From an optimization exercise on the open Yosys and OpenROAD flow, aimed at small area, a short achievable clock period and few clock cycles per item; shortcuts taken in it are not production practice.
Only simulation tests tie the RTL to the original design; equivalence was not proved.
Not every run is shown, and edits may drop behaviour that the tests do not exercise.

run_1/logic_types.png
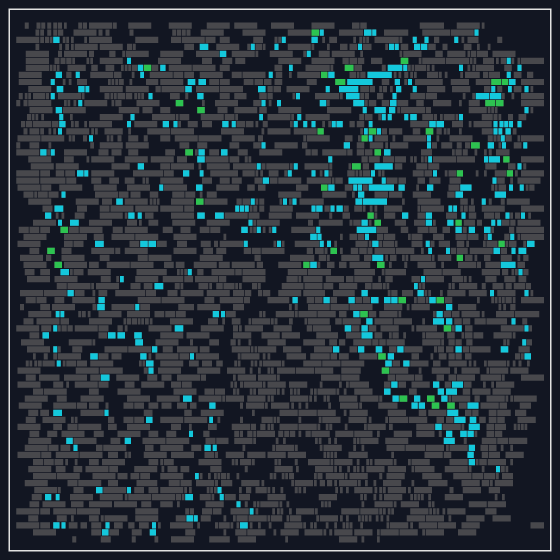
run_1/layer_met2.png
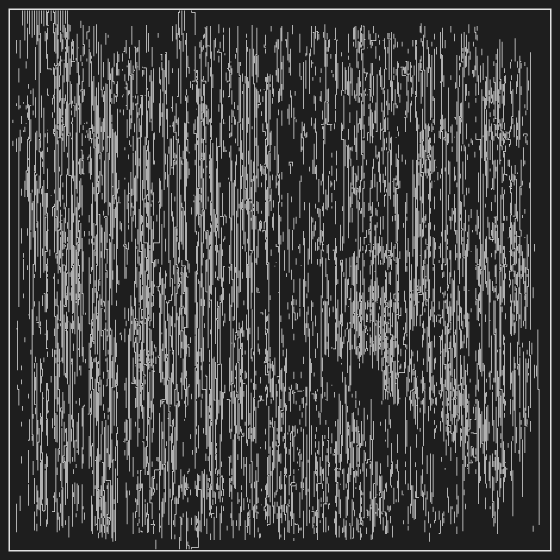
run_1/congestion.png
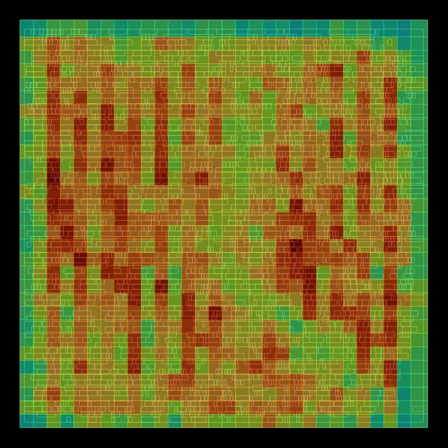
File: flow/config.mk
export PLATFORM = sky130hd
export DESIGN_NAME = ahb_lite_fir_filter
export DESIGN_NICKNAME = ahb_lite_fir_filter
export VERILOG_FILES = /design/flow/design.v
export SDC_FILE = /design/flow/constraint.sdc
export NUM_CORES = 4
export LEC_CHECK = 0
export ABC_CLOCK_PERIOD_IN_PS = 5500
export CAP_MARGIN = 20
export CORE_MARGIN = 2
export CORE_UTILIZATION = 55
export SLEW_MARGIN = 20
File: flow/constraint.sdc
create_clock -name core_clock -period 12.0 [get_ports {clk}]
set_input_delay 2.4000 -clock core_clock [delete_from_list [all_inputs] [get_ports {clk}]]
set_output_delay 2.4000 -clock core_clock [all_outputs]
set_load 0.01 [all_outputs]
File: flow/design.v
module ahb_lite_fir_filter(
    input clk,
          n_rst,
    input logic hsel,
    input logic [3:0] haddr,
    input logic hsize,
    input logic [1:0] htrans,
    input logic hwrite,
    input logic [15:0] hwdata,
    output logic [15:0] hrdata,
    output logic hresp
);
    logic nonseq_wr, a15, ro, wr_req, rd_req;
    assign nonseq_wr = hwrite & (htrans == 2'b10);
    assign a15       = (haddr == 4'd15);
    assign ro        = (haddr[3:2] == 2'b00);
    assign hresp     = hsel & (a15 | (nonseq_wr & ro));
    assign wr_req    = hsel & nonseq_wr & ~ro & ~a15;
    assign rd_req    = hsel & ~nonseq_wr & ~a15;
    localparam int K = 9;                   
    localparam int L = 15 - K;              
    logic          wr_pend;
    logic [2:0]    wr_pair;
    logic [15:0]   smp, c0, c1, c2, c3;     
    logic [7:0]    r14, r15;                
    logic [15:0]   f0, f1, f2, f3;          
    logic [15:0]   h1, h2;                  
    logic          samp_pend;               
    logic [1:0]    seq;                     
    logic          k_t0, k_t2, k_t1, k_t3;  
    logic [15:0]   s1s, s1c;                
    logic          s1k;                     
    localparam int M = (18 - K) / 2;        
    logic [M-1:0]  bo_neg, bo_one, bo_two;  
    logic [15:0]   b2;                      
    logic [17:0]   ap;                      
    logic          apw;
    logic [17:0]   nb;                      
    logic [1:0]    nbc;
    logic [16:0]   res;                     
    logic          resw;
    logic          err;
    logic wr_smp, wr_c0, wr_c1, wr_c2, wr_c3, wr_r14;
    assign wr_smp = wr_pend & (wr_pair == 3'd2);
    assign wr_c0  = wr_pend & (wr_pair == 3'd3);
    assign wr_c1  = wr_pend & (wr_pair == 3'd4);
    assign wr_c2  = wr_pend & (wr_pair == 3'd5);
    assign wr_c3  = wr_pend & (wr_pair == 3'd6);
    assign wr_r14 = wr_pend & (wr_pair == 3'd7);
    logic s1_free, s1_hw, s1_sm, do_load;
    assign s1_free = (seq == 2'd0);
    assign s1_hw   = s1_free & wr_smp;                  
    assign s1_sm   = s1_free & ~wr_smp & samp_pend;     
    assign do_load = s1_free & ~wr_smp & ~samp_pend & r14[0];
    logic [15:0] a1r, a1, b1;
    always_comb begin
        case (seq)
            2'd0:    begin a1r = smp; b1 = f0; end
            2'd1:    begin a1r = h1;  b1 = f2; end
            2'd2:    begin a1r = smp; b1 = f1; end
            default: begin a1r = h2;  b1 = f3; end
        endcase
    end
    assign a1 = s1_hw ? hwdata : a1r;
    logic [17-K:0] xb;
    logic [M-1:0]  b1_neg, b1_one, b1_two;
    assign xb = {1'b0, a1[15:K], 1'b0};
    always_comb begin
        for (int i = 0; i < M; i++) begin
            b1_neg[i] = xb[2*i+2];
            b1_one[i] = xb[2*i+1] ^ xb[2*i];
            b1_two[i] = (xb[2*i+2] & ~xb[2*i+1] & ~xb[2*i]) | (~xb[2*i+2] & xb[2*i+1] & xb[2*i]);
        end
    end
    logic [15+K:0] m1_r0, m1_r1;
    logic m1_w1, m1_w2, m1_w3, m1_w4, m1_w5, m1_w6, m1_w7, m1_w8;
    logic m1_w9, m1_w10, m1_w11, m1_w12, m1_w13, m1_w14, m1_w15, m1_w16;
    logic m1_w17, m1_w18, m1_w19, m1_w20, m1_w21, m1_w22, m1_w23, m1_w24;
    logic m1_w25, m1_w26, m1_w27, m1_w28, m1_w29, m1_w30, m1_w31, m1_w32;
    logic m1_w33, m1_w34, m1_w35, m1_w36, m1_w37, m1_w38, m1_w39, m1_w40;
    logic m1_w41, m1_w42, m1_w43, m1_w44, m1_w45, m1_w46, m1_w47, m1_w48;
    logic m1_w49, m1_w50, m1_w51, m1_w52, m1_w53, m1_w54, m1_w55, m1_w56;
    logic m1_w57, m1_w58, m1_w59, m1_w60, m1_w61, m1_w62, m1_w63, m1_w64;
    logic m1_w65, m1_w66, m1_w67, m1_w68, m1_w69, m1_w70, m1_w71, m1_w72;
    logic m1_w73, m1_w74, m1_w75, m1_w76, m1_w77, m1_w78, m1_w79, m1_w80;
    logic m1_w81, m1_w82, m1_w83, m1_w84, m1_w85, m1_w86, m1_w87, m1_w88;
    logic m1_w89, m1_w90, m1_w91, m1_w92, m1_w93, m1_w94, m1_w95, m1_w96;
    logic m1_w97, m1_w98, m1_w99, m1_w100, m1_w101, m1_w102, m1_w103, m1_w104;
    logic m1_w105, m1_w106, m1_w107, m1_w108, m1_w109, m1_w110, m1_w111, m1_w112;
    logic m1_w113, m1_w114, m1_w115, m1_w116, m1_w117, m1_w118, m1_w119, m1_w120;
    logic m1_w121, m1_w122, m1_w123, m1_w124, m1_w125, m1_w126, m1_w127, m1_w128;
    logic m1_w129, m1_w130, m1_w131, m1_w132, m1_w133, m1_w134, m1_w135, m1_w136;
    logic m1_w137, m1_w138, m1_w139, m1_w140, m1_w141, m1_w142, m1_w143, m1_w144;
    logic m1_w145, m1_w146, m1_w147, m1_w148, m1_w149, m1_w150, m1_w151, m1_w152;
    logic m1_w153, m1_w154, m1_w155, m1_w156, m1_w157, m1_w158, m1_w159, m1_w160;
    logic m1_w161, m1_w162, m1_w163, m1_w164, m1_w165, m1_w166, m1_w167, m1_w168;
    logic m1_w169, m1_w170, m1_w171, m1_w172, m1_w173, m1_w174, m1_w175, m1_w176;
    logic m1_w177, m1_w178, m1_w179, m1_w180, m1_w181, m1_w182, m1_w183, m1_w184;
    logic m1_w185, m1_w186, m1_w187, m1_w188, m1_w189, m1_w190, m1_w191, m1_w192;
    logic m1_w193, m1_w194, m1_w195, m1_w196, m1_w197, m1_w198, m1_w199, m1_w200;
    logic m1_w201, m1_w202, m1_w203, m1_w204, m1_w205, m1_w206, m1_w207, m1_w208;
    logic m1_w209, m1_w210;
    assign m1_w1 = (a1[0] & b1[6]) ^ (a1[1] & b1[5]);
    assign m1_w2 = (a1[0] & b1[6]) & (a1[1] & b1[5]);
    assign m1_w3 = (a1[0] & b1[7]) ^ (a1[1] & b1[6]) ^ (a1[2] & b1[5]);
    assign m1_w4 = ((a1[0] & b1[7]) & (a1[1] & b1[6])) | ((a1[2] & b1[5]) & ((a1[0] & b1[7]) ^ (a1[1] & b1[6])));
    assign m1_w5 = (a1[3] & b1[4]) ^ (a1[4] & b1[3]);
    assign m1_w6 = (a1[3] & b1[4]) & (a1[4] & b1[3]);
    assign m1_w7 = (a1[0] & b1[8]) ^ (a1[1] & b1[7]) ^ (a1[2] & b1[6]);
    assign m1_w8 = ((a1[0] & b1[8]) & (a1[1] & b1[7])) | ((a1[2] & b1[6]) & ((a1[0] & b1[8]) ^ (a1[1] & b1[7])));
    assign m1_w9 = (a1[3] & b1[5]) ^ (a1[4] & b1[4]) ^ (a1[5] & b1[3]);
    assign m1_w10 = ((a1[3] & b1[5]) & (a1[4] & b1[4])) | ((a1[5] & b1[3]) & ((a1[3] & b1[5]) ^ (a1[4] & b1[4])));
    assign m1_w11 = (a1[6] & b1[2]) ^ (a1[7] & b1[1]);
    assign m1_w12 = (a1[6] & b1[2]) & (a1[7] & b1[1]);
    assign m1_w13 = (a1[0] & b1[9]) ^ (a1[1] & b1[8]) ^ (a1[2] & b1[7]);
    assign m1_w14 = ((a1[0] & b1[9]) & (a1[1] & b1[8])) | ((a1[2] & b1[7]) & ((a1[0] & b1[9]) ^ (a1[1] & b1[8])));
    assign m1_w15 = (a1[3] & b1[6]) ^ (a1[4] & b1[5]) ^ (a1[5] & b1[4]);
    assign m1_w16 = ((a1[3] & b1[6]) & (a1[4] & b1[5])) | ((a1[5] & b1[4]) & ((a1[3] & b1[6]) ^ (a1[4] & b1[5])));
    assign m1_w17 = (a1[6] & b1[3]) ^ (a1[7] & b1[2]) ^ (a1[8] & b1[1]);
    assign m1_w18 = ((a1[6] & b1[3]) & (a1[7] & b1[2])) | ((a1[8] & b1[1]) & ((a1[6] & b1[3]) ^ (a1[7] & b1[2])));
    assign m1_w19 = (a1[0] & b1[10]) ^ (a1[1] & b1[9]) ^ (a1[2] & b1[8]);
    assign m1_w20 = ((a1[0] & b1[10]) & (a1[1] & b1[9])) | ((a1[2] & b1[8]) & ((a1[0] & b1[10]) ^ (a1[1] & b1[9])));
    assign m1_w21 = (a1[3] & b1[7]) ^ (a1[4] & b1[6]) ^ (a1[5] & b1[5]);
    assign m1_w22 = ((a1[3] & b1[7]) & (a1[4] & b1[6])) | ((a1[5] & b1[5]) & ((a1[3] & b1[7]) ^ (a1[4] & b1[6])));
    assign m1_w23 = (a1[6] & b1[4]) ^ (a1[7] & b1[3]) ^ (a1[8] & b1[2]);
    assign m1_w24 = ((a1[6] & b1[4]) & (a1[7] & b1[3])) | ((a1[8] & b1[2]) & ((a1[6] & b1[4]) ^ (a1[7] & b1[3])));
    assign m1_w25 = (a1[0] & b1[11]) ^ (a1[1] & b1[10]) ^ (a1[2] & b1[9]);
    assign m1_w26 = ((a1[0] & b1[11]) & (a1[1] & b1[10])) | ((a1[2] & b1[9]) & ((a1[0] & b1[11]) ^ (a1[1] & b1[10])));
    assign m1_w27 = (a1[3] & b1[8]) ^ (a1[4] & b1[7]) ^ (a1[5] & b1[6]);
    assign m1_w28 = ((a1[3] & b1[8]) & (a1[4] & b1[7])) | ((a1[5] & b1[6]) & ((a1[3] & b1[8]) ^ (a1[4] & b1[7])));
    assign m1_w29 = (a1[6] & b1[5]) ^ (a1[7] & b1[4]) ^ (a1[8] & b1[3]);
    assign m1_w30 = ((a1[6] & b1[5]) & (a1[7] & b1[4])) | ((a1[8] & b1[3]) & ((a1[6] & b1[5]) ^ (a1[7] & b1[4])));
    assign m1_w31 = (a1[0] & b1[12]) ^ (a1[1] & b1[11]) ^ (a1[2] & b1[10]);
    assign m1_w32 = ((a1[0] & b1[12]) & (a1[1] & b1[11])) | ((a1[2] & b1[10]) & ((a1[0] & b1[12]) ^ (a1[1] & b1[11])));
    assign m1_w33 = (a1[3] & b1[9]) ^ (a1[4] & b1[8]) ^ (a1[5] & b1[7]);
    assign m1_w34 = ((a1[3] & b1[9]) & (a1[4] & b1[8])) | ((a1[5] & b1[7]) & ((a1[3] & b1[9]) ^ (a1[4] & b1[8])));
    assign m1_w35 = (a1[6] & b1[6]) ^ (a1[7] & b1[5]) ^ (a1[8] & b1[4]);
    assign m1_w36 = ((a1[6] & b1[6]) & (a1[7] & b1[5])) | ((a1[8] & b1[4]) & ((a1[6] & b1[6]) ^ (a1[7] & b1[5])));
    assign m1_w37 = (a1[0] & b1[13]) ^ (a1[1] & b1[12]) ^ (a1[2] & b1[11]);
    assign m1_w38 = ((a1[0] & b1[13]) & (a1[1] & b1[12])) | ((a1[2] & b1[11]) & ((a1[0] & b1[13]) ^ (a1[1] & b1[12])));
    assign m1_w39 = (a1[3] & b1[10]) ^ (a1[4] & b1[9]) ^ (a1[5] & b1[8]);
    assign m1_w40 = ((a1[3] & b1[10]) & (a1[4] & b1[9])) | ((a1[5] & b1[8]) & ((a1[3] & b1[10]) ^ (a1[4] & b1[9])));
    assign m1_w41 = (a1[6] & b1[7]) ^ (a1[7] & b1[6]) ^ (a1[8] & b1[5]);
    assign m1_w42 = ((a1[6] & b1[7]) & (a1[7] & b1[6])) | ((a1[8] & b1[5]) & ((a1[6] & b1[7]) ^ (a1[7] & b1[6])));
    assign m1_w43 = (a1[0] & b1[14]) ^ (a1[1] & b1[13]) ^ (a1[2] & b1[12]);
    assign m1_w44 = ((a1[0] & b1[14]) & (a1[1] & b1[13])) | ((a1[2] & b1[12]) & ((a1[0] & b1[14]) ^ (a1[1] & b1[13])));
    assign m1_w45 = (a1[3] & b1[11]) ^ (a1[4] & b1[10]) ^ (a1[5] & b1[9]);
    assign m1_w46 = ((a1[3] & b1[11]) & (a1[4] & b1[10])) | ((a1[5] & b1[9]) & ((a1[3] & b1[11]) ^ (a1[4] & b1[10])));
    assign m1_w47 = (a1[6] & b1[8]) ^ (a1[7] & b1[7]) ^ (a1[8] & b1[6]);
    assign m1_w48 = ((a1[6] & b1[8]) & (a1[7] & b1[7])) | ((a1[8] & b1[6]) & ((a1[6] & b1[8]) ^ (a1[7] & b1[7])));
    assign m1_w49 = (a1[0] & b1[15]) ^ (a1[1] & b1[14]) ^ (a1[2] & b1[13]);
    assign m1_w50 = ((a1[0] & b1[15]) & (a1[1] & b1[14])) | ((a1[2] & b1[13]) & ((a1[0] & b1[15]) ^ (a1[1] & b1[14])));
    assign m1_w51 = (a1[3] & b1[12]) ^ (a1[4] & b1[11]) ^ (a1[5] & b1[10]);
    assign m1_w52 = ((a1[3] & b1[12]) & (a1[4] & b1[11])) | ((a1[5] & b1[10]) & ((a1[3] & b1[12]) ^ (a1[4] & b1[11])));
    assign m1_w53 = (a1[6] & b1[9]) ^ (a1[7] & b1[8]) ^ (a1[8] & b1[7]);
    assign m1_w54 = ((a1[6] & b1[9]) & (a1[7] & b1[8])) | ((a1[8] & b1[7]) & ((a1[6] & b1[9]) ^ (a1[7] & b1[8])));
    assign m1_w55 = (a1[1] & b1[15]) ^ (a1[2] & b1[14]) ^ (a1[3] & b1[13]);
    assign m1_w56 = ((a1[1] & b1[15]) & (a1[2] & b1[14])) | ((a1[3] & b1[13]) & ((a1[1] & b1[15]) ^ (a1[2] & b1[14])));
    assign m1_w57 = (a1[4] & b1[12]) ^ (a1[5] & b1[11]) ^ (a1[6] & b1[10]);
    assign m1_w58 = ((a1[4] & b1[12]) & (a1[5] & b1[11])) | ((a1[6] & b1[10]) & ((a1[4] & b1[12]) ^ (a1[5] & b1[11])));
    assign m1_w59 = (a1[7] & b1[9]) ^ (a1[8] & b1[8]);
    assign m1_w60 = (a1[7] & b1[9]) & (a1[8] & b1[8]);
    assign m1_w61 = (a1[2] & b1[15]) ^ (a1[3] & b1[14]) ^ (a1[4] & b1[13]);
    assign m1_w62 = ((a1[2] & b1[15]) & (a1[3] & b1[14])) | ((a1[4] & b1[13]) & ((a1[2] & b1[15]) ^ (a1[3] & b1[14])));
    assign m1_w63 = (a1[5] & b1[12]) ^ (a1[6] & b1[11]) ^ (a1[7] & b1[10]);
    assign m1_w64 = ((a1[5] & b1[12]) & (a1[6] & b1[11])) | ((a1[7] & b1[10]) & ((a1[5] & b1[12]) ^ (a1[6] & b1[11])));
    assign m1_w65 = (a1[3] & b1[15]) ^ (a1[4] & b1[14]) ^ (a1[5] & b1[13]);
    assign m1_w66 = ((a1[3] & b1[15]) & (a1[4] & b1[14])) | ((a1[5] & b1[13]) & ((a1[3] & b1[15]) ^ (a1[4] & b1[14])));
    assign m1_w67 = (a1[0] & b1[4]) ^ (a1[1] & b1[3]);
    assign m1_w68 = (a1[0] & b1[4]) & (a1[1] & b1[3]);
    assign m1_w69 = (a1[0] & b1[5]) ^ (a1[1] & b1[4]) ^ (a1[2] & b1[3]);
    assign m1_w70 = ((a1[0] & b1[5]) & (a1[1] & b1[4])) | ((a1[2] & b1[3]) & ((a1[0] & b1[5]) ^ (a1[1] & b1[4])));
    assign m1_w71 = (a1[3] & b1[2]) ^ (a1[4] & b1[1]);
    assign m1_w72 = (a1[3] & b1[2]) & (a1[4] & b1[1]);
    assign m1_w73 = (a1[2] & b1[4]) ^ (a1[3] & b1[3]) ^ (a1[4] & b1[2]);
    assign m1_w74 = ((a1[2] & b1[4]) & (a1[3] & b1[3])) | ((a1[4] & b1[2]) & ((a1[2] & b1[4]) ^ (a1[3] & b1[3])));
    assign m1_w75 = (a1[5] & b1[1]) ^ (a1[6] & b1[0]) ^ m1_w1;
    assign m1_w76 = ((a1[5] & b1[1]) & (a1[6] & b1[0])) | (m1_w1 & ((a1[5] & b1[1]) ^ (a1[6] & b1[0])));
    assign m1_w77 = (a1[5] & b1[2]) ^ (a1[6] & b1[1]) ^ (a1[7] & b1[0]);
    assign m1_w78 = ((a1[5] & b1[2]) & (a1[6] & b1[1])) | ((a1[7] & b1[0]) & ((a1[5] & b1[2]) ^ (a1[6] & b1[1])));
    assign m1_w79 = m1_w2 ^ m1_w5 ^ m1_w3;
    assign m1_w80 = (m1_w2 & m1_w5) | (m1_w3 & (m1_w2 ^ m1_w5));
    assign m1_w81 = (a1[8] & b1[0]) ^ m1_w6 ^ m1_w11;
    assign m1_w82 = ((a1[8] & b1[0]) & m1_w6) | (m1_w11 & ((a1[8] & b1[0]) ^ m1_w6));
    assign m1_w83 = m1_w4 ^ m1_w7 ^ m1_w9;
    assign m1_w84 = (m1_w4 & m1_w7) | (m1_w9 & (m1_w4 ^ m1_w7));
    assign m1_w85 = m1_w12 ^ m1_w8 ^ m1_w10;
    assign m1_w86 = (m1_w12 & m1_w8) | (m1_w10 & (m1_w12 ^ m1_w8));
    assign m1_w87 = m1_w13 ^ m1_w15 ^ m1_w17;
    assign m1_w88 = (m1_w13 & m1_w15) | (m1_w17 & (m1_w13 ^ m1_w15));
    assign m1_w89 = m1_w14 ^ m1_w16 ^ m1_w18;
    assign m1_w90 = (m1_w14 & m1_w16) | (m1_w18 & (m1_w14 ^ m1_w16));
    assign m1_w91 = m1_w19 ^ m1_w21 ^ m1_w23;
    assign m1_w92 = (m1_w19 & m1_w21) | (m1_w23 & (m1_w19 ^ m1_w21));
    assign m1_w93 = m1_w20 ^ m1_w22 ^ m1_w24;
    assign m1_w94 = (m1_w20 & m1_w22) | (m1_w24 & (m1_w20 ^ m1_w22));
    assign m1_w95 = m1_w25 ^ m1_w27 ^ m1_w29;
    assign m1_w96 = (m1_w25 & m1_w27) | (m1_w29 & (m1_w25 ^ m1_w27));
    assign m1_w97 = m1_w26 ^ m1_w28 ^ m1_w30;
    assign m1_w98 = (m1_w26 & m1_w28) | (m1_w30 & (m1_w26 ^ m1_w28));
    assign m1_w99 = m1_w31 ^ m1_w33 ^ m1_w35;
    assign m1_w100 = (m1_w31 & m1_w33) | (m1_w35 & (m1_w31 ^ m1_w33));
    assign m1_w101 = m1_w32 ^ m1_w34 ^ m1_w36;
    assign m1_w102 = (m1_w32 & m1_w34) | (m1_w36 & (m1_w32 ^ m1_w34));
    assign m1_w103 = m1_w37 ^ m1_w39 ^ m1_w41;
    assign m1_w104 = (m1_w37 & m1_w39) | (m1_w41 & (m1_w37 ^ m1_w39));
    assign m1_w105 = m1_w38 ^ m1_w40 ^ m1_w42;
    assign m1_w106 = (m1_w38 & m1_w40) | (m1_w42 & (m1_w38 ^ m1_w40));
    assign m1_w107 = m1_w43 ^ m1_w45 ^ m1_w47;
    assign m1_w108 = (m1_w43 & m1_w45) | (m1_w47 & (m1_w43 ^ m1_w45));
    assign m1_w109 = m1_w44 ^ m1_w46 ^ m1_w48;
    assign m1_w110 = (m1_w44 & m1_w46) | (m1_w48 & (m1_w44 ^ m1_w46));
    assign m1_w111 = m1_w49 ^ m1_w51 ^ m1_w53;
    assign m1_w112 = (m1_w49 & m1_w51) | (m1_w53 & (m1_w49 ^ m1_w51));
    assign m1_w113 = m1_w59 ^ m1_w50 ^ m1_w52;
    assign m1_w114 = (m1_w59 & m1_w50) | (m1_w52 & (m1_w59 ^ m1_w50));
    assign m1_w115 = m1_w54 ^ m1_w55 ^ m1_w57;
    assign m1_w116 = (m1_w54 & m1_w55) | (m1_w57 & (m1_w54 ^ m1_w55));
    assign m1_w117 = (a1[8] & b1[9]) ^ m1_w60 ^ m1_w56;
    assign m1_w118 = ((a1[8] & b1[9]) & m1_w60) | (m1_w56 & ((a1[8] & b1[9]) ^ m1_w60));
    assign m1_w119 = m1_w58 ^ m1_w61 ^ m1_w63;
    assign m1_w120 = (m1_w58 & m1_w61) | (m1_w63 & (m1_w58 ^ m1_w61));
    assign m1_w121 = (a1[6] & b1[12]) ^ (a1[7] & b1[11]) ^ (a1[8] & b1[10]);
    assign m1_w122 = ((a1[6] & b1[12]) & (a1[7] & b1[11])) | ((a1[8] & b1[10]) & ((a1[6] & b1[12]) ^ (a1[7] & b1[11])));
    assign m1_w123 = m1_w62 ^ m1_w64 ^ m1_w65;
    assign m1_w124 = (m1_w62 & m1_w64) | (m1_w65 & (m1_w62 ^ m1_w64));
    assign m1_w125 = (a1[4] & b1[15]) ^ (a1[5] & b1[14]) ^ (a1[6] & b1[13]);
    assign m1_w126 = ((a1[4] & b1[15]) & (a1[5] & b1[14])) | ((a1[6] & b1[13]) & ((a1[4] & b1[15]) ^ (a1[5] & b1[14])));
    assign m1_w127 = (a1[7] & b1[12]) ^ (a1[8] & b1[11]) ^ m1_w66;
    assign m1_w128 = ((a1[7] & b1[12]) & (a1[8] & b1[11])) | (m1_w66 & ((a1[7] & b1[12]) ^ (a1[8] & b1[11])));
    assign m1_w129 = (a1[5] & b1[15]) ^ (a1[6] & b1[14]) ^ (a1[7] & b1[13]);
    assign m1_w130 = ((a1[5] & b1[15]) & (a1[6] & b1[14])) | ((a1[7] & b1[13]) & ((a1[5] & b1[15]) ^ (a1[6] & b1[14])));
    assign m1_w131 = (a1[0] & b1[3]) ^ (a1[1] & b1[2]);
    assign m1_w132 = (a1[0] & b1[3]) & (a1[1] & b1[2]);
    assign m1_w133 = (a1[2] & b1[2]) ^ (a1[3] & b1[1]) ^ (a1[4] & b1[0]);
    assign m1_w134 = ((a1[2] & b1[2]) & (a1[3] & b1[1])) | ((a1[4] & b1[0]) & ((a1[2] & b1[2]) ^ (a1[3] & b1[1])));
    assign m1_w135 = (a1[5] & b1[0]) ^ m1_w68 ^ m1_w71;
    assign m1_w136 = ((a1[5] & b1[0]) & m1_w68) | (m1_w71 & ((a1[5] & b1[0]) ^ m1_w68));
    assign m1_w137 = m1_w72 ^ m1_w70 ^ m1_w73;
    assign m1_w138 = (m1_w72 & m1_w70) | (m1_w73 & (m1_w72 ^ m1_w70));
    assign m1_w139 = m1_w74 ^ m1_w77 ^ m1_w76;
    assign m1_w140 = (m1_w74 & m1_w77) | (m1_w76 & (m1_w74 ^ m1_w77));
    assign m1_w141 = m1_w78 ^ m1_w81 ^ m1_w80;
    assign m1_w142 = (m1_w78 & m1_w81) | (m1_w80 & (m1_w78 ^ m1_w81));
    assign m1_w143 = m1_w82 ^ m1_w84 ^ m1_w85;
    assign m1_w144 = (m1_w82 & m1_w84) | (m1_w85 & (m1_w82 ^ m1_w84));
    assign m1_w145 = m1_w86 ^ m1_w88 ^ m1_w89;
    assign m1_w146 = (m1_w86 & m1_w88) | (m1_w89 & (m1_w86 ^ m1_w88));
    assign m1_w147 = m1_w90 ^ m1_w92 ^ m1_w93;
    assign m1_w148 = (m1_w90 & m1_w92) | (m1_w93 & (m1_w90 ^ m1_w92));
    assign m1_w149 = m1_w94 ^ m1_w96 ^ m1_w97;
    assign m1_w150 = (m1_w94 & m1_w96) | (m1_w97 & (m1_w94 ^ m1_w96));
    assign m1_w151 = m1_w98 ^ m1_w100 ^ m1_w101;
    assign m1_w152 = (m1_w98 & m1_w100) | (m1_w101 & (m1_w98 ^ m1_w100));
    assign m1_w153 = m1_w102 ^ m1_w104 ^ m1_w105;
    assign m1_w154 = (m1_w102 & m1_w104) | (m1_w105 & (m1_w102 ^ m1_w104));
    assign m1_w155 = m1_w106 ^ m1_w108 ^ m1_w109;
    assign m1_w156 = (m1_w106 & m1_w108) | (m1_w109 & (m1_w106 ^ m1_w108));
    assign m1_w157 = m1_w110 ^ m1_w112 ^ m1_w113;
    assign m1_w158 = (m1_w110 & m1_w112) | (m1_w113 & (m1_w110 ^ m1_w112));
    assign m1_w159 = m1_w114 ^ m1_w116 ^ m1_w117;
    assign m1_w160 = (m1_w114 & m1_w116) | (m1_w117 & (m1_w114 ^ m1_w116));
    assign m1_w161 = m1_w121 ^ m1_w118 ^ m1_w120;
    assign m1_w162 = (m1_w121 & m1_w118) | (m1_w120 & (m1_w121 ^ m1_w118));
    assign m1_w163 = m1_w122 ^ m1_w125 ^ m1_w124;
    assign m1_w164 = (m1_w122 & m1_w125) | (m1_w124 & (m1_w122 ^ m1_w125));
    assign m1_w165 = (a1[8] & b1[12]) ^ m1_w126 ^ m1_w129;
    assign m1_w166 = ((a1[8] & b1[12]) & m1_w126) | (m1_w129 & ((a1[8] & b1[12]) ^ m1_w126));
    assign m1_w167 = (a1[6] & b1[15]) ^ (a1[7] & b1[14]) ^ (a1[8] & b1[13]);
    assign m1_w168 = ((a1[6] & b1[15]) & (a1[7] & b1[14])) | ((a1[8] & b1[13]) & ((a1[6] & b1[15]) ^ (a1[7] & b1[14])));
    assign m1_w169 = (a1[0] & b1[2]) ^ (a1[1] & b1[1]);
    assign m1_w170 = (a1[0] & b1[2]) & (a1[1] & b1[1]);
    assign m1_w171 = (a1[2] & b1[1]) ^ (a1[3] & b1[0]) ^ m1_w131;
    assign m1_w172 = ((a1[2] & b1[1]) & (a1[3] & b1[0])) | (m1_w131 & ((a1[2] & b1[1]) ^ (a1[3] & b1[0])));
    assign m1_w173 = m1_w132 ^ m1_w67 ^ m1_w133;
    assign m1_w174 = (m1_w132 & m1_w67) | (m1_w133 & (m1_w132 ^ m1_w67));
    assign m1_w175 = m1_w134 ^ m1_w69 ^ m1_w135;
    assign m1_w176 = (m1_w134 & m1_w69) | (m1_w135 & (m1_w134 ^ m1_w69));
    assign m1_w177 = m1_w136 ^ m1_w75 ^ m1_w137;
    assign m1_w178 = (m1_w136 & m1_w75) | (m1_w137 & (m1_w136 ^ m1_w75));
    assign m1_w179 = m1_w138 ^ m1_w79 ^ m1_w139;
    assign m1_w180 = (m1_w138 & m1_w79) | (m1_w139 & (m1_w138 ^ m1_w79));
    assign m1_w181 = m1_w83 ^ m1_w140 ^ m1_w141;
    assign m1_w182 = (m1_w83 & m1_w140) | (m1_w141 & (m1_w83 ^ m1_w140));
    assign m1_w183 = m1_w87 ^ m1_w142 ^ m1_w143;
    assign m1_w184 = (m1_w87 & m1_w142) | (m1_w143 & (m1_w87 ^ m1_w142));
    assign m1_w185 = m1_w91 ^ m1_w144 ^ m1_w145;
    assign m1_w186 = (m1_w91 & m1_w144) | (m1_w145 & (m1_w91 ^ m1_w144));
    assign m1_w187 = m1_w95 ^ m1_w146 ^ m1_w147;
    assign m1_w188 = (m1_w95 & m1_w146) | (m1_w147 & (m1_w95 ^ m1_w146));
    assign m1_w189 = m1_w99 ^ m1_w148 ^ m1_w149;
    assign m1_w190 = (m1_w99 & m1_w148) | (m1_w149 & (m1_w99 ^ m1_w148));
    assign m1_w191 = m1_w103 ^ m1_w150 ^ m1_w151;
    assign m1_w192 = (m1_w103 & m1_w150) | (m1_w151 & (m1_w103 ^ m1_w150));
    assign m1_w193 = m1_w107 ^ m1_w152 ^ m1_w153;
    assign m1_w194 = (m1_w107 & m1_w152) | (m1_w153 & (m1_w107 ^ m1_w152));
    assign m1_w195 = m1_w111 ^ m1_w154 ^ m1_w155;
    assign m1_w196 = (m1_w111 & m1_w154) | (m1_w155 & (m1_w111 ^ m1_w154));
    assign m1_w197 = m1_w115 ^ m1_w156 ^ m1_w157;
    assign m1_w198 = (m1_w115 & m1_w156) | (m1_w157 & (m1_w115 ^ m1_w156));
    assign m1_w199 = m1_w119 ^ m1_w158 ^ m1_w159;
    assign m1_w200 = (m1_w119 & m1_w158) | (m1_w159 & (m1_w119 ^ m1_w158));
    assign m1_w201 = m1_w123 ^ m1_w160 ^ m1_w161;
    assign m1_w202 = (m1_w123 & m1_w160) | (m1_w161 & (m1_w123 ^ m1_w160));
    assign m1_w203 = m1_w127 ^ m1_w162 ^ m1_w163;
    assign m1_w204 = (m1_w127 & m1_w162) | (m1_w163 & (m1_w127 ^ m1_w162));
    assign m1_w205 = m1_w128 ^ m1_w165 ^ m1_w164;
    assign m1_w206 = (m1_w128 & m1_w165) | (m1_w164 & (m1_w128 ^ m1_w165));
    assign m1_w207 = m1_w130 ^ m1_w167 ^ m1_w166;
    assign m1_w208 = (m1_w130 & m1_w167) | (m1_w166 & (m1_w130 ^ m1_w167));
    assign m1_w209 = (a1[7] & b1[15]) ^ (a1[8] & b1[14]) ^ m1_w168;
    assign m1_w210 = ((a1[7] & b1[15]) & (a1[8] & b1[14])) | (m1_w168 & ((a1[7] & b1[15]) ^ (a1[8] & b1[14])));
    assign m1_r0 = {1'b0, (a1[8] & b1[15]), m1_w209, m1_w207, m1_w204, m1_w202, m1_w200, m1_w198, m1_w196, m1_w194, m1_w192, m1_w190, m1_w188, m1_w186, m1_w184, m1_w182, m1_w180, m1_w178, m1_w176, m1_w174, m1_w172, m1_w170, (a1[2] & b1[0]), (a1[0] & b1[1]), (a1[0] & b1[0])};
    assign m1_r1 = {1'b0, m1_w210, m1_w208, m1_w206, m1_w205, m1_w203, m1_w201, m1_w199, m1_w197, m1_w195, m1_w193, m1_w191, m1_w189, m1_w187, m1_w185, m1_w183, m1_w181, m1_w179, m1_w177, m1_w175, m1_w173, m1_w171, m1_w169, (a1[1] & b1[0]), 1'b0};
    logic [K:0] m1_lo;
    assign m1_lo = {1'b0, m1_r0[K-1:0]} + {1'b0, m1_r1[K-1:0]};
    logic [31-K:0] m2_r0, m2_r1;
    logic m2_w1, m2_w2, m2_w3, m2_w4, m2_w5, m2_w6, m2_w7, m2_w8;
    logic m2_w9, m2_w10, m2_w11, m2_w12, m2_w13, m2_w14, m2_w15, m2_w16;
    logic m2_w17, m2_w18, m2_w19, m2_w20, m2_w21, m2_w22, m2_w23, m2_w24;
    logic m2_w25, m2_w26, m2_w27, m2_w28, m2_w29, m2_w30, m2_w31, m2_w32;
    logic m2_w33, m2_w34, m2_w35, m2_w36, m2_w37, m2_w38, m2_w39, m2_w40;
    logic m2_w41, m2_w42, m2_w43, m2_w44, m2_w45, m2_w46, m2_w47, m2_w48;
    logic m2_w49, m2_w50, m2_w51, m2_w52, m2_w53, m2_w54, m2_w55, m2_w56;
    logic m2_w57, m2_w58, m2_w59, m2_w60, m2_w61, m2_w62, m2_w63, m2_w64;
    logic m2_w65, m2_w66, m2_w67, m2_w68, m2_w69, m2_w70, m2_w71, m2_w72;
    logic m2_w73, m2_w74, m2_w75, m2_w76, m2_w77, m2_w78, m2_w79, m2_w80;
    logic m2_w81, m2_w82, m2_w83, m2_w84, m2_w85, m2_w86, m2_w87, m2_w88;
    logic m2_w89, m2_w90, m2_w91, m2_w92, m2_w93, m2_w94, m2_w95, m2_w96;
    logic m2_w97, m2_w98, m2_w99, m2_w100, m2_w101, m2_w102, m2_w103, m2_w104;
    logic m2_w105, m2_w106, m2_w107, m2_w108, m2_w109, m2_w110, m2_w111, m2_w112;
    logic m2_w113, m2_w114, m2_w115, m2_w116, m2_w117, m2_w118, m2_w119, m2_w120;
    logic m2_w121, m2_w122, m2_w123, m2_w124, m2_w125, m2_w126, m2_w127, m2_w128;
    logic m2_w129, m2_w130, m2_w131, m2_w132, m2_w133, m2_w134, m2_w135, m2_w136;
    logic m2_w137, m2_w138, m2_w139, m2_w140, m2_w141, m2_w142, m2_w143, m2_w144;
    logic m2_w145, m2_w146;
    assign m2_w1 = bo_neg[1] ^ s1s[2];
    assign m2_w2 = bo_neg[1] & s1s[2];
    assign m2_w3 = s1s[3] ^ s1c[3];
    assign m2_w4 = s1s[3] & s1c[3];
    assign m2_w5 = bo_neg[2] ^ s1s[4] ^ s1c[4];
    assign m2_w6 = (bo_neg[2] & s1s[4]) | (s1c[4] & (bo_neg[2] ^ s1s[4]));
    assign m2_w7 = (((bo_one[0] & b2[4]) | (bo_two[0] & b2[3])) ^ bo_neg[0]) ^ (((bo_one[1] & b2[2]) | (bo_two[1] & b2[1])) ^ bo_neg[1]);
    assign m2_w8 = (((bo_one[0] & b2[4]) | (bo_two[0] & b2[3])) ^ bo_neg[0]) & (((bo_one[1] & b2[2]) | (bo_two[1] & b2[1])) ^ bo_neg[1]);
    assign m2_w9 = s1s[5] ^ s1c[5] ^ (((bo_one[0] & b2[5]) | (bo_two[0] & b2[4])) ^ bo_neg[0]);
    assign m2_w10 = (s1s[5] & s1c[5]) | ((((bo_one[0] & b2[5]) | (bo_two[0] & b2[4])) ^ bo_neg[0]) & (s1s[5] ^ s1c[5]));
    assign m2_w11 = (((bo_one[1] & b2[3]) | (bo_two[1] & b2[2])) ^ bo_neg[1]) ^ (((bo_one[2] & b2[1]) | (bo_two[2] & b2[0])) ^ bo_neg[2]);
    assign m2_w12 = (((bo_one[1] & b2[3]) | (bo_two[1] & b2[2])) ^ bo_neg[1]) & (((bo_one[2] & b2[1]) | (bo_two[2] & b2[0])) ^ bo_neg[2]);
    assign m2_w13 = s1s[6] ^ s1c[6] ^ (((bo_one[0] & b2[6]) | (bo_two[0] & b2[5])) ^ bo_neg[0]);
    assign m2_w14 = (s1s[6] & s1c[6]) | ((((bo_one[0] & b2[6]) | (bo_two[0] & b2[5])) ^ bo_neg[0]) & (s1s[6] ^ s1c[6]));
    assign m2_w15 = (((bo_one[1] & b2[4]) | (bo_two[1] & b2[3])) ^ bo_neg[1]) ^ (((bo_one[2] & b2[2]) | (bo_two[2] & b2[1])) ^ bo_neg[2]) ^ ((bo_one[3] & b2[0]));
    assign m2_w16 = ((((bo_one[1] & b2[4]) | (bo_two[1] & b2[3])) ^ bo_neg[1]) & (((bo_one[2] & b2[2]) | (bo_two[2] & b2[1])) ^ bo_neg[2])) | (((bo_one[3] & b2[0])) & ((((bo_one[1] & b2[4]) | (bo_two[1] & b2[3])) ^ bo_neg[1]) ^ (((bo_one[2] & b2[2]) | (bo_two[2] & b2[1])) ^ bo_neg[2])));
    assign m2_w17 = s1s[7] ^ s1c[7] ^ (((bo_one[0] & b2[7]) | (bo_two[0] & b2[6])) ^ bo_neg[0]);
    assign m2_w18 = (s1s[7] & s1c[7]) | ((((bo_one[0] & b2[7]) | (bo_two[0] & b2[6])) ^ bo_neg[0]) & (s1s[7] ^ s1c[7]));
    assign m2_w19 = (((bo_one[1] & b2[5]) | (bo_two[1] & b2[4])) ^ bo_neg[1]) ^ (((bo_one[2] & b2[3]) | (bo_two[2] & b2[2])) ^ bo_neg[2]) ^ ((bo_one[3] & b2[1]) | (bo_two[3] & b2[0]));
    assign m2_w20 = ((((bo_one[1] & b2[5]) | (bo_two[1] & b2[4])) ^ bo_neg[1]) & (((bo_one[2] & b2[3]) | (bo_two[2] & b2[2])) ^ bo_neg[2])) | (((bo_one[3] & b2[1]) | (bo_two[3] & b2[0])) & ((((bo_one[1] & b2[5]) | (bo_two[1] & b2[4])) ^ bo_neg[1]) ^ (((bo_one[2] & b2[3]) | (bo_two[2] & b2[2])) ^ bo_neg[2])));
    assign m2_w21 = s1s[8] ^ s1c[8] ^ (((bo_one[0] & b2[8]) | (bo_two[0] & b2[7])) ^ bo_neg[0]);
    assign m2_w22 = (s1s[8] & s1c[8]) | ((((bo_one[0] & b2[8]) | (bo_two[0] & b2[7])) ^ bo_neg[0]) & (s1s[8] ^ s1c[8]));
    assign m2_w23 = (((bo_one[1] & b2[6]) | (bo_two[1] & b2[5])) ^ bo_neg[1]) ^ (((bo_one[2] & b2[4]) | (bo_two[2] & b2[3])) ^ bo_neg[2]) ^ ((bo_one[3] & b2[2]) | (bo_two[3] & b2[1]));
    assign m2_w24 = ((((bo_one[1] & b2[6]) | (bo_two[1] & b2[5])) ^ bo_neg[1]) & (((bo_one[2] & b2[4]) | (bo_two[2] & b2[3])) ^ bo_neg[2])) | (((bo_one[3] & b2[2]) | (bo_two[3] & b2[1])) & ((((bo_one[1] & b2[6]) | (bo_two[1] & b2[5])) ^ bo_neg[1]) ^ (((bo_one[2] & b2[4]) | (bo_two[2] & b2[3])) ^ bo_neg[2])));
    assign m2_w25 = s1s[9] ^ s1c[9] ^ (((bo_one[0] & b2[9]) | (bo_two[0] & b2[8])) ^ bo_neg[0]);
    assign m2_w26 = (s1s[9] & s1c[9]) | ((((bo_one[0] & b2[9]) | (bo_two[0] & b2[8])) ^ bo_neg[0]) & (s1s[9] ^ s1c[9]));
    assign m2_w27 = (((bo_one[1] & b2[7]) | (bo_two[1] & b2[6])) ^ bo_neg[1]) ^ (((bo_one[2] & b2[5]) | (bo_two[2] & b2[4])) ^ bo_neg[2]) ^ ((bo_one[3] & b2[3]) | (bo_two[3] & b2[2]));
    assign m2_w28 = ((((bo_one[1] & b2[7]) | (bo_two[1] & b2[6])) ^ bo_neg[1]) & (((bo_one[2] & b2[5]) | (bo_two[2] & b2[4])) ^ bo_neg[2])) | (((bo_one[3] & b2[3]) | (bo_two[3] & b2[2])) & ((((bo_one[1] & b2[7]) | (bo_two[1] & b2[6])) ^ bo_neg[1]) ^ (((bo_one[2] & b2[5]) | (bo_two[2] & b2[4])) ^ bo_neg[2])));
    assign m2_w29 = s1s[10] ^ s1c[10] ^ (((bo_one[0] & b2[10]) | (bo_two[0] & b2[9])) ^ bo_neg[0]);
    assign m2_w30 = (s1s[10] & s1c[10]) | ((((bo_one[0] & b2[10]) | (bo_two[0] & b2[9])) ^ bo_neg[0]) & (s1s[10] ^ s1c[10]));
    assign m2_w31 = (((bo_one[1] & b2[8]) | (bo_two[1] & b2[7])) ^ bo_neg[1]) ^ (((bo_one[2] & b2[6]) | (bo_two[2] & b2[5])) ^ bo_neg[2]) ^ ((bo_one[3] & b2[4]) | (bo_two[3] & b2[3]));
    assign m2_w32 = ((((bo_one[1] & b2[8]) | (bo_two[1] & b2[7])) ^ bo_neg[1]) & (((bo_one[2] & b2[6]) | (bo_two[2] & b2[5])) ^ bo_neg[2])) | (((bo_one[3] & b2[4]) | (bo_two[3] & b2[3])) & ((((bo_one[1] & b2[8]) | (bo_two[1] & b2[7])) ^ bo_neg[1]) ^ (((bo_one[2] & b2[6]) | (bo_two[2] & b2[5])) ^ bo_neg[2])));
    assign m2_w33 = s1s[11] ^ s1c[11] ^ (((bo_one[0] & b2[11]) | (bo_two[0] & b2[10])) ^ bo_neg[0]);
    assign m2_w34 = (s1s[11] & s1c[11]) | ((((bo_one[0] & b2[11]) | (bo_two[0] & b2[10])) ^ bo_neg[0]) & (s1s[11] ^ s1c[11]));
    assign m2_w35 = (((bo_one[1] & b2[9]) | (bo_two[1] & b2[8])) ^ bo_neg[1]) ^ (((bo_one[2] & b2[7]) | (bo_two[2] & b2[6])) ^ bo_neg[2]) ^ ((bo_one[3] & b2[5]) | (bo_two[3] & b2[4]));
    assign m2_w36 = ((((bo_one[1] & b2[9]) | (bo_two[1] & b2[8])) ^ bo_neg[1]) & (((bo_one[2] & b2[7]) | (bo_two[2] & b2[6])) ^ bo_neg[2])) | (((bo_one[3] & b2[5]) | (bo_two[3] & b2[4])) & ((((bo_one[1] & b2[9]) | (bo_two[1] & b2[8])) ^ bo_neg[1]) ^ (((bo_one[2] & b2[7]) | (bo_two[2] & b2[6])) ^ bo_neg[2])));
    assign m2_w37 = s1s[12] ^ s1c[12] ^ (((bo_one[0] & b2[12]) | (bo_two[0] & b2[11])) ^ bo_neg[0]);
    assign m2_w38 = (s1s[12] & s1c[12]) | ((((bo_one[0] & b2[12]) | (bo_two[0] & b2[11])) ^ bo_neg[0]) & (s1s[12] ^ s1c[12]));
    assign m2_w39 = (((bo_one[1] & b2[10]) | (bo_two[1] & b2[9])) ^ bo_neg[1]) ^ (((bo_one[2] & b2[8]) | (bo_two[2] & b2[7])) ^ bo_neg[2]) ^ ((bo_one[3] & b2[6]) | (bo_two[3] & b2[5]));
    assign m2_w40 = ((((bo_one[1] & b2[10]) | (bo_two[1] & b2[9])) ^ bo_neg[1]) & (((bo_one[2] & b2[8]) | (bo_two[2] & b2[7])) ^ bo_neg[2])) | (((bo_one[3] & b2[6]) | (bo_two[3] & b2[5])) & ((((bo_one[1] & b2[10]) | (bo_two[1] & b2[9])) ^ bo_neg[1]) ^ (((bo_one[2] & b2[8]) | (bo_two[2] & b2[7])) ^ bo_neg[2])));
    assign m2_w41 = s1s[13] ^ s1c[13] ^ (((bo_one[0] & b2[13]) | (bo_two[0] & b2[12])) ^ bo_neg[0]);
    assign m2_w42 = (s1s[13] & s1c[13]) | ((((bo_one[0] & b2[13]) | (bo_two[0] & b2[12])) ^ bo_neg[0]) & (s1s[13] ^ s1c[13]));
    assign m2_w43 = (((bo_one[1] & b2[11]) | (bo_two[1] & b2[10])) ^ bo_neg[1]) ^ (((bo_one[2] & b2[9]) | (bo_two[2] & b2[8])) ^ bo_neg[2]) ^ ((bo_one[3] & b2[7]) | (bo_two[3] & b2[6]));
    assign m2_w44 = ((((bo_one[1] & b2[11]) | (bo_two[1] & b2[10])) ^ bo_neg[1]) & (((bo_one[2] & b2[9]) | (bo_two[2] & b2[8])) ^ bo_neg[2])) | (((bo_one[3] & b2[7]) | (bo_two[3] & b2[6])) & ((((bo_one[1] & b2[11]) | (bo_two[1] & b2[10])) ^ bo_neg[1]) ^ (((bo_one[2] & b2[9]) | (bo_two[2] & b2[8])) ^ bo_neg[2])));
    assign m2_w45 = s1s[14] ^ s1c[14] ^ (((bo_one[0] & b2[14]) | (bo_two[0] & b2[13])) ^ bo_neg[0]);
    assign m2_w46 = (s1s[14] & s1c[14]) | ((((bo_one[0] & b2[14]) | (bo_two[0] & b2[13])) ^ bo_neg[0]) & (s1s[14] ^ s1c[14]));
    assign m2_w47 = (((bo_one[1] & b2[12]) | (bo_two[1] & b2[11])) ^ bo_neg[1]) ^ (((bo_one[2] & b2[10]) | (bo_two[2] & b2[9])) ^ bo_neg[2]) ^ ((bo_one[3] & b2[8]) | (bo_two[3] & b2[7]));
    assign m2_w48 = ((((bo_one[1] & b2[12]) | (bo_two[1] & b2[11])) ^ bo_neg[1]) & (((bo_one[2] & b2[10]) | (bo_two[2] & b2[9])) ^ bo_neg[2])) | (((bo_one[3] & b2[8]) | (bo_two[3] & b2[7])) & ((((bo_one[1] & b2[12]) | (bo_two[1] & b2[11])) ^ bo_neg[1]) ^ (((bo_one[2] & b2[10]) | (bo_two[2] & b2[9])) ^ bo_neg[2])));
    assign m2_w49 = s1s[15] ^ s1c[15] ^ (((bo_one[0] & b2[15]) | (bo_two[0] & b2[14])) ^ bo_neg[0]);
    assign m2_w50 = (s1s[15] & s1c[15]) | ((((bo_one[0] & b2[15]) | (bo_two[0] & b2[14])) ^ bo_neg[0]) & (s1s[15] ^ s1c[15]));
    assign m2_w51 = (((bo_one[1] & b2[13]) | (bo_two[1] & b2[12])) ^ bo_neg[1]) ^ (((bo_one[2] & b2[11]) | (bo_two[2] & b2[10])) ^ bo_neg[2]) ^ ((bo_one[3] & b2[9]) | (bo_two[3] & b2[8]));
    assign m2_w52 = ((((bo_one[1] & b2[13]) | (bo_two[1] & b2[12])) ^ bo_neg[1]) & (((bo_one[2] & b2[11]) | (bo_two[2] & b2[10])) ^ bo_neg[2])) | (((bo_one[3] & b2[9]) | (bo_two[3] & b2[8])) & ((((bo_one[1] & b2[13]) | (bo_two[1] & b2[12])) ^ bo_neg[1]) ^ (((bo_one[2] & b2[11]) | (bo_two[2] & b2[10])) ^ bo_neg[2])));
    assign m2_w53 = (((bo_two[0] & b2[15])) ^ bo_neg[0]) ^ (((bo_one[1] & b2[14]) | (bo_two[1] & b2[13])) ^ bo_neg[1]) ^ (((bo_one[2] & b2[12]) | (bo_two[2] & b2[11])) ^ bo_neg[2]);
    assign m2_w54 = ((((bo_two[0] & b2[15])) ^ bo_neg[0]) & (((bo_one[1] & b2[14]) | (bo_two[1] & b2[13])) ^ bo_neg[1])) | ((((bo_one[2] & b2[12]) | (bo_two[2] & b2[11])) ^ bo_neg[2]) & ((((bo_two[0] & b2[15])) ^ bo_neg[0]) ^ (((bo_one[1] & b2[14]) | (bo_two[1] & b2[13])) ^ bo_neg[1])));
    assign m2_w55 = 1'b1 ^ ~bo_neg[0] ^ (((bo_one[1] & b2[15]) | (bo_two[1] & b2[14])) ^ bo_neg[1]);
    assign m2_w56 = (1'b1 & ~bo_neg[0]) | ((((bo_one[1] & b2[15]) | (bo_two[1] & b2[14])) ^ bo_neg[1]) & (1'b1 ^ ~bo_neg[0]));
    assign m2_w57 = 1'b1 ^ (((bo_two[1] & b2[15])) ^ bo_neg[1]);
    assign m2_w58 = 1'b1 & (((bo_two[1] & b2[15])) ^ bo_neg[1]);
    assign m2_w59 = bo_neg[0] ^ s1s[0];
    assign m2_w60 = bo_neg[0] & s1s[0];
    assign m2_w61 = s1s[1] ^ s1c[1];
    assign m2_w62 = s1s[1] & s1c[1];
    assign m2_w63 = s1c[2] ^ m2_w1 ^ (((bo_one[0] & b2[2]) | (bo_two[0] & b2[1])) ^ bo_neg[0]);
    assign m2_w64 = (s1c[2] & m2_w1) | ((((bo_one[0] & b2[2]) | (bo_two[0] & b2[1])) ^ bo_neg[0]) & (s1c[2] ^ m2_w1));
    assign m2_w65 = m2_w2 ^ m2_w3 ^ (((bo_one[0] & b2[3]) | (bo_two[0] & b2[2])) ^ bo_neg[0]);
    assign m2_w66 = (m2_w2 & m2_w3) | ((((bo_one[0] & b2[3]) | (bo_two[0] & b2[2])) ^ bo_neg[0]) & (m2_w2 ^ m2_w3));
    assign m2_w67 = m2_w4 ^ (((bo_one[2] & b2[0])) ^ bo_neg[2]) ^ m2_w5;
    assign m2_w68 = (m2_w4 & (((bo_one[2] & b2[0])) ^ bo_neg[2])) | (m2_w5 & (m2_w4 ^ (((bo_one[2] & b2[0])) ^ bo_neg[2])));
    assign m2_w69 = m2_w6 ^ m2_w8 ^ m2_w11;
    assign m2_w70 = (m2_w6 & m2_w8) | (m2_w11 & (m2_w6 ^ m2_w8));
    assign m2_w71 = m2_w12 ^ m2_w10 ^ m2_w13;
    assign m2_w72 = (m2_w12 & m2_w10) | (m2_w13 & (m2_w12 ^ m2_w10));
    assign m2_w73 = m2_w14 ^ m2_w16 ^ m2_w17;
    assign m2_w74 = (m2_w14 & m2_w16) | (m2_w17 & (m2_w14 ^ m2_w16));
    assign m2_w75 = m2_w18 ^ m2_w20 ^ m2_w21;
    assign m2_w76 = (m2_w18 & m2_w20) | (m2_w21 & (m2_w18 ^ m2_w20));
    assign m2_w77 = m2_w22 ^ m2_w24 ^ m2_w25;
    assign m2_w78 = (m2_w22 & m2_w24) | (m2_w25 & (m2_w22 ^ m2_w24));
    assign m2_w79 = m2_w26 ^ m2_w28 ^ m2_w29;
    assign m2_w80 = (m2_w26 & m2_w28) | (m2_w29 & (m2_w26 ^ m2_w28));
    assign m2_w81 = m2_w30 ^ m2_w32 ^ m2_w33;
    assign m2_w82 = (m2_w30 & m2_w32) | (m2_w33 & (m2_w30 ^ m2_w32));
    assign m2_w83 = m2_w34 ^ m2_w36 ^ m2_w37;
    assign m2_w84 = (m2_w34 & m2_w36) | (m2_w37 & (m2_w34 ^ m2_w36));
    assign m2_w85 = m2_w38 ^ m2_w40 ^ m2_w41;
    assign m2_w86 = (m2_w38 & m2_w40) | (m2_w41 & (m2_w38 ^ m2_w40));
    assign m2_w87 = m2_w42 ^ m2_w44 ^ m2_w45;
    assign m2_w88 = (m2_w42 & m2_w44) | (m2_w45 & (m2_w42 ^ m2_w44));
    assign m2_w89 = m2_w46 ^ m2_w48 ^ m2_w49;
    assign m2_w90 = (m2_w46 & m2_w48) | (m2_w49 & (m2_w46 ^ m2_w48));
    assign m2_w91 = ((bo_one[3] & b2[10]) | (bo_two[3] & b2[9])) ^ m2_w50 ^ m2_w52;
    assign m2_w92 = (((bo_one[3] & b2[10]) | (bo_two[3] & b2[9])) & m2_w50) | (m2_w52 & (((bo_one[3] & b2[10]) | (bo_two[3] & b2[9])) ^ m2_w50));
    assign m2_w93 = (((bo_one[2] & b2[13]) | (bo_two[2] & b2[12])) ^ bo_neg[2]) ^ ((bo_one[3] & b2[11]) | (bo_two[3] & b2[10])) ^ m2_w54;
    assign m2_w94 = ((((bo_one[2] & b2[13]) | (bo_two[2] & b2[12])) ^ bo_neg[2]) & ((bo_one[3] & b2[11]) | (bo_two[3] & b2[10]))) | (m2_w54 & ((((bo_one[2] & b2[13]) | (bo_two[2] & b2[12])) ^ bo_neg[2]) ^ ((bo_one[3] & b2[11]) | (bo_two[3] & b2[10]))));
    assign m2_w95 = (((bo_one[2] & b2[14]) | (bo_two[2] & b2[13])) ^ bo_neg[2]) ^ ((bo_one[3] & b2[12]) | (bo_two[3] & b2[11])) ^ m2_w57;
    assign m2_w96 = ((((bo_one[2] & b2[14]) | (bo_two[2] & b2[13])) ^ bo_neg[2]) & ((bo_one[3] & b2[12]) | (bo_two[3] & b2[11]))) | (m2_w57 & ((((bo_one[2] & b2[14]) | (bo_two[2] & b2[13])) ^ bo_neg[2]) ^ ((bo_one[3] & b2[12]) | (bo_two[3] & b2[11]))));
    assign m2_w97 = ~bo_neg[1] ^ (((bo_one[2] & b2[15]) | (bo_two[2] & b2[14])) ^ bo_neg[2]) ^ ((bo_one[3] & b2[13]) | (bo_two[3] & b2[12]));
    assign m2_w98 = (~bo_neg[1] & (((bo_one[2] & b2[15]) | (bo_two[2] & b2[14])) ^ bo_neg[2])) | (((bo_one[3] & b2[13]) | (bo_two[3] & b2[12])) & (~bo_neg[1] ^ (((bo_one[2] & b2[15]) | (bo_two[2] & b2[14])) ^ bo_neg[2])));
    assign m2_w99 = 1'b1 ^ (((bo_two[2] & b2[15])) ^ bo_neg[2]);
    assign m2_w100 = 1'b1 & (((bo_two[2] & b2[15])) ^ bo_neg[2]);
    assign m2_w101 = s1c[0] ^ m2_w59;
    assign m2_w102 = s1c[0] & m2_w59;
    assign m2_w103 = m2_w60 ^ m2_w61 ^ (((bo_one[0] & b2[1]) | (bo_two[0] & b2[0])) ^ bo_neg[0]);
    assign m2_w104 = (m2_w60 & m2_w61) | ((((bo_one[0] & b2[1]) | (bo_two[0] & b2[0])) ^ bo_neg[0]) & (m2_w60 ^ m2_w61));
    assign m2_w105 = m2_w62 ^ (((bo_one[1] & b2[0])) ^ bo_neg[1]) ^ m2_w63;
    assign m2_w106 = (m2_w62 & (((bo_one[1] & b2[0])) ^ bo_neg[1])) | (m2_w63 & (m2_w62 ^ (((bo_one[1] & b2[0])) ^ bo_neg[1])));
    assign m2_w107 = (((bo_one[1] & b2[1]) | (bo_two[1] & b2[0])) ^ bo_neg[1]) ^ m2_w64 ^ m2_w65;
    assign m2_w108 = ((((bo_one[1] & b2[1]) | (bo_two[1] & b2[0])) ^ bo_neg[1]) & m2_w64) | (m2_w65 & ((((bo_one[1] & b2[1]) | (bo_two[1] & b2[0])) ^ bo_neg[1]) ^ m2_w64));
    assign m2_w109 = m2_w7 ^ m2_w66 ^ m2_w67;
    assign m2_w110 = (m2_w7 & m2_w66) | (m2_w67 & (m2_w7 ^ m2_w66));
    assign m2_w111 = m2_w9 ^ m2_w68 ^ m2_w69;
    assign m2_w112 = (m2_w9 & m2_w68) | (m2_w69 & (m2_w9 ^ m2_w68));
    assign m2_w113 = m2_w15 ^ m2_w70 ^ m2_w71;
    assign m2_w114 = (m2_w15 & m2_w70) | (m2_w71 & (m2_w15 ^ m2_w70));
    assign m2_w115 = m2_w19 ^ m2_w72 ^ m2_w73;
    assign m2_w116 = (m2_w19 & m2_w72) | (m2_w73 & (m2_w19 ^ m2_w72));
    assign m2_w117 = m2_w23 ^ m2_w74 ^ m2_w75;
    assign m2_w118 = (m2_w23 & m2_w74) | (m2_w75 & (m2_w23 ^ m2_w74));
    assign m2_w119 = m2_w27 ^ m2_w76 ^ m2_w77;
    assign m2_w120 = (m2_w27 & m2_w76) | (m2_w77 & (m2_w27 ^ m2_w76));
    assign m2_w121 = m2_w31 ^ m2_w78 ^ m2_w79;
    assign m2_w122 = (m2_w31 & m2_w78) | (m2_w79 & (m2_w31 ^ m2_w78));
    assign m2_w123 = m2_w35 ^ m2_w80 ^ m2_w81;
    assign m2_w124 = (m2_w35 & m2_w80) | (m2_w81 & (m2_w35 ^ m2_w80));
    assign m2_w125 = m2_w39 ^ m2_w82 ^ m2_w83;
    assign m2_w126 = (m2_w39 & m2_w82) | (m2_w83 & (m2_w39 ^ m2_w82));
    assign m2_w127 = m2_w43 ^ m2_w84 ^ m2_w85;
    assign m2_w128 = (m2_w43 & m2_w84) | (m2_w85 & (m2_w43 ^ m2_w84));
    assign m2_w129 = m2_w47 ^ m2_w86 ^ m2_w87;
    assign m2_w130 = (m2_w47 & m2_w86) | (m2_w87 & (m2_w47 ^ m2_w86));
    assign m2_w131 = m2_w51 ^ m2_w88 ^ m2_w89;
    assign m2_w132 = (m2_w51 & m2_w88) | (m2_w89 & (m2_w51 ^ m2_w88));
    assign m2_w133 = m2_w53 ^ m2_w91 ^ m2_w90;
    assign m2_w134 = (m2_w53 & m2_w91) | (m2_w90 & (m2_w53 ^ m2_w91));
    assign m2_w135 = m2_w55 ^ m2_w92 ^ m2_w93;
    assign m2_w136 = (m2_w55 & m2_w92) | (m2_w93 & (m2_w55 ^ m2_w92));
    assign m2_w137 = m2_w56 ^ m2_w94 ^ m2_w95;
    assign m2_w138 = (m2_w56 & m2_w94) | (m2_w95 & (m2_w56 ^ m2_w94));
    assign m2_w139 = m2_w58 ^ m2_w97 ^ m2_w96;
    assign m2_w140 = (m2_w58 & m2_w97) | (m2_w96 & (m2_w58 ^ m2_w97));
    assign m2_w141 = ((bo_one[3] & b2[14]) | (bo_two[3] & b2[13])) ^ m2_w99 ^ m2_w98;
    assign m2_w142 = (((bo_one[3] & b2[14]) | (bo_two[3] & b2[13])) & m2_w99) | (m2_w98 & (((bo_one[3] & b2[14]) | (bo_two[3] & b2[13])) ^ m2_w99));
    assign m2_w143 = ~bo_neg[2] ^ ((bo_one[3] & b2[15]) | (bo_two[3] & b2[14])) ^ m2_w100;
    assign m2_w144 = (~bo_neg[2] & ((bo_one[3] & b2[15]) | (bo_two[3] & b2[14]))) | (m2_w100 & (~bo_neg[2] ^ ((bo_one[3] & b2[15]) | (bo_two[3] & b2[14]))));
    assign m2_w145 = 1'b1 ^ ((bo_two[3] & b2[15]));
    assign m2_w146 = 1'b1 & ((bo_two[3] & b2[15]));
    assign m2_r0 = {m2_w145, m2_w142, m2_w141, m2_w138, m2_w136, m2_w134, m2_w132, m2_w130, m2_w128, m2_w126, m2_w124, m2_w122, m2_w120, m2_w118, m2_w116, m2_w114, m2_w112, m2_w110, m2_w108, m2_w106, m2_w104, m2_w102, (((bo_one[0] & b2[0])) ^ bo_neg[0])};
    assign m2_r1 = {m2_w144, m2_w143, m2_w140, m2_w139, m2_w137, m2_w135, m2_w133, m2_w131, m2_w129, m2_w127, m2_w125, m2_w123, m2_w121, m2_w119, m2_w117, m2_w115, m2_w113, m2_w111, m2_w109, m2_w107, m2_w105, m2_w103, m2_w101};
    logic [L+1:0] m2_lo;
    logic [15:0]  s16, c16;
    logic         c_lo;
    assign m2_lo = {1'b0, m2_r0[L-1:0], 1'b1} + {1'b0, m2_r1[L-1:0], s1k};
    assign c_lo  = m2_lo[L+1];
    assign s16   = m2_r0[L+15:L];
    assign c16   = m2_r1[L+15:L];
    logic [17:0] wsum;
    logic        w;                         
    assign wsum  = {1'b0, s16, 1'b1} + {1'b0, c16, c_lo};
    assign w     = wsum[17];
    logic [17:0] nb_x, ap_y, ra, rb, x1, y1, x2, y2, v1, v2;
    logic [18:0] v2c;
    logic        sub;
    assign sub  = k_t1 | k_t3;
    assign nb_x = k_t2 ? 18'h3FFFF : {nb[17:16] + nbc, nb[15:0]};
    assign ap_y = k_t2 ? 18'd1 : {ap[17:16] - {1'b0, apw}, ap[15:0]};
    assign ra   = {2'b00, s16};
    assign rb   = {2'b00, c16};
    logic [17:0] a1x, a2x;
    assign a1x  = nb_x ^ {18{sub}};
    assign a2x  = ~ap_y;
    logic [17:0] q1, q2;
    assign x1   = a1x ^ ra ^ rb;
    assign q1   = (a1x & ra) | (rb & (a1x ^ ra));
    assign y1   = {q1[16:0], c_lo};
    assign x2   = a2x ^ ra ^ rb;
    assign q2   = (a2x & ra) | (rb & (a2x ^ ra));
    assign y2   = {q2[16:0], 1'b1};
    assign v1   = x1 + y1;
    assign v2c  = {x2, 1'b1} + {y2, c_lo};
    assign v2   = v2c[18:1];
    logic err_new, err3, err4;
    assign err4    = w ? (v1[17] & v1[16]) : (v1[17] & ~v1[16]);
    assign err3    = w ? (v2[17] & ~v2[16]) : (~v2[17] & v2[16]);
    assign err_new = err3 | err4;
    logic busy, err_bit;
    assign busy    = wr_pend | samp_pend | r14[0];
    assign err_bit = k_t0 ? err_new : err;
    logic [16:0] res_c;
    logic [15:0] mag, pdata, rdata;
    logic        st_hw, st_b1;
    assign res_c = {res[16] ^ resw, res[15:0]};
    assign mag   = res_c[16] ? (~res_c[15:0] + 16'd1) : res_c[15:0];
    assign st_hw = rd_req & (haddr[3:1] == 3'd0) & hsize;
    assign st_b1 = rd_req & (haddr == 4'd1) & ~hsize;
    always_comb begin
        case (haddr[3:1])
            3'd0:    pdata = {15'd0, busy};
            3'd1:    pdata = mag;
            3'd2:    pdata = smp;
            3'd3:    pdata = c0;
            3'd4:    pdata = c1;
            3'd5:    pdata = c2;
            3'd6:    pdata = c3;
            default: pdata = {r15, r14};
        endcase
        if (!rd_req)
            rdata = 16'd0;
        else if (hsize)
            rdata = pdata;
        else
            rdata = {8'd0, haddr[0] ? pdata[15:8] : pdata[7:0]};
        rdata[8] = rdata[8] | (st_hw & err_bit);
        rdata[0] = rdata[0] | (st_b1 & err_bit);
    end
    always_ff @(posedge clk) begin
        s1s <= m1_r0[15+K:K];
        s1c <= m1_r1[15+K:K];
        s1k <= m1_lo[K];
        bo_neg <= b1_neg;
        bo_one <= b1_one;
        bo_two <= b1_two;
        b2  <= b1;
    end
    always_ff @(posedge clk, negedge n_rst) begin
        if (!n_rst) begin
            hrdata    <= 16'd0;
            wr_pend   <= 1'b0;
            wr_pair   <= 3'd0;
            smp       <= 16'd0;
            c0        <= 16'd0;
            c1        <= 16'd0;
            c2        <= 16'd0;
            c3        <= 16'd0;
            r14       <= 8'd0;
            r15       <= 8'd0;
            f0        <= 16'd0;
            f1        <= 16'd0;
            f2        <= 16'd0;
            f3        <= 16'd0;
            h1        <= 16'd0;
            h2        <= 16'd0;
            samp_pend <= 1'b0;
            seq       <= 2'd0;
            k_t0      <= 1'b0;
            k_t2      <= 1'b0;
            k_t1      <= 1'b0;
            k_t3      <= 1'b0;
            ap        <= 18'd1;
            apw       <= 1'b0;
            nb        <= 18'h3FFFF;
            nbc       <= 2'd0;
            res       <= 17'd0;
            resw      <= 1'b0;
            err       <= 1'b0;
        end else begin
            hrdata  <= rdata;
            wr_pend <= wr_req;
            wr_pair <= haddr[3:1];
            if (wr_smp) begin
                smp <= hwdata;
                h1  <= smp;
                h2  <= h1;
            end
            if (wr_c0) c0 <= hwdata;
            if (wr_c1) c1 <= hwdata;
            if (wr_c2) c2 <= hwdata;
            if (wr_c3) c3 <= hwdata;
            if (wr_r14) begin
                r14 <= hwdata[7:0];
                r15 <= hwdata[15:8];
            end else if (do_load) begin
                r14 <= 8'd0;
            end
            if (do_load) begin
                f0 <= c0;
                f1 <= c1;
                f2 <= c2;
                f3 <= c3;
            end
            if (wr_smp & ~s1_hw)
                samp_pend <= 1'b1;
            else if (s1_sm)
                samp_pend <= 1'b0;
            seq  <= (s1_hw | s1_sm | do_load) ? 2'd1 : (seq + {1'b0, ~s1_free});
            k_t0 <= s1_hw | s1_sm;
            k_t2 <= (seq == 2'd1);
            k_t1 <= (seq == 2'd2);
            k_t3 <= (seq == 2'd3);
            if (k_t0) begin
                res  <= ~v1[16:0];
                resw <= w;
                err  <= err_new;
            end else if (do_load) begin
                err <= 1'b0;
            end
            if (k_t2 | k_t1 | k_t3) begin
                nb  <= sub ? ~v1 : v1;
                nbc <= sub ? {1'b0, w} : {w, w};
            end
            if (k_t2 | k_t1) begin
                ap  <= v2;
                apw <= w;
            end
        end
    end
endmodule
File: flow/flow/run.sh
#!/bin/bash
# The standard layout, with timing repair aimed at a setup slack margin
# (a shorter achieved period than the 12 ns constraint) and port buffers of a
# regular buffer cell. The clock and constraints are the standard flow's own.
set -euo pipefail
MARGIN=${MARGIN:-6.5}
bash standard.sh "SETUP_SLACK_MARGIN=$MARGIN" \
    "BUFFER_PORTS_ARGS=-buffer_cell sky130_fd_sc_hd__buf_2" finish > standard_flow.log 2>&1
File: flow/standard.sh
#!/bin/bash
# synth_recipe.tcl (not shown) runs the flow's synth.tcl, then flattens the netlist and writes it again
# the make line also repeats each setting of config.mk as NAME=value (left out here)
make -C /OpenROAD-flow-scripts/flow DESIGN_CONFIG=/design/flow/config.mk WORK_HOME=/design/flow/orfs CLKGATE_MAP_FILE= SYNTH_SCRIPT=/design/flow/synth_recipe.tcl "${@:-finish}"
==> impl_metrics.json, run 1 <==
{
  "status": "no timing/DRC/antenna violations",
  "tritoncts": "done",
  "crit_end": "hresp",
  "port_buffers": 43,
  "max_stage_delay_ns": 0.15,
  "multi_input_gates": 1543,
  "post_cts_resized": 73,
  "yosysWarnings": 1,
  "final_area_sq_um": 25950,
  "synth_top_area_share_pct": 28.01,
  "seq_cells": 335,
  "avgViaCountPerCell": 5.852,
  "grt_util_met3_pct": 4.554,
  "routed_wl_um": 62730,
  "yosys.area.top_type": "dfrtp_1",
  "die_h_um": 208.7,
  "endpoint_kind": "output pin",
  "yosysSeqAreaShare_pct": 35.22,
  "clock_path_buffers": 3,
  "r2r_slack_ns": 6.60,
  "period_minus_slack_ns": 5.466,
  "grtUsageMet1_pct": 39.44,
  "dr_wl_met2_um": 29420,
  "crit_family": "buffers and inverters",
  "numCtsBuffers": 38,
  "drv_cap": 0,
  "sh_seq_area_pct": 31.47,
  "rows": 74,
  "hp-class": "reg2reg",
  "ant_nets": 0,
  "crit_buf_inv": 3,
  "die_x_um": 208.7,
  "path_depth": 5,
  "setup_tns_ns": 0,
  "grt_pass1_vias": 17343,
  "synth_cells": 2246,
  "grt_pass1_wl_um": 99240,
  "buffer_area_share_pct": 3.596,
  "reg_top3": "ap (18), nb (18), res (17)",
  "synthTopCellsByArea": "dfrtp_1 28%, fa_1 15%, mux2_2 9.7%, ha_1 5.4%, dfxtp_1 5.0%",
  "setup_viol": 0,
  "gp_congestion": 0.9027,
  "first_pass_iters": 6,
  "period_share_pct": 45.55,
  "vias": 16660,
  "antenna_cells": 1,
  "synth_common_cells": "258 x dfrtp_1, 254 x inv_1, 207 x nand2_1, 199 x mux2_2, 177 x fa_1",
  "final_hold_viol_count": 0,
  "crit_slowest_cell": "a21boi_1",
  "drt_iter0_markers": 1354,
  "syn_area_sq_um": 23050,
  "clock_buffers": 53,
  "area_delta_synth_final_pct": 12.62,
  "num_tap_cells": 532,
  "timing.slew.headroom_pct": 23.38,
  "dpl_cell_area_sq_um": 23730,
  "die_area_sq_um": 43560,
  "n_all_buffers": 115,
  "initial_core_util_pct": 56.06,
  "worst_pin_slew_ns": 1.117,
  "post_cts_buffers": 28,
  "cts_root_buffer": "clkbuf_16",
  "ys_seq_elements": 335,
  "place_hpwl_um": 44500,
  "finClkSkew_ns": 0.01875,
  "register_area_sq_um": 8168
}
Testbench counts for the RTL of run 1, summed over its fixed seeds: cycles 2,064, samples 512.
Back to the opening pictures, logic_types.png:
legend:
  cyan:
    family: aoi and oai cells
    cells: 348
    where: widely spread
  green:
    family: non-inverting ao/oa cells
    cells: 46
post-route insts no fill: 2847
fraction of area in multi-input gates: 53.80%
leading cell type in the layout, fill and taps excluded: dfrtp_1

Back to the opening pictures, layer_met2.png:
nets with wire on the layer: 2203
main direction: vertical
longest straight run: 122 um

Back to the opening pictures, congestion.png:
grt peak-use layer: met2
GR Layer Usage met2: 49.06%
Total GRT Usage: 29.59%
DR WL/cell: 22.03 um

[run 1: worst min-delay path, cell delays in order (launching register included)]
cell and delay (ns):
dfrtp_1 0.33, nand2_1 0.04, o21ai_0 0.06
[run 1: per-stage QoR]
stage / setup WS (ns) / hold WS [ns]
after floorplan: 6.506 / 0.4404
after global placement: 5.359 / 0.4539
after detailed placement: 5.212 / 0.4569
after CTS: 6.501 / 0.4711
after global routing: 6.456 / 0.4962
final: 6.534 / 0.4692
[run 1: kinds of logic after synthesis]
| family | share of synthesized area [%] |
|---|---|
| xor+xnor | 4.902 |
| fa+ha+maj | 20.85 |
| simple gates | 9.533 |
| flops | 35.22 |
| compound gates | 11.75 |
| mux | 11.59 |
| buf+inv | 6.156 |
==> run 2: changes to the inputs <==
--- a/flow/config.mk
+++ b/flow/config.mk
@@ -10,3 +10,3 @@
 export CORE_MARGIN = 2
-export CORE_UTILIZATION = 55
+export CORE_UTILIZATION = 70
 export SLEW_MARGIN = 20
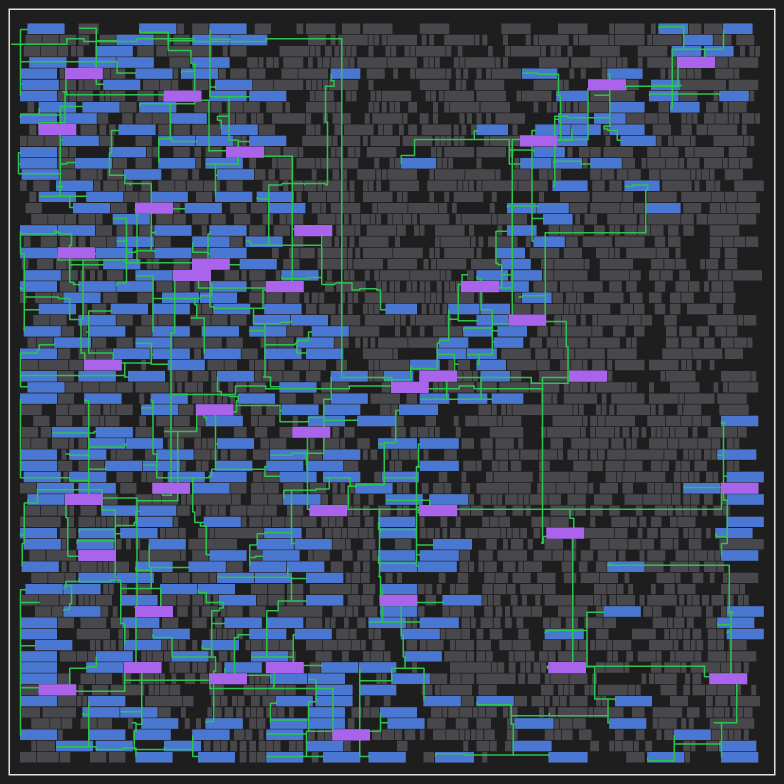
run_2/clk_routes.png
legend:
  purple:
    item: clock drivers
    count: 37
  blue:
    item: flip-flops
    count: 335
  green:
    item: clock wires
    length: 4120 um
flops lie: widely spread
routed clock nets: 38
clk_skew: 0.02390 ns

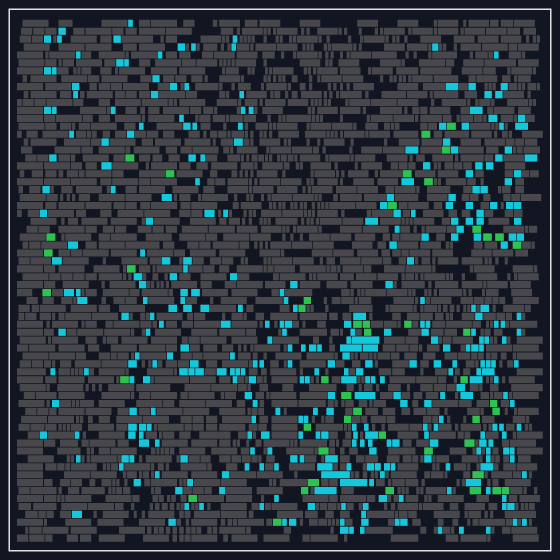
run_2/logic_types.png
legend:
  green:
    family: non-inverting ao/oa cells
    cells: 46
  cyan:
    family: aoi and oai cells
    cells: 348
    where: widely spread
post-route insts no fill: 2744
fraction of area in multi-input gates: 53.73%

==> run 2 against run 1 <==
  * Synthesized area is the same
  * Hold slack improved by 0.0096 ns
  * Via count up 3.0%
  * Largest cell class unchanged
  * Clock skew up 0.0051 ns
  * Fmax shrank 0.34%
  * Wire length is 1.0% lower
  * Die area down 21%
  * Flip-flop and latch count stayed put
  * Global-route usage grew 7.1 points
  * Critical path depth increased by 1
  * Register-to-register slack barely moved
  * First-iteration DRC count is 20% higher
==> impl_metrics.json, run 2 <==
{
  "gp_congestion": 0.9660,
  "vias": 17164,
  "seq_cells": 335,
  "yosysWarnings": 1,
  "ys_seq_elements": 335,
  "port_buffers": 43,
  "largest_cell_class": "multi-input combinational cells",
  "crit_start": "haddr[2]",
  "cts_root_buffer": "clkbuf_16",
  "first_pass_iters": 5,
  "grt_util_met2_pct": 60.04,
  "wire_per_inst_um": 22.63,
  "reg2reg_from": "bo_one[0]",
  "sh_seq_area_pct": 31.84,
  "drv_cap": 0,
  "grt_util_met3_pct": 7.337,
  "ant_nets": 0,
  "yosysSeqAreaShare_pct": 35.22,
  "synth_common_cells": "258 x dfrtp_1, 254 x inv_1, 207 x nand2_1, 199 x mux2_2, 177 x fa_1",
  "synth_top_area_share_pct": 28.01,
  "final_area_sq_um": 25670,
  "dp_slack_ns": 5.392,
  "reg2regPathDepth": 21,
  "r2r_slack_ns": 6.59,
  "critical_path_class": "in2out",
  "status": "no timing/DRC/antenna violations",
  "path_depth": 6,
  "nFillCells": 2098,
  "hp-class": "reg2reg",
  "fin_ws_ns": 6.515,
  "drv_slew": 0,
  "final_hold_viol_count": 0,
  "crit_family": "buffers and inverters",
  "crit_end": "hresp",
  "drt_iter0_markers": 1631,
  "routed_wl_um": 62090,
  "antenna_cells": 1,
  "die_area_sq_um": 34390,
  "place_hpwl_um": 43100,
  "setup_viol": 0,
  "period_minus_slack_ns": 5.485,
  "clk_pin_slew_ns": 0.06,
  "dpl_cell_area_sq_um": 23590,
  "grtUsageMet1_pct": 47.73,
  "period_share_pct": 45.70,
  "drive_above_1_share_pct": 21.12,
  "coreArea_sq_um": 32450,
  "rows": 66,
  "worst_pin_slew_ns": 1.146,
  "hold_ws_ns": 0.4789,
  "die_h_um": 185.5,
  "grt_pass1_vias": 17397,
  "synth_cells": 2246,
  "tritoncts": "done",
  "area_delta_synth_final_pct": 11.36,
  "synth.avg_cell_area_sq_um": 10.26,
  "final_common_cell": "dfrtp_1",
  "multi_input_gates": 1543,
  "setup_tns_ns": 0,
  "endpoint_kind": "output pin",
  "num_tap_cells": 442,
  "async_flop_share_pct": 82.69,
  "grtUsageTotal_pct": 36.68,
  "syn_area_sq_um": 23050,
  "met3_length_um": 4942,
  "n_all_buffers": 102,
  "dr_wl_met2_um": 29610,
  "register_area_sq_um": 8172,
  "inv_count": 255,
  "final_cell_mix": "258 x dfrtp_1, 252 x inv_1, 206 x nand2_1, 199 x mux2_2, 169 x fa_1",
  "avgViaCountPerCell": 6.255,
  "crit_buf_inv": 3,
  "clock_buffers": 49,
  "timing.slew.headroom_pct": 23.11,
  "cp.required_ns": 9.60,
  "buffer_area_share_pct": 3.432,
  "clock_path_buffers": 3,
  "reg_top3": "ap (18), nb (18), res (17)",
  "crit_slowest_cell": "buf_2",
  "grt_pass1_wl_um": 95900,
  "synth_edf_count": 0,
  "initial_core_util_pct": 71.02,
  "yosys.area.top_type": "dfrtp_1",
  "numCtsBuffers": 37,
  "synthTopCellsByArea": "dfrtp_1 28%, fa_1 15%, mux2_2 9.7%, ha_1 5.4%, dfxtp_1 5.0%",
  "grt_busiest_layer": "met2",
  "die_x_um": 185.5,
  "synth_fp_nets": 2550,
  "max_stage_delay_ns": 0.14
}
run 2: cell counts after synthesis:
Identical to the previous run, type by type.
run 2: what timing repair did:
action / in CTS / in global routing
resized for setup: 57 / 47
pin swaps: 10 / 18
setup buffers: 17 / 12
cloned: 3 / 1
setup endpoints to repair: 34 / 11
run 2: worst reg2reg max path, stage by stage, from the launching register on:
cell and delay [ns]:
dfxtp_4 0.39, a22oi_2 0.21, xnor2_1 0.15, fa_1 0.46, fa_1 0.54, inv_1 0.05
fa_2 0.58, inv_1 0.09, fa_1 0.53, ha_4 0.17, inv_1 0.05, fa_2 0.37
nor2b_4 0.16, o31ai_4 0.08, a221oi_2 0.24, buf_4 0.17, nand3_1 0.09, nand3_2 0.10
a2111oi_4 0.07, a221o_1 0.43, a31oi_4 0.24, o22ai_1 0.11
run 2: kinds of logic after synthesis:
family | Yosys count | synth area share, %
AO/OA/AOI/OAI | 394 | 11.75
XOR/XNOR | 129 | 4.902
adder cells (fa/ha/maj) | 278 | 20.85
buffers and inverters | 368 | 6.156
flip-flops | 335 | 35.22
multiplexers | 237 | 11.59
AND/OR/NAND/NOR | 505 | 9.533
==> run 3: changes to the inputs <==
--- a/flow/config.mk
+++ b/flow/config.mk
@@ -10,3 +10,3 @@
 export CORE_MARGIN = 2
-export CORE_UTILIZATION = 70
+export CORE_UTILIZATION = 40
 export SLEW_MARGIN = 20
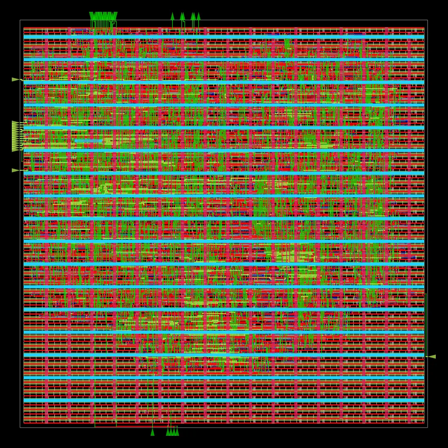
run_3/chip.png
die width: 244.0 um
DIE AREA: 59550 sq um
Post-Route WL: 64480 um
IO Pins: 44
Final Util: 46.55%

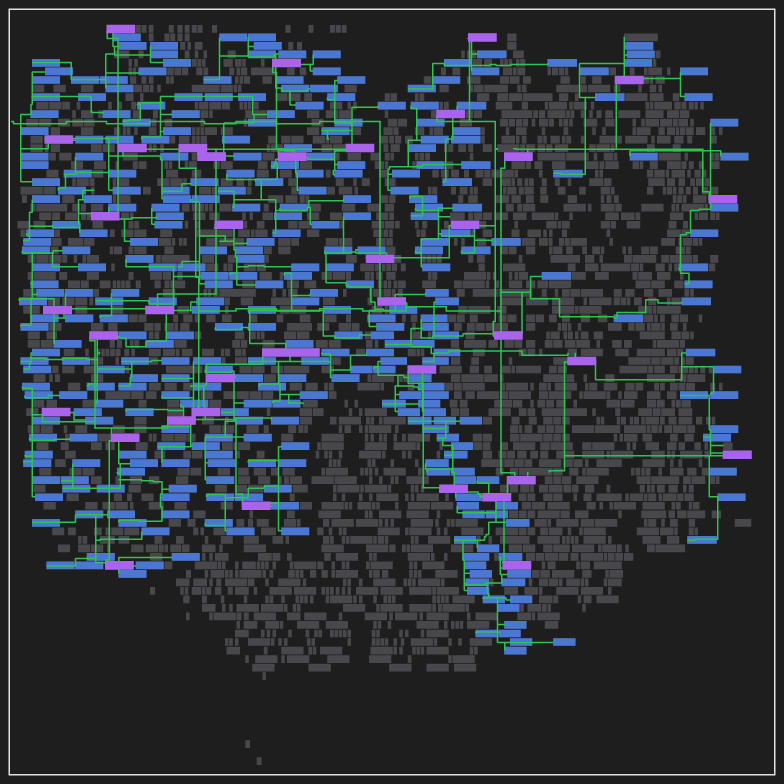
run_3/clk_routes.png
legend:
  green:
    item: clock wires
    length: 4760 um
  purple:
    item: clock drivers
    count: 38
  blue:
    item: flip-flops
    count: 335
routed clock nets: 39
worst skew pair latency: 0.58 ns
clk_skew: 0.02761 ns

==> run 3 against run 2 <==
  * Clock skew is 0.0037 ns higher
  * Final cell count is 13% higher
  * Clock-buffer cell count is 7 higher
  * Fmax is 0.77% higher
  * Critical endpoint unchanged
  * Highest routed layer unchanged
==> impl_metrics.json, run 3 <==
{
  "grt_pass1_vias": 17432,
  "final_common_cell": "dfrtp_1",
  "syn_area_sq_um": 23050,
  "crit_slowest_cell": "buf_2",
  "yosysWarnings": 1,
  "cts_hold_buf": 0,
  "avgViaCountPerCell": 5.446,
  "cts_root_buffer": "clkbuf_16",
  "period_share_pct": 45.35,
  "yosys.area.top_type": "dfrtp_1",
  "worst_pin_slew_ns": 1.162,
  "wire_per_inst_um": 20.89,
  "dpl.cell_count": 2962,
  "hold_ws_ns": 0.4683,
  "reg_top3": "ap (18), nb (18), res (17)",
  "grtUsageTotal_pct": 21.54,
  "gp_congestion": 0.8977,
  "drv_slew": 0,
  "worst-path-max-fanout": 3,
  "cp.required_ns": 9.60,
  "timing.slew.headroom_pct": 20.30,
  "synth_cells": 2246,
  "max_stage_delay_ns": 0.15,
  "async_flop_share_pct": 82.69,
  "critical_path_class": "in2out",
  "endpoint_kind": "output pin",
  "setup_tns_ns": 0,
  "htreeDepth": 2,
  "post_cts_resized": 64,
  "synthTopCellsByArea": "dfrtp_1 28%, fa_1 15%, mux2_2 9.7%, ha_1 5.4%, dfxtp_1 5.0%",
  "area_delta_synth_final_pct": 14.55,
  "dp_slack_ns": 5.187,
  "drv_cap": 0,
  "period_minus_slack_ns": 5.442,
  "grt_max_degree": 84,
  "tritoncts": "done",
  "ys_seq_elements": 335,
  "rows": 87,
  "ant_nets": 0,
  "post_cts_buffers": 14,
  "yosysSeqAreaShare_pct": 35.22,
  "first_pass_iters": 5,
  "synth.avg_cell_area_sq_um": 10.26,
  "synth.distinct_cells": 81,
  "clk_pin_slew_ns": 0.06,
  "crit_buf_inv": 3,
  "r2r_slack_ns": 6.60,
  "initial_core_util_pct": 40.64,
  "setup_viol": 0,
  "route.detailed.drc": 0,
  "final_hold_viol_count": 0,
  "path_cells": "buf_6, buf_12, nand4_1, a21boi_1, buf_2",
  "yosysMostFrequentCell": "dfrtp_1",
  "arrival_ns": 3.04,
  "coreArea_sq_um": 56710,
  "place_hpwl_um": 45050,
  "rsz0062_at_grt": "true",
  "crit_family": "buffers and inverters",
  "port_buffers": 43,
  "clock_path_buffers": 3,
  "synth_edf_count": 0,
  "vias": 16813,
  "synth_top_area_share_pct": 28.01,
  "numCtsBuffers": 38,
  "drive_above_1_share_pct": 23.19,
  "synth_fp_nets": 2550,
  "final_cell_mix": "258 x dfrtp_1, 242 x inv_1, 206 x nand2_1, 199 x mux2_2, 169 x fa_1",
  "dpl_cell_area_sq_um": 24030,
  "synth_common_cells": "258 x dfrtp_1, 254 x inv_1, 207 x nand2_1, 199 x mux2_2, 177 x fa_1",
  "hp-class": "reg2reg",
  "ys.flop_type": "dfrtp_1",
  "max_freq_mhz": 183.7,
  "fin_ws_ns": 6.558,
  "grt_pass1_wl_um": 100200,
  "drt_iter0_markers": 1107,
  "final_area_sq_um": 26400,
  "gr-total-overflow": 0,
  "final_cells": 3087,
  "layout.nets": 2606,
  "status": "no timing/DRC/antenna violations",
  "cts_sinks": 335
}
run 3: worst paths after layout:
| path | to | startpoint | cells past startpoint |
|---|---|---|---|
| min in group asynchronous | ap[7] | n_rst | 1 |
| hold / removal | r15[5] | r15[5] | 2 |
| hold reg to reg | r15[5] | r15[5] | 2 |
| setup reg to reg | hrdata[8] | bo_two[1] | 18 |
| max in group asynchronous | smp[1] | n_rst | 3 |
| setup / recovery | hresp | haddr[1] | 5 |
run 3: cell families after synthesis:
logic type	synth area share [%]
compound gates	11.75
xor+xnor	4.902
fa+ha+maj	20.85
buf+inv	6.156
flops	35.22
mux	11.59
simple gates	9.533
run 3: per-layer routing:
metal	up-vias	routed length (um)	global-route usage, %
met1	8478	28100	29.09
met5	-	14	0
met2	539	30370	35.09
li1	7655	-	-
met4	2	2293	7.981
met3	139	3705	3.248
run 3: layout make-up:
class / count / area (sq um)
Antenna cell: 2 / 5.005
Multi-Input combinational cell: 1543 / 13970
Inverter: 255 / 962.2
Fill cell: 5179 / 30310
Clock buffer: 56 / 1119
Clock inverter: 11 / 162.7
Tap cell: 756 / 945.9
Sequential cell: 335 / 8179
Timing Repair Buffer: 129 / 1062
==> run 4: changes to the inputs <==
==> flow/flow/run.sh (replaced) <==
#!/bin/bash
# The standard layout (its synthesis script, registers unchanged), with:
#  - no ABC pass inside yosys's generic synth before the adders are extracted
#    (SYNTH_ARGS=-noabc), so the hand-built adder trees reach extract_fa as
#    written, without inverters around every full adder; ABC still maps the
#    logic afterwards as usual,
#  - timing repair aimed at a setup slack margin (a shorter achieved period
#    than the 12 ns constraint), and
#  - port buffers of a regular buffer cell.
# The clock and constraints are the standard flow's own.
set -euo pipefail
MARGIN=${MARGIN:-6.8}
bash standard.sh "SYNTH_ARGS=-noabc" "SETUP_SLACK_MARGIN=$MARGIN" \
    "BUFFER_PORTS_ARGS=-buffer_cell sky130_fd_sc_hd__buf_2" finish > standard_flow.log 2>&1
--- a/flow/config.mk
+++ b/flow/config.mk
@@ -10,3 +10,3 @@
 export CORE_MARGIN = 2
-export CORE_UTILIZATION = 40
+export CORE_UTILIZATION = 70
 export SLEW_MARGIN = 20
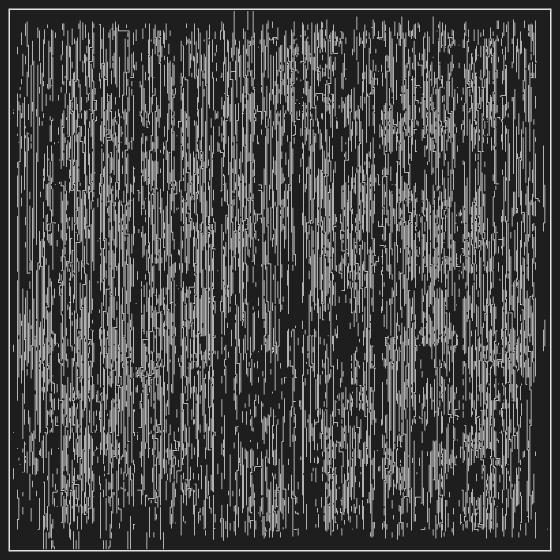
run_4/layer_met2.png
nets with wire on the layer: 2152
longest straight run: 70.0 um
Post-Route WL: 60880 um
total number of vias: 16620

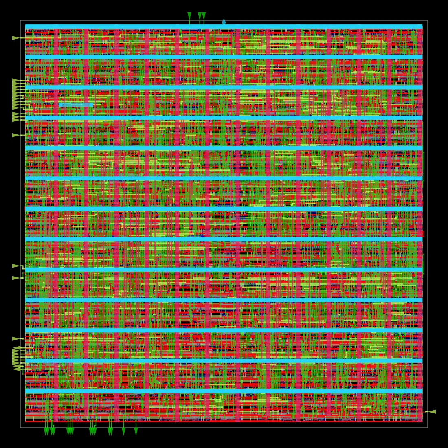
run_4/chip.png
Row Count: 65
post-route insts no fill: 2540
die height: 182.3 um
DIE AREA: 33230 sq um
Final Util: 81.05%

==> run 4 against run 3 <==
  * Critical path type is now reg2reg
  * Synthesized area is 3.5% lower
  * Critical endpoint is now err
  * Largest cell class unchanged
  * Cell area shrank 3.6%
  * Highest routed layer unchanged
  * First-iteration DRC count rose by 43%
==> impl_metrics.json, run 4 <==
{
  "status": "no timing/DRC/antenna violations",
  "yosysWarnings": 1,
  "crit_start": "bo_one[0]",
  "synthAdderAreaFrac_pct": 22.01,
  "synth_top_family_by_area": "adder cells",
  "endpoint_kind": "flip-flop",
  "multi_input_gates": 1482,
  "min_from": "ap[10]",
  "r2r_slack_ns": 6.56,
  "wire_per_inst_um": 23.97,
  "hold_ws_ns": 0.4680,
  "nFillCells": 1865,
  "n_all_buffers": 152,
  "first_pass_iters": 8,
  "avgViaCountPerCell": 6.543,
  "max_stage_delay_ns": 0.57,
  "final_area_sq_um": 25440,
  "port_buffers": 43,
  "ys.flop_type": "dfrtp_1",
  "worst_pin_slew_ns": 1.178,
  "synth-xor-area-share_pct": 4.819,
  "inv_count": 105,
  "reg_top3": "ap (18), nb (18), res (17)",
  "final_common_cell": "dfrtp_1",
  "yosys.area.top_type": "dfrtp_1",
  "drv_slew": 0,
  "met1_length_um": 23640,
  "worst-path-max-fanout": 7,
  "grt_util_met2_pct": 59.83,
  "drive_above_1_share_pct": 27.92,
  "yosysSeqAreaShare_pct": 36.48,
  "period_share_pct": 45.29,
  "synth.avg_cell_area_sq_um": 10.91,
  "path_depth": 20,
  "dp_slack_ns": 5.823,
  "setup_tns_ns": 0,
  "critical_path_class": "reg2reg",
  "gr-total-overflow": 0,
  "coreArea_sq_um": 31390,
  "cts_sinks": 335,
  "gp_congestion": 0.9510,
  "synth.distinct_cells": 76,
  "initial_core_util_pct": 70.87,
  "synth-compound-area-share_pct": 11.75,
  "final_cell_mix": "258 x dfrtp_1, 221 x nor2_1, 207 x mux2_2, 168 x fa_1, 124 x nand2_1",
  "crit_buf_inv": 3,
  "drt_iter0_markers": 1578,
  "num_io_pins": 44,
  "r2r_end": "err",
  "place_hpwl_um": 39940,
  "grt_pass1_wl_um": 94010,
  "synth_top_area_share_pct": 29.02,
  "finClkSkew_ns": 0.03260,
  "multi_input_area_share_pct": 54.55,
  "dr_wl_met2_um": 29000,
  "cts_root_buffer": "clkbuf_16",
  "reg2regPathDepth": 20,
  "grt_pass1_vias": 17033,
  "numCtsBuffers": 36,
  "dpl_cell_area_sq_um": 22820,
  "crit_slowest_cell": "fa_2",
  "synth_mux_area_share_pct": 11.71,
  "grtUsageMet1_pct": 49.57,
  "crit_family": "adder cells",
  "grt_busiest_layer": "met2"
}
[run 4: cell types whose count changed in the layout (fill, tap and decap cells not counted), sizes merged, moves of 12 or more]
cell / before / now
buf: 124 / 149
a21oi: 83 / 65
nor2: 171 / 227
nand2: 208 / 126
a222oi: 11 / 23
inv: 257 / 106
fa: 177 / 189
[run 4: repair_timing]
action / in CTS / in global routing
setup endpoints to repair: 33 / 19
hold buffers: 0 / 0
pin swaps: 29 / 41
cloned: 3 / 0
endpoints found under the hold margin: 0 / 0
setup buffers: 39 / 35
resized for setup: 124 / 55
[run 4: worst register-to-register path, cell delays in order, from the launching register on]
cell      delay [ns]
dfxtp_4         0.38
buf_8           0.15
a22oi_2         0.17
xnor2_1         0.16
fa_1            0.46
fa_1            0.46
fa_2            0.57
buf_6           0.11
fa_2            0.47
fa_2            0.41
a211o_1         0.30
o211ai_1        0.14
a21oi_2         0.10
a221o_1         0.35
o22ai_2         0.23
xor2_2          0.28
xnor2_2         0.11
buf_4           0.16
o21ai_1         0.12
nand2_1         0.07
o21ai_1         0.13
==> run 5: changes to the inputs <==
--- a/flow/flow/run.sh
+++ b/flow/flow/run.sh
@@ -11,3 +11,3 @@
 set -euo pipefail
-MARGIN=${MARGIN:-6.8}
+MARGIN=${MARGIN:-6.5}
 bash standard.sh "SYNTH_ARGS=-noabc" "SETUP_SLACK_MARGIN=$MARGIN" \
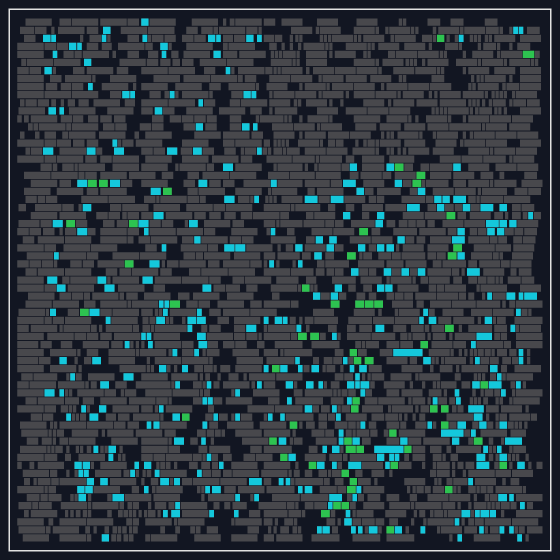
run_5/logic_types.png
legend:
  cyan:
    family: aoi and oai cells
    cells: 321
    where: widely spread
  green:
    family: non-inverting ao/oa cells
    cells: 58
post-route insts no fill: 2527
fraction of area in multi-input gates: 54.44%

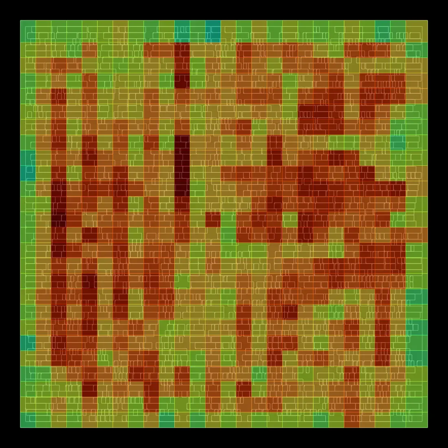
run_5/congestion.png
met1 usage in global routing: 49.04%
Total GRT Usage: 36.11%
GR Layer Usage met2: 59.21%
Final Util: 79.37%
routing usage on met3: 4.311%

==> run 5 against run 4 <==
  * Sequential share of layout area increased by 0.72 points
  * Non-clock buffer count decreased by 17
  * Via count decreased by 1.2%
  * Critical path type unchanged
  * Wire length decreased by 2.3%
  * Setup slack got worse by 0.10 ns
  * Hold slack improved by 0.0063 ns
  * Core utilization decreased by 1.7 points
==> impl_metrics.json, run 5 <==
{
  "cts_root_buffer": "clkbuf_16",
  "num_io_pins": 44,
  "worst-path-max-fanout": 15,
  "crit_family": "adder cells",
  "cts_hold_buf": 0,
  "synth.avg_cell_area_sq_um": 10.91,
  "finClkSkew_ns": 0.01729,
  "register_area_sq_um": 8178,
  "crit_slowest_cell": "fa_2",
  "yosysSeqAreaShare_pct": 36.48,
  "path_depth": 18,
  "grt_pass1_vias": 16370,
  "hold_end": "ap[13]",
  "inv_count": 105,
  "die_h_um": 182.3,
  "wire_per_inst_um": 23.55,
  "r2r_slack_ns": 6.46,
  "reg_top3": "ap (18), nb (18), res (17)",
  "synth_top_area_share_pct": 29.02,
  "ant_nets": 0,
  "coreArea_sq_um": 31390,
  "routed_wl_um": 59500,
  "drv_slew": 0,
  "post_cts_resized": 68,
  "die_area_sq_um": 33230,
  "place_hpwl_um": 40060,
  "nFillCells": 1997,
  "n_all_buffers": 135,
  "drive_above_1_share_pct": 25.46,
  "numCtsBuffers": 37,
  "crit_path_frequent_cell": "fa_1",
  "synth.distinct_cells": 76,
  "post_cts_buffers": 18,
  "cts_sinks": 335,
  "min_from": "ap[13]",
  "port_buffers": 43,
  "endpoint_kind": "flip-flop",
  "crit_start": "bo_two[0]",
  "worst_pin_slew_ns": 1.102,
  "multi_input_gates": 1482,
  "avgViaCountPerCell": 6.499,
  "met1_length_um": 23210,
  "vias": 16423,
  "final_cell_mix": "258 x dfrtp_1, 224 x nor2_1, 207 x mux2_2, 172 x fa_1, 125 x nand2_1",
  "dr_wl_met2_um": 28780,
  "yosysWarnings": 1,
  "gr-total-overflow": 0,
  "multi_input_area_sq_um": 13560,
  "r2r_end": "hrdata[8]",
  "grt_pass1_wl_um": 91870,
  "rows": 65,
  "crit_buf_inv": 0,
  "period_share_pct": 46.13,
  "first_pass_iters": 6,
  "yosys.area.top_type": "dfrtp_1",
  "reg2regPathDepth": 18,
  "initial_core_util_pct": 70.87,
  "max_stage_delay_ns": 0.62,
  "ys.flop_type": "dfrtp_1",
  "drt_iter0_markers": 1674,
  "gp_congestion": 0.9286,
  "antenna_found_initial": 1,
  "final_common_cell": "dfrtp_1",
  "yosysMostFrequentCell": "dfrtp_1",
  "setup_tns_ns": 0,
  "critical_path_class": "reg2reg",
  "synth_common_cells": "258 x dfrtp_1, 227 x nor2_1, 207 x mux2_2, 189 x fa_1, 125 x nand2_1",
  "status": "no timing/DRC/antenna violations",
  "clk_pin_slew_ns": 0.06
}
==> run 5: cell counts after synthesis <==
No cell type changed its count.
==> run 5: per-layer routing <==
metal / global-route usage [%] / up-vias
met2: 59.21 / 828
li1: - / 7139
met3: 4.311 / 185
met1: 49.04 / 8269
met4: 16.26 / 2
met5: 0 / -
==> run 5: stage by stage <==
stage | hold slack [ns] | worst slack [ns] | cells | area (sq um) | util, %
3_3_place_gp | 0.4534 | 5.852 | 2398 | 22770 | 72.52
5_1_grt | 0.4980 | 6.292 | 2527 | 24920 | 79.37
3_5_place_dp | 0.4584 | 5.657 | 2398 | 22770 | 72.52
6_report | 0.4742 | 6.465 | 2527 | 24920 | 79.37
4_1_cts | 0.4704 | 6.501 | 2485 | 24380 | 77.67
2_1_floorplan | 0.4404 | 6.464 | 2040 | 22270 | -
==> run 5: cell families after synthesis <==
kind of cell | Yosys count | share of synthesized area, %
AOI/OAI and AO/OA | 379 | 11.75
xor gates and xnor gates | 120 | 4.819
adders and majority gates | 278 | 22.01
buffers and inverters | 223 | 3.869
DFF | 335 | 36.48
muxes | 232 | 11.71
and+or+nand+nor | 473 | 9.352
==> run 6: changes to the inputs <==
--- a/flow/config.mk
+++ b/flow/config.mk
@@ -7,6 +7,6 @@
 export LEC_CHECK = 0
-export ABC_CLOCK_PERIOD_IN_PS = 5500
+export ABC_CLOCK_PERIOD_IN_PS = 4500
 export CAP_MARGIN = 20
 export CORE_MARGIN = 2
-export CORE_UTILIZATION = 70
+export CORE_UTILIZATION = 40
 export SLEW_MARGIN = 20
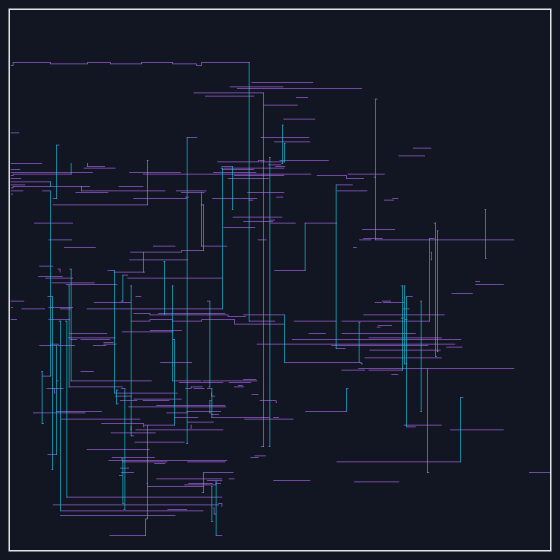
run_6/wires.png
Two of the layers only.
legend:
  cyan:
    layer: metal 4
    wire_length: 2340 um
  purple:
    layer: metal 3
    wire_length: 3960 um
Total GRT Usage: 21.47%
DR WL/cell: 21.36 um
Post-Route WL: 60890 um
total number of vias: 15732

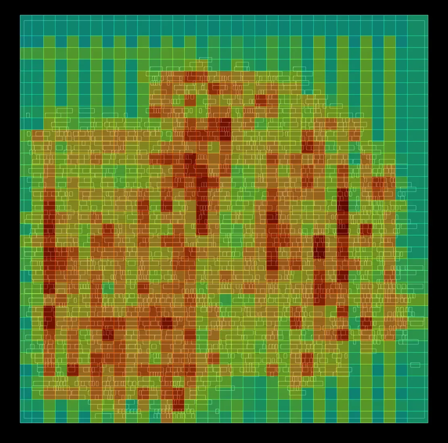
run_6/congestion.png
routing usage on met3: 4.368%
Final Util: 45.83%
GR Layer Usage met2: 33.48%
met1 usage in global routing: 29.33%

==> run 6 against run 5 <==
  * Still clean
  * Die area up 73%
  * Via count down 4.2%
  * Global-route usage down 15 points
  * Synthesized area unchanged
  * Critical path type unchanged
  * Critical endpoint unchanged
==> impl_metrics.json, run 6 <==
{
  "status": "no timing/DRC/antenna violations",
  "initial_core_util_pct": 40.38,
  "setup_tns_ns": 0,
  "finClkSkew_ns": 0.03106,
  "crit_path_frequent_cell": "fa_2",
  "r2r_end": "hrdata[8]",
  "numCtsBuffers": 38,
  "cts_hold_buf": 0,
  "min_from": "ap[9]",
  "crit_start": "bo_two[0]",
  "drive_above_1_share_pct": 23.80,
  "coreArea_sq_um": 55090,
  "path_depth": 19,
  "cts_root_buffer": "clkbuf_16",
  "first_pass_iters": 6,
  "post_cts_buffers": 16,
  "synth_common_cells": "258 x dfrtp_1, 227 x nor2_1, 207 x mux2_2, 189 x fa_1, 125 x nand2_1",
  "synth_top_area_share_pct": 29.02,
  "ant_nets": 0,
  "reg2regPathDepth": 19,
  "final_common_cell": "dfrtp_1",
  "post_cts_resized": 52,
  "die_area_sq_um": 57530,
  "antenna_found_initial": 4,
  "crit_buf_inv": 1,
  "grt_pass1_vias": 16186,
  "gp_congestion": 0.8661,
  "dr_wl_met2_um": 27870,
  "crit_family": "adder cells",
  "avgViaCountPerCell": 5.520,
  "drv_slew": 0,
  "gr-total-overflow": 0,
  "dp_slack_ns": 5.614,
  "crit_slowest_cell": "fa_2",
  "met1_length_um": 26690,
  "final_area_sq_um": 25250,
  "yosysSeqAreaShare_pct": 36.48,
  "grt_pass1_wl_um": 94480
}
==> run 6: cell count changes in the layout (fill, tap and decap cells not counted), sizes merged <==
cell      before  now
buf          134  108
bufbuf         1    3
clkbuf        52   54
clkinv        12    7
clkinvlp       0    2
diode          0    1
inv          107  108
==> run 6: final cells by class <==
| class | count | area, sq um | share of cell area, % |
|---|---|---|---|
| Antenna cell | 1 | 2.502 | 0.009912 |
| Clock buffer | 54 | 1081 | 4.282 |
| Clock inverter | 14 | 177.7 | 0.7037 |
| Inverter | 105 | 394.1 | 1.561 |
| Multi-Input combinational cell | 1482 | 13540 | 53.63 |
| Sequential cell | 335 | 8167 | 32.35 |
| Tap cell | 748 | 935.9 | 3.707 |
| Timing Repair Buffer | 111 | 948.4 | 3.757 |
==> run 6: logic make-up after synthesis <==
| group | synth area share (%) |
|---|---|
| adder cells (fa/ha/maj) | 22.01 |
| AO/OA/AOI/OAI | 11.75 |
| multiplexers | 11.71 |
| XOR/XNOR | 4.819 |
| flip-flops | 36.48 |
| buffers and inverters | 3.869 |
| AND/OR/NAND/NOR | 9.352 |
==> run 7: changes to the inputs <==
--- a/flow/config.mk
+++ b/flow/config.mk
@@ -7,3 +7,3 @@
 export LEC_CHECK = 0
-export ABC_CLOCK_PERIOD_IN_PS = 4500
+export ABC_CLOCK_PERIOD_IN_PS = 5500
 export CAP_MARGIN = 20
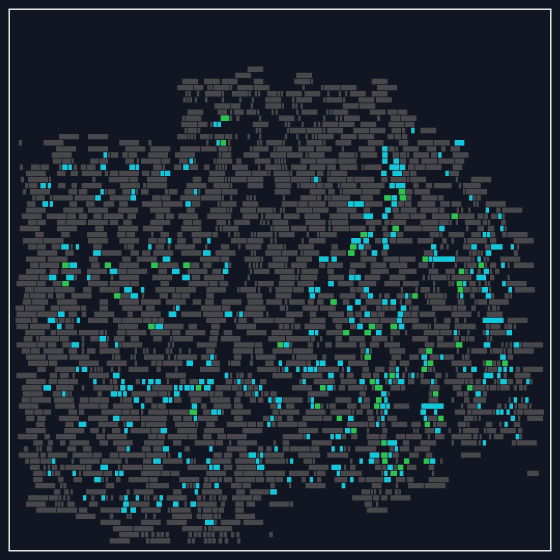
run_7/logic_types.png
legend:
  cyan:
    family: aoi and oai cells
    cells: 321
  green:
    family: non-inverting ao/oa cells
    cells: 58

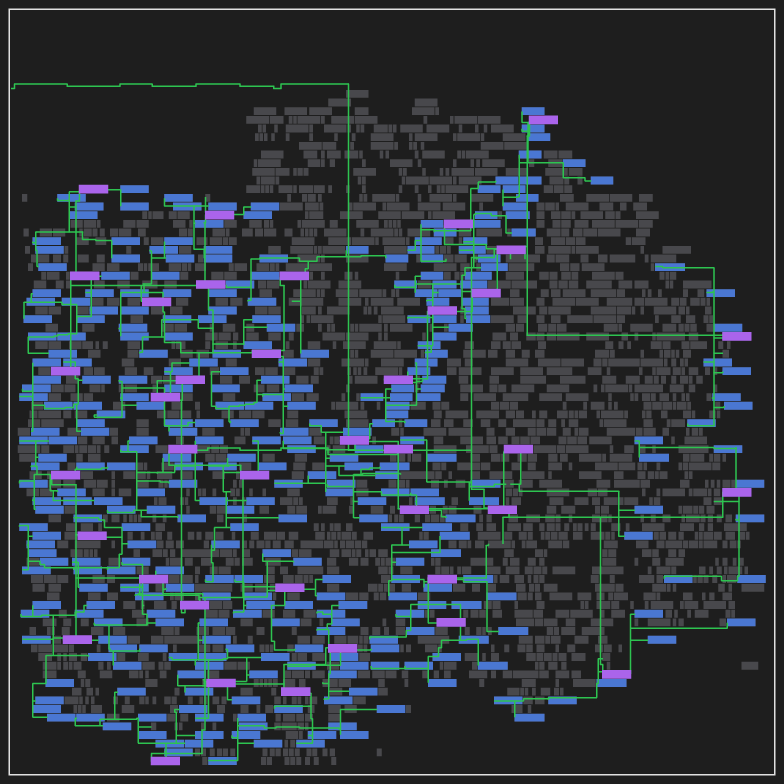
run_7/clk_routes.png
legend:
  green:
    item: clock wires
    length: 4680 um
  blue:
    item: flip-flops
    count: 335
  purple:
    item: clock drivers
    count: 38
routed clock nets: 39
clk_skew: 0.03106 ns

==> run 7 against run 6 <==
  * Setup slack is the same
  * Critical path type unchanged
  * Synthesized area is the same
  * Hold slack is the same
  * Critical path depth is the same
  * Wire length is the same
  * First-iteration DRC count is the same
==> impl_metrics.json, run 7 <==
{
  "status": "no timing/DRC/antenna violations",
  "synth_common_cells": "258 x dfrtp_1, 227 x nor2_1, 207 x mux2_2, 189 x fa_1, 125 x nand2_1",
  "cts_root_buffer": "clkbuf_16",
  "grt_pass1_vias": 16186,
  "setup_tns_ns": 0,
  "antenna_found_initial": 4,
  "setup_viol": 0,
  "synth-xor-area-share_pct": 4.819,
  "final_area_sq_um": 25250,
  "dp_slack_ns": 5.614,
  "synth.avg_cell_area_sq_um": 10.91,
  "synth_top_family_by_area": "adder cells",
  "first_pass_iters": 6,
  "numCtsBuffers": 38,
  "drv_slew": 0,
  "die_h_um": 239.8,
  "grtUsageTotal_pct": 21.47,
  "routed_wl_um": 60890,
  "layout.nets": 2378,
  "crit_slowest_cell": "fa_2",
  "clk_pin_slew_ns": 0.06,
  "avgViaCountPerCell": 5.520,
  "htreeDepth": 2,
  "crit_buf_inv": 1,
  "die_x_um": 239.8,
  "min_from": "ap[9]",
  "synth_top_area_share_pct": 29.02,
  "gr-total-overflow": 0,
  "route.detailed.drc": 0,
  "coreArea_sq_um": 55090,
  "synth-compound-area-share_pct": 11.75,
  "num_io_pins": 44,
  "timing.slew.headroom_pct": 21.69,
  "gp_congestion": 0.8661,
  "clock_path_buffers": 3,
  "initial_core_util_pct": 40.38,
  "ant_nets": 0,
  "drive_above_1_share_pct": 23.80,
  "rsz0062_at_grt": "true",
  "synth_mux_area_share_pct": 11.71,
  "yosysSeqAreaShare_pct": 36.48,
  "synth_edf_count": 0,
  "drt_iter0_markers": 1125,
  "crit_family": "adder cells",
  "period_minus_slack_ns": 5.552,
  "rows": 86,
  "grt_pass1_wl_um": 94480,
  "utilization_pct": 45.83,
  "crit_path_frequent_cell": "fa_2",
  "wire_per_inst_um": 21.36,
  "synthSimpleGateAreaFrac_pct": 9.352,
  "crit_start": "bo_two[0]",
  "port_buffers": 43,
  "die_area_sq_um": 57530,
  "cts_hold_buf": 0,
  "final_hold_viol_count": 0,
  "vias": 15732,
  "final_common_cell": "dfrtp_1",
  "place_hpwl_um": 41910,
  "synthAdderAreaFrac_pct": 22.01,
  "max_freq_mhz": 180.1
}
## run 7: cell counts after synthesis
Identical to the previous run, type by type.
## run 7: layer usage
metal	GRT usage (%)	up-vias	wire length [um]
met5	0	-	34
met1	29.33	8019	26690
li1	-	7093	-
met4	8.470	6	2338
met3	4.368	122	3961
met2	33.48	492	27870
## run 7: area by class of cell
class	count	area [sq um]
well taps	748	935.9
flip-flops and latches	335	8167
repair buffers	111	948.4
clock inverters	14	177.7
clock buffers	54	1081
fillers	5159	29850
inverters	105	394.1
diodes	1	2.502
multi-input cells	1482	13540
## run 7: path summary, 6_finish.rpt
check,end,slack (ns),cells past startpoint
max,hrdata[8],6.45,19
min,ap[9],0.47,2
max reg2reg,hrdata[8],6.45,19
min reg2reg,ap[9],0.47,2
max in group asynchronous,h1[8],9.13,2
min in group asynchronous,ap[14],1.69,1
## run 7: what timing repair did
item | CTS | global route
pin swaps | 8 | 28
resized for setup | 52 | 53
cloned | 3 | 0
buffers inserted | 16 | 10
setup endpoints to repair | 22 | 11
## run 7: metrics by stage
step	hold slack (ns)
finish	0.4738
global route	0.5013
CTS	0.4810
detailed placement	0.4658
global placement	0.4569
floorplan	0.4404
==> run 8: changes to the inputs <==
--- a/flow/config.mk
+++ b/flow/config.mk
@@ -8,5 +8,5 @@
 export ABC_CLOCK_PERIOD_IN_PS = 5500
-export CAP_MARGIN = 20
+export CAP_MARGIN = 0
 export CORE_MARGIN = 2
 export CORE_UTILIZATION = 40
-export SLEW_MARGIN = 20
+export SLEW_MARGIN = 0
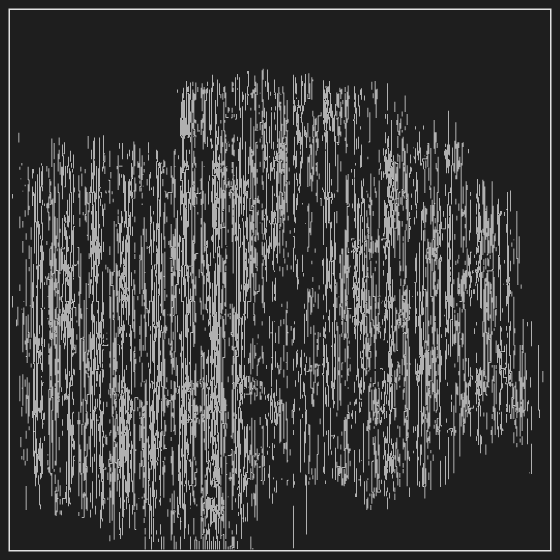
run_8/layer_met2.png
longest straight run: 89.7 um
wire length on this layer: 28.0 mm
share of all routed wire: 46%
nets with wire on the layer: 2023

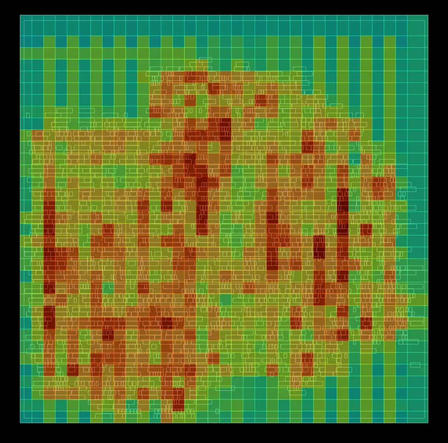
run_8/congestion.png
Final Util: 45.78%
DR WL/cell: 21.40 um

==> run 8 against run 7 <==
  * Sequential share of layout area hardly changed
  * Flip-flop and latch count stayed put
  * Still clean
  * Critical path depth is the same
  * Clock skew up 0.0018 ns
  * Hold slack hardly changed
  * Cell area is 0.11% lower
  * Critical endpoint unchanged
  * Register-to-register slack worse by 0.02 ns
  * Setup slack worse by 0.015 ns
  * Final cell count about the same
  * Core utilization decreased by 0.050 points
==> impl_metrics.json, run 8 <==
{
  "hold_ws_ns": 0.4738,
  "drive_above_1_share_pct": 23.76,
  "final_area_sq_um": 25220,
  "cts_hold_buf": 0,
  "die_area_sq_um": 57530,
  "synth-xor-area-share_pct": 4.819,
  "rsz0062_at_grt": "true",
  "die_h_um": 239.8,
  "r2r_slack_ns": 6.43,
  "status": "no timing/DRC/antenna violations",
  "grt_util_met2_pct": 33.48,
  "vias": 15653,
  "grtUsageMet1_pct": 29.33,
  "crit_end": "hrdata[8]",
  "r2r_end": "hrdata[8]",
  "place_hpwl_um": 41910,
  "avgViaCountPerCell": 5.494,
  "route.detailed.drc": 0,
  "synth.avg_cell_area_sq_um": 10.91,
  "antenna_found_initial": 4,
  "grt_pass1_wl_um": 94480,
  "setup_viol": 0,
  "cts_root_buffer": "clkbuf_16",
  "multi_input_area_sq_um": 13540,
  "clock_path_buffers": 3,
  "synth-compound-area-share_pct": 11.75,
  "crit_start": "bo_two[0]",
  "nFillCells": 5163,
  "htreeDepth": 2,
  "final_hold_viol_count": 0,
  "grt_busiest_layer": "met2",
  "max_freq_mhz": 179.6,
  "synthSimpleGateAreaFrac_pct": 9.352,
  "final_common_cell": "dfrtp_1",
  "drt_iter0_markers": 1129,
  "grt_pass1_vias": 16186,
  "min_path_cells": 2,
  "routed_wl_um": 60960,
  "ant_nets": 0,
  "coreArea_sq_um": 55090,
  "synth_mux_area_share_pct": 11.71,
  "period_minus_slack_ns": 5.567
}
-- run 8: repair_timing --
action,in CTS,in global routing
gates cloned,3,0
endpoints found under the setup margin,22,11
setup buffers,16,10
gates resized for setup,52,53
pin swaps,8,28
-- run 8: metal layers --
| metal | up-vias | wire length, um |
|---|---|---|
| met5 | - | 34 |
| li1 | 7082 | - |
| met3 | 119 | 3739 |
| met1 | 7983 | 26920 |
| met2 | 463 | 27970 |
| met4 | 6 | 2297 |
-- run 8: cell type report --
type	count	share of cell area, %
multi-input cells	1482	53.69
flip-flops and latches	335	32.38
clock buffers	54	4.287
well taps	748	3.711
repair buffers	110	3.652
inverters	105	1.563
clock inverters	14	0.7045
diodes	1	0.009923
-- run 8: critical path, stage by stage (launching register included) --
cell	delay (ns)
dfxtp_4	0.35
buf_6	0.14
a22oi_2	0.20
xnor2_2	0.11
fa_2	0.59
fa_1	0.45
fa_2	0.66
fa_1	0.44
ha_2	0.20
fa_2	0.36
a211o_1	0.30
o211ai_1	0.16
a21oi_2	0.11
a221o_1	0.36
o22ai_2	0.22
xor2_2	0.25
xnor2_2	0.16
o211ai_2	0.13
a31oi_1	0.21
nor2_1	0.06
==> run 9: changes to the inputs <==
--- a/flow/config.mk
+++ b/flow/config.mk
@@ -8,5 +8,6 @@
 export ABC_CLOCK_PERIOD_IN_PS = 5500
-export CAP_MARGIN = 0
+export CAP_MARGIN = 20
 export CORE_MARGIN = 2
 export CORE_UTILIZATION = 40
-export SLEW_MARGIN = 0
+export CTS_BUF_LIST = sky130_fd_sc_hd__clkbuf_4 sky130_fd_sc_hd__clkbuf_8
+export SLEW_MARGIN = 20
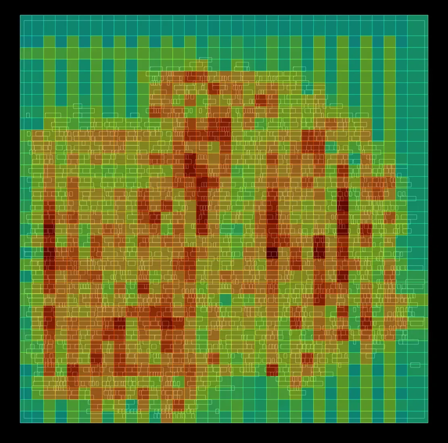
run_9/congestion.png
GR Layer Usage met2: 33.56%
met1 usage in global routing: 29.51%
Final Util: 46.24%
Total GRT Usage: 21.52%

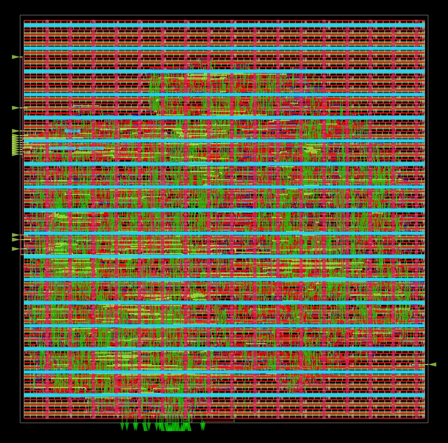
run_9/chip.png
Row Count: 86
post-route insts no fill: 2895
DIE AREA: 57530 sq um
die width: 239.8 um
die height: 239.8 um

==> run 9 against run 8 <==
  * Sequential share of layout area down 0.28 points
  * First-iteration DRC count down 11%
  * Critical path depth fell by 13
  * Largest cell class unchanged
==> impl_metrics.json, run 9 <==
{
  "status": "no timing/DRC/antenna violations",
  "num_tap_cells": 748,
  "final_area_sq_um": 25470,
  "first_pass_iters": 6,
  "max_stage_delay_ns": 0.13,
  "drive_above_1_share_pct": 26.29,
  "synth_edf_count": 0,
  "crit_start": "haddr[2]",
  "routed_wl_um": 61340,
  "setup_tns_ns": 0,
  "multi_input_area_share_pct": 53.43,
  "path_cells": "buf_8, buf_12, nor2_4, nand2_2, a21boi_2, buf_2",
  "antenna_cells": 2,
  "hold_ws_ns": 0.4742,
  "drt_iter0_markers": 1002,
  "vias": 15813,
  "sh_seq_area_pct": 32.10,
  "timing.slew.headroom_pct": 22.76,
  "grt_pass1_vias": 16314,
  "multi_input_gates": 1482,
  "crit_slowest_cell": "buf_12",
  "r2r_end": "hrdata[8]",
  "avgViaCountPerCell": 5.462,
  "grt_pass1_wl_um": 94690,
  "largest_cell_class": "multi-input combinational cells",
  "final_common_cell": "dfrtp_1",
  "antenna_found_initial": 4,
  "wire_per_inst_um": 21.19,
  "buffer_area_share_pct": 3.895,
  "route.detailed.drc": 0,
  "dp_slack_ns": 5.614,
  "fin_ws_ns": 6.536,
  "clk_pin_slew_ns": 0.06,
  "dpl.cell_count": 2751,
  "path_depth": 6,
  "area_delta_synth_final_pct": 14.49,
  "post_cts_resized": 48,
  "clk_share_pct": 5.339,
  "multi_input_area_sq_um": 13610,
  "synth.avg_cell_area_sq_um": 10.91,
  "max_freq_mhz": 183.0,
  "final_hold_viol_count": 0,
  "htreeDepth": 2,
  "ant_nets": 0,
  "critical_path_class": "in2out",
  "drv_slew": 0,
  "clock_path_buffers": 3,
  "setup_viol": 0,
  "seq_cells": 335,
  "final_cell_mix": "258 x dfrtp_1, 225 x nor2_1, 207 x mux2_2, 174 x fa_1, 124 x nand2_1",
  "crit_family": "buffers and inverters",
  "r2r_slack_ns": 6.58,
  "nFillCells": 5153,
  "coreArea_sq_um": 55090,
  "n_all_buffers": 116,
  "clock_buffers": 87,
  "crit_end": "hresp",
  "inv_count": 105,
  "post_cts_buffers": 15,
  "rsz0062_at_grt": "true",
  "cts_root_buffer": "clkbuf_8",
  "place_hpwl_um": 41910,
  "period_minus_slack_ns": 5.464,
  "worst-path-max-fanout": 3,
  "crit_buf_inv": 3,
  "ys.flop_type": "dfrtp_1",
  "cts_hold_buf": 0,
  "endpoint_kind": "output pin",
  "numCtsBuffers": 58
}
## run 9: cells by family (layout without fill, tap and decap cells)
family / after synthesis / in the layout / share of synthesized area [%]
compound gates: 379 / 379 / 11.75
xor+xnor: 120 / 120 / 4.819
other cells: 0 / 2 / 0
simple gates: 473 / 473 / 9.352
buf+inv: 223 / 328 / 3.869
mux: 232 / 232 / 11.71
flops: 335 / 335 / 36.48
fa+ha+maj: 278 / 278 / 22.01
## run 9: worst min path at each step
stage / from / end / slack, ns / cells after the start
finish: ap[9] / ap[9] / 0.47 / 2
global placement: ap[5] / ap[5] / 0.46 / 2
floorplan: r15[1] / r15[1] / 0.44 / 2
CTS: ap[8] / ap[8] / 0.48 / 2
detailed placement: ap[8] / ap[8] / 0.47 / 2
global route: ap[1] / ap[1] / 0.50 / 2
## run 9: layer usage
layer	track usage [%]	part of all wire, %	up-vias
li1	-	-	7149
met5	0	0.055	-
met4	8.319	3.3	6
met1	29.51	44	8063
met3	4.287	6.2	113
met2	33.56	46	482
==> run 10: changes to the inputs <==
--- a/flow/config.mk
+++ b/flow/config.mk
@@ -11,3 +11,4 @@
 export CORE_UTILIZATION = 40
-export CTS_BUF_LIST = sky130_fd_sc_hd__clkbuf_4 sky130_fd_sc_hd__clkbuf_8
+export CTS_BUF_LIST = sky130_fd_sc_hd__clkbuf_2 sky130_fd_sc_hd__clkbuf_4 sky130_fd_sc_hd__clkbuf_8
+export CTS_CLUSTER_SIZE = 30
 export SLEW_MARGIN = 20
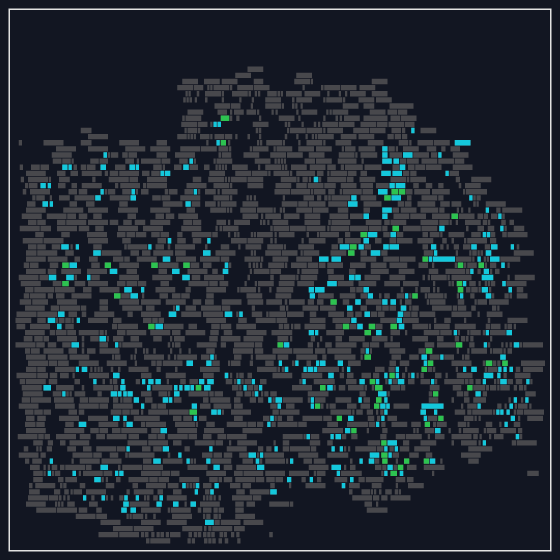
run_10/logic_types.png
legend:
  cyan:
    family: aoi and oai cells
    cells: 321
  green:
    family: non-inverting ao/oa cells
    cells: 58
fraction of area in multi-input gates: 53.43%

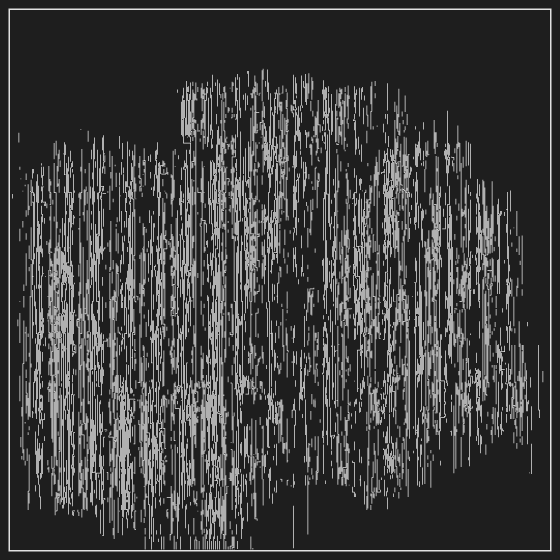
run_10/layer_met2.png
share of all routed wire: 46%
nets with wire on the layer: 2048
wire length on this layer: 28.3 mm

==> run 10 against run 9 <==
  * Final cell count unchanged
  * Non-clock buffer count unchanged
  * Highest routed layer unchanged
  * Critical path type unchanged
  * Global-route usage unchanged
  * Critical endpoint unchanged
  * Clock-buffer cell count unchanged
  * Synthesized cell count unchanged
==> impl_metrics.json, run 10 <==
{
  "setup_viol": 0,
  "final_common_cell": "dfrtp_1",
  "path_depth": 6,
  "crit_family": "buffers and inverters",
  "fin_ws_ns": 6.536,
  "clk_pin_slew_ns": 0.06,
  "final_area_sq_um": 25470,
  "avgViaCountPerCell": 5.462,
  "routed_wl_um": 61340,
  "ant_nets": 0,
  "synth_edf_count": 0,
  "htreeDepth": 2,
  "die_area_sq_um": 57530,
  "max_stage_delay_ns": 0.13,
  "area_delta_synth_final_pct": 14.49,
  "grt_pass1_wl_um": 94690,
  "grtUsageTotal_pct": 21.52,
  "first_pass_iters": 6,
  "worst-path-max-fanout": 3,
  "ys.flop_type": "dfrtp_1",
  "crit_end": "hresp",
  "wire_per_inst_um": 21.19,
  "r2r_slack_ns": 6.58,
  "crit_buf_inv": 3,
  "dp_slack_ns": 5.614,
  "final_hold_viol_count": 0,
  "final_cell_mix": "258 x dfrtp_1, 225 x nor2_1, 207 x mux2_2, 174 x fa_1, 124 x nand2_1",
  "antenna_found_initial": 4,
  "dpl.cell_count": 2751,
  "die_h_um": 239.8,
  "cts_hold_buf": 0,
  "period_minus_slack_ns": 5.464,
  "grt_pass1_vias": 16314,
  "drt_iter0_markers": 1002,
  "final_cells": 2895,
  "critical_path_class": "in2out",
  "cts_root_buffer": "clkbuf_8",
  "place_hpwl_um": 41910,
  "path_cells": "buf_8, buf_12, nor2_4, nand2_2, a21boi_2, buf_2",
  "coreArea_sq_um": 55090,
  "max_freq_mhz": 183.0,
  "route.detailed.drc": 0,
  "min_from": "ap[9]",
  "timing.slew.headroom_pct": 22.76,
  "vias": 15813,
  "status": "no timing/DRC/antenna violations",
  "setup_tns_ns": 0,
  "crit_start": "haddr[2]",
  "utilization_pct": 46.24,
  "rsz0062_at_grt": "true"
}
run 10: cell counts after synthesis:
No cell type changed its count.
run 10: area by class of cell:
cell class / count / area [sq um]
Fill cell: 5153 / 29620
Multi-Input combinational cell: 1482 / 13610
Sequential cell: 335 / 8177
Inverter: 105 / 394.1
Clock inverter: 20 / 262.8
Clock buffer: 87 / 1097
Antenna cell: 2 / 5.005
Tap cell: 748 / 935.9
Timing Repair Buffer: 116 / 992.2
run 10: timing repair:
action | 4_1_cts | 5_1_grt
setup buffers | 15 | 15
pin swaps | 7 | 33
resized for setup | 48 | 75
setup endpoints to repair | 22 | 11
cloned | 3 | 0
run 10: cells by family (layout without fill, tap and decap cells):
logic type      Yosys count  count (layout)  share of synthesized area (%)
compound gates          379             379                          11.75
flops                   335             335                          36.48
buf+inv                 223             328                          3.869
other cells               0               2                              0
fa+ha+maj               278             278                          22.01
mux                     232             232                          11.71
simple gates            473             473                          9.352
xor+xnor                120             120                          4.819
run 10: routing by layer:
metal / wire length [um] / global-route usage, %
met3: 3823 / 4.287
met5: 34 / 0
met2: 28330 / 33.56
met1: 27140 / 29.51
met4: 2003 / 8.319
==> run 11: changes to the inputs <==
--- a/flow/flow/run.sh
+++ b/flow/flow/run.sh
@@ -8,3 +8,5 @@
 #    than the 12 ns constraint), and
-#  - port buffers of a regular buffer cell.
+#  - port buffers of a regular buffer cell, and
+#  - clock tree synthesis without dummy loads (capacitive cells that only balance
+#    the tree).
 # The clock and constraints are the standard flow's own.
@@ -13,2 +15,3 @@
 bash standard.sh "SYNTH_ARGS=-noabc" "SETUP_SLACK_MARGIN=$MARGIN" \
-    "BUFFER_PORTS_ARGS=-buffer_cell sky130_fd_sc_hd__buf_2" finish > standard_flow.log 2>&1
+    "BUFFER_PORTS_ARGS=-buffer_cell sky130_fd_sc_hd__buf_2" \
+    "CTS_ARGS=-sink_clustering_enable -repair_clock_nets -dont_use_dummy_load -buf_list {sky130_fd_sc_hd__clkbuf_4 sky130_fd_sc_hd__clkbuf_8}" finish > standard_flow.log 2>&1
--- a/flow/config.mk
+++ b/flow/config.mk
@@ -10,5 +10,4 @@
 export CORE_MARGIN = 2
-export CORE_UTILIZATION = 40
-export CTS_BUF_LIST = sky130_fd_sc_hd__clkbuf_2 sky130_fd_sc_hd__clkbuf_4 sky130_fd_sc_hd__clkbuf_8
-export CTS_CLUSTER_SIZE = 30
+export CORE_UTILIZATION = 60
+export PLACE_DENSITY = 0.75
 export SLEW_MARGIN = 20
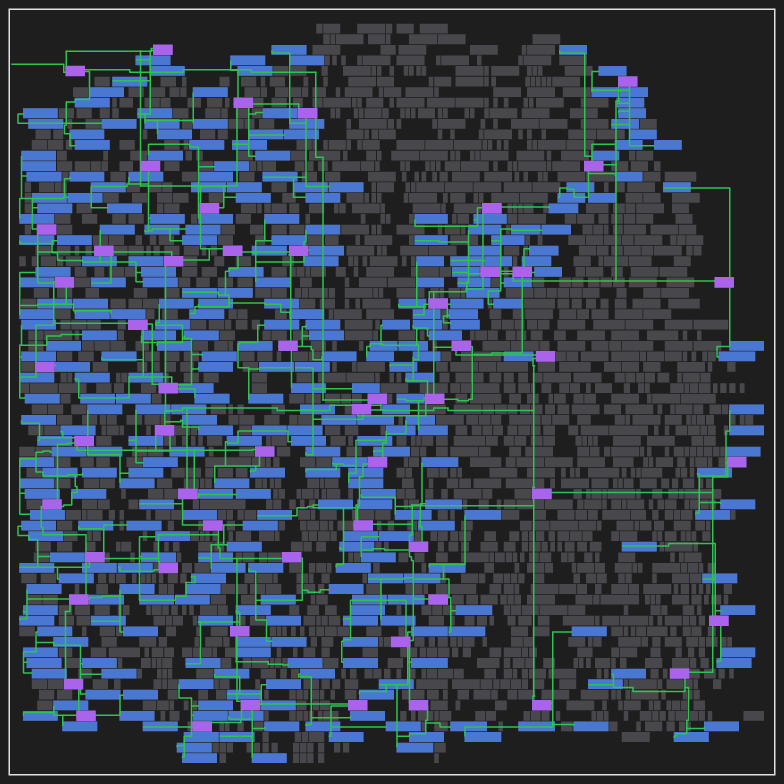
run_11/clk_routes.png
legend:
  blue:
    item: flip-flops
    count: 335
  green:
    item: clock wires
    length: 4510 um
  purple:
    item: clock drivers
    count: 55
routed clock nets: 56
flops lie: widely spread
worst skew pair latency: 0.63 ns
clk_skew: 0.08423 ns

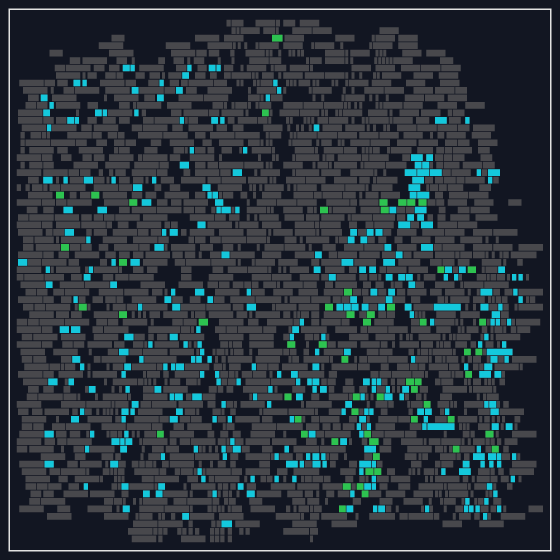
run_11/logic_types.png
legend:
  green:
    family: non-inverting ao/oa cells
    cells: 58
  cyan:
    family: aoi and oai cells
    cells: 321

==> run 11 against run 10 <==
  * Setup slack worse by 0.0059 ns
  * Via count rose by 1.6%
  * Flip-flop and latch count is the same
  * Cell area fell by 4.2%
  * Sequential share of layout area rose by 1.4 points
  * Fmax shrank 0.11%
  * Synthesized area is the same
  * Core utilization is 21 points higher
==> impl_metrics.json, run 11 <==
{
  "status": "no timing/DRC/antenna violations",
  "timing.slew.headroom_pct": 26.20,
  "area_delta_synth_final_pct": 9.729,
  "grt_pass1_vias": 16648,
  "hp-class": "reg2reg",
  "critical_path_class": "in2out",
  "grtUsageTotal_pct": 30.84,
  "routed_wl_um": 58370,
  "die_h_um": 196.6,
  "fin_ws_ns": 6.530,
  "grt_busiest_layer": "met2",
  "utilization_pct": 66.84,
  "synthSimpleGateAreaFrac_pct": 9.352,
  "max_freq_mhz": 182.8,
  "worst-path-max-fanout": 3,
  "path_cells": "buf_6, buf_12, nand4_1, a21boi_2, buf_2",
  "synth_top_family_by_area": "adder cells",
  "dp_slack_ns": 5.735,
  "route.detailed.drc": 0,
  "period_minus_slack_ns": 5.470,
  "ant_nets": 0,
  "final_common_cell": "dfrtp_1",
  "clock_path_buffers": 3,
  "crit_family": "buffers and inverters",
  "synth_mux_area_share_pct": 11.71,
  "gp_congestion": 0.9427,
  "final_hold_viol_count": 0,
  "setup_tns_ns": 0,
  "synth_edf_count": 0,
  "rsz0062_at_grt": "true",
  "reg_top3": "ap (18), nb (18), res (17)",
  "path_depth": 5,
  "setup_viol": 0,
  "final_cell_mix": "258 x dfrtp_1, 223 x nor2_1, 207 x mux2_2, 176 x fa_1, 124 x nand2_1",
  "synth-xor-area-share_pct": 4.819,
  "grt_util_met2_pct": 51.39,
  "r2r_slack_ns": 6.58,
  "synth_common_cells": "258 x dfrtp_1, 227 x nor2_1, 207 x mux2_2, 189 x fa_1, 125 x nand2_1",
  "grt_pass1_wl_um": 92030,
  "final_area_sq_um": 24410,
  "grt_util_met3_pct": 4.843,
  "wire_per_inst_um": 22.79,
  "avgViaCountPerCell": 6.274,
  "place_hpwl_um": 40130,
  "grtUsageMet1_pct": 40.63,
  "synth.distinct_cells": 76,
  "vias": 16068,
  "htreeDepth": 2,
  "synthAdderAreaFrac_pct": 22.01,
  "crit_buf_inv": 3,
  "max_stage_delay_ns": 0.16,
  "synth_cells": 2040,
  "antenna_found_initial": 4,
  "final_cells": 2561,
  "dpl.cell_count": 2469,
  "ys.flop_type": "dfrtp_1",
  "drt_iter0_markers": 1422,
  "nFillCells": 2722,
  "die_area_sq_um": 38640,
  "coreArea_sq_um": 36520
}
-- run 11: cell counts after synthesis --
No cell type changed its count.
-- run 11: worst min-delay path: stages (launching register included) --
cell,delay [ns]
dfrtp_1,0.33
nand2_1,0.04
o21ai_0,0.06
-- run 11: path summary, 6_finish.rpt --
check,from,endpoint
hold / removal,ap[2],ap[2]
hold reg to reg,ap[2],ap[2]
setup reg to reg,bo_one[0],hrdata[8]
min in group asynchronous,n_rst,ap[12]
setup / recovery,haddr[3],hresp
max in group asynchronous,n_rst,h2[3]
-- run 11: timing repair --
item                                    CTS  global route
hold buffers                              0             0
gates resized for setup                  50            72
gates cloned                              2             0
setup buffers                             9            26
pin swaps                                 5            26
endpoints found under the setup margin   20            12
-- run 11: area by class of cell --
class | instances | area, sq um | share of cell area [%]
tap | 468 | 585.6 | 2.399
clock buffer | 55 | 757.0 | 3.101
sequential | 335 | 8175 | 33.49
multi-input combinational | 1482 | 13570 | 55.60
timing repair buffer | 116 | 928.4 | 3.803
inverter | 105 | 394.1 | 1.614
-- run 11: per-layer routing --
metal / share of wire [%] / wire (um)
met3: 7.0 / 4083
met2: 48 / 28160
met5: 0.081 / 47
met1: 40 / 23510
met4: 4.4 / 2565
==> run 12: changes to the inputs <==
--- a/flow/config.mk
+++ b/flow/config.mk
@@ -10,4 +10,3 @@
 export CORE_MARGIN = 2
-export CORE_UTILIZATION = 60
-export PLACE_DENSITY = 0.75
+export CORE_UTILIZATION = 40
 export SLEW_MARGIN = 20
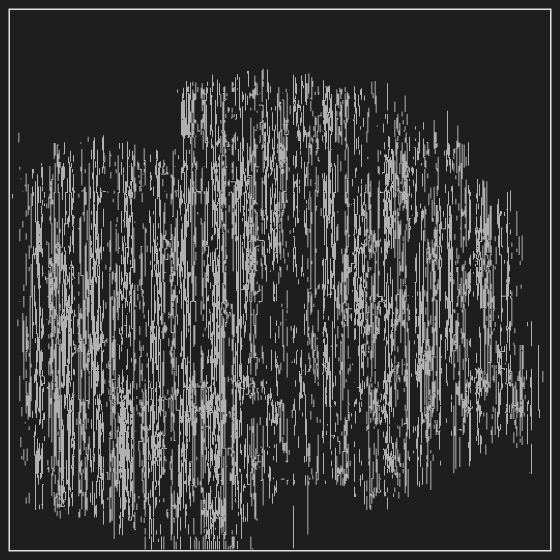
run_12/layer_met2.png
longest straight run: 95.2 um
share of all routed wire: 46%
wire length on this layer: 28.2 mm
nets with wire on the layer: 2056
main direction: vertical

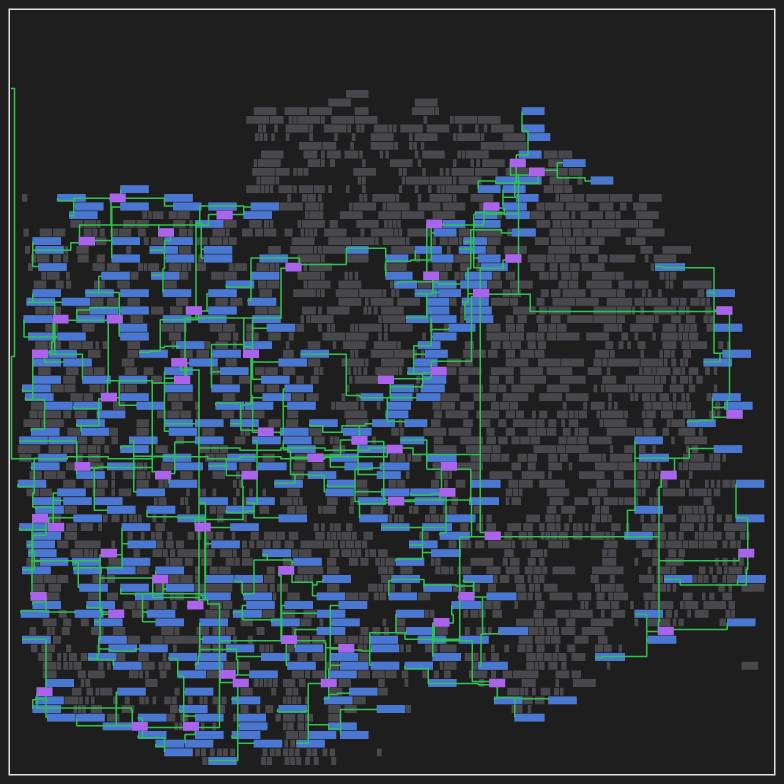
run_12/clk_routes.png
legend:
  blue:
    item: flip-flops
    count: 335
  purple:
    item: clock drivers
    count: 58
  green:
    item: clock wires
    length: 4710 um
routed clock nets: 59
worst skew pair latency: 0.67 ns

==> run 12 against run 11 <==
  * Register-to-register slack about the same
  * Clock skew increased by 0.025 ns
  * Non-clock buffer count increased by 6
  * Highest routed layer unchanged
==> impl_metrics.json, run 12 <==
{
  "final_hold_viol_count": 0,
  "die_h_um": 239.8,
  "coreArea_sq_um": 55090,
  "hold_end": "ap[9]",
  "setup_viol": 0,
  "synth_top_family_by_area": "adder cells",
  "crit_buf_inv": 3,
  "crit_family": "buffers and inverters",
  "area_delta_synth_final_pct": 12.24,
  "final_cell_mix": "258 x dfrtp_1, 225 x nor2_1, 207 x mux2_2, 174 x fa_1, 124 x nand2_1",
  "synth.distinct_cells": 76,
  "status": "no timing/DRC/antenna violations",
  "period_minus_slack_ns": 5.466,
  "synthSimpleGateAreaFrac_pct": 9.352,
  "ant_nets": 0,
  "grt_pass1_wl_um": 94070,
  "place_hpwl_um": 41910,
  "met3_length_um": 3879,
  "min_from": "ap[9]",
  "wire_per_inst_um": 21.39,
  "grt_util_met2_pct": 33.55,
  "finClkSkew_ns": 0.1089,
  "grt_pass1_vias": 16251,
  "die_area_sq_um": 57530,
  "clock_path_buffers": 3,
  "timing.slew.headroom_pct": 20.18,
  "routed_wl_um": 60980,
  "grt_busiest_layer": "met2",
  "ys.flop_type": "dfrtp_1",
  "synthAdderAreaFrac_pct": 22.01,
  "met1_length_um": 26830,
  "hp-class": "reg2reg",
  "route.detailed.drc": 0,
  "critical_path_class": "in2out"
}
run 12: final cells by class:
class | instances | area, sq um
antenna | 1 | 2.502
clock buffer | 58 | 798.3
fill | 5199 | 30120
inverter | 105 | 394.1
multi-input combinational | 1482 | 13640
sequential | 335 | 8177
tap | 748 | 935.9
timing repair buffer | 122 | 1025
run 12: worst max path at each step:
stage,end,slack (ns),depth (start not counted)
after floorplan,hresp,6.46,4
after global placement,hrdata[8],5.79,20
after detailed placement,hrdata[8],5.61,20
after CTS,hrdata[8],6.49,20
after global routing,hrdata[8],6.35,18
final,hresp,6.53,6
run 12: stage by stage:
step                      hold slack (ns)  util [%]  instance area (sq um)  setup slack [ns]
after detailed placement           0.4658     42.20                  23250             5.614
final                              0.4730     45.33                  24970             6.534
after floorplan                    0.4404         -                  22270             6.464
after global routing               0.4978     45.33                  24970             6.354
after CTS                          0.4727     44.31                  24410             6.487
after global placement             0.4569     42.20                  23250             5.788
run 12: repair_timing:
action                                  CTS  global route
resized for setup                        49            82
setup buffers                            15            21
pin swaps                                 7            46
endpoints found under the setup margin   21            11
gates cloned                              3             0
==> run 13: changes to the inputs <==
--- a/flow/flow/run.sh
+++ b/flow/flow/run.sh
@@ -16,2 +16,2 @@
     "BUFFER_PORTS_ARGS=-buffer_cell sky130_fd_sc_hd__buf_2" \
-    "CTS_ARGS=-sink_clustering_enable -repair_clock_nets -dont_use_dummy_load -buf_list {sky130_fd_sc_hd__clkbuf_4 sky130_fd_sc_hd__clkbuf_8}" finish > standard_flow.log 2>&1
+    "CTS_ARGS=-sink_clustering_enable -repair_clock_nets -dont_use_dummy_load" finish > standard_flow.log 2>&1
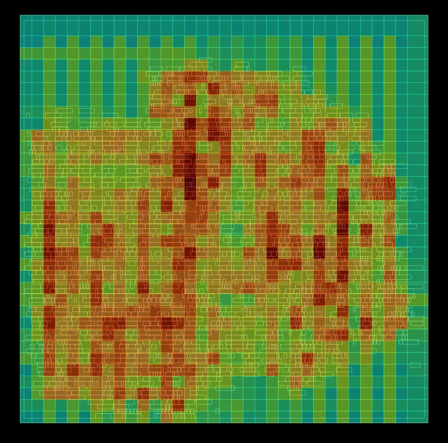
run_13/congestion.png
Final Util: 45.58%
met1 usage in global routing: 29.36%
Total GRT Usage: 21.51%
GR Layer Usage met2: 33.42%

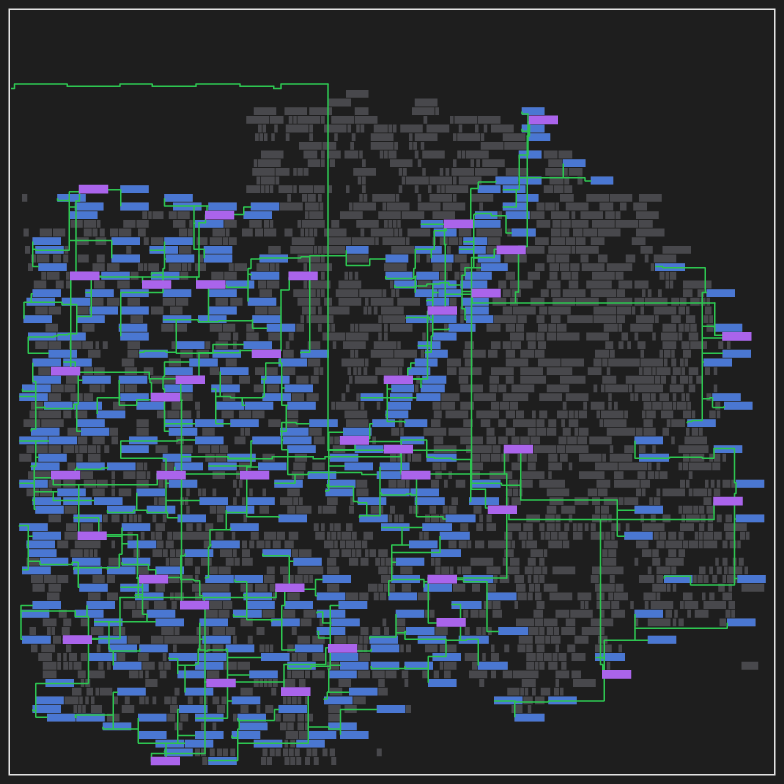
run_13/clk_routes.png
legend:
  blue:
    item: flip-flops
    count: 335
  purple:
    item: clock drivers
    count: 38
  green:
    item: clock wires
    length: 4620 um
routed clock nets: 39
worst skew pair latency: 0.57 ns
clk_skew: 0.07759 ns

==> run 13 against run 12 <==
  * Still clean on timing, DRC and antenna
  * Register-to-register slack about the same
  * Sequential share of layout area decreased by 0.19 points
  * Non-clock buffer count decreased by 1
  * Largest cell class unchanged
==> impl_metrics.json, run 13 <==
{
  "largest_cell_class": "multi-input combinational cells",
  "inv_count": 105,
  "clock_path_buffers": 3,
  "n_all_buffers": 121,
  "met1_length_um": 27010,
  "grt_pass1_wl_um": 94590,
  "coreArea_sq_um": 55090,
  "arrival_ns": 3.06,
  "met3_length_um": 3860,
  "buffer_area_share_pct": 4.001,
  "timing.slew.headroom_pct": 23.03,
  "hp-class": "reg2reg",
  "multi_input_gates": 1482,
  "crit_family": "buffers and inverters",
  "die_h_um": 239.8,
  "worst-path-max-fanout": 3,
  "register_area_sq_um": 8174,
  "status": "no timing/DRC/antenna violations",
  "hold_ws_ns": 0.4735,
  "yosysSeqAreaShare_pct": 36.48,
  "nFillCells": 5159,
  "critical_path_class": "in2out",
  "antenna_cells": 1,
  "multi_input_area_sq_um": 13650,
  "grt_busiest_layer": "met2",
  "routed_wl_um": 61320,
  "wire_per_inst_um": 21.67,
  "final_cell_mix": "258 x dfrtp_1, 225 x nor2_1, 207 x mux2_2, 174 x fa_1, 124 x nand2_1",
  "final_hold_viol_count": 0,
  "clock_buffers": 38,
  "place_hpwl_um": 41910,
  "grt_pass1_vias": 16160,
  "route.detailed.drc": 0,
  "area_delta_synth_final_pct": 12.86,
  "final_area_sq_um": 25110,
  "multi_input_area_share_pct": 54.35,
  "ys.flop_type": "dfrtp_1",
  "clk_share_pct": 3.787,
  "dpl_cell_area_sq_um": 23250,
  "dp_slack_ns": 5.614,
  "vias": 15638,
  "drt_iter0_markers": 1085,
  "setup_viol": 0,
  "period_minus_slack_ns": 5.462,
  "setup_tns_ns": 0,
  "cts_root_buffer": "clkbuf_16",
  "gp_congestion": 0.8661,
  "synth.distinct_cells": 76,
  "num_tap_cells": 748,
  "sh_seq_area_pct": 32.55,
  "fin_ws_ns": 6.538,
  "dr.max_layer_used": "met5"
}
## run 13: cell types whose count changed in the layout (fill, tap and decap cells not counted), moves of 2 or more
cell,delta
xnor2_2,-2
buf_6,+2
clkbuf_8,-58
clkbuf_16,+38
xnor2_1,+2
## run 13: cells by family after synthesis
group / synth area share (%)
AO/OA/AOI/OAI: 11.75
XOR/XNOR: 4.819
adder cells (fa/ha/maj): 22.01
buffers and inverters: 3.869
flip-flops: 36.48
multiplexers: 11.71
AND/OR/NAND/NOR: 9.352
## run 13: worst paths after layout
path	start	to	slack [ns]	depth (start not counted)
hold / removal	ap[9]	ap[9]	0.47	2
max in group asynchronous	n_rst	c0[6]	8.69	2
setup reg to reg	bo_one[0]	hrdata[8]	6.59	22
min in group asynchronous	n_rst	ap[14]	1.90	1
hold reg to reg	ap[9]	ap[9]	0.47	2
setup / recovery	haddr[2]	hresp	6.54	6
## run 13: repair_timing
| action | in CTS | in global routing |
|---|---|---|
| hold buffers | 0 | 0 |
| hold endpoints to repair | 0 | 0 |
| cloned | 3 | 0 |
| gates resized for setup | 50 | 82 |
| pin swaps | 7 | 46 |
| setup buffers | 18 | 17 |
| setup endpoints to repair | 22 | 11 |
==> run 14: changes to the inputs <==
--- a/flow/flow/run.sh
+++ b/flow/flow/run.sh
@@ -16,2 +16,2 @@
     "BUFFER_PORTS_ARGS=-buffer_cell sky130_fd_sc_hd__buf_2" \
-    "CTS_ARGS=-sink_clustering_enable -repair_clock_nets -dont_use_dummy_load" finish > standard_flow.log 2>&1
+    "CTS_ARGS=-sink_clustering_enable -repair_clock_nets -dont_use_dummy_load -sink_clustering_size 30 -sink_clustering_max_diameter 100" finish > standard_flow.log 2>&1
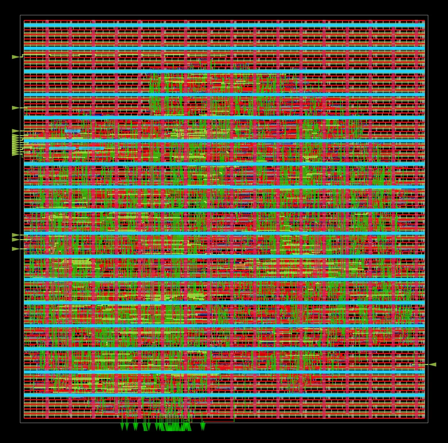
run_14/chip.png
Post-Route WL: 60680 um
Final Util: 44.91%
post-route insts no fill: 2825
fin area: 24740 sq um

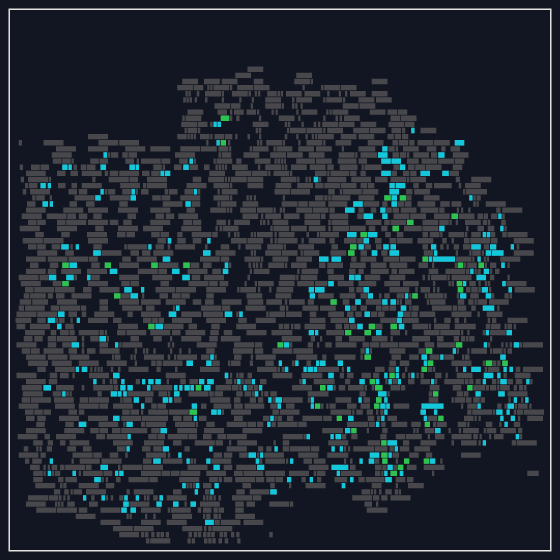
run_14/logic_types.png
legend:
  green:
    family: non-inverting ao/oa cells
    cells: 58
  cyan:
    family: aoi and oai cells
    cells: 321

==> run 14 against run 13 <==
  * Still clean on timing, DRC and antenna
  * Final cell count shrank 0.18%
  * Via count did not move
  * Setup slack gained 0.0059 ns
  * Critical endpoint unchanged
  * Largest cell class unchanged
==> impl_metrics.json, run 14 <==
{
  "status": "no timing/DRC/antenna violations",
  "yosysSeqAreaShare_pct": 36.48,
  "clock_path_buffers": 3,
  "cts_hold_buf": 0,
  "synth-xor-area-share_pct": 4.819,
  "synth_top_family_by_area": "adder cells",
  "final_hold_viol_count": 0,
  "arrival_ns": 3.06,
  "crit_family": "buffers and inverters",
  "worst-path-max-fanout": 3,
  "yosys.area.top_type": "dfrtp_1",
  "synthSimpleGateAreaFrac_pct": 9.352,
  "dpl_cell_area_sq_um": 23250,
  "hp-class": "reg2reg",
  "synth_mux_area_share_pct": 11.71,
  "dp_slack_ns": 5.614,
  "ys.flop_type": "dfrtp_1",
  "setup_viol": 0,
  "place_hpwl_um": 41910,
  "hold_ws_ns": 0.4752,
  "post_cts_buffers": 26,
  "rsz0062_at_grt": "true",
  "synth.distinct_cells": 76,
  "grt_pass1_vias": 15920,
  "critical_path_class": "in2out",
  "vias": 15638,
  "gp_congestion": 0.8661,
  "synth.avg_cell_area_sq_um": 10.91,
  "die_h_um": 239.8,
  "synth-compound-area-share_pct": 11.75,
  "register_area_sq_um": 8169,
  "cts_root_buffer": "clkbuf_16",
  "route.detailed.drc": 0,
  "tritoncts": "done",
  "grt_pass1_wl_um": 93760,
  "final_cell_mix": "258 x dfrtp_1, 224 x nor2_1, 207 x mux2_2, 176 x fa_1, 124 x nand2_1",
  "period_minus_slack_ns": 5.456,
  "setup_tns_ns": 0,
  "fin_ws_ns": 6.544,
  "synthAdderAreaFrac_pct": 22.01,
  "worst_pin_slew_ns": 1.188,
  "wire_per_inst_um": 21.48,
  "antenna_cells": 0,
  "worst_skew_pair.late_latency_ns": 0.55,
  "grtUsageTotal_pct": 21.22
}
==> run 14: final cells by class <==
| cell class | count | share of cell area, % |
|---|---|---|
| Timing Repair Buffer | 138 | 4.728 |
| Sequential cell | 335 | 33.01 |
| Tap cell | 748 | 3.782 |
| Clock buffer | 17 | 1.719 |
| Inverter | 105 | 1.593 |
| Multi-Input combinational cell | 1482 | 55.16 |
==> run 14: per-layer routing <==
layer	routed length (um)	track usage, %
met1	26610	29.33
met2	28070	33.64
met3	3976	4.149
met4	1987	6.588
met5	34	0
==> run 14: worst paths after layout <==
check                           startpoint         to  slack [ns]  cells after the start
min in group asynchronous            n_rst     ap[14]        1.93                      1
worst max register to register       b2[0]  hrdata[8]        6.60                     22
max in group asynchronous            n_rst      h2[5]        8.71                      2
worst max-delay path              haddr[2]      hresp        6.54                      6
worst min register to register       ap[9]      ap[9]        0.48                      2
worst min-delay path                 ap[9]      ap[9]        0.48                      2
==> run 15: changes to the inputs <==
--- a/flow/flow/run.sh
+++ b/flow/flow/run.sh
@@ -16,2 +16,2 @@
     "BUFFER_PORTS_ARGS=-buffer_cell sky130_fd_sc_hd__buf_2" \
-    "CTS_ARGS=-sink_clustering_enable -repair_clock_nets -dont_use_dummy_load -sink_clustering_size 30 -sink_clustering_max_diameter 100" finish > standard_flow.log 2>&1
+    "CTS_ARGS=-sink_clustering_enable -repair_clock_nets -dont_use_dummy_load -sink_clustering_size 18 -sink_clustering_max_diameter 100" finish > standard_flow.log 2>&1
--- a/flow/config.mk
+++ b/flow/config.mk
@@ -10,3 +10,4 @@
 export CORE_MARGIN = 2
-export CORE_UTILIZATION = 40
+export CORE_UTILIZATION = 60
+export PLACE_DENSITY = 0.75
 export SLEW_MARGIN = 20
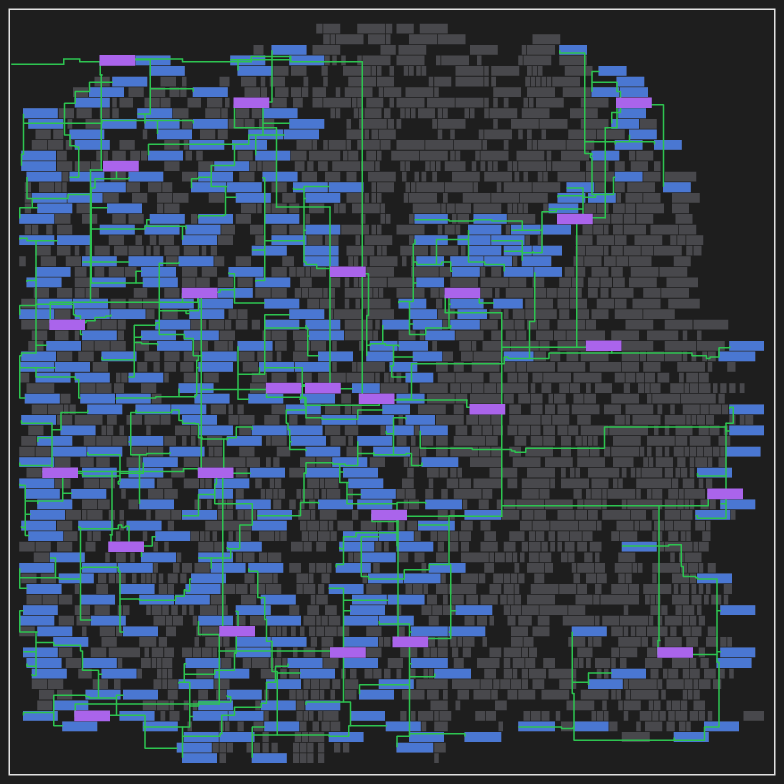
run_15/clk_routes.png
legend:
  blue:
    item: flip-flops
    count: 335
  green:
    item: clock wires
    length: 4080 um
  purple:
    item: clock drivers
    count: 24
flops lie: widely spread
routed clock nets: 25

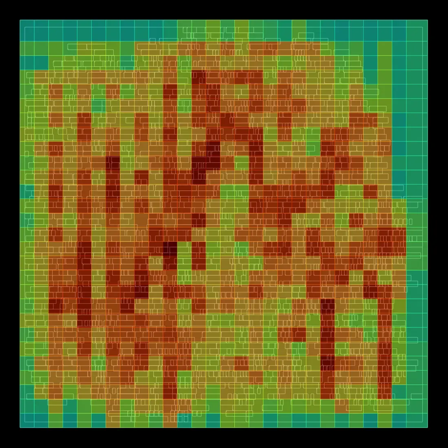
run_15/congestion.png
met1 usage in global routing: 40.07%
Total GRT Usage: 30.62%
DR WL/cell: 23.04 um

==> run 15 against run 14 <==
  * First-iteration DRC count rose by 23%
  * Critical path type unchanged
  * Global-route usage rose by 9.4 points
  * Critical endpoint unchanged
  * Hold slack got worse by 0.0040 ns
==> impl_metrics.json, run 15 <==
{
  "status": "no timing/DRC/antenna violations",
  "setup_tns_ns": 0,
  "grt_util_met2_pct": 51.08,
  "grt_busiest_layer": "met2",
  "critical_path_class": "in2out",
  "synth_mux_area_share_pct": 11.71,
  "fin_ws_ns": 6.524,
  "gp_congestion": 0.9427,
  "final_cell_mix": "258 x dfrtp_1, 224 x nor2_1, 207 x mux2_2, 174 x fa_1, 124 x nand2_1",
  "tritoncts": "done",
  "vias": 16056,
  "worst_pin_slew_ns": 1.111,
  "synth-compound-area-share_pct": 11.75,
  "r2r_slack_ns": 6.55,
  "min_from": "ap[2]",
  "r2r_end": "err",
  "routed_wl_um": 58540,
  "synth.distinct_cells": 76,
  "utilization_pct": 66.70,
  "post_cts_buffers": 9,
  "synth_top_family_by_area": "adder cells",
  "hp-class": "reg2reg",
  "synthAdderAreaFrac_pct": 22.01,
  "clk_pin_slew_ns": 0.06,
  "rows": 70,
  "worst-path-max-fanout": 2,
  "dp_slack_ns": 5.735,
  "period_minus_slack_ns": 5.476,
  "antenna_cells": 0,
  "crit_family": "buffers and inverters",
  "ys.flop_type": "dfrtp_1",
  "cts_hold_buf": 0,
  "grt_pass1_wl_um": 91710,
  "arrival_ns": 3.08,
  "cts_root_buffer": "clkbuf_16",
  "place_hpwl_um": 40130,
  "final_hold_viol_count": 0,
  "hold_end": "ap[2]",
  "min_path_cells": 2,
  "yosysSeqAreaShare_pct": 36.48,
  "synth-xor-area-share_pct": 4.819,
  "reg2reg_from": "bo_one[0]",
  "grt_pass1_vias": 16473,
  "rsz0062_at_grt": "true",
  "grt_util_met3_pct": 4.928,
  "setup_viol": 0,
  "final_cells": 2541,
  "yosys.area.top_type": "dfrtp_1",
  "reg2regPathDepth": 22
}
## run 15: cell counts after synthesis
Identical to the previous run, type by type.
## run 15: cell type report
cell class	instances	area, sq um
clock buffers	24	600.6
repair buffers	127	1003
multi-input cells	1482	13610
inverters	105	394.1
well taps	468	585.6
fillers	2715	12160
flip-flops and latches	335	8169
## run 15: metal layers
layer / part of all wire (%) / vias to the layer above
met1: 40 / 8190
met4: 4.3 / 6
met2: 49 / 647
li1: - / 7067
met3: 7.2 / 146
met5: 0.068 / -
## run 15: worst max path at each step
stage / startpoint / end / slack (ns)
5_1_grt: bo_two[0] / hrdata[8] / 6.33
3_3_place_gp: bo_neg[2] / hrdata[8] / 5.88
4_1_cts: bo_two[1] / hrdata[8] / 6.50
2_1_floorplan: haddr[2] / hresp / 6.46
3_5_place_dp: bo_neg[2] / hrdata[8] / 5.74
6_report: haddr[1] / hresp / 6.52
==> run 16: changes to the inputs <==
--- a/flow/flow/run.sh
+++ b/flow/flow/run.sh
@@ -16,2 +16,2 @@
     "BUFFER_PORTS_ARGS=-buffer_cell sky130_fd_sc_hd__buf_2" \
-    "CTS_ARGS=-sink_clustering_enable -repair_clock_nets -dont_use_dummy_load -sink_clustering_size 18 -sink_clustering_max_diameter 100" finish > standard_flow.log 2>&1
+    "CTS_ARGS=-sink_clustering_enable -repair_clock_nets -dont_use_dummy_load -sink_clustering_size 22 -sink_clustering_max_diameter 100" finish > standard_flow.log 2>&1
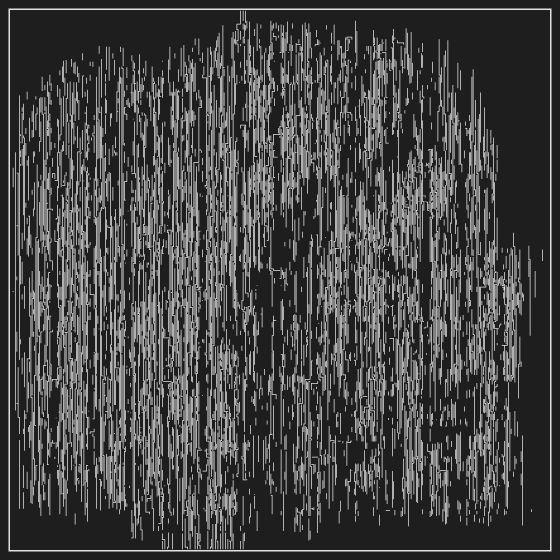
run_16/layer_met2.png
wire length on this layer: 28.3 mm
longest straight run: 96.2 um
nets with wire on the layer: 2058
main direction: vertical
share of all routed wire: 49%

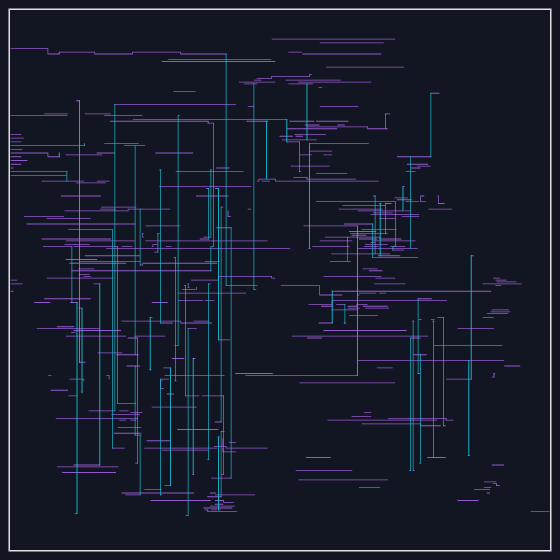
run_16/wires.png
Two of the layers only.
legend:
  purple:
    layer: metal 3
    wire_length: 3710 um
  cyan:
    layer: metal 4
    wire_length: 2470 um
DR WL/cell: 22.93 um
total number of vias: 15984
Total GRT Usage: 30.41%
Post-Route WL: 58280 um

==> run 16 against run 15 <==
  * Still clean
  * Wire length fell by 0.46%
  * Clock-buffer cell count shrank 3
  * Non-clock buffer count rose by 4
  * Synthesized area unchanged
  * Fmax is 0.24% higher
  * First-iteration DRC count is 12% higher
  * Register-to-register slack barely moved
  * Core utilization decreased by 0.072 points
  * Critical path depth increased by 1
  * Hold slack lost 0.0020 ns
  * Critical endpoint unchanged
  * Highest routed layer unchanged
==> impl_metrics.json, run 16 <==
{
  "crit_start": "haddr[3]",
  "gp_congestion": 0.9427,
  "utilization_pct": 66.63,
  "tritoncts": "done",
  "first_pass_iters": 6,
  "grt_pass1_wl_um": 91040,
  "min_path_cells": 2,
  "synth-compound-area-share_pct": 11.75,
  "rows": 70,
  "place_hpwl_um": 40130,
  "hp-class": "reg2reg",
  "synth.avg_cell_area_sq_um": 10.91,
  "status": "no timing/DRC/antenna violations",
  "synth_top_family_by_area": "adder cells",
  "antenna_cells": 0,
  "clk_pin_slew_ns": 0.06,
  "reg2reg_from": "bo_one[2]",
  "hold_end": "ap[2]",
  "synthAdderAreaFrac_pct": 22.01,
  "cts_hold_buf": 0,
  "period_minus_slack_ns": 5.463,
  "register_area_sq_um": 8173,
  "synth.distinct_cells": 76,
  "dp_slack_ns": 5.735,
  "worst_pin_slew_ns": 1.154,
  "min_from": "ap[2]",
  "setup_tns_ns": 0,
  "worst_skew_pair.late_latency_ns": 0.55,
  "r2r_slack_ns": 6.56,
  "worst-path-max-fanout": 3,
  "setup_viol": 0,
  "synthSimpleGateAreaFrac_pct": 9.352,
  "grt_pass1_vias": 16379,
  "nFillCells": 2681,
  "antenna_found_initial": 4,
  "yosysSeqAreaShare_pct": 36.48,
  "yosys.area.top_type": "dfrtp_1",
  "final_cells": 2542,
  "final_hold_viol_count": 0,
  "final_cell_mix": "258 x dfrtp_1, 223 x nor2_1, 207 x mux2_2, 178 x fa_1, 124 x nand2_1",
  "post_cts_buffers": 11,
  "cts_root_buffer": "clkbuf_16",
  "critical_path_class": "in2out",
  "synth_mux_area_share_pct": 11.71
}
## run 16: cell counts after synthesis
Identical to the previous run, type by type.
## run 16: layer usage
metal / vias up / track usage [%] / wire length (um)
met1: 8169 / 40.28 / 23770
met4: 8 / 11.34 / 2471
met2: 603 / 51.52 / 28280
met3: 141 / 4.124 / 3706
li1: 7063 / - / -
met5: - / 0 / 46
## run 16: cell type report
type / instances / area share (%)
multi-input combinational: 1482 / 56.05
sequential: 335 / 33.59
tap: 468 / 2.406
clock buffer: 21 / 2.160
timing repair buffer: 131 / 4.175
inverter: 105 / 1.620
==> run 17: changes to the inputs <==
--- a/flow/config.mk
+++ b/flow/config.mk
@@ -10,4 +10,3 @@
 export CORE_MARGIN = 2
-export CORE_UTILIZATION = 60
-export PLACE_DENSITY = 0.75
+export CORE_UTILIZATION = 40
 export SLEW_MARGIN = 20
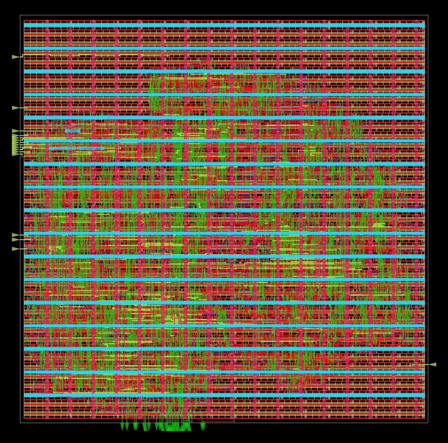
run_17/chip.png
Post-Route WL: 60560 um
fin area: 24470 sq um

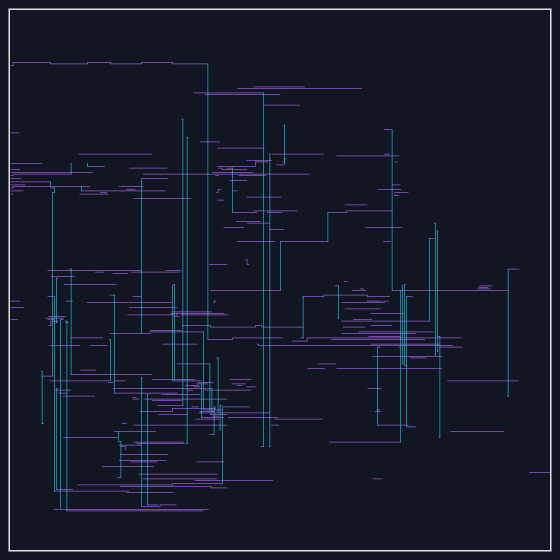
run_17/wires.png
Two of the layers only.
legend:
  cyan:
    layer: metal 4
    wire_length: 2320 um
  purple:
    layer: metal 3
    wire_length: 3610 um

==> run 17 against run 16 <==
  * Clock skew fell by 0.014 ns
  * Core utilization fell by 22 points
  * First-iteration DRC count decreased by 28%
  * Wire length is 3.9% higher
  * Critical endpoint unchanged
==> impl_metrics.json, run 17 <==
{
  "setup_tns_ns": 0,
  "grtUsageMet1_pct": 29.46,
  "critical_path_class": "in2out",
  "met1_length_um": 27070,
  "htreeDepth": 1,
  "synth_fp_nets": 2345,
  "status": "no timing/DRC/antenna violations",
  "final_cells": 2804,
  "min_from": "ap[9]",
  "synth.avg_cell_area_sq_um": 10.91,
  "place_hpwl_um": 41910,
  "first_pass_iters": 5,
  "area_delta_synth_final_pct": 9.965,
  "post_cts_buffers": 17,
  "cts_hold_buf": 0,
  "path_depth": 6,
  "final_hold_viol_count": 0,
  "synth_top_area_share_pct": 29.02,
  "layout.nets": 2363,
  "grt_util_met2_pct": 33.38,
  "clk_pin_slew_ns": 0.06,
  "worst_pin_slew_ns": 1.211,
  "dp_slack_ns": 5.614,
  "grt_pass1_wl_um": 93820,
  "dr.max_layer_used": "met5",
  "min_path_cells": 2,
  "cp.required_ns": 9.60,
  "final_cell_mix": "258 x dfrtp_1, 226 x nor2_1, 207 x mux2_2, 175 x fa_1, 124 x nand2_1",
  "hp-class": "reg2reg",
  "met3_length_um": 3614,
  "ant_nets": 0,
  "numCtsBuffers": 21,
  "grtUsageTotal_pct": 21.24,
  "worst-path-max-fanout": 3,
  "crit_start": "haddr[2]",
  "grt_util_met3_pct": 4.034,
  "antenna_found_initial": 3,
  "path_cells": "buf_8, buf_12, nor2_4, nand2_2, a21boi_2, buf_2",
  "yosys.area.top_type": "dfrtp_1",
  "wire_per_inst_um": 21.60,
  "rows": 86,
  "crit_buf_inv": 3,
  "grt_busiest_layer": "met2",
  "dr_wl_met2_um": 27530,
  "yosysSeqAreaShare_pct": 36.48,
  "reg_top3": "ap (18), nb (18), res (17)",
  "reg2reg_from": "bo_two[0]",
  "period_minus_slack_ns": 5.461,
  "grt_pass1_vias": 15980,
  "worst_skew_pair.late_latency_ns": 0.56,
  "tritoncts": "done",
  "antenna_cells": 0,
  "gp_congestion": 0.8661,
  "cts_root_buffer": "clkbuf_16",
  "setup_viol": 0,
  "utilization_pct": 44.41,
  "vias": 15627,
  "synth.distinct_cells": 76,
  "hold_end": "ap[9]"
}
[run 17: cell counts after synthesis]
Identical to the previous run, type by type.
[run 17: worst register-to-register path: stages (launching register included)]
cell and delay (ns):
dfxtp_4 0.40, buf_6 0.16, a22oi_1 0.21, xnor2_1 0.16, fa_1 0.47, fa_1 0.48
fa_2 0.59, inv_1 0.07, fa_1 0.49, inv_1 0.07, ha_4 0.26, and3_1 0.20
and3_1 0.17, o31ai_1 0.10, a31oi_2 0.22, o21ai_1 0.23, a21boi_1 0.13, or4_1 0.43
a31oi_1 0.21, xor2_1 0.17, o21ai_1 0.07
[run 17: cells by family (layout without fill, tap and decap cells)]
group	Yosys count	in the layout	synth area share, %
flip-flops	335	335	36.48
adder cells (fa/ha/maj)	278	278	22.01
multiplexers	232	232	11.71
buffers and inverters	223	239	3.869
AO/OA/AOI/OAI	379	379	11.75
XOR/XNOR	120	120	4.819
AND/OR/NAND/NOR	473	473	9.352
[run 17: cell type report]
type	instances	area, sq um
Clock buffer	21	525.5
Sequential cell	335	8165
Multi-Input combinational cell	1482	13470
Inverter	105	394.1
Fill cell	5227	30630
Timing Repair Buffer	113	975.9
Tap cell	748	935.9
==> run 18: changes to the inputs <==
--- a/flow/design.v
+++ b/flow/design.v
@@ -42,2 +42,4 @@
     logic          err;
+    logic          smp_v, h1_v, h2_v, r_v, acc_v, res_v;
+    logic [3:0]    c_v, f_v;
     logic wr_smp, wr_c0, wr_c1, wr_c2, wr_c3, wr_r14;
@@ -57,6 +59,6 @@
         case (seq)
-            2'd0:    begin a1r = smp; b1 = f0; end
-            2'd1:    begin a1r = h1;  b1 = f2; end
-            2'd2:    begin a1r = smp; b1 = f1; end
-            default: begin a1r = h2;  b1 = f3; end
+            2'd0:    begin a1r = smp_v ? smp : 16'd0; b1 = f_v[0] ? f0 : 16'd0; end
+            2'd1:    begin a1r = h1_v  ? h1  : 16'd0; b1 = f_v[2] ? f2 : 16'd0; end
+            2'd2:    begin a1r = smp_v ? smp : 16'd0; b1 = f_v[1] ? f1 : 16'd0; end
+            default: begin a1r = h2_v  ? h2  : 16'd0; b1 = f_v[3] ? f3 : 16'd0; end
         endcase
@@ -499,4 +501,4 @@
     assign sub  = k_t1 | k_t3;
-    assign nb_x = k_t2 ? 18'h3FFFF : {nb[17:16] + nbc, nb[15:0]};
-    assign ap_y = k_t2 ? 18'd1 : {ap[17:16] - {1'b0, apw}, ap[15:0]};
+    assign nb_x = (k_t2 | ~acc_v) ? 18'h3FFFF : {nb[17:16] + nbc, nb[15:0]};
+    assign ap_y = (k_t2 | ~acc_v) ? 18'd1 : {ap[17:16] - {1'b0, apw}, ap[15:0]};
     assign ra   = {2'b00, s16};
@@ -526,3 +528,3 @@
     logic        st_hw, st_b1;
-    assign res_c = {res[16] ^ resw, res[15:0]};
+    assign res_c = res_v ? {res[16] ^ resw, res[15:0]} : 17'd0;
     assign mag   = res_c[16] ? (~res_c[15:0] + 16'd1) : res_c[15:0];
@@ -534,8 +536,8 @@
             3'd1:    pdata = mag;
-            3'd2:    pdata = smp;
-            3'd3:    pdata = c0;
-            3'd4:    pdata = c1;
-            3'd5:    pdata = c2;
-            3'd6:    pdata = c3;
-            default: pdata = {r15, r14};
+            3'd2:    pdata = smp_v  ? smp : 16'd0;
+            3'd3:    pdata = c_v[0] ? c0  : 16'd0;
+            3'd4:    pdata = c_v[1] ? c1  : 16'd0;
+            3'd5:    pdata = c_v[2] ? c2  : 16'd0;
+            3'd6:    pdata = c_v[3] ? c3  : 16'd0;
+            default: pdata = r_v ? {r15, r14[7:1], r14[0]} : {15'd0, r14[0]};
         endcase
@@ -559,2 +561,37 @@
     end
+    always_ff @(posedge clk) begin
+        if (wr_smp) begin
+            smp <= hwdata;
+            h1  <= smp;
+            h2  <= h1;
+        end
+        if (wr_c0) c0 <= hwdata;
+        if (wr_c1) c1 <= hwdata;
+        if (wr_c2) c2 <= hwdata;
+        if (wr_c3) c3 <= hwdata;
+        if (wr_r14) begin
+            r14[7:1] <= hwdata[7:1];
+            r15      <= hwdata[15:8];
+        end else if (do_load) begin
+            r14[7:1] <= 7'd0;
+        end
+        if (do_load) begin
+            f0 <= c0;
+            f1 <= c1;
+            f2 <= c2;
+            f3 <= c3;
+        end
+        if (k_t0) begin
+            res  <= ~v1[16:0];
+            resw <= w;
+        end
+        if (k_t2 | k_t1 | k_t3) begin
+            nb  <= sub ? ~v1 : v1;
+            nbc <= sub ? {1'b0, w} : {w, w};
+        end
+        if (k_t2 | k_t1) begin
+            ap  <= v2;
+            apw <= w;
+        end
+    end
     always_ff @(posedge clk, negedge n_rst) begin
@@ -564,15 +601,11 @@
             wr_pair   <= 3'd0;
-            smp       <= 16'd0;
-            c0        <= 16'd0;
-            c1        <= 16'd0;
-            c2        <= 16'd0;
-            c3        <= 16'd0;
-            r14       <= 8'd0;
-            r15       <= 8'd0;
-            f0        <= 16'd0;
-            f1        <= 16'd0;
-            f2        <= 16'd0;
-            f3        <= 16'd0;
-            h1        <= 16'd0;
-            h2        <= 16'd0;
+            r14[0]    <= 1'b0;
+            smp_v     <= 1'b0;
+            h1_v      <= 1'b0;
+            h2_v      <= 1'b0;
+            c_v       <= 4'd0;
+            r_v       <= 1'b0;
+            f_v       <= 4'd0;
+            acc_v     <= 1'b0;
+            res_v     <= 1'b0;
             samp_pend <= 1'b0;
@@ -583,8 +616,2 @@
             k_t3      <= 1'b0;
-            ap        <= 18'd1;
-            apw       <= 1'b0;
-            nb        <= 18'h3FFFF;
-            nbc       <= 2'd0;
-            res       <= 17'd0;
-            resw      <= 1'b0;
             err       <= 1'b0;
@@ -595,22 +622,19 @@
             if (wr_smp) begin
-                smp <= hwdata;
-                h1  <= smp;
-                h2  <= h1;
+                smp_v <= 1'b1;
+                h1_v  <= smp_v;
+                h2_v  <= h1_v;
             end
-            if (wr_c0) c0 <= hwdata;
-            if (wr_c1) c1 <= hwdata;
-            if (wr_c2) c2 <= hwdata;
-            if (wr_c3) c3 <= hwdata;
+            if (wr_c0) c_v[0] <= 1'b1;
+            if (wr_c1) c_v[1] <= 1'b1;
+            if (wr_c2) c_v[2] <= 1'b1;
+            if (wr_c3) c_v[3] <= 1'b1;
             if (wr_r14) begin
-                r14 <= hwdata[7:0];
-                r15 <= hwdata[15:8];
+                r14[0] <= hwdata[0];
+                r_v    <= 1'b1;
             end else if (do_load) begin
-                r14 <= 8'd0;
-            end
-            if (do_load) begin
-                f0 <= c0;
-                f1 <= c1;
-                f2 <= c2;
-                f3 <= c3;
+                r14[0] <= 1'b0;
             end
+            if (do_load) f_v <= c_v;
+            if (k_t2) acc_v <= 1'b1;
+            if (k_t0) res_v <= 1'b1;
             if (wr_smp & ~s1_hw)
@@ -624,17 +648,6 @@
             k_t3 <= (seq == 2'd3);
-            if (k_t0) begin
-                res  <= ~v1[16:0];
-                resw <= w;
-                err  <= err_new;
-            end else if (do_load) begin
+            if (k_t0)
+                err <= err_new;
+            else if (do_load)
                 err <= 1'b0;
-            end
-            if (k_t2 | k_t1 | k_t3) begin
-                nb  <= sub ? ~v1 : v1;
-                nbc <= sub ? {1'b0, w} : {w, w};
-            end
-            if (k_t2 | k_t1) begin
-                ap  <= v2;
-                apw <= w;
-            end
         end
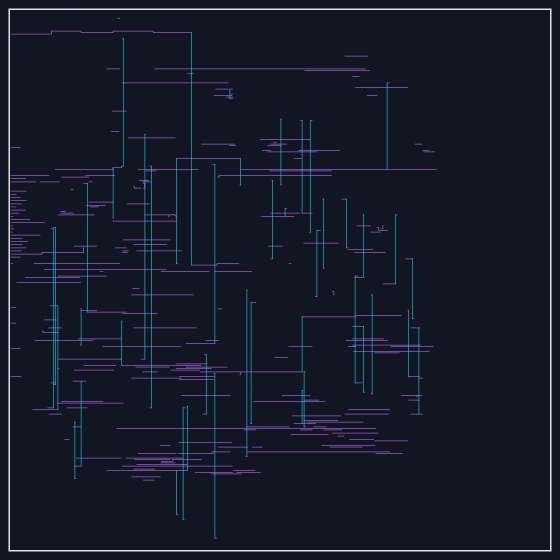
run_18/wires.png
Two of the layers only.
legend:
  cyan:
    layer: metal 4
    wire_length: 1780 um
  purple:
    layer: metal 3
    wire_length: 3120 um

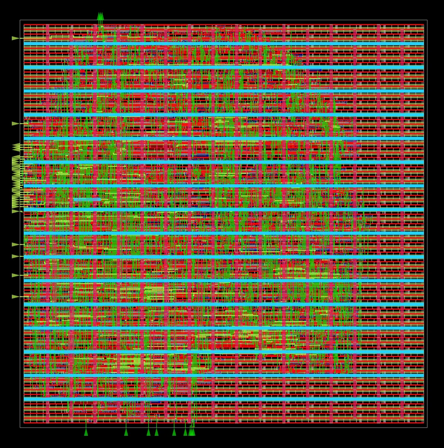
run_18/chip.png
post-route insts no fill: 2476
die width: 233.9 um
DIE AREA: 54700 sq um
Post-Route WL: 54610 um
die height: 233.9 um

==> run 18 against run 17 <==
  * First-iteration DRC count is the same
  * Register-to-register slack got worse by 0.099 ns
  * Global-route usage fell by 0.95 points
  * Hold slack got worse by 0.028 ns
  * Synthesized cell count down 14%
  * Final cell count is 12% lower
  * Non-clock buffer count is 2 lower
  * Fmax down 1.1%
  * Cell area decreased by 4.3%
  * Clock-buffer cell count unchanged
  * Wire length shrank 9.8%
  * Critical endpoint is now hrdata[0]
==> impl_metrics.json, run 18 <==
{
  "num_tap_cells": 688,
  "gp_congestion": 0.8985,
  "synth.avg_cell_area_sq_um": 12.05,
  "synth.distinct_cells": 81,
  "grt_util_met2_pct": 34.42,
  "register_area_sq_um": 9739,
  "status": "no timing/DRC/antenna violations",
  "largest_cell_class": "multi-input combinational cells",
  "worst-path-max-fanout": 8,
  "synth_cells": 1754,
  "crit_buf_inv": 1,
  "multi_input_area_share_pct": 47.55,
  "wire_per_inst_um": 22.05,
  "coreArea_sq_um": 52450,
  "clock_path_buffers": 3,
  "num_io_pins": 44,
  "cts_root_buffer": "clkbuf_16",
  "met1_length_um": 22970,
  "critical_path_class": "reg2reg",
  "drt_iter0_markers": 1060,
  "dr.max_layer_used": "met5",
  "rows": 84,
  "synthSimpleGateAreaFrac_pct": 8.962,
  "seq_cells": 349,
  "final_cell_mix": "248 x edfxtp_1, 208 x nor2_1, 171 x fa_1, 99 x inv_1, 84 x a21oi_1",
  "yosysSeqAreaShare_pct": 45.82,
  "clk_pin_slew_ns": 0.10,
  "yosys.area.top_type": "edfxtp_1",
  "grt_pass1_vias": 14310,
  "hold_ws_ns": 0.4471,
  "drv_slew": 0,
  "grtUsageTotal_pct": 20.28,
  "area_delta_synth_final_pct": 10.74,
  "sh_seq_area_pct": 41.61,
  "synth_top_family_by_area": "adder cells",
  "grt_util_met3_pct": 2.371,
  "layout.nets": 2095,
  "grt_pass1_wl_um": 84180,
  "multi_input_gates": 1206,
  "numCtsBuffers": 21,
  "cts_hold_buf": 0,
  "met3_length_um": 3120,
  "cp.required_ns": 12.43,
  "synth_edf_count": 248,
  "multi_input_area_sq_um": 11130,
  "inv_count": 101,
  "yosysMostFrequentCell": "edfxtp_1",
  "grtUsageMet1_pct": 27.20,
  "vias": 13910,
  "reg_top3": "ap (18), nb (18), res (17)",
  "first_pass_iters": 5,
  "htreeDepth": 1,
  "hp-class": "reg2reg",
  "buffer_area_share_pct": 3.303,
  "synth_fp_nets": 2059,
  "synthAdderAreaFrac_pct": 23.17,
  "gr-total-overflow": 0,
  "synth_top_area_share_pct": 35.23,
  "crit_family": "adder cells",
  "setup_viol": 0,
  "nFillCells": 4749,
  "place_hpwl_um": 38650,
  "yosysWarnings": 1,
  "synth_common_cells": "248 x edfxtp_1, 211 x nor2_1, 189 x fa_1, 101 x inv_1, 92 x a21oi_1",
  "synth-xor-area-share_pct": 5.540,
  "dp_slack_ns": 5.409,
  "clk_share_pct": 2.245,
  "worst_skew_pair.late_latency_ns": 0.55,
  "dr_wl_met2_um": 26730,
  "drive_above_1_share_pct": 15.32,
  "antenna_found_initial": 1,
  "ys.flop_type": "edfxtp_1",
  "path_cells": "a22oi_2, xnor2_2, fa_1, fa_1, fa_2, fa_1, ha_2, fa_2, a211oi_2, o211ai_2, nand2_2, o21ai_4, o22a_1, xor2_2, buf_4, a221o_2, o211ai_4, a2111oi_4, o311a_1",
  "n_all_buffers": 111,
  "grt_busiest_layer": "met2",
  "antenna_cells": 0,
  "synth_mux_area_share_pct": 0.6511,
  "dpl.cell_count": 2422,
  "period_minus_slack_ns": 5.519,
  "endpoint_kind": "flip-flop",
  "setup_tns_ns": 0,
  "tritoncts": "done",
  "clock_buffers": 21,
  "finClkSkew_ns": 0.07450,
  "final_hold_viol_count": 0,
  "synth-compound-area-share_pct": 12.16,
  "final_area_sq_um": 23410,
  "utilization_pct": 44.63,
  "ant_nets": 0,
  "port_buffers": 43,
  "worst_pin_slew_ns": 1.096
}
Testbench counts for the RTL of run 18, summed over its fixed seeds: cycles 2,064, samples 512.
[run 18: path summary, 6_finish.rpt]
path                        from          to  slack, ns  depth (start not counted)
setup / recovery           b2[5]   hrdata[0]       6.48                         19
hold / removal             c3[2]       f3[2]       0.45                          0
setup reg to reg           b2[5]   hrdata[0]       6.48                         19
hold reg to reg            c3[2]       f3[2]       0.45                          0
max in group asynchronous  n_rst        h2_v       9.75                          1
min in group asynchronous  n_rst  wr_pair[1]       1.86                          1
[run 18: kinds of logic (layout without fill, tap and decap cells)]
family / Yosys count / count (layout)
multiplexers: 13 / 13
adder cells (fa/ha/maj): 278 / 278
XOR/XNOR: 132 / 132
AND/OR/NAND/NOR: 420 / 420
flip-flops: 349 / 349
AO/OA/AOI/OAI: 363 / 363
buffers and inverters: 199 / 233
[run 18: repair_timing]
| item | 4_1_cts | 5_1_grt |
|---|---|---|
| endpoints found under the setup margin | 25 | 8 |
| setup buffers | 20 | 12 |
| gates resized for setup | 80 | 56 |
| pin swaps | 31 | 43 |
| endpoints found under the hold margin | 0 | 0 |
==> run 19: changes to the inputs <==
--- a/flow/design.v
+++ b/flow/design.v
@@ -522,5 +522,4 @@
     assign err_new = err3 | err4;
-    logic busy, err_bit;
+    logic busy;
     assign busy    = wr_pend | samp_pend | r14[0];
-    assign err_bit = k_t0 ? err_new : err;
     logic [16:0] res_c;
@@ -549,4 +548,4 @@
             rdata = {8'd0, haddr[0] ? pdata[15:8] : pdata[7:0]};
-        rdata[8] = rdata[8] | (st_hw & err_bit);
-        rdata[0] = rdata[0] | (st_b1 & err_bit);
+        rdata[8] = (st_hw & k_t0) ? err_new : (rdata[8] | (st_hw & err));
+        rdata[0] = (st_b1 & k_t0) ? err_new : (rdata[0] | (st_b1 & err));
     end
@@ -562,2 +561,3 @@
     always_ff @(posedge clk) begin
+        wr_pair <= haddr[3:1];              
         if (wr_smp) begin
@@ -600,3 +600,2 @@
             wr_pend   <= 1'b0;
-            wr_pair   <= 3'd0;
             r14[0]    <= 1'b0;
@@ -620,3 +619,2 @@
             wr_pend <= wr_req;
-            wr_pair <= haddr[3:1];
             if (wr_smp) begin
--- a/flow/flow/run.sh
+++ b/flow/flow/run.sh
@@ -13,3 +13,3 @@
 set -euo pipefail
-MARGIN=${MARGIN:-6.5}
+MARGIN=${MARGIN:-6.7}
 bash standard.sh "SYNTH_ARGS=-noabc" "SETUP_SLACK_MARGIN=$MARGIN" \
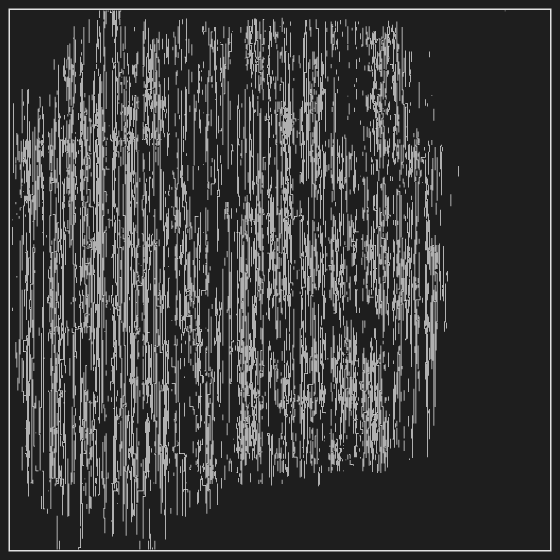
run_19/layer_met2.png
longest straight run: 141 um
main direction: vertical
GR Layer Usage met2: 35.20%
total number of vias: 14109

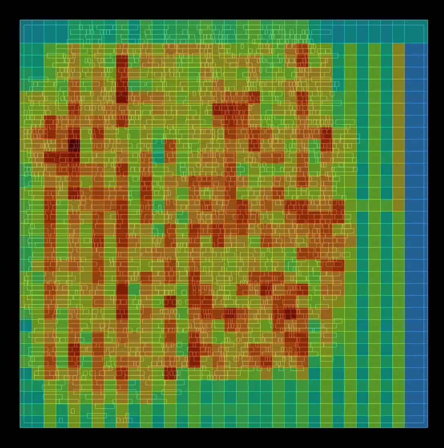
run_19/congestion.png
Final Util: 44.86%
routing usage on met3: 2.371%
Total GRT Usage: 20.32%

==> run 19 against run 18 <==
  * Still clean on timing, DRC and antenna
  * First-iteration DRC count down 10%
  * Critical path depth down 13
  * Sequential share of layout area down 0.26 points
  * Wire length up 0.55%
  * Hold slack worse by 0.0052 ns
  * Die area up 0.17%
  * Core utilization up 0.22 points
  * Flip-flop and latch count unchanged
  * Cell area up 0.50%
  * Global-route usage about the same
  * Largest cell class unchanged
==> impl_metrics.json, run 19 <==
{
  "ys.flop_type": "edfxtp_1",
  "status": "no timing/DRC/antenna violations",
  "routed_wl_um": 54910,
  "multi_input_area_share_pct": 47.26,
  "first_pass_iters": 6,
  "final_cell_mix": "248 x edfxtp_1, 200 x nor2_1, 174 x fa_1, 104 x inv_1, 100 x nand2_1",
  "reg2regPathDepth": 17,
  "reg2reg_from": "bo_one[0]",
  "tritoncts": "done",
  "grt_pass1_wl_um": 85210,
  "dpl.cell_count": 2438,
  "die_x_um": 234.1,
  "clock_buffers": 21,
  "coreArea_sq_um": 52450,
  "num_io_pins": 44,
  "synth_edf_count": 248,
  "drive_above_1_share_pct": 15.48,
  "multi_input_area_sq_um": 11120,
  "min_from": "h1[1]",
  "period_minus_slack_ns": 5.407,
  "ant_nets": 0,
  "final_area_sq_um": 23530,
  "gr-total-overflow": 0,
  "synth_fp_nets": 2081,
  "grt_pass1_vias": 14629,
  "die_area_sq_um": 54790,
  "clk_pin_slew_ns": 0.09,
  "buffer_area_share_pct": 3.808,
  "clock_path_buffers": 3,
  "min_path_cells": 0,
  "setup_tns_ns": 0,
  "finClkSkew_ns": 0.07227,
  "n_all_buffers": 123,
  "gp_congestion": 0.9259,
  "final_cells": 2511,
  "synth_top_area_share_pct": 35.17,
  "largest_cell_class": "multi-input combinational cells",
  "antenna_cells": 1,
  "path_cells": "buf_2, nand2_2, nor2_2, nand2_1, a21boi_2, buf_2",
  "hold_ws_ns": 0.4420,
  "worst_skew_pair.late_latency_ns": 0.55,
  "yosysMostFrequentCell": "edfxtp_1",
  "setup_viol": 0,
  "hold_end": "h2[1]",
  "yosysWarnings": 1,
  "numCtsBuffers": 21,
  "register_area_sq_um": 9728,
  "inv_count": 105,
  "sh_seq_area_pct": 41.35,
  "clk_share_pct": 2.234,
  "wire_per_inst_um": 21.87,
  "port_buffers": 43,
  "worst-path-max-fanout": 2,
  "synth.avg_cell_area_sq_um": 11.92,
  "synth.distinct_cells": 69,
  "cp.required_ns": 9.60,
  "num_tap_cells": 688,
  "r2r_slack_ns": 6.70,
  "critical_path_class": "in2out"
}
Testbench counts for the RTL of run 19, summed over its fixed seeds: cycles 2,064, samples 512.
[run 19: critical path: cells and delay by family]
kind	cells	cell delay, ns
and+or+nand+nor	3	0.24
AOI/OAI and AO/OA	1	0.13
buffers and inverters	2	0.23
[run 19: how the worst max path moves through the flow]
stage                     startpoint        end  slack (ns)
after floorplan             haddr[1]      hresp        6.56
after global placement     bo_neg[2]  hrdata[0]        5.88
after detailed placement   bo_neg[2]  hrdata[0]        5.74
after CTS                   haddr[3]      hresp        6.60
after global routing       bo_one[0]  hrdata[0]        6.54
final                         hwrite      hresp        6.59
[run 19: layer usage]
metal	routed length, um	vias up	global-route usage (%)	share of wire [%]
met5	0	-	0	0
met4	1663	0	6.527	3.0
met3	3168	84	2.371	5.8
met2	27400	491	35.20	50
met1	22680	7193	26.61	41
li1	-	6341	-	-
[run 19: cell families after synthesis]
logic type	after synthesis	synth area share, %
AOI/OAI and AO/OA	365	12.27
xor gates and xnor gates	136	5.626
adders and majority gates	278	23.13
buffers and inverters	203	3.711
DFF	349	45.67
muxes	7	0.3427
and+or+nand+nor	438	9.260
[run 19: repair_timing]
action                     CTS  global route
pin swaps                   11            14
resized for setup           58            76
setup endpoints to repair   31            17
hold buffers                 0             0
buffers inserted            23            28
==> run 20: changes to the inputs <==
--- a/flow/flow/run.sh
+++ b/flow/flow/run.sh
@@ -13,3 +13,3 @@
 set -euo pipefail
-MARGIN=${MARGIN:-6.7}
+MARGIN=${MARGIN:-6.5}
 bash standard.sh "SYNTH_ARGS=-noabc" "SETUP_SLACK_MARGIN=$MARGIN" \
--- a/flow/config.mk
+++ b/flow/config.mk
@@ -7,2 +7,3 @@
 export LEC_CHECK = 0
+export ABC_AREA = 1
 export ABC_CLOCK_PERIOD_IN_PS = 5500
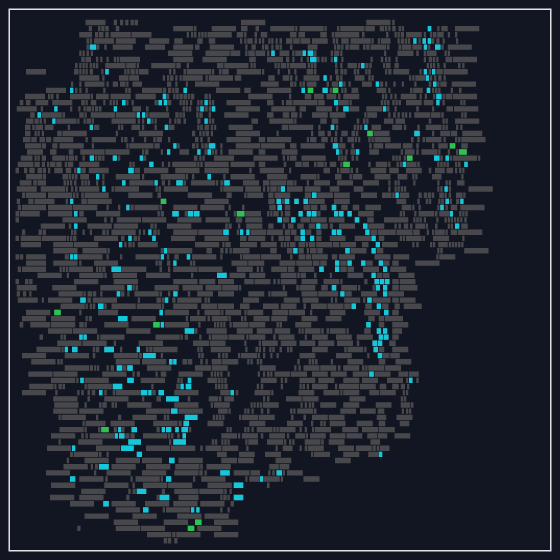
run_20/logic_types.png
legend:
  green:
    family: non-inverting ao/oa cells
    cells: 14
  cyan:
    family: aoi and oai cells
    cells: 232
post-route insts no fill: 2899
fraction of area in multi-input gates: 46.49%

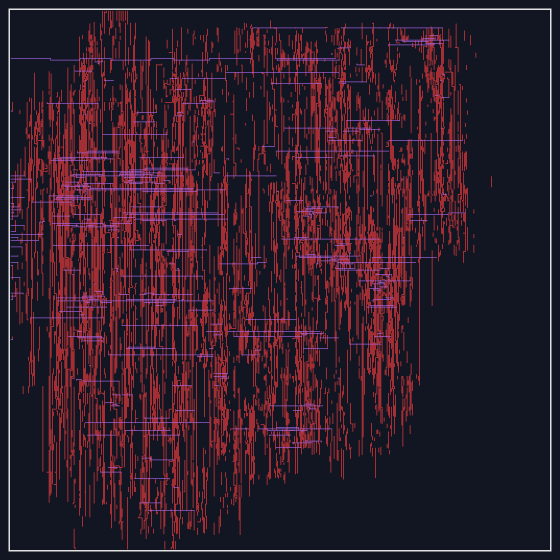
run_20/wires.png
Two of the layers only.
legend:
  red:
    layer: metal 2
    wire_length: 27.8 mm
  purple:
    layer: metal 3
    wire_length: 3240 um
Total GRT Usage: 19.93%
Post-Route WL: 56490 um

==> run 20 against run 19 <==
  * Critical path depth increased by 2
  * Sequential share of layout area down 0.77 points
  * Still clean on timing, DRC and antenna
  * Non-clock buffer count fell by 26
  * Largest cell class unchanged
  * Synthesized cell count rose by 20%
  * Global-route usage down 0.39 points
  * Core utilization down 0.73 points
  * First-iteration DRC count is 32% higher
==> impl_metrics.json, run 20 <==
{
  "synth.distinct_cells": 52,
  "wire_per_inst_um": 19.48,
  "drv_cap": 0,
  "grt_max_degree": 67,
  "crit_family": "simple AND/OR/NAND/NOR gates",
  "post_cts_buffers": 6,
  "die_x_um": 238.0,
  "numCtsBuffers": 21,
  "cts_sinks": 349,
  "yosys.area.top_type": "edfxtp_1",
  "ys.flop_type": "edfxtp_1",
  "final_common_cell": "nand2_1",
  "grtUsageMet1_pct": 26.70,
  "antenna_cells": 0,
  "max_freq_mhz": 181.5,
  "tritoncts": "done",
  "num_io_pins": 44,
  "max_stage_delay_ns": 0.13,
  "grt_util_met2_pct": 34.42,
  "period_share_pct": 45.91,
  "vias": 15250,
  "synth.avg_cell_area_sq_um": 10.24,
  "yosysWarnings": 1,
  "utilization_pct": 44.13,
  "crit_buf_inv": 3,
  "dp_slack_ns": 5.997,
  "hold_ws_ns": 0.4450,
  "rows": 85,
  "dr.max_layer_used": "met4",
  "route.detailed.drc": 0,
  "gr-total-overflow": 0,
  "startpoint_type": "input port",
  "post_cts_resized": 15,
  "ant_nets": 0,
  "clock_path_buffers": 3,
  "clk_pin_slew_ns": 0.08,
  "synthTopCellsByArea": "edfxtp_1 34%, fa_1 17%, nand2_1 7.1%, dfxtp_1 5.6%, ha_1 5.1%",
  "synth_edf_count": 248,
  "cp.required_ns": 9.60,
  "crit_path_frequent_cell": "nor2_4",
  "status": "no timing/DRC/antenna violations",
  "worst_pin_slew_ns": 1.051,
  "path_cells": "buf_8, nand2_4, nor2_4, inv_4, nor2_4, a21oi_2, nor2_1, buf_2",
  "worst-path-max-fanout": 3,
  "grt_pass1_vias": 15202,
  "grt_pass1_wl_um": 87690,
  "reg_top3": "ap (18), nb (18), res (17)",
  "final_cell_mix": "411 x nand2_1, 255 x nor2_1, 248 x edfxtp_1, 246 x inv_1, 184 x fa_1",
  "cts_hold_buf": 0,
  "period_minus_slack_ns": 5.509,
  "dpl_cell_area_sq_um": 22940,
  "final_area_sq_um": 23840,
  "layout.nets": 2510,
  "arrival_ns": 3.11,
  "finClkSkew_ns": 0.05699,
  "setup_tns_ns": 0,
  "grt_busiest_layer": "met2",
  "dpl.cell_count": 2847,
  "die_area_sq_um": 56670,
  "synth_common_cells": "413 x nand2_1, 259 x nor2_1, 252 x inv_1, 248 x edfxtp_1, 189 x fa_1",
  "coreArea_sq_um": 54030,
  "initial_core_util_pct": 40.56,
  "synth_top_area_share_pct": 33.99,
  "avgViaCountPerCell": 5.260,
  "r2r_slack_ns": 6.83,
  "met1_length_um": 23900,
  "first_pass_iters": 5,
  "port_buffers": 43,
  "die_h_um": 238.0,
  "fin_ws_ns": 6.491,
  "setup_viol": 0,
  "crit_slowest_cell": "buf_2",
  "yosysMostFrequentCell": "nand2_1",
  "critical_path_class": "in2out",
  "met3_length_um": 3238,
  "drive_above_1_share_pct": 9.260,
  "synth_fp_nets": 2444,
  "grt_util_met3_pct": 2.082,
  "final_hold_viol_count": 0,
  "dr_wl_met2_um": 27770,
  "worst_skew_pair.late_latency_ns": 0.56,
  "nFillCells": 5130,
  "gp_congestion": 0.8942
}
-- run 20: cell types whose count changed in the layout (fill, tap and decap cells not counted), sizes merged, moves of 43 or more --
cell	change
o22ai	+61
xnor2	-62
nand2	+312
xor2	+46
nand3	+65
a32oi	-43
inv	+146
nor2	+63
-- run 20: cell type report --
type,instances,area [sq um],share of cell area [%]
multi-input cells,1472,11080,46.49
repair buffers,97,659.4,2.766
clock buffers,21,525.5,2.204
inverters,261,1011,4.240
flip-flops and latches,349,9676,40.58
well taps,696,870.8,3.653
repair inverters,3,15.01,0.06298
-- run 20: path summary, 6_finish.rpt --
check / end / start / cells after the start
min reg2reg: acc_v / acc_v / 2
max in group asynchronous: hrdata[7] / n_rst / 1
min in group asynchronous: c_v[0] / n_rst / 1
max reg2reg: err / bo_one[0] / 22
max: hresp / haddr[2] / 8
min: acc_v / acc_v / 2
-- run 20: logic make-up after synthesis --
group           count (synthesis)  synth area share [%]
xor+xnor                      121                 4.899
fa+ha+maj                     278                 22.35
flops                         349                 44.13
buf+inv                       318                 5.802
simple gates                  827                 15.49
compound gates                246                 7.332
==> run 21: changes to the inputs <==
--- a/flow/config.mk
+++ b/flow/config.mk
@@ -7,3 +7,2 @@
 export LEC_CHECK = 0
-export ABC_AREA = 1
 export ABC_CLOCK_PERIOD_IN_PS = 5500
@@ -12,2 +11,3 @@
 export CORE_UTILIZATION = 40
+export GPL_ROUTABILITY_DRIVEN = 0
 export SLEW_MARGIN = 20
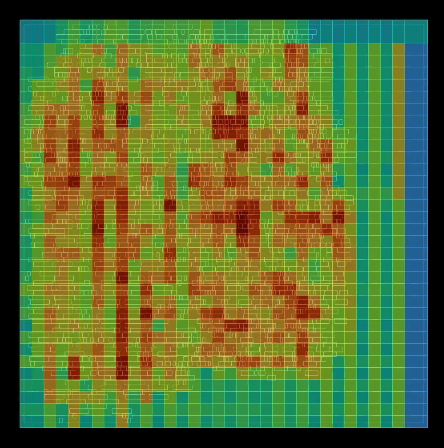
run_21/congestion.png
routing usage on met3: 2.420%
Total GRT Usage: 20.00%

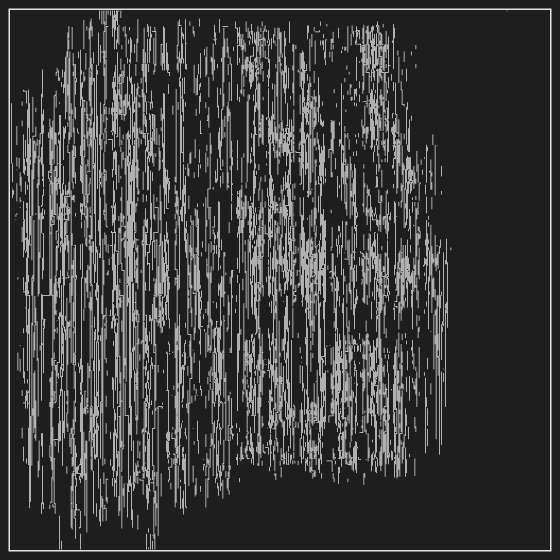
run_21/layer_met2.png
wire length on this layer: 26.2 mm
main direction: vertical
nets with wire on the layer: 1766
longest straight run: 107 um
GR Layer Usage met2: 33.33%
Post-Route WL: 53650 um

==> run 21 against run 20 <==
  * Non-clock buffer count shrank 8
  * Core utilization decreased by 0.082 points
  * Clock skew rose by 0.014 ns
  * Hold slack got worse by 0.0078 ns
  * Setup slack better by 0.070 ns
  * Clock-buffer cell count is the same
  * Critical path depth fell by 3
  * Critical path type unchanged
  * Largest cell class unchanged
==> impl_metrics.json, run 21 <==
{
  "status": "no timing/DRC/antenna violations",
  "vias": 13874,
  "hold_ws_ns": 0.4371,
  "synth.avg_cell_area_sq_um": 11.92,
  "utilization_pct": 44.05,
  "startpoint_type": "input port",
  "avgViaCountPerCell": 5.601,
  "post_cts_buffers": 2,
  "reg_top3": "ap (18), nb (18), res (17)",
  "synth.distinct_cells": 69,
  "crit_end": "hresp",
  "final_hold_viol_count": 0,
  "coreArea_sq_um": 52450,
  "yosys.area.top_type": "edfxtp_1",
  "buffer_area_share_pct": 2.649,
  "multi_input_area_sq_um": 10990,
  "dr.max_layer_used": "met4",
  "clk_share_pct": 2.275,
  "drv_cap": 0,
  "final_cell_mix": "248 x edfxtp_1, 202 x nor2_1, 181 x fa_1, 104 x inv_1, 101 x nand2_1",
  "crit_start": "haddr[2]",
  "worst-path-max-fanout": 9,
  "grt_busiest_layer": "met2",
  "tritoncts": "done",
  "final_common_cell": "edfxtp_1",
  "critical_path_class": "in2out",
  "synthTopCellsByArea": "edfxtp_1 35%, fa_1 18%, dfxtp_1 5.8%, ha_1 5.3%, dfrtp_1 4.7%",
  "sh_seq_area_pct": 42.06,
  "worst_skew_pair.late_latency_ns": 0.54,
  "grtUsageMet1_pct": 26.59,
  "finClkSkew_ns": 0.07066,
  "met1_length_um": 22370,
  "setup_viol": 0,
  "period_minus_slack_ns": 5.439,
  "num_tap_cells": 688,
  "grt_pass1_wl_um": 83910,
  "seq_cells": 349,
  "die_x_um": 234.1,
  "drive_above_1_share_pct": 11.86,
  "largest_cell_class": "multi-input combinational cells",
  "yosysMostFrequentCell": "edfxtp_1",
  "ys.flop_type": "edfxtp_1",
  "crit_slowest_cell": "and3_4",
  "period_share_pct": 45.32,
  "multi_input_gates": 1224,
  "min_path_cells": 0,
  "layout.nets": 2095,
  "first_pass_iters": 5,
  "numCtsBuffers": 21,
  "cp.required_ns": 9.60,
  "clock_path_buffers": 3,
  "port_buffers": 43,
  "antenna_cells": 1,
  "cts_sinks": 349,
  "dr_wl_met2_um": 26240,
  "max_stage_delay_ns": 0.20,
  "ant_nets": 0,
  "setup_tns_ns": 0,
  "met3_length_um": 2682,
  "min_from": "c1[7]",
  "multi_input_area_share_pct": 47.57,
  "fin_ws_ns": 6.561,
  "synth_fp_nets": 2081,
  "gr-total-overflow": 0,
  "synth_common_cells": "248 x edfxtp_1, 205 x nor2_1, 189 x fa_1, 105 x inv_1, 102 x nand2_1",
  "nFillCells": 4758,
  "final_area_sq_um": 23100,
  "die_h_um": 234.1,
  "hold_end": "f1[7]",
  "num_io_pins": 44,
  "r2r_end": "hrdata[0]",
  "max_freq_mhz": 183.9,
  "dpl.cell_count": 2438,
  "synth_top_area_share_pct": 35.17
}
run 21: cell types whose count changed after synthesis, sizes merged, moves of 22 or more:
| cell | before | now |
|---|---|---|
| a22oi | 30 | 57 |
| a32oi | 0 | 43 |
| and2 | 0 | 32 |
| buf | 44 | 14 |
| clkbuf | 13 | 84 |
| inv | 257 | 105 |
| nand2 | 415 | 103 |
| nand3 | 99 | 34 |
| nor2 | 268 | 205 |
| o211ai | 1 | 23 |
| o22ai | 62 | 1 |
| xnor2 | 15 | 77 |
| xor2 | 105 | 59 |
run 21: cell families (layout without fill, tap and decap cells):
kind of cell    after synthesis  count (layout)  synth area share [%]
fa+ha+maj                   278             278                 23.13
flops                       349             349                 45.67
simple gates                438             438                 9.260
other cells                   0               1                     0
compound gates              365             365                 12.27
xor+xnor                    136             136                 5.626
buf+inv                     203             215                 3.711
mux                           7               7                0.3427
run 21: critical path, delay by kind of cell:
kind / cells / cell delay (ns)
and+or+nand+nor: 2 / 0.27
buffers and inverters: 2 / 0.24
AOI/OAI and AO/OA: 1 / 0.12
==> run 22: changes to the inputs <==
--- a/flow/config.mk
+++ b/flow/config.mk
@@ -11,3 +11,3 @@
 export CORE_UTILIZATION = 40
-export GPL_ROUTABILITY_DRIVEN = 0
+export GPL_TIMING_DRIVEN = 0
 export SLEW_MARGIN = 20
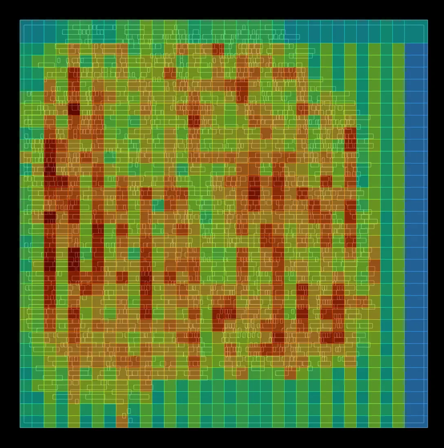
run_22/congestion.png
routing usage on met3: 2.991%
GR Layer Usage met2: 33.86%
Final Util: 45.46%
DR WL/cell: 21.77 um

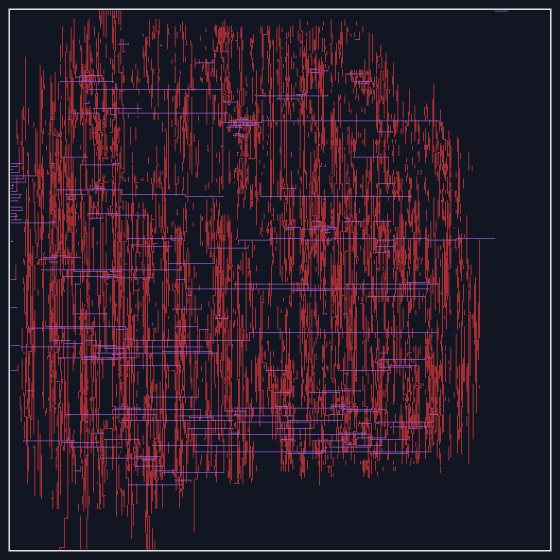
run_22/wires.png
Two of the layers only.
legend:
  red:
    layer: metal 2
    wire_length: 26.5 mm
  purple:
    layer: metal 3
    wire_length: 3130 um
Post-Route WL: 55750 um
total number of vias: 14070
Total GRT Usage: 20.77%

==> run 22 against run 21 <==
  * Still clean
  * Cell area rose by 3.2%
  * Via count increased by 1.4%
  * Critical path depth up 2
  * Non-clock buffer count up 85
  * Global-route usage rose by 0.77 points
==> impl_metrics.json, run 22 <==
{
  "status": "no timing/DRC/antenna violations",
  "dr_wl_met2_um": 26530,
  "drt_iter0_markers": 1239,
  "startpoint_type": "input port",
  "die_h_um": 234.1,
  "ys.flop_type": "edfxtp_1",
  "first_pass_iters": 5,
  "final_area_sq_um": 23840,
  "finClkSkew_ns": 0.04859,
  "grtUsageMet1_pct": 27.87,
  "period_minus_slack_ns": 5.535,
  "numCtsBuffers": 21,
  "final_hold_viol_count": 0,
  "antenna_cells": 0,
  "antenna_found_initial": 0,
  "yosysMostFrequentCell": "edfxtp_1",
  "cts_root_buffer": "clkbuf_16",
  "synth_fp_nets": 2081,
  "num_io_pins": 44,
  "synthTopCellsByArea": "edfxtp_1 35%, fa_1 18%, dfxtp_1 5.8%, ha_1 5.3%, dfrtp_1 4.7%",
  "grt_pass1_vias": 14588,
  "hold_end": "f3[10]",
  "met3_length_um": 3131,
  "reg_top3": "ap (18), nb (18), res (17)",
  "cts_sinks": 349,
  "yosys.area.top_type": "edfxtp_1",
  "drive_above_1_share_pct": 15.06,
  "tritoncts": "done",
  "cp.required_ns": 9.60,
  "synth.distinct_cells": 69,
  "worst_skew_pair.late_latency_ns": 0.54,
  "cts_hold_buf": 0,
  "place_hpwl_um": 42750,
  "synth.avg_cell_area_sq_um": 11.92,
  "min_path_cells": 0,
  "max_freq_mhz": 180.7,
  "setup_viol": 0,
  "final_cell_mix": "248 x edfxtp_1, 203 x nor2_1, 172 x fa_1, 102 x inv_1, 101 x nand2_1",
  "setup_tns_ns": 0,
  "worst-path-max-fanout": 3,
  "ant_nets": 0,
  "crit_start": "haddr[1]",
  "synth_common_cells": "248 x edfxtp_1, 205 x nor2_1, 189 x fa_1, 105 x inv_1, 102 x nand2_1",
  "layout.nets": 2180,
  "grt_busiest_layer": "met2",
  "drv_cap": 0,
  "hp-class": "reg2reg",
  "critical_path_class": "in2out",
  "gr-total-overflow": 0,
  "dr.max_layer_used": "met4",
  "grt_pass1_wl_um": 85900,
  "worst_pin_slew_ns": 0.9932,
  "avgViaCountPerCell": 5.494,
  "min_from": "c3[10]",
  "initial_core_util_pct": 40.37,
  "r2r_slack_ns": 6.62,
  "met1_length_um": 23660,
  "die_x_um": 234.1,
  "coreArea_sq_um": 52450,
  "r2r_end": "nb[16]",
  "die_area_sq_um": 54790,
  "clk_pin_slew_ns": 0.09,
  "final_common_cell": "edfxtp_1",
  "dpl.cell_count": 2516,
  "hold_ws_ns": 0.4009,
  "route.detailed.drc": 0,
  "clock_path_buffers": 3,
  "period_share_pct": 46.13,
  "crit_end": "hresp",
  "port_buffers": 43,
  "fin_ws_ns": 6.465,
  "synth_cells": 1776,
  "synth_top_area_share_pct": 35.17
}
## run 22: cell counts after synthesis
Identical to the previous run, type by type.
## run 22: kinds of logic after synthesis
kind of cell / synth area share (%)
AOI/OAI and AO/OA: 12.27
xor gates and xnor gates: 5.626
adders and majority gates: 23.13
buffers and inverters: 3.711
DFF: 45.67
muxes: 0.3427
and+or+nand+nor: 9.260
## run 22: timing repair
| item | 4_1_cts | 5_1_grt |
|---|---|---|
| gates resized for setup | 81 | 122 |
| setup buffers | 14 | 10 |
| pin swaps | 17 | 49 |
| endpoints found under the setup margin | 58 | 29 |
| endpoints found under the hold margin | 0 | 0 |
## run 22: final cells by class
type / instances / area, sq um
timing repair buffer: 76 / 501.7
fill: 4718 / 28600
buffer: 98 / 599.3
tap: 688 / 860.8
clock buffer: 21 / 525.5
sequential: 349 / 9679
multi-input combinational: 1224 / 11280
inverter: 105 / 396.6
## run 22: worst max-delay path, cell delays in order
cell,delay (ns)
buf_8,0.08
buf_8,0.08
and3_4,0.18
buf_8,0.10
nand2_4,0.05
a21boi_2,0.12
buf_2,0.13
==> run 23: changes to the inputs <==
--- a/flow/config.mk
+++ b/flow/config.mk
@@ -11,3 +11,2 @@
 export CORE_UTILIZATION = 40
-export GPL_TIMING_DRIVEN = 0
 export SLEW_MARGIN = 20
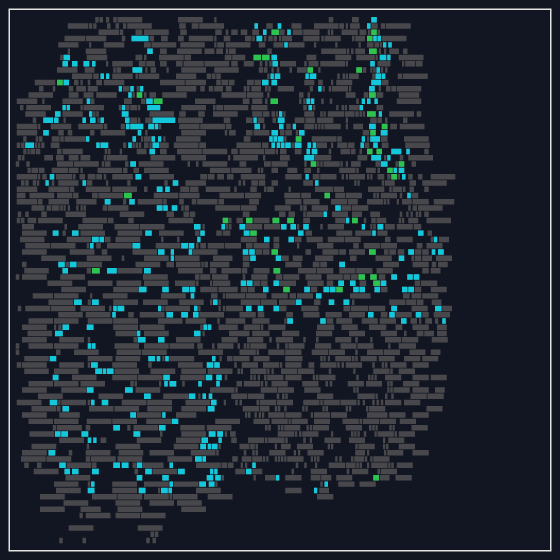
run_23/logic_types.png
legend:
  cyan:
    family: aoi and oai cells
    cells: 324
  green:
    family: non-inverting ao/oa cells
    cells: 41
post-route insts no fill: 2476
leading cell type in the layout, fill and taps excluded: edfxtp_1
fraction of area in multi-input gates: 47.45%

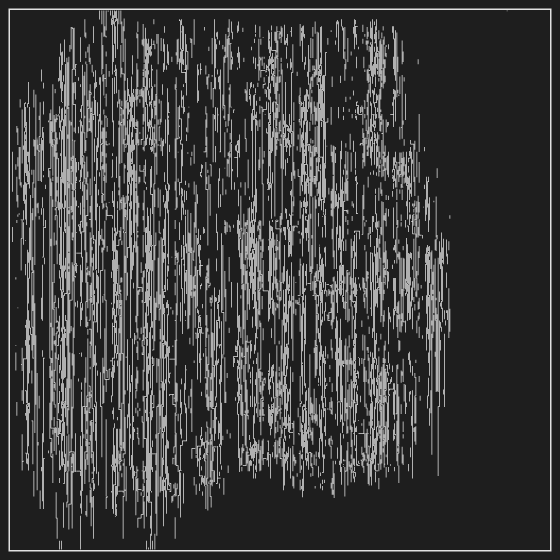
run_23/layer_met2.png
nets with wire on the layer: 1749
wire length on this layer: 26.5 mm
total number of vias: 13771
Post-Route WL: 54070 um
GR Layer Usage met2: 34.02%

==> run 23 against run 22 <==
  * Largest cell class unchanged
  * Highest routed layer is now met5
  * Clock skew is 0.029 ns higher
  * Flip-flop and latch count did not move
  * First-iteration DRC count fell by 23%
  * Register-to-register slack better by 0.06 ns
  * Cell area decreased by 3.5%
  * Core utilization fell by 1.6 points
==> impl_metrics.json, run 23 <==
{
  "buffer_area_share_pct": 2.556,
  "max_stage_delay_ns": 0.19,
  "grt_pass1_wl_um": 83510,
  "num_io_pins": 44,
  "route.detailed.drc": 0,
  "utilization_pct": 43.87,
  "dpl.cell_count": 2443,
  "clock_buffers": 21,
  "seq_cells": 349,
  "worst_skew_pair.late_latency_ns": 0.55,
  "final_area_sq_um": 23010,
  "clk_pin_slew_ns": 0.09,
  "final_cell_mix": "248 x edfxtp_1, 202 x nor2_1, 186 x fa_1, 104 x inv_1, 101 x nand2_1",
  "avgViaCountPerCell": 5.562,
  "numCtsBuffers": 21,
  "die_x_um": 234.1,
  "multi_input_area_sq_um": 10920,
  "yosysMostFrequentCell": "edfxtp_1",
  "cts_root_buffer": "clkbuf_16",
  "crit_family": "simple AND/OR/NAND/NOR gates",
  "inv_count": 105,
  "antenna_found_initial": 2,
  "clock_path_buffers": 3,
  "hold_ws_ns": 0.4272,
  "synthTopCellsByArea": "edfxtp_1 35%, fa_1 18%, dfxtp_1 5.8%, ha_1 5.3%, dfrtp_1 4.7%",
  "nFillCells": 4797,
  "n_all_buffers": 88,
  "die_h_um": 234.1,
  "hp-class": "reg2reg",
  "tritoncts": "done",
  "cp.required_ns": 9.60,
  "grtUsageTotal_pct": 20.07,
  "crit_start": "haddr[3]",
  "cts_sinks": 349,
  "gp_congestion": 0.8921,
  "startpoint_type": "input port",
  "synth_cells": 1776,
  "largest_cell_class": "multi-input combinational cells",
  "synth_top_area_share_pct": 35.17,
  "ys.flop_type": "edfxtp_1",
  "clk_share_pct": 2.284,
  "setup_tns_ns": 0,
  "min_from": "c2[11]",
  "period_share_pct": 45.43,
  "worst-path-max-fanout": 9,
  "critical_path_class": "in2out",
  "reg_top3": "ap (18), nb (18), res (17)",
  "port_buffers": 43,
  "setup_viol": 0,
  "synth_fp_nets": 2081,
  "synth.avg_cell_area_sq_um": 11.92,
  "sh_seq_area_pct": 42.24,
  "yosysSeqAreaShare_pct": 45.67,
  "crit_buf_inv": 2,
  "num_tap_cells": 688,
  "first_pass_iters": 5,
  "r2r_slack_ns": 6.68,
  "synth.distinct_cells": 69,
  "die_area_sq_um": 54790,
  "grt_pass1_vias": 14194,
  "fin_ws_ns": 6.548,
  "ant_nets": 0,
  "gr-total-overflow": 0,
  "layout.nets": 2094,
  "place_hpwl_um": 39280,
  "crit_slowest_cell": "nor2_4",
  "register_area_sq_um": 9718,
  "area_delta_synth_final_pct": 8.657,
  "worst_pin_slew_ns": 1.034,
  "drive_above_1_share_pct": 11.08,
  "status": "no timing/DRC/antenna violations",
  "coreArea_sq_um": 52450,
  "drt_iter0_markers": 951,
  "synth_common_cells": "248 x edfxtp_1, 205 x nor2_1, 189 x fa_1, 105 x inv_1, 102 x nand2_1",
  "yosys.area.top_type": "edfxtp_1",
  "initial_core_util_pct": 40.37,
  "antenna_cells": 1,
  "path_cells": "buf_6, nor2_4, nand2_1, a21boi_2, buf_2",
  "wire_per_inst_um": 21.84,
  "period_minus_slack_ns": 5.452,
  "max_freq_mhz": 183.4,
  "finClkSkew_ns": 0.07732,
  "multi_input_gates": 1224,
  "final_hold_viol_count": 0
}
## run 23: final timing paths
| path | end | cells after the start |
|---|---|---|
| max in group asynchronous | smp_v | 1 |
| worst max register to register | hrdata[0] | 19 |
| worst min-delay path | f2[11] | 0 |
| worst min register to register | f2[11] | 0 |
| worst max-delay path | hresp | 5 |
| min in group asynchronous | hrdata[9] | 1 |
## run 23: metal layers
layer / vias to the layer above / track usage, % / wire length [um]
met5: - / 0 / 13
met2: 427 / 34.02 / 26480
met3: 87 / 2.274 / 2754
li1: 6269 / - / -
met1: 6986 / 26.57 / 22740
met4: 2 / 7.397 / 2083
## run 23: cells by family after synthesis
logic type,after synthesis,synth area share [%]
AND/OR/NAND/NOR,438,9.260
multiplexers,7,0.3427
XOR/XNOR,136,5.626
buffers and inverters,203,3.711
AO/OA/AOI/OAI,365,12.27
adder cells (fa/ha/maj),278,23.13
flip-flops,349,45.67
## run 23: timing repair
item,in CTS,in global routing
buffers inserted,1,10
cloned,0,0
hold buffers,0,0
pin swaps,1,2
setup endpoints to repair,23,9
gates resized for setup,32,34
==> run 24: changes to the inputs <==
--- a/flow/flow/run.sh
+++ b/flow/flow/run.sh
@@ -13,3 +13,3 @@
 set -euo pipefail
-MARGIN=${MARGIN:-6.5}
+MARGIN=${MARGIN:-6.2}
 bash standard.sh "SYNTH_ARGS=-noabc" "SETUP_SLACK_MARGIN=$MARGIN" \
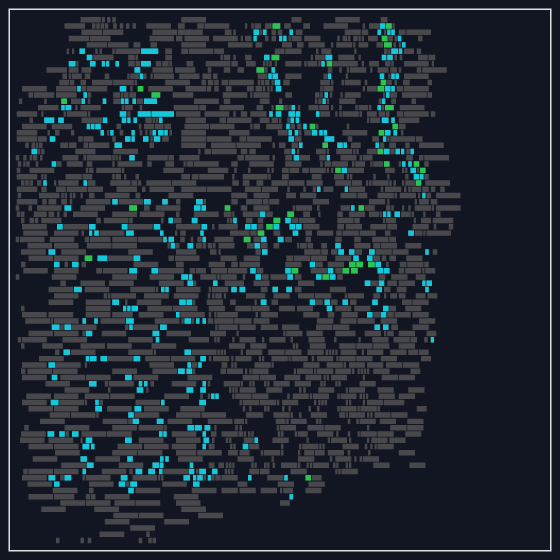
run_24/logic_types.png
legend:
  cyan:
    family: aoi and oai cells
    cells: 324
  green:
    family: non-inverting ao/oa cells
    cells: 41
fraction of area in multi-input gates: 47.32%

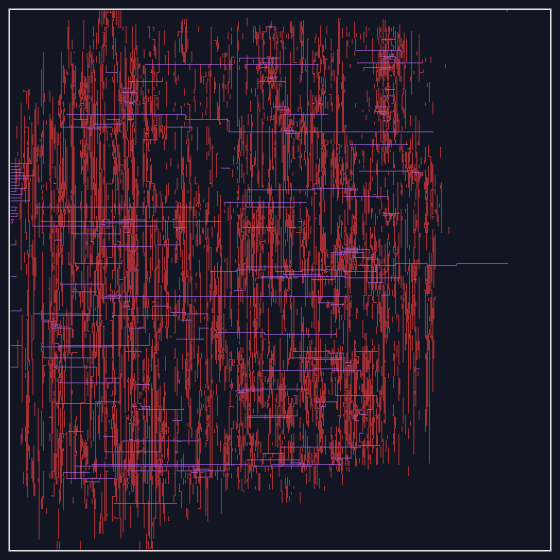
run_24/wires.png
Two of the layers only.
legend:
  purple:
    layer: metal 3
    wire_length: 2740 um
  red:
    layer: metal 2
    wire_length: 25.7 mm
DR WL/cell: 21.45 um
total number of vias: 13725
Total GRT Usage: 19.96%

==> run 24 against run 23 <==
  * Flip-flop and latch count is the same
  * Register-to-register slack worse by 0.31 ns
  * Clock skew is 0.0063 ns lower
  * Die area is the same
  * Fmax fell by 4.4%
  * Still clean on timing, DRC and antenna
  * Synthesized cell count stayed put
  * Global-route usage fell by 0.11 points
  * Largest cell class unchanged
  * Via count down 0.33%
  * Setup slack got worse by 0.25 ns
  * Hold slack better by 0.0058 ns
==> impl_metrics.json, run 24 <==
{
  "status": "no timing/DRC/antenna violations",
  "clock_buffers": 21,
  "worst-path-max-fanout": 12,
  "final_area_sq_um": 22860,
  "max_stage_delay_ns": 0.29,
  "reg_top3": "ap (18), nb (18), res (17)",
  "synth_cells": 1776,
  "worst_skew_pair.late_latency_ns": 0.55,
  "final_hold_viol_count": 0,
  "grt_util_met3_pct": 2.298,
  "nFillCells": 4753,
  "crit_family": "buffers and inverters",
  "avgViaCountPerCell": 5.543,
  "synth_top_family_by_area": "adder cells",
  "clock_path_buffers": 3,
  "num_tap_cells": 688,
  "final_cell_mix": "248 x edfxtp_1, 202 x nor2_1, 189 x fa_1, 104 x inv_1, 102 x nand2_1",
  "path_depth": 5,
  "period_share_pct": 47.52,
  "worst_pin_slew_ns": 1.175,
  "drive_above_1_share_pct": 9.457,
  "gp_congestion": 0.8748,
  "buffer_area_share_pct": 2.419,
  "setup_tns_ns": 0,
  "place_hpwl_um": 38850,
  "met3_length_um": 2744,
  "sh_seq_area_pct": 42.46,
  "hold_ws_ns": 0.4329,
  "clk_pin_slew_ns": 0.09,
  "synth.avg_cell_area_sq_um": 11.92,
  "synth_mux_area_share_pct": 0.3427,
  "grt_busiest_layer": "met2",
  "die_x_um": 234.1,
  "synth-compound-area-share_pct": 12.27,
  "synth-xor-area-share_pct": 5.625,
  "startpoint_type": "input port",
  "register_area_sq_um": 9708,
  "cts_hold_buf": 0,
  "path_cells": "buf_2, and3_4, nand2_1, a21boi_1, buf_2",
  "yosysMostFrequentCell": "edfxtp_1",
  "gr-total-overflow": 0,
  "coreArea_sq_um": 52450,
  "synth_common_cells": "248 x edfxtp_1, 205 x nor2_1, 189 x fa_1, 105 x inv_1, 102 x nand2_1",
  "dr_wl_met2_um": 25690,
  "crit_buf_inv": 2,
  "multi_input_area_sq_um": 10820,
  "crit_end": "hresp",
  "routed_wl_um": 53120,
  "crit_start": "haddr[1]",
  "crit_slowest_cell": "and3_4",
  "route.detailed.drc": 0,
  "drt_iter0_markers": 1141,
  "cts_root_buffer": "clkbuf_16",
  "grt_pass1_vias": 14260,
  "met1_length_um": 22490,
  "largest_cell_class": "multi-input combinational cells",
  "finClkSkew_ns": 0.07099,
  "first_pass_iters": 5,
  "inv_count": 105
}
[run 24: cell counts after synthesis]
Identical to the previous run, type by type.
[run 24: what timing repair did]
item / 4_1_cts / 5_1_grt
buffers inserted: 0 / 15
gates resized for setup: 7 / 22
gates cloned: 0 / 0
endpoints found under the setup margin: 14 / 14
[run 24: metrics by stage]
step           std cells  setup slack (ns)
4_1_cts             2460             6.164
2_1_floorplan       1776             6.266
6_report            2476             6.298
3_5_place_dp        2439             5.762
3_3_place_gp        2438             5.910
5_1_grt             2476             6.127
[run 24: worst min path at each step]
stage,startpoint,to,cells past startpoint
final,c2[11],f2[11],0
after global routing,c0[12],f0[12],0
after CTS,c2[11],f2[11],0
after detailed placement,c1[8],f1[8],0
after global placement,c1[8],f1[8],0
after floorplan,c0[9],f0[9],0
==> run 25: changes to the inputs <==
--- a/flow/flow/run.sh
+++ b/flow/flow/run.sh
@@ -13,5 +13,5 @@
 set -euo pipefail
-MARGIN=${MARGIN:-6.2}
+MARGIN=${MARGIN:-6.5}
 bash standard.sh "SYNTH_ARGS=-noabc" "SETUP_SLACK_MARGIN=$MARGIN" \
-    "BUFFER_PORTS_ARGS=-buffer_cell sky130_fd_sc_hd__buf_2" \
+    "BUFFER_PORTS_ARGS=-buffer_cell sky130_fd_sc_hd__buf_4" \
     "CTS_ARGS=-sink_clustering_enable -repair_clock_nets -dont_use_dummy_load -sink_clustering_size 22 -sink_clustering_max_diameter 100" finish > standard_flow.log 2>&1
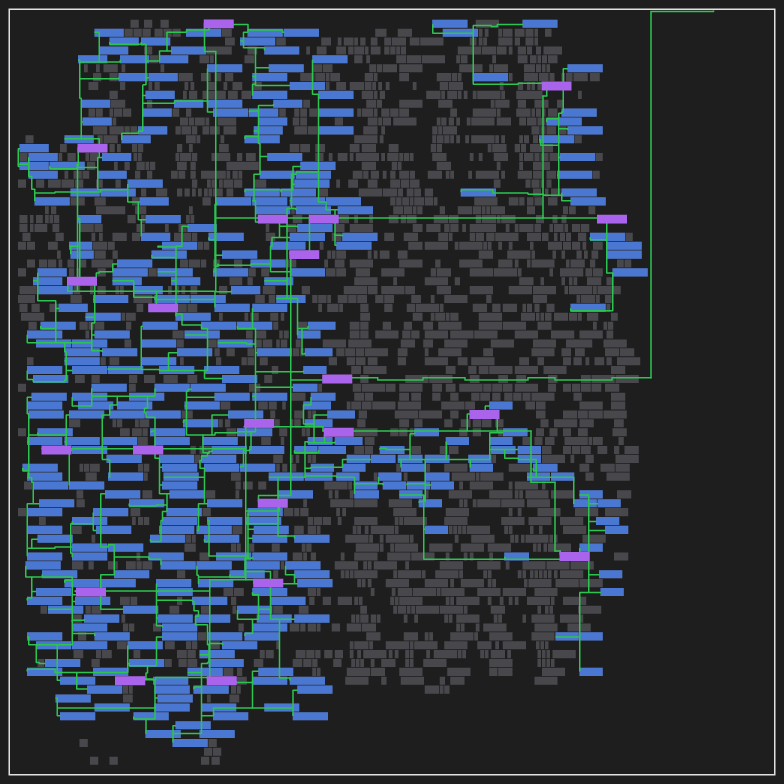
run_25/clk_routes.png
legend:
  purple:
    item: clock drivers
    count: 21
  green:
    item: clock wires
    length: 3990 um
  blue:
    item: flip-flops
    count: 349
routed clock nets: 22
clk_skew: 0.06354 ns
worst skew pair latency: 0.55 ns

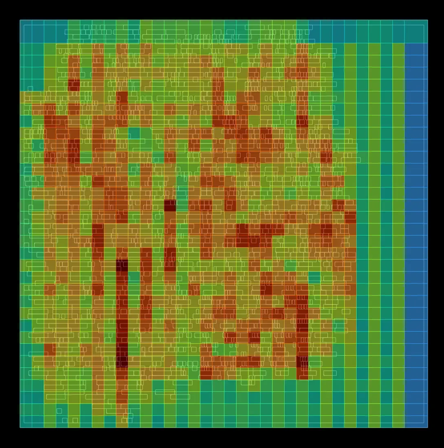
run_25/congestion.png
met1 usage in global routing: 26.87%
Final Util: 44.11%
routing usage on met3: 2.177%
Total GRT Usage: 20.24%

==> run 25 against run 24 <==
  * Still clean on timing, DRC and antenna
  * Cell area up 1.2%
  * First-iteration DRC count down 22%
  * Largest cell class unchanged
==> impl_metrics.json, run 25 <==
{
  "synth.avg_cell_area_sq_um": 11.92,
  "startpoint_type": "input port",
  "multi_input_area_sq_um": 10910,
  "die_h_um": 234.1,
  "cts_root_buffer": "clkbuf_16",
  "worst-path-max-fanout": 9,
  "dr_wl_met2_um": 27130,
  "nFillCells": 4784,
  "route.detailed.drc": 0,
  "coreArea_sq_um": 52450,
  "synth_cells": 1776,
  "final_cells": 2477,
  "first_pass_iters": 7,
  "place_hpwl_um": 39230,
  "hold_ws_ns": 0.4343,
  "path_cells": "buf_8, and3_4, nand2_2, a21boi_2, buf_4",
  "min_path_cells": 0,
  "synth_common_cells": "248 x edfxtp_1, 205 x nor2_1, 189 x fa_1, 105 x inv_1, 102 x nand2_1",
  "gr-total-overflow": 0,
  "grt_max_degree": 55,
  "drt_iter0_markers": 887,
  "gp_congestion": 0.9117,
  "hp-class": "reg2reg",
  "status": "no timing/DRC/antenna violations",
  "max_stage_delay_ns": 0.20,
  "die_x_um": 234.1,
  "avgViaCountPerCell": 5.571,
  "reg2regPathDepth": 18,
  "dpl.cell_count": 2441,
  "register_area_sq_um": 9718,
  "vias": 13799,
  "fin_ws_ns": 6.549,
  "setup_tns_ns": 0,
  "antenna_cells": 0,
  "crit_family": "simple AND/OR/NAND/NOR gates",
  "final_area_sq_um": 23140,
  "drive_above_1_share_pct": 11.07,
  "worst_pin_slew_ns": 1.041,
  "period_share_pct": 45.42,
  "routed_wl_um": 54060,
  "min_from": "c3[2]",
  "grt_busiest_layer": "met2",
  "hold_end": "f3[2]",
  "initial_core_util_pct": 40.37,
  "yosysMostFrequentCell": "edfxtp_1",
  "crit_slowest_cell": "and3_4",
  "crit_buf_inv": 2,
  "clock_path_buffers": 3,
  "clk_pin_slew_ns": 0.08,
  "grt_pass1_vias": 14153,
  "reg_top3": "ap (18), nb (18), res (17)",
  "met1_length_um": 22830,
  "wire_per_inst_um": 21.82,
  "final_cell_mix": "248 x edfxtp_1, 202 x nor2_1, 187 x fa_1, 104 x inv_1, 101 x nand2_1",
  "final_hold_viol_count": 0,
  "met3_length_um": 2585,
  "dp_slack_ns": 5.875,
  "cts_hold_buf": 0
}
-- run 25: kinds of logic after synthesis --
kind of cell	count (synthesis)	share of synthesized area, %
AO/OA/AOI/OAI	365	12.27
AND/OR/NAND/NOR	438	9.260
adder cells (fa/ha/maj)	278	23.13
buffers and inverters	203	3.711
multiplexers	7	0.3427
flip-flops	349	45.67
XOR/XNOR	136	5.626
-- run 25: cell type report --
class | instances | area share, %
Clock buffer | 21 | 2.271
Inverter | 105 | 1.704
Multi-Input combinational cell | 1224 | 47.15
Sequential cell | 349 | 42.00
Tap cell | 688 | 3.721
Timing Repair Buffer | 90 | 3.147
-- run 25: repair_timing --
item	CTS	global route
gates resized for setup	27	37
pin swaps	1	4
buffers inserted	1	14
endpoints found under the setup margin	22	10
-- run 25: worst max path at each step --
stage                   start         to  slack (ns)  cells past startpoint
floorplan            haddr[1]      hresp        6.48                      5
detailed placement  bo_neg[1]  hrdata[0]        5.87                     18
finish               haddr[2]      hresp        6.55                      5
global route        bo_two[1]  hrdata[0]        6.39                     18
CTS                 bo_neg[2]  hrdata[0]        6.50                     19
global placement    bo_neg[1]  hrdata[0]        5.93                     18
==> run 26: changes to the inputs <==
--- a/flow/flow/run.sh
+++ b/flow/flow/run.sh
@@ -15,3 +15,3 @@
 bash standard.sh "SYNTH_ARGS=-noabc" "SETUP_SLACK_MARGIN=$MARGIN" \
-    "BUFFER_PORTS_ARGS=-buffer_cell sky130_fd_sc_hd__buf_4" \
-    "CTS_ARGS=-sink_clustering_enable -repair_clock_nets -dont_use_dummy_load -sink_clustering_size 22 -sink_clustering_max_diameter 100" finish > standard_flow.log 2>&1
+    "BUFFER_PORTS_ARGS=-buffer_cell sky130_fd_sc_hd__buf_2" \
+    "CTS_ARGS=-sink_clustering_enable -repair_clock_nets -dont_use_dummy_load -sink_clustering_size 26 -sink_clustering_max_diameter 100" finish > standard_flow.log 2>&1
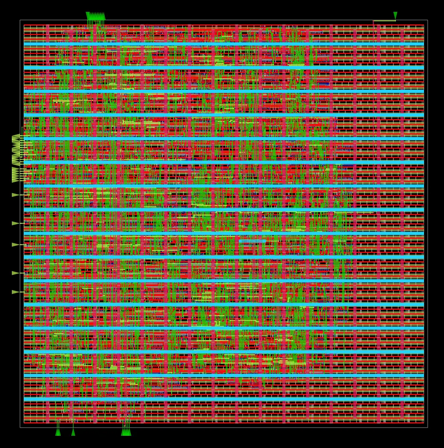
run_26/chip.png
DIE AREA: 54790 sq um
fin area: 22970 sq um
Post-Route WL: 54060 um

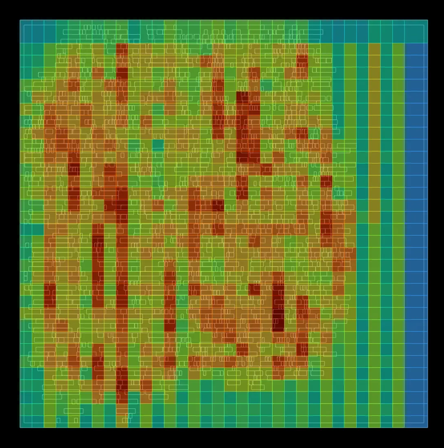
run_26/congestion.png
met1 usage in global routing: 26.50%
Total GRT Usage: 20.08%
routing usage on met3: 2.213%
GR Layer Usage met2: 33.85%
DR WL/cell: 21.83 um

==> run 26 against run 25 <==
  * Flip-flop and latch count unchanged
  * Clock-buffer cell count down 2
  * Final cell count about the same
  * Non-clock buffer count unchanged
  * Core utilization down 0.31 points
  * Synthesized cell count unchanged
  * Fmax down 0.24%
  * Clock skew up 0.012 ns
  * Synthesized area unchanged
==> impl_metrics.json, run 26 <==
{
  "grt_pass1_vias": 14161,
  "dr_wl_met2_um": 26410,
  "multi_input_area_share_pct": 47.53,
  "status": "no timing/DRC/antenna violations",
  "place_hpwl_um": 39280,
  "startpoint_type": "input port",
  "register_area_sq_um": 9718,
  "cts_root_buffer": "clkbuf_16",
  "final_cell_mix": "248 x edfxtp_1, 202 x nor2_1, 185 x fa_1, 104 x inv_1, 101 x nand2_1",
  "synth.avg_cell_area_sq_um": 11.92,
  "synth_cells": 1776,
  "nFillCells": 4802,
  "largest_cell_class": "multi-input combinational cells",
  "dp_slack_ns": 5.891,
  "gp_congestion": 0.8921,
  "crit_slowest_cell": "nor2_4",
  "max_stage_delay_ns": 0.20,
  "dpl.cell_count": 2443,
  "met1_length_um": 22740,
  "worst_skew_pair.late_latency_ns": 0.54,
  "fin_ws_ns": 6.536,
  "final_hold_viol_count": 0,
  "period_share_pct": 45.53,
  "die_h_um": 234.1,
  "buffer_area_share_pct": 2.625,
  "synth_common_cells": "248 x edfxtp_1, 205 x nor2_1, 189 x fa_1, 105 x inv_1, 102 x nand2_1",
  "avgViaCountPerCell": 5.560,
  "clock_buffers": 19,
  "setup_tns_ns": 0,
  "multi_input_gates": 1224,
  "seq_cells": 349,
  "drive_above_1_share_pct": 11.14,
  "sh_seq_area_pct": 42.30,
  "initial_core_util_pct": 40.37,
  "grt_busiest_layer": "met2",
  "first_pass_iters": 6,
  "multi_input_area_sq_um": 10920,
  "crit_family": "simple AND/OR/NAND/NOR gates",
  "utilization_pct": 43.81,
  "path_cells": "buf_6, nor2_4, nand2_1, a21boi_2, buf_2",
  "clk_share_pct": 2.069,
  "worst_pin_slew_ns": 1.074,
  "hold_ws_ns": 0.4469,
  "final_cells": 2476,
  "num_tap_cells": 688,
  "drt_iter0_markers": 950,
  "synth.distinct_cells": 69,
  "coreArea_sq_um": 52450,
  "hp-class": "reg2reg",
  "crit_buf_inv": 2,
  "met3_length_um": 2635,
  "clk_pin_slew_ns": 0.10,
  "finClkSkew_ns": 0.07505
}
run 26: cell types whose count changed in the layout (fill, tap and decap cells not counted), moves of 2 or more:
| cell | previous run | this run |
|---|---|---|
| buf_12 | 3 | 1 |
| buf_2 | 0 | 40 |
| buf_4 | 85 | 46 |
| buf_6 | 0 | 2 |
| clkbuf_16 | 21 | 19 |
| fa_1 | 187 | 185 |
| fa_2 | 2 | 4 |
run 26: kinds of logic after synthesis:
kind of cell	Yosys count	share of synthesized area (%)
AO/OA/AOI/OAI	365	12.27
XOR/XNOR	136	5.626
buffers and inverters	203	3.711
adder cells (fa/ha/maj)	278	23.13
multiplexers	7	0.3427
flip-flops	349	45.67
AND/OR/NAND/NOR	438	9.260
run 26: final timing paths:
kind | from | end | cells after the start | slack [ns]
setup / recovery | haddr[3] | hresp | 5 | 6.54
hold reg to reg | c2[11] | f2[11] | 0 | 0.45
min in group asynchronous | n_rst | hrdata[1] | 1 | 2.01
setup reg to reg | bo_neg[2] | hrdata[0] | 19 | 6.67
max in group asynchronous | n_rst | smp_v | 1 | 9.36
hold / removal | c2[11] | f2[11] | 0 | 0.45
==> run 27: changes to the inputs <==
--- a/flow/flow/run.sh
+++ b/flow/flow/run.sh
@@ -7,6 +7,8 @@
 #  - timing repair aimed at a setup slack margin (a shorter achieved period
-#    than the 12 ns constraint), and
-#  - port buffers of a regular buffer cell, and
+#    than the 12 ns constraint),
+#  - port buffers of a regular buffer cell (every port still gets one), and
 #  - clock tree synthesis without dummy loads (capacitive cells that only balance
-#    the tree).
+#    the tree) and with sink clusters of up to 22 flip-flops.
+# make's output goes to standard_flow.log; each ORFS step keeps its own log
+# under orfs/logs/.
 # The clock and constraints are the standard flow's own.
@@ -16,2 +18,2 @@
     "BUFFER_PORTS_ARGS=-buffer_cell sky130_fd_sc_hd__buf_2" \
-    "CTS_ARGS=-sink_clustering_enable -repair_clock_nets -dont_use_dummy_load -sink_clustering_size 26 -sink_clustering_max_diameter 100" finish > standard_flow.log 2>&1
+    "CTS_ARGS=-sink_clustering_enable -repair_clock_nets -dont_use_dummy_load -sink_clustering_size 22 -sink_clustering_max_diameter 100" finish > standard_flow.log 2>&1
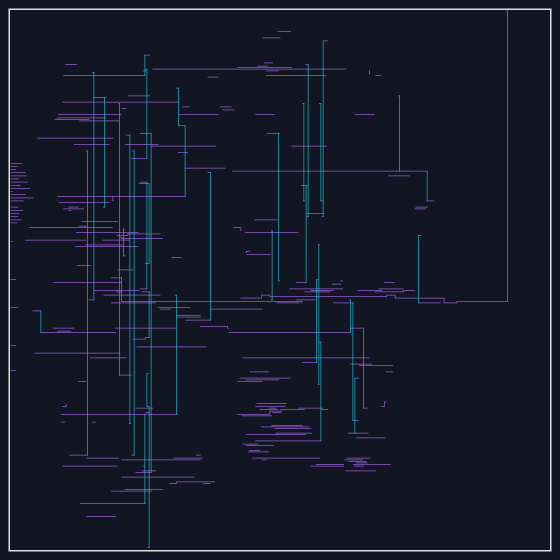
run_27/wires.png
Two of the layers only.
legend:
  purple:
    layer: metal 3
    wire_length: 2750 um
  cyan:
    layer: metal 4
    wire_length: 2080 um

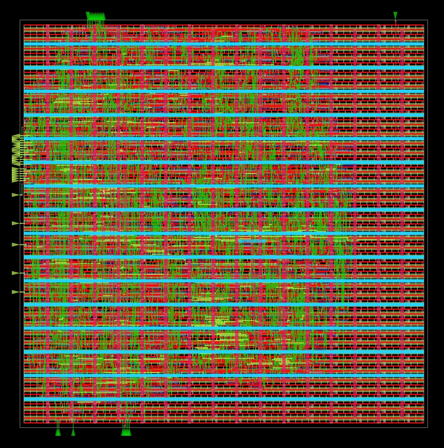
run_27/chip.png
fin area: 23010 sq um
Final Util: 43.87%
die height: 234.1 um
die width: 234.1 um
Post-Route WL: 54070 um

==> run 27 against run 26 <==
  * Via count about the same
  * Die area unchanged
  * Register-to-register slack about the same
  * Non-clock buffer count down 2
  * Highest routed layer unchanged
==> impl_metrics.json, run 27 <==
{
  "fin_ws_ns": 6.548,
  "tritoncts": "done",
  "drt_iter0_markers": 951,
  "clk_pin_slew_ns": 0.09,
  "coreArea_sq_um": 52450,
  "numCtsBuffers": 21,
  "met1_length_um": 22740,
  "synth-xor-area-share_pct": 5.625,
  "ys_seq_elements": 349,
  "first_pass_iters": 5,
  "crit_slowest_cell": "nor2_4",
  "worst_pin_slew_ns": 1.034,
  "dp_slack_ns": 5.891,
  "wire_per_inst_um": 21.84,
  "grt_util_met3_pct": 2.274,
  "grt_util_met2_pct": 34.02,
  "avgViaCountPerCell": 5.562,
  "gp_congestion": 0.8921,
  "synth_common_cells": "248 x edfxtp_1, 205 x nor2_1, 189 x fa_1, 105 x inv_1, 102 x nand2_1",
  "final_cells": 2476,
  "hp-class": "reg2reg",
  "initial_core_util_pct": 40.37,
  "setup_tns_ns": 0,
  "synth.avg_cell_area_sq_um": 11.92,
  "cts_root_buffer": "clkbuf_16",
  "dr_wl_met2_um": 26480,
  "synth.distinct_cells": 69,
  "path_cells": "buf_6, nor2_4, nand2_1, a21boi_2, buf_2",
  "cp.required_ns": 9.60,
  "synth_cells": 1776,
  "synthSimpleGateAreaFrac_pct": 9.260,
  "crit_buf_inv": 2,
  "met3_length_um": 2754,
  "worst_skew_pair.late_latency_ns": 0.55,
  "startpoint_type": "input port",
  "route.detailed.drc": 0,
  "die_area_sq_um": 54790,
  "synth-compound-area-share_pct": 12.27,
  "crit_family": "simple AND/OR/NAND/NOR gates",
  "place_hpwl_um": 39280,
  "finClkSkew_ns": 0.07732,
  "drive_above_1_share_pct": 11.08,
  "final_cell_mix": "248 x edfxtp_1, 202 x nor2_1, 186 x fa_1, 104 x inv_1, 101 x nand2_1",
  "final_hold_viol_count": 0,
  "grt_busiest_layer": "met2",
  "timing.slew.headroom_pct": 31.07,
  "grtUsageTotal_pct": 20.07,
  "grtUsageMet1_pct": 26.57,
  "max_stage_delay_ns": 0.19,
  "grt_pass1_vias": 14194,
  "synthAdderAreaFrac_pct": 23.13,
  "synth_mux_area_share_pct": 0.3427,
  "synth_top_family_by_area": "adder cells",
  "hold_ws_ns": 0.4272,
  "period_share_pct": 45.43,
  "max_freq_mhz": 183.4,
  "status": "no timing/DRC/antenna violations"
}
==> run 27: cell counts after synthesis <==
Identical to the previous run, type by type.
==> run 27: repair_timing <==
| item | CTS | global route |
|---|---|---|
| setup endpoints to repair | 23 | 9 |
| buffers inserted | 1 | 10 |
| cloned | 0 | 0 |
| hold buffers | 0 | 0 |
| pin swaps | 1 | 2 |
| gates resized for setup | 32 | 34 |
==> run 27: final cells by class <==
class,instances,area (sq um)
Clock buffer,21,525.5
Tap cell,688,860.8
Inverter,105,394.1
Multi-Input combinational cell,1224,10920
Sequential cell,349,9718
Timing Repair Buffer,88,588.1
Antenna cell,1,2.502
Fill cell,4797,29440
==> run 27: path summary, 6_finish.rpt <==
| kind | from | to | slack, ns | cells past startpoint |
|---|---|---|---|---|
| worst min-delay path | c2[11] | f2[11] | 0.43 | 0 |
| worst max-delay path | haddr[3] | hresp | 6.55 | 5 |
| worst min register to register | c2[11] | f2[11] | 0.43 | 0 |
| worst max register to register | bo_neg[2] | hrdata[0] | 6.68 | 19 |
| min in group asynchronous | n_rst | hrdata[9] | 2.02 | 1 |
| max in group asynchronous | n_rst | smp_v | 9.36 | 1 |
==> run 28: changes to the inputs <==
--- a/flow/design.v
+++ b/flow/design.v
@@ -35,3 +35,3 @@
     logic [15:0]   b2;                      
-    logic [17:0]   ap;                      
+    logic [17:0]   nap;                     
     logic          apw;
@@ -497,3 +497,3 @@
     assign w     = wsum[17];
-    logic [17:0] nb_x, ap_y, ra, rb, x1, y1, x2, y2, v1, v2;
+    logic [17:0] nb_x, ra, rb, x1, y1, x2, y2, v1, v2;
     logic [18:0] v2c;
@@ -502,3 +502,2 @@
     assign nb_x = (k_t2 | ~acc_v) ? 18'h3FFFF : {nb[17:16] + nbc, nb[15:0]};
-    assign ap_y = (k_t2 | ~acc_v) ? 18'd1 : {ap[17:16] - {1'b0, apw}, ap[15:0]};
     assign ra   = {2'b00, s16};
@@ -507,3 +506,3 @@
     assign a1x  = nb_x ^ {18{sub}};
-    assign a2x  = ~ap_y;
+    assign a2x  = (k_t2 | ~acc_v) ? 18'h3FFFE : {nap[17:16] + {1'b0, apw}, nap[15:0]};
     logic [17:0] q1, q2;
@@ -527,3 +526,3 @@
     logic        st_hw, st_b1;
-    assign res_c = res_v ? {res[16] ^ resw, res[15:0]} : 17'd0;
+    assign res_c = res_v ? ~{res[16] ^ resw, res[15:0]} : 17'd0;
     assign mag   = res_c[16] ? (~res_c[15:0] + 16'd1) : res_c[15:0];
@@ -584,3 +583,3 @@
         if (k_t0) begin
-            res  <= ~v1[16:0];
+            res  <= v1[16:0];
             resw <= w;
@@ -592,3 +591,3 @@
         if (k_t2 | k_t1) begin
-            ap  <= v2;
+            nap <= ~v2;
             apw <= w;
--- a/flow/flow/run.sh
+++ b/flow/flow/run.sh
@@ -15,3 +15,3 @@
 set -euo pipefail
-MARGIN=${MARGIN:-6.5}
+MARGIN=${MARGIN:-6.6}
 bash standard.sh "SYNTH_ARGS=-noabc" "SETUP_SLACK_MARGIN=$MARGIN" \
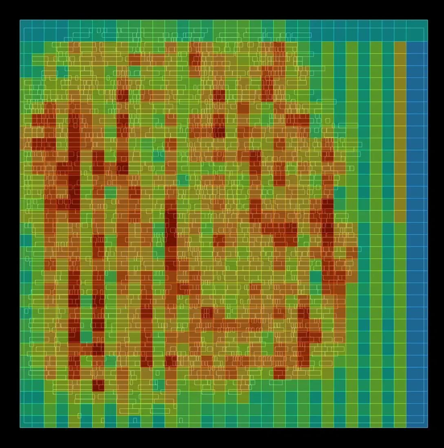
run_28/congestion.png
Total GRT Usage: 20.47%
Final Util: 45.37%
GR Layer Usage met2: 35.79%
DR WL/cell: 22.58 um
routing usage on met3: 2.527%

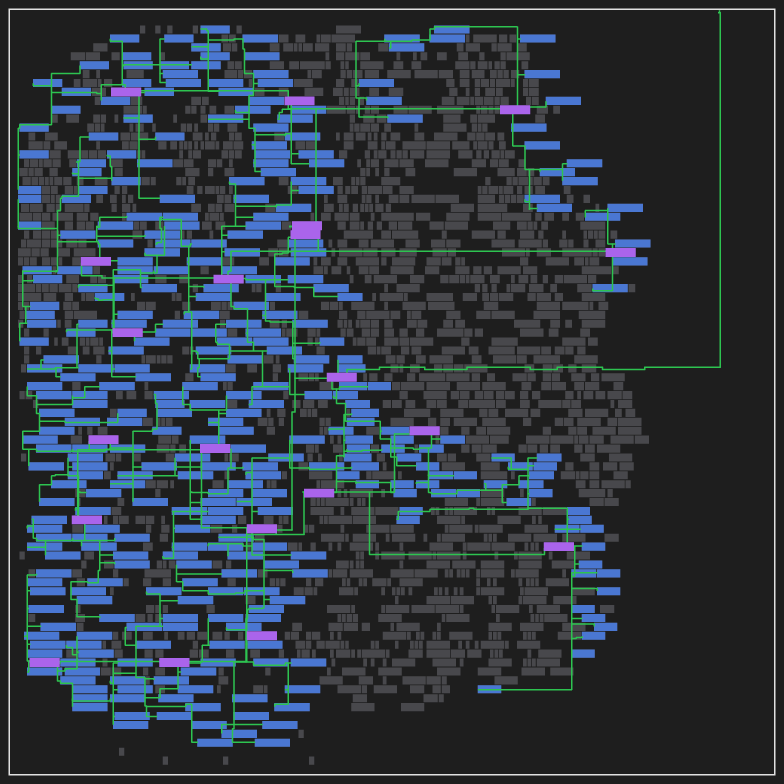
run_28/clk_routes.png
legend:
  purple:
    item: clock drivers
    count: 20
  blue:
    item: flip-flops
    count: 349
  green:
    item: clock wires
    length: 4010 um
routed clock nets: 21

==> run 28 against run 27 <==
  * Die area decreased by 0.85%
  * Critical path depth increased by 1
  * Flip-flop and latch count unchanged
  * Clock skew decreased by 0.025 ns
  * Clock-buffer cell count decreased by 1
  * Sequential share of layout area decreased by 0.70 points
  * Via count increased by 1.2%
  * Synthesized cell count decreased by 3.1%
  * Register-to-register slack improved by 0.02 ns
==> impl_metrics.json, run 28 <==
{
  "cts_sinks": 349,
  "final_cells": 2457,
  "timing.slew.headroom_pct": 25.05,
  "synth_top_family_by_area": "adder cells",
  "synth_edf_count": 248,
  "synth_cells": 1721,
  "synthSimpleGateAreaFrac_pct": 9.371,
  "grt_pass1_wl_um": 84770,
  "dr_wl_met2_um": 27820,
  "die_h_um": 233.1,
  "status": "no timing/DRC/antenna violations",
  "met1_length_um": 22750,
  "die_area_sq_um": 54320,
  "multi_input_area_sq_um": 11150,
  "crit_slowest_cell": "and3_4",
  "setup_viol": 0,
  "post_cts_buffers": 30,
  "path_cells": "buf_6, and3_4, nand2_4, o31ai_2, and2_1, buf_2",
  "synth.avg_cell_area_sq_um": 12.20,
  "antenna_found_initial": 0,
  "drive_above_1_share_pct": 16.09,
  "synth_common_cells": "248 x edfxtp_1, 202 x nor2_1, 189 x fa_1, 104 x xnor2_1",
  "drv_cap": 0,
  "synth_fp_nets": 2026,
  "worst_skew_pair.late_latency_ns": 0.54,
  "synth-compound-area-share_pct": 12.14,
  "port_buffers": 43,
  "hp-class": "reg2reg",
  "drv_slew": 0,
  "die_x_um": 233.1,
  "worst-path-max-fanout": 10,
  "yosysWarnings": 1,
  "dr.max_layer_used": "met4",
  "cts_hold_buf": 0,
  "met3_length_um": 3093,
  "initial_core_util_pct": 40.67,
  "final_hold_viol_count": 0,
  "finClkSkew_ns": 0.05212,
  "numCtsBuffers": 20,
  "area_delta_synth_final_pct": 11.55,
  "syn_area_sq_um": 20990,
  "vias": 13942,
  "cp.required_ns": 9.60,
  "fin_ws_ns": 6.486,
  "clock_path_buffers": 3,
  "reg_top3": "nap (18), nb (18), res (17)",
  "tritoncts": "done",
  "dpl.cell_count": 2379,
  "endpoint_kind": "output pin",
  "cts_root_buffer": "clkbuf_16",
  "synthAdderAreaFrac_pct": 23.33,
  "period_minus_slack_ns": 5.514,
  "period_share_pct": 45.95,
  "max_stage_delay_ns": 0.22,
  "coreArea_sq_um": 51610,
  "ys_seq_elements": 349,
  "arrival_ns": 3.11,
  "startpoint_type": "input port",
  "clk_pin_slew_ns": 0.08,
  "async_flop_share_pct": 11.46,
  "post_cts_resized": 41,
  "max_freq_mhz": 181.3,
  "final_common_cell": "edfxtp_1",
  "worst_pin_slew_ns": 1.124,
  "num_io_pins": 44,
  "avgViaCountPerCell": 5.674,
  "grt_pass1_vias": 14401,
  "final_cell_mix": "248 x edfxtp_1, 198 x nor2_1, 173 x fa_1, 101 x xnor2_1, 86 x nand2_1",
  "grt_max_degree": 66,
  "drt_iter0_markers": 1126,
  "crit_buf_inv": 2,
  "final_area_sq_um": 23420,
  "routed_wl_um": 55470,
  "route.detailed.drc": 0,
  "synth-xor-area-share_pct": 5.591,
  "crit_family": "simple AND/OR/NAND/NOR gates",
  "synth_mux_area_share_pct": 0.7093,
  "synth.distinct_cells": 70,
  "antenna_cells": 0,
  "synth_top_area_share_pct": 35.48,
  "htreeDepth": 1,
  "grt_busiest_layer": "met2",
  "place_hpwl_um": 38850,
  "layout.nets": 2084,
  "critical_path_class": "in2out",
  "setup_tns_ns": 0,
  "gr-total-overflow": 0,
  "hold_ws_ns": 0.4365,
  "register_area_sq_um": 9726,
  "gp_congestion": 0.8632,
  "grtUsageMet1_pct": 26.27,
  "rows": 83,
  "dp_slack_ns": 5.835,
  "nFillCells": 4647,
  "first_pass_iters": 5
}
Testbench counts for the RTL of run 28, summed over its fixed seeds: cycles 2,064, samples 512.
==> run 28: changes by cell type after synthesis, sizes merged, moves of 8 or more <==
| cell | delta |
|---|---|
| xor2 | -29 |
| nand2 | -16 |
| clkbuf | +11 |
| o21ai | +13 |
| and2 | -13 |
| xnor2 | +27 |
| inv | -60 |
| buf | -8 |
| o211ai | -8 |
| nand2b | +21 |
==> run 28: layout make-up <==
type | instances | area share (%)
Sequential cell | 349 | 41.54
Inverter | 45 | 0.7214
Timing Repair Buffer | 137 | 4.339
Tap cell | 680 | 3.634
Clock buffer | 20 | 2.137
Multi-Input combinational cell | 1226 | 47.63
==> run 28: worst paths after layout <==
path	slack [ns]	cells past startpoint	from	endpoint
setup / recovery	6.49	6	haddr[3]	hresp
hold / removal	0.44	0	c1[1]	f1[1]
setup reg to reg	6.70	16	bo_one[0]	hrdata[8]
hold reg to reg	0.44	0	c1[1]	f1[1]
max in group asynchronous	9.41	1	n_rst	acc_v
min in group asynchronous	2.00	1	n_rst	f_v[0]

==> layout pictures side by side <==
Routing congestion map.
panel A
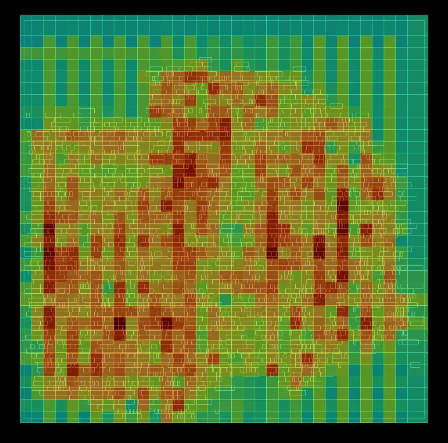
panel B
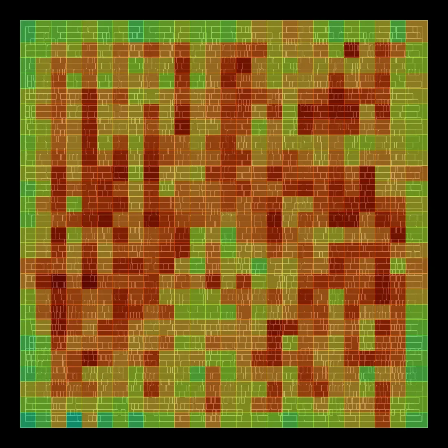
panel C
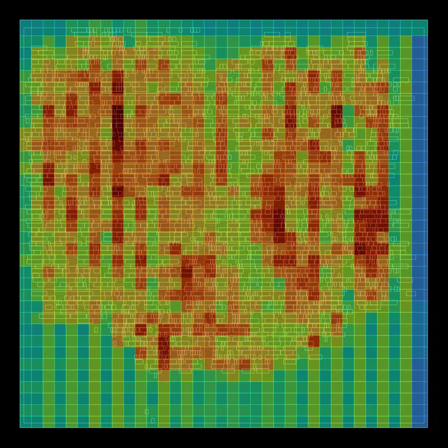
panel D
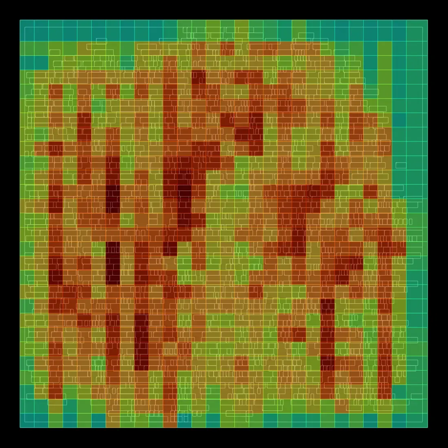
panel E
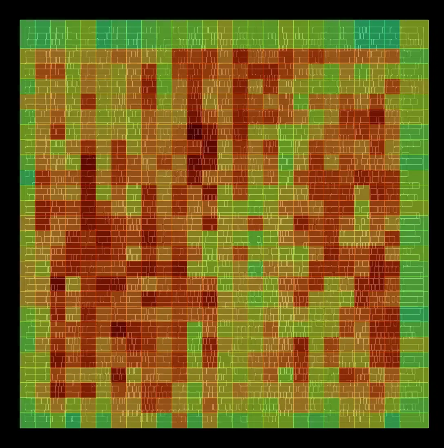
panel F
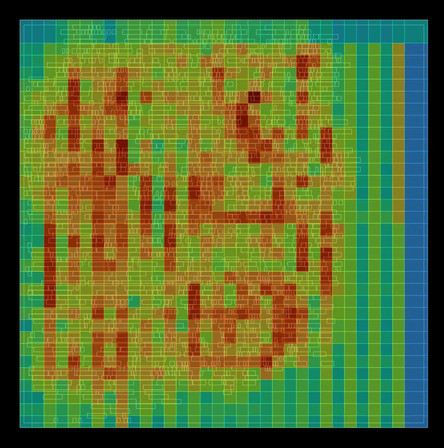
| from | picture |
|---|---|
| run 4 | panel B |
| run 24 | panel F |
| run 11 | panel D |
| run 2 | panel E |
| run 3 | panel C |
| run 12 | panel A |

## static timing again, ports no longer ideal
Ports are ideal in the flow. The routed layouts listed here were re-timed in OpenROAD.
Step 1 sets driving cells, clkbuf_16 on the clock port and buf_2 on the other inputs (assumed; they add their load-dependent delay and slew).
Step 2, shift: input delay + t, output delay - t, t = (earliest + latest rising clock arrival at the registers) / 2. This alone moves slack from input paths to output paths.
Slacks: no drivers / after step 1 / after step 2; pairs: no drivers / after step 1.
run	t (ns)	setup WS [ns]	worst hold slack (ns)	slew at the worst register clock pin (ns)	pins driven straight from the clock port
run 1	0.604	6.534 / 6.425 / 6.108	0.469 / 0.469 / 0.469	0.07 / 0.07	1
run 2	0.590	6.515 / 6.463 / 6.207	0.479 / 0.479 / 0.479	0.07 / 0.07	1
run 3	0.623	6.558 / 6.442 / 6.019	0.468 / 0.468 / 0.468	0.07 / 0.07	1
run 4	0.591	6.565 / 6.470 / 6.306	0.468 / 0.468 / 0.468	0.07 / 0.07	1
run 5	0.591	6.465 / 6.465 / 6.167	0.474 / 0.474 / 0.474	0.07 / 0.07	1
run 6	0.619	6.448 / 6.448 / 6.021	0.474 / 0.474 / 0.474	0.06 / 0.06	1
run 7	0.619	6.448 / 6.448 / 6.021	0.474 / 0.474 / 0.474	0.06 / 0.06	1
run 8	0.619	6.433 / 6.433 / 6.005	0.474 / 0.474 / 0.474	0.07 / 0.07	1
run 9	0.707	6.536 / 6.498 / 5.913	0.474 / 0.474 / 0.474	0.07 / 0.07	1
run 10	0.707	6.536 / 6.498 / 5.913	0.474 / 0.474 / 0.474	0.07 / 0.07	1
run 11	0.641	6.530 / 6.470 / 6.078	0.469 / 0.469 / 0.469	0.06 / 0.06	1
run 12	0.668	6.534 / 6.496 / 5.933	0.473 / 0.473 / 0.473	0.07 / 0.07	1
run 13	0.595	6.538 / 6.500 / 6.017	0.474 / 0.474 / 0.474	0.06 / 0.06	1
run 14	0.573	6.544 / 6.506 / 6.033	0.475 / 0.475 / 0.475	0.12 / 0.12	1
run 15	0.585	6.524 / 6.470 / 6.187	0.471 / 0.471 / 0.471	0.08 / 0.08	1
run 16	0.566	6.537 / 6.495 / 6.211	0.469 / 0.469 / 0.469	0.10 / 0.10	1
run 17	0.597	6.539 / 6.501 / 6.013	0.475 / 0.475 / 0.475	0.10 / 0.10	1
run 18	0.572	6.481 / 6.452 / 6.334	0.447 / 0.447 / 0.447	0.10 / 0.10	1
run 19	0.570	6.593 / 6.537 / 6.356	0.442 / 0.442 / 0.442	0.09 / 0.09	1
run 20	0.588	6.491 / 6.423 / 6.123	0.445 / 0.445 / 0.445	0.09 / 0.09	1
run 21	0.565	6.561 / 6.499 / 6.299	0.437 / 0.437 / 0.437	0.09 / 0.09	1
run 22	0.577	6.465 / 6.412 / 6.166	0.401 / 0.401 / 0.401	0.10 / 0.10	1
run 23	0.571	6.548 / 6.500 / 6.262	0.427 / 0.427 / 0.427	0.09 / 0.09	1
run 24	0.575	6.298 / 6.277 / 6.107	0.433 / 0.433 / 0.433	0.09 / 0.09	1
run 25	0.577	6.549 / 6.500 / 6.284	0.434 / 0.434 / 0.434	0.09 / 0.09	1
run 26	0.560	6.536 / 6.495 / 6.234	0.447 / 0.447 / 0.447	0.10 / 0.10	1
run 27	0.571	6.548 / 6.500 / 6.262	0.427 / 0.427 / 0.427	0.09 / 0.09	1
run 28	0.576	6.486 / 6.446 / 6.027	0.436 / 0.436 / 0.436	0.09 / 0.09	1
After both steps every run listed still meets setup and hold.
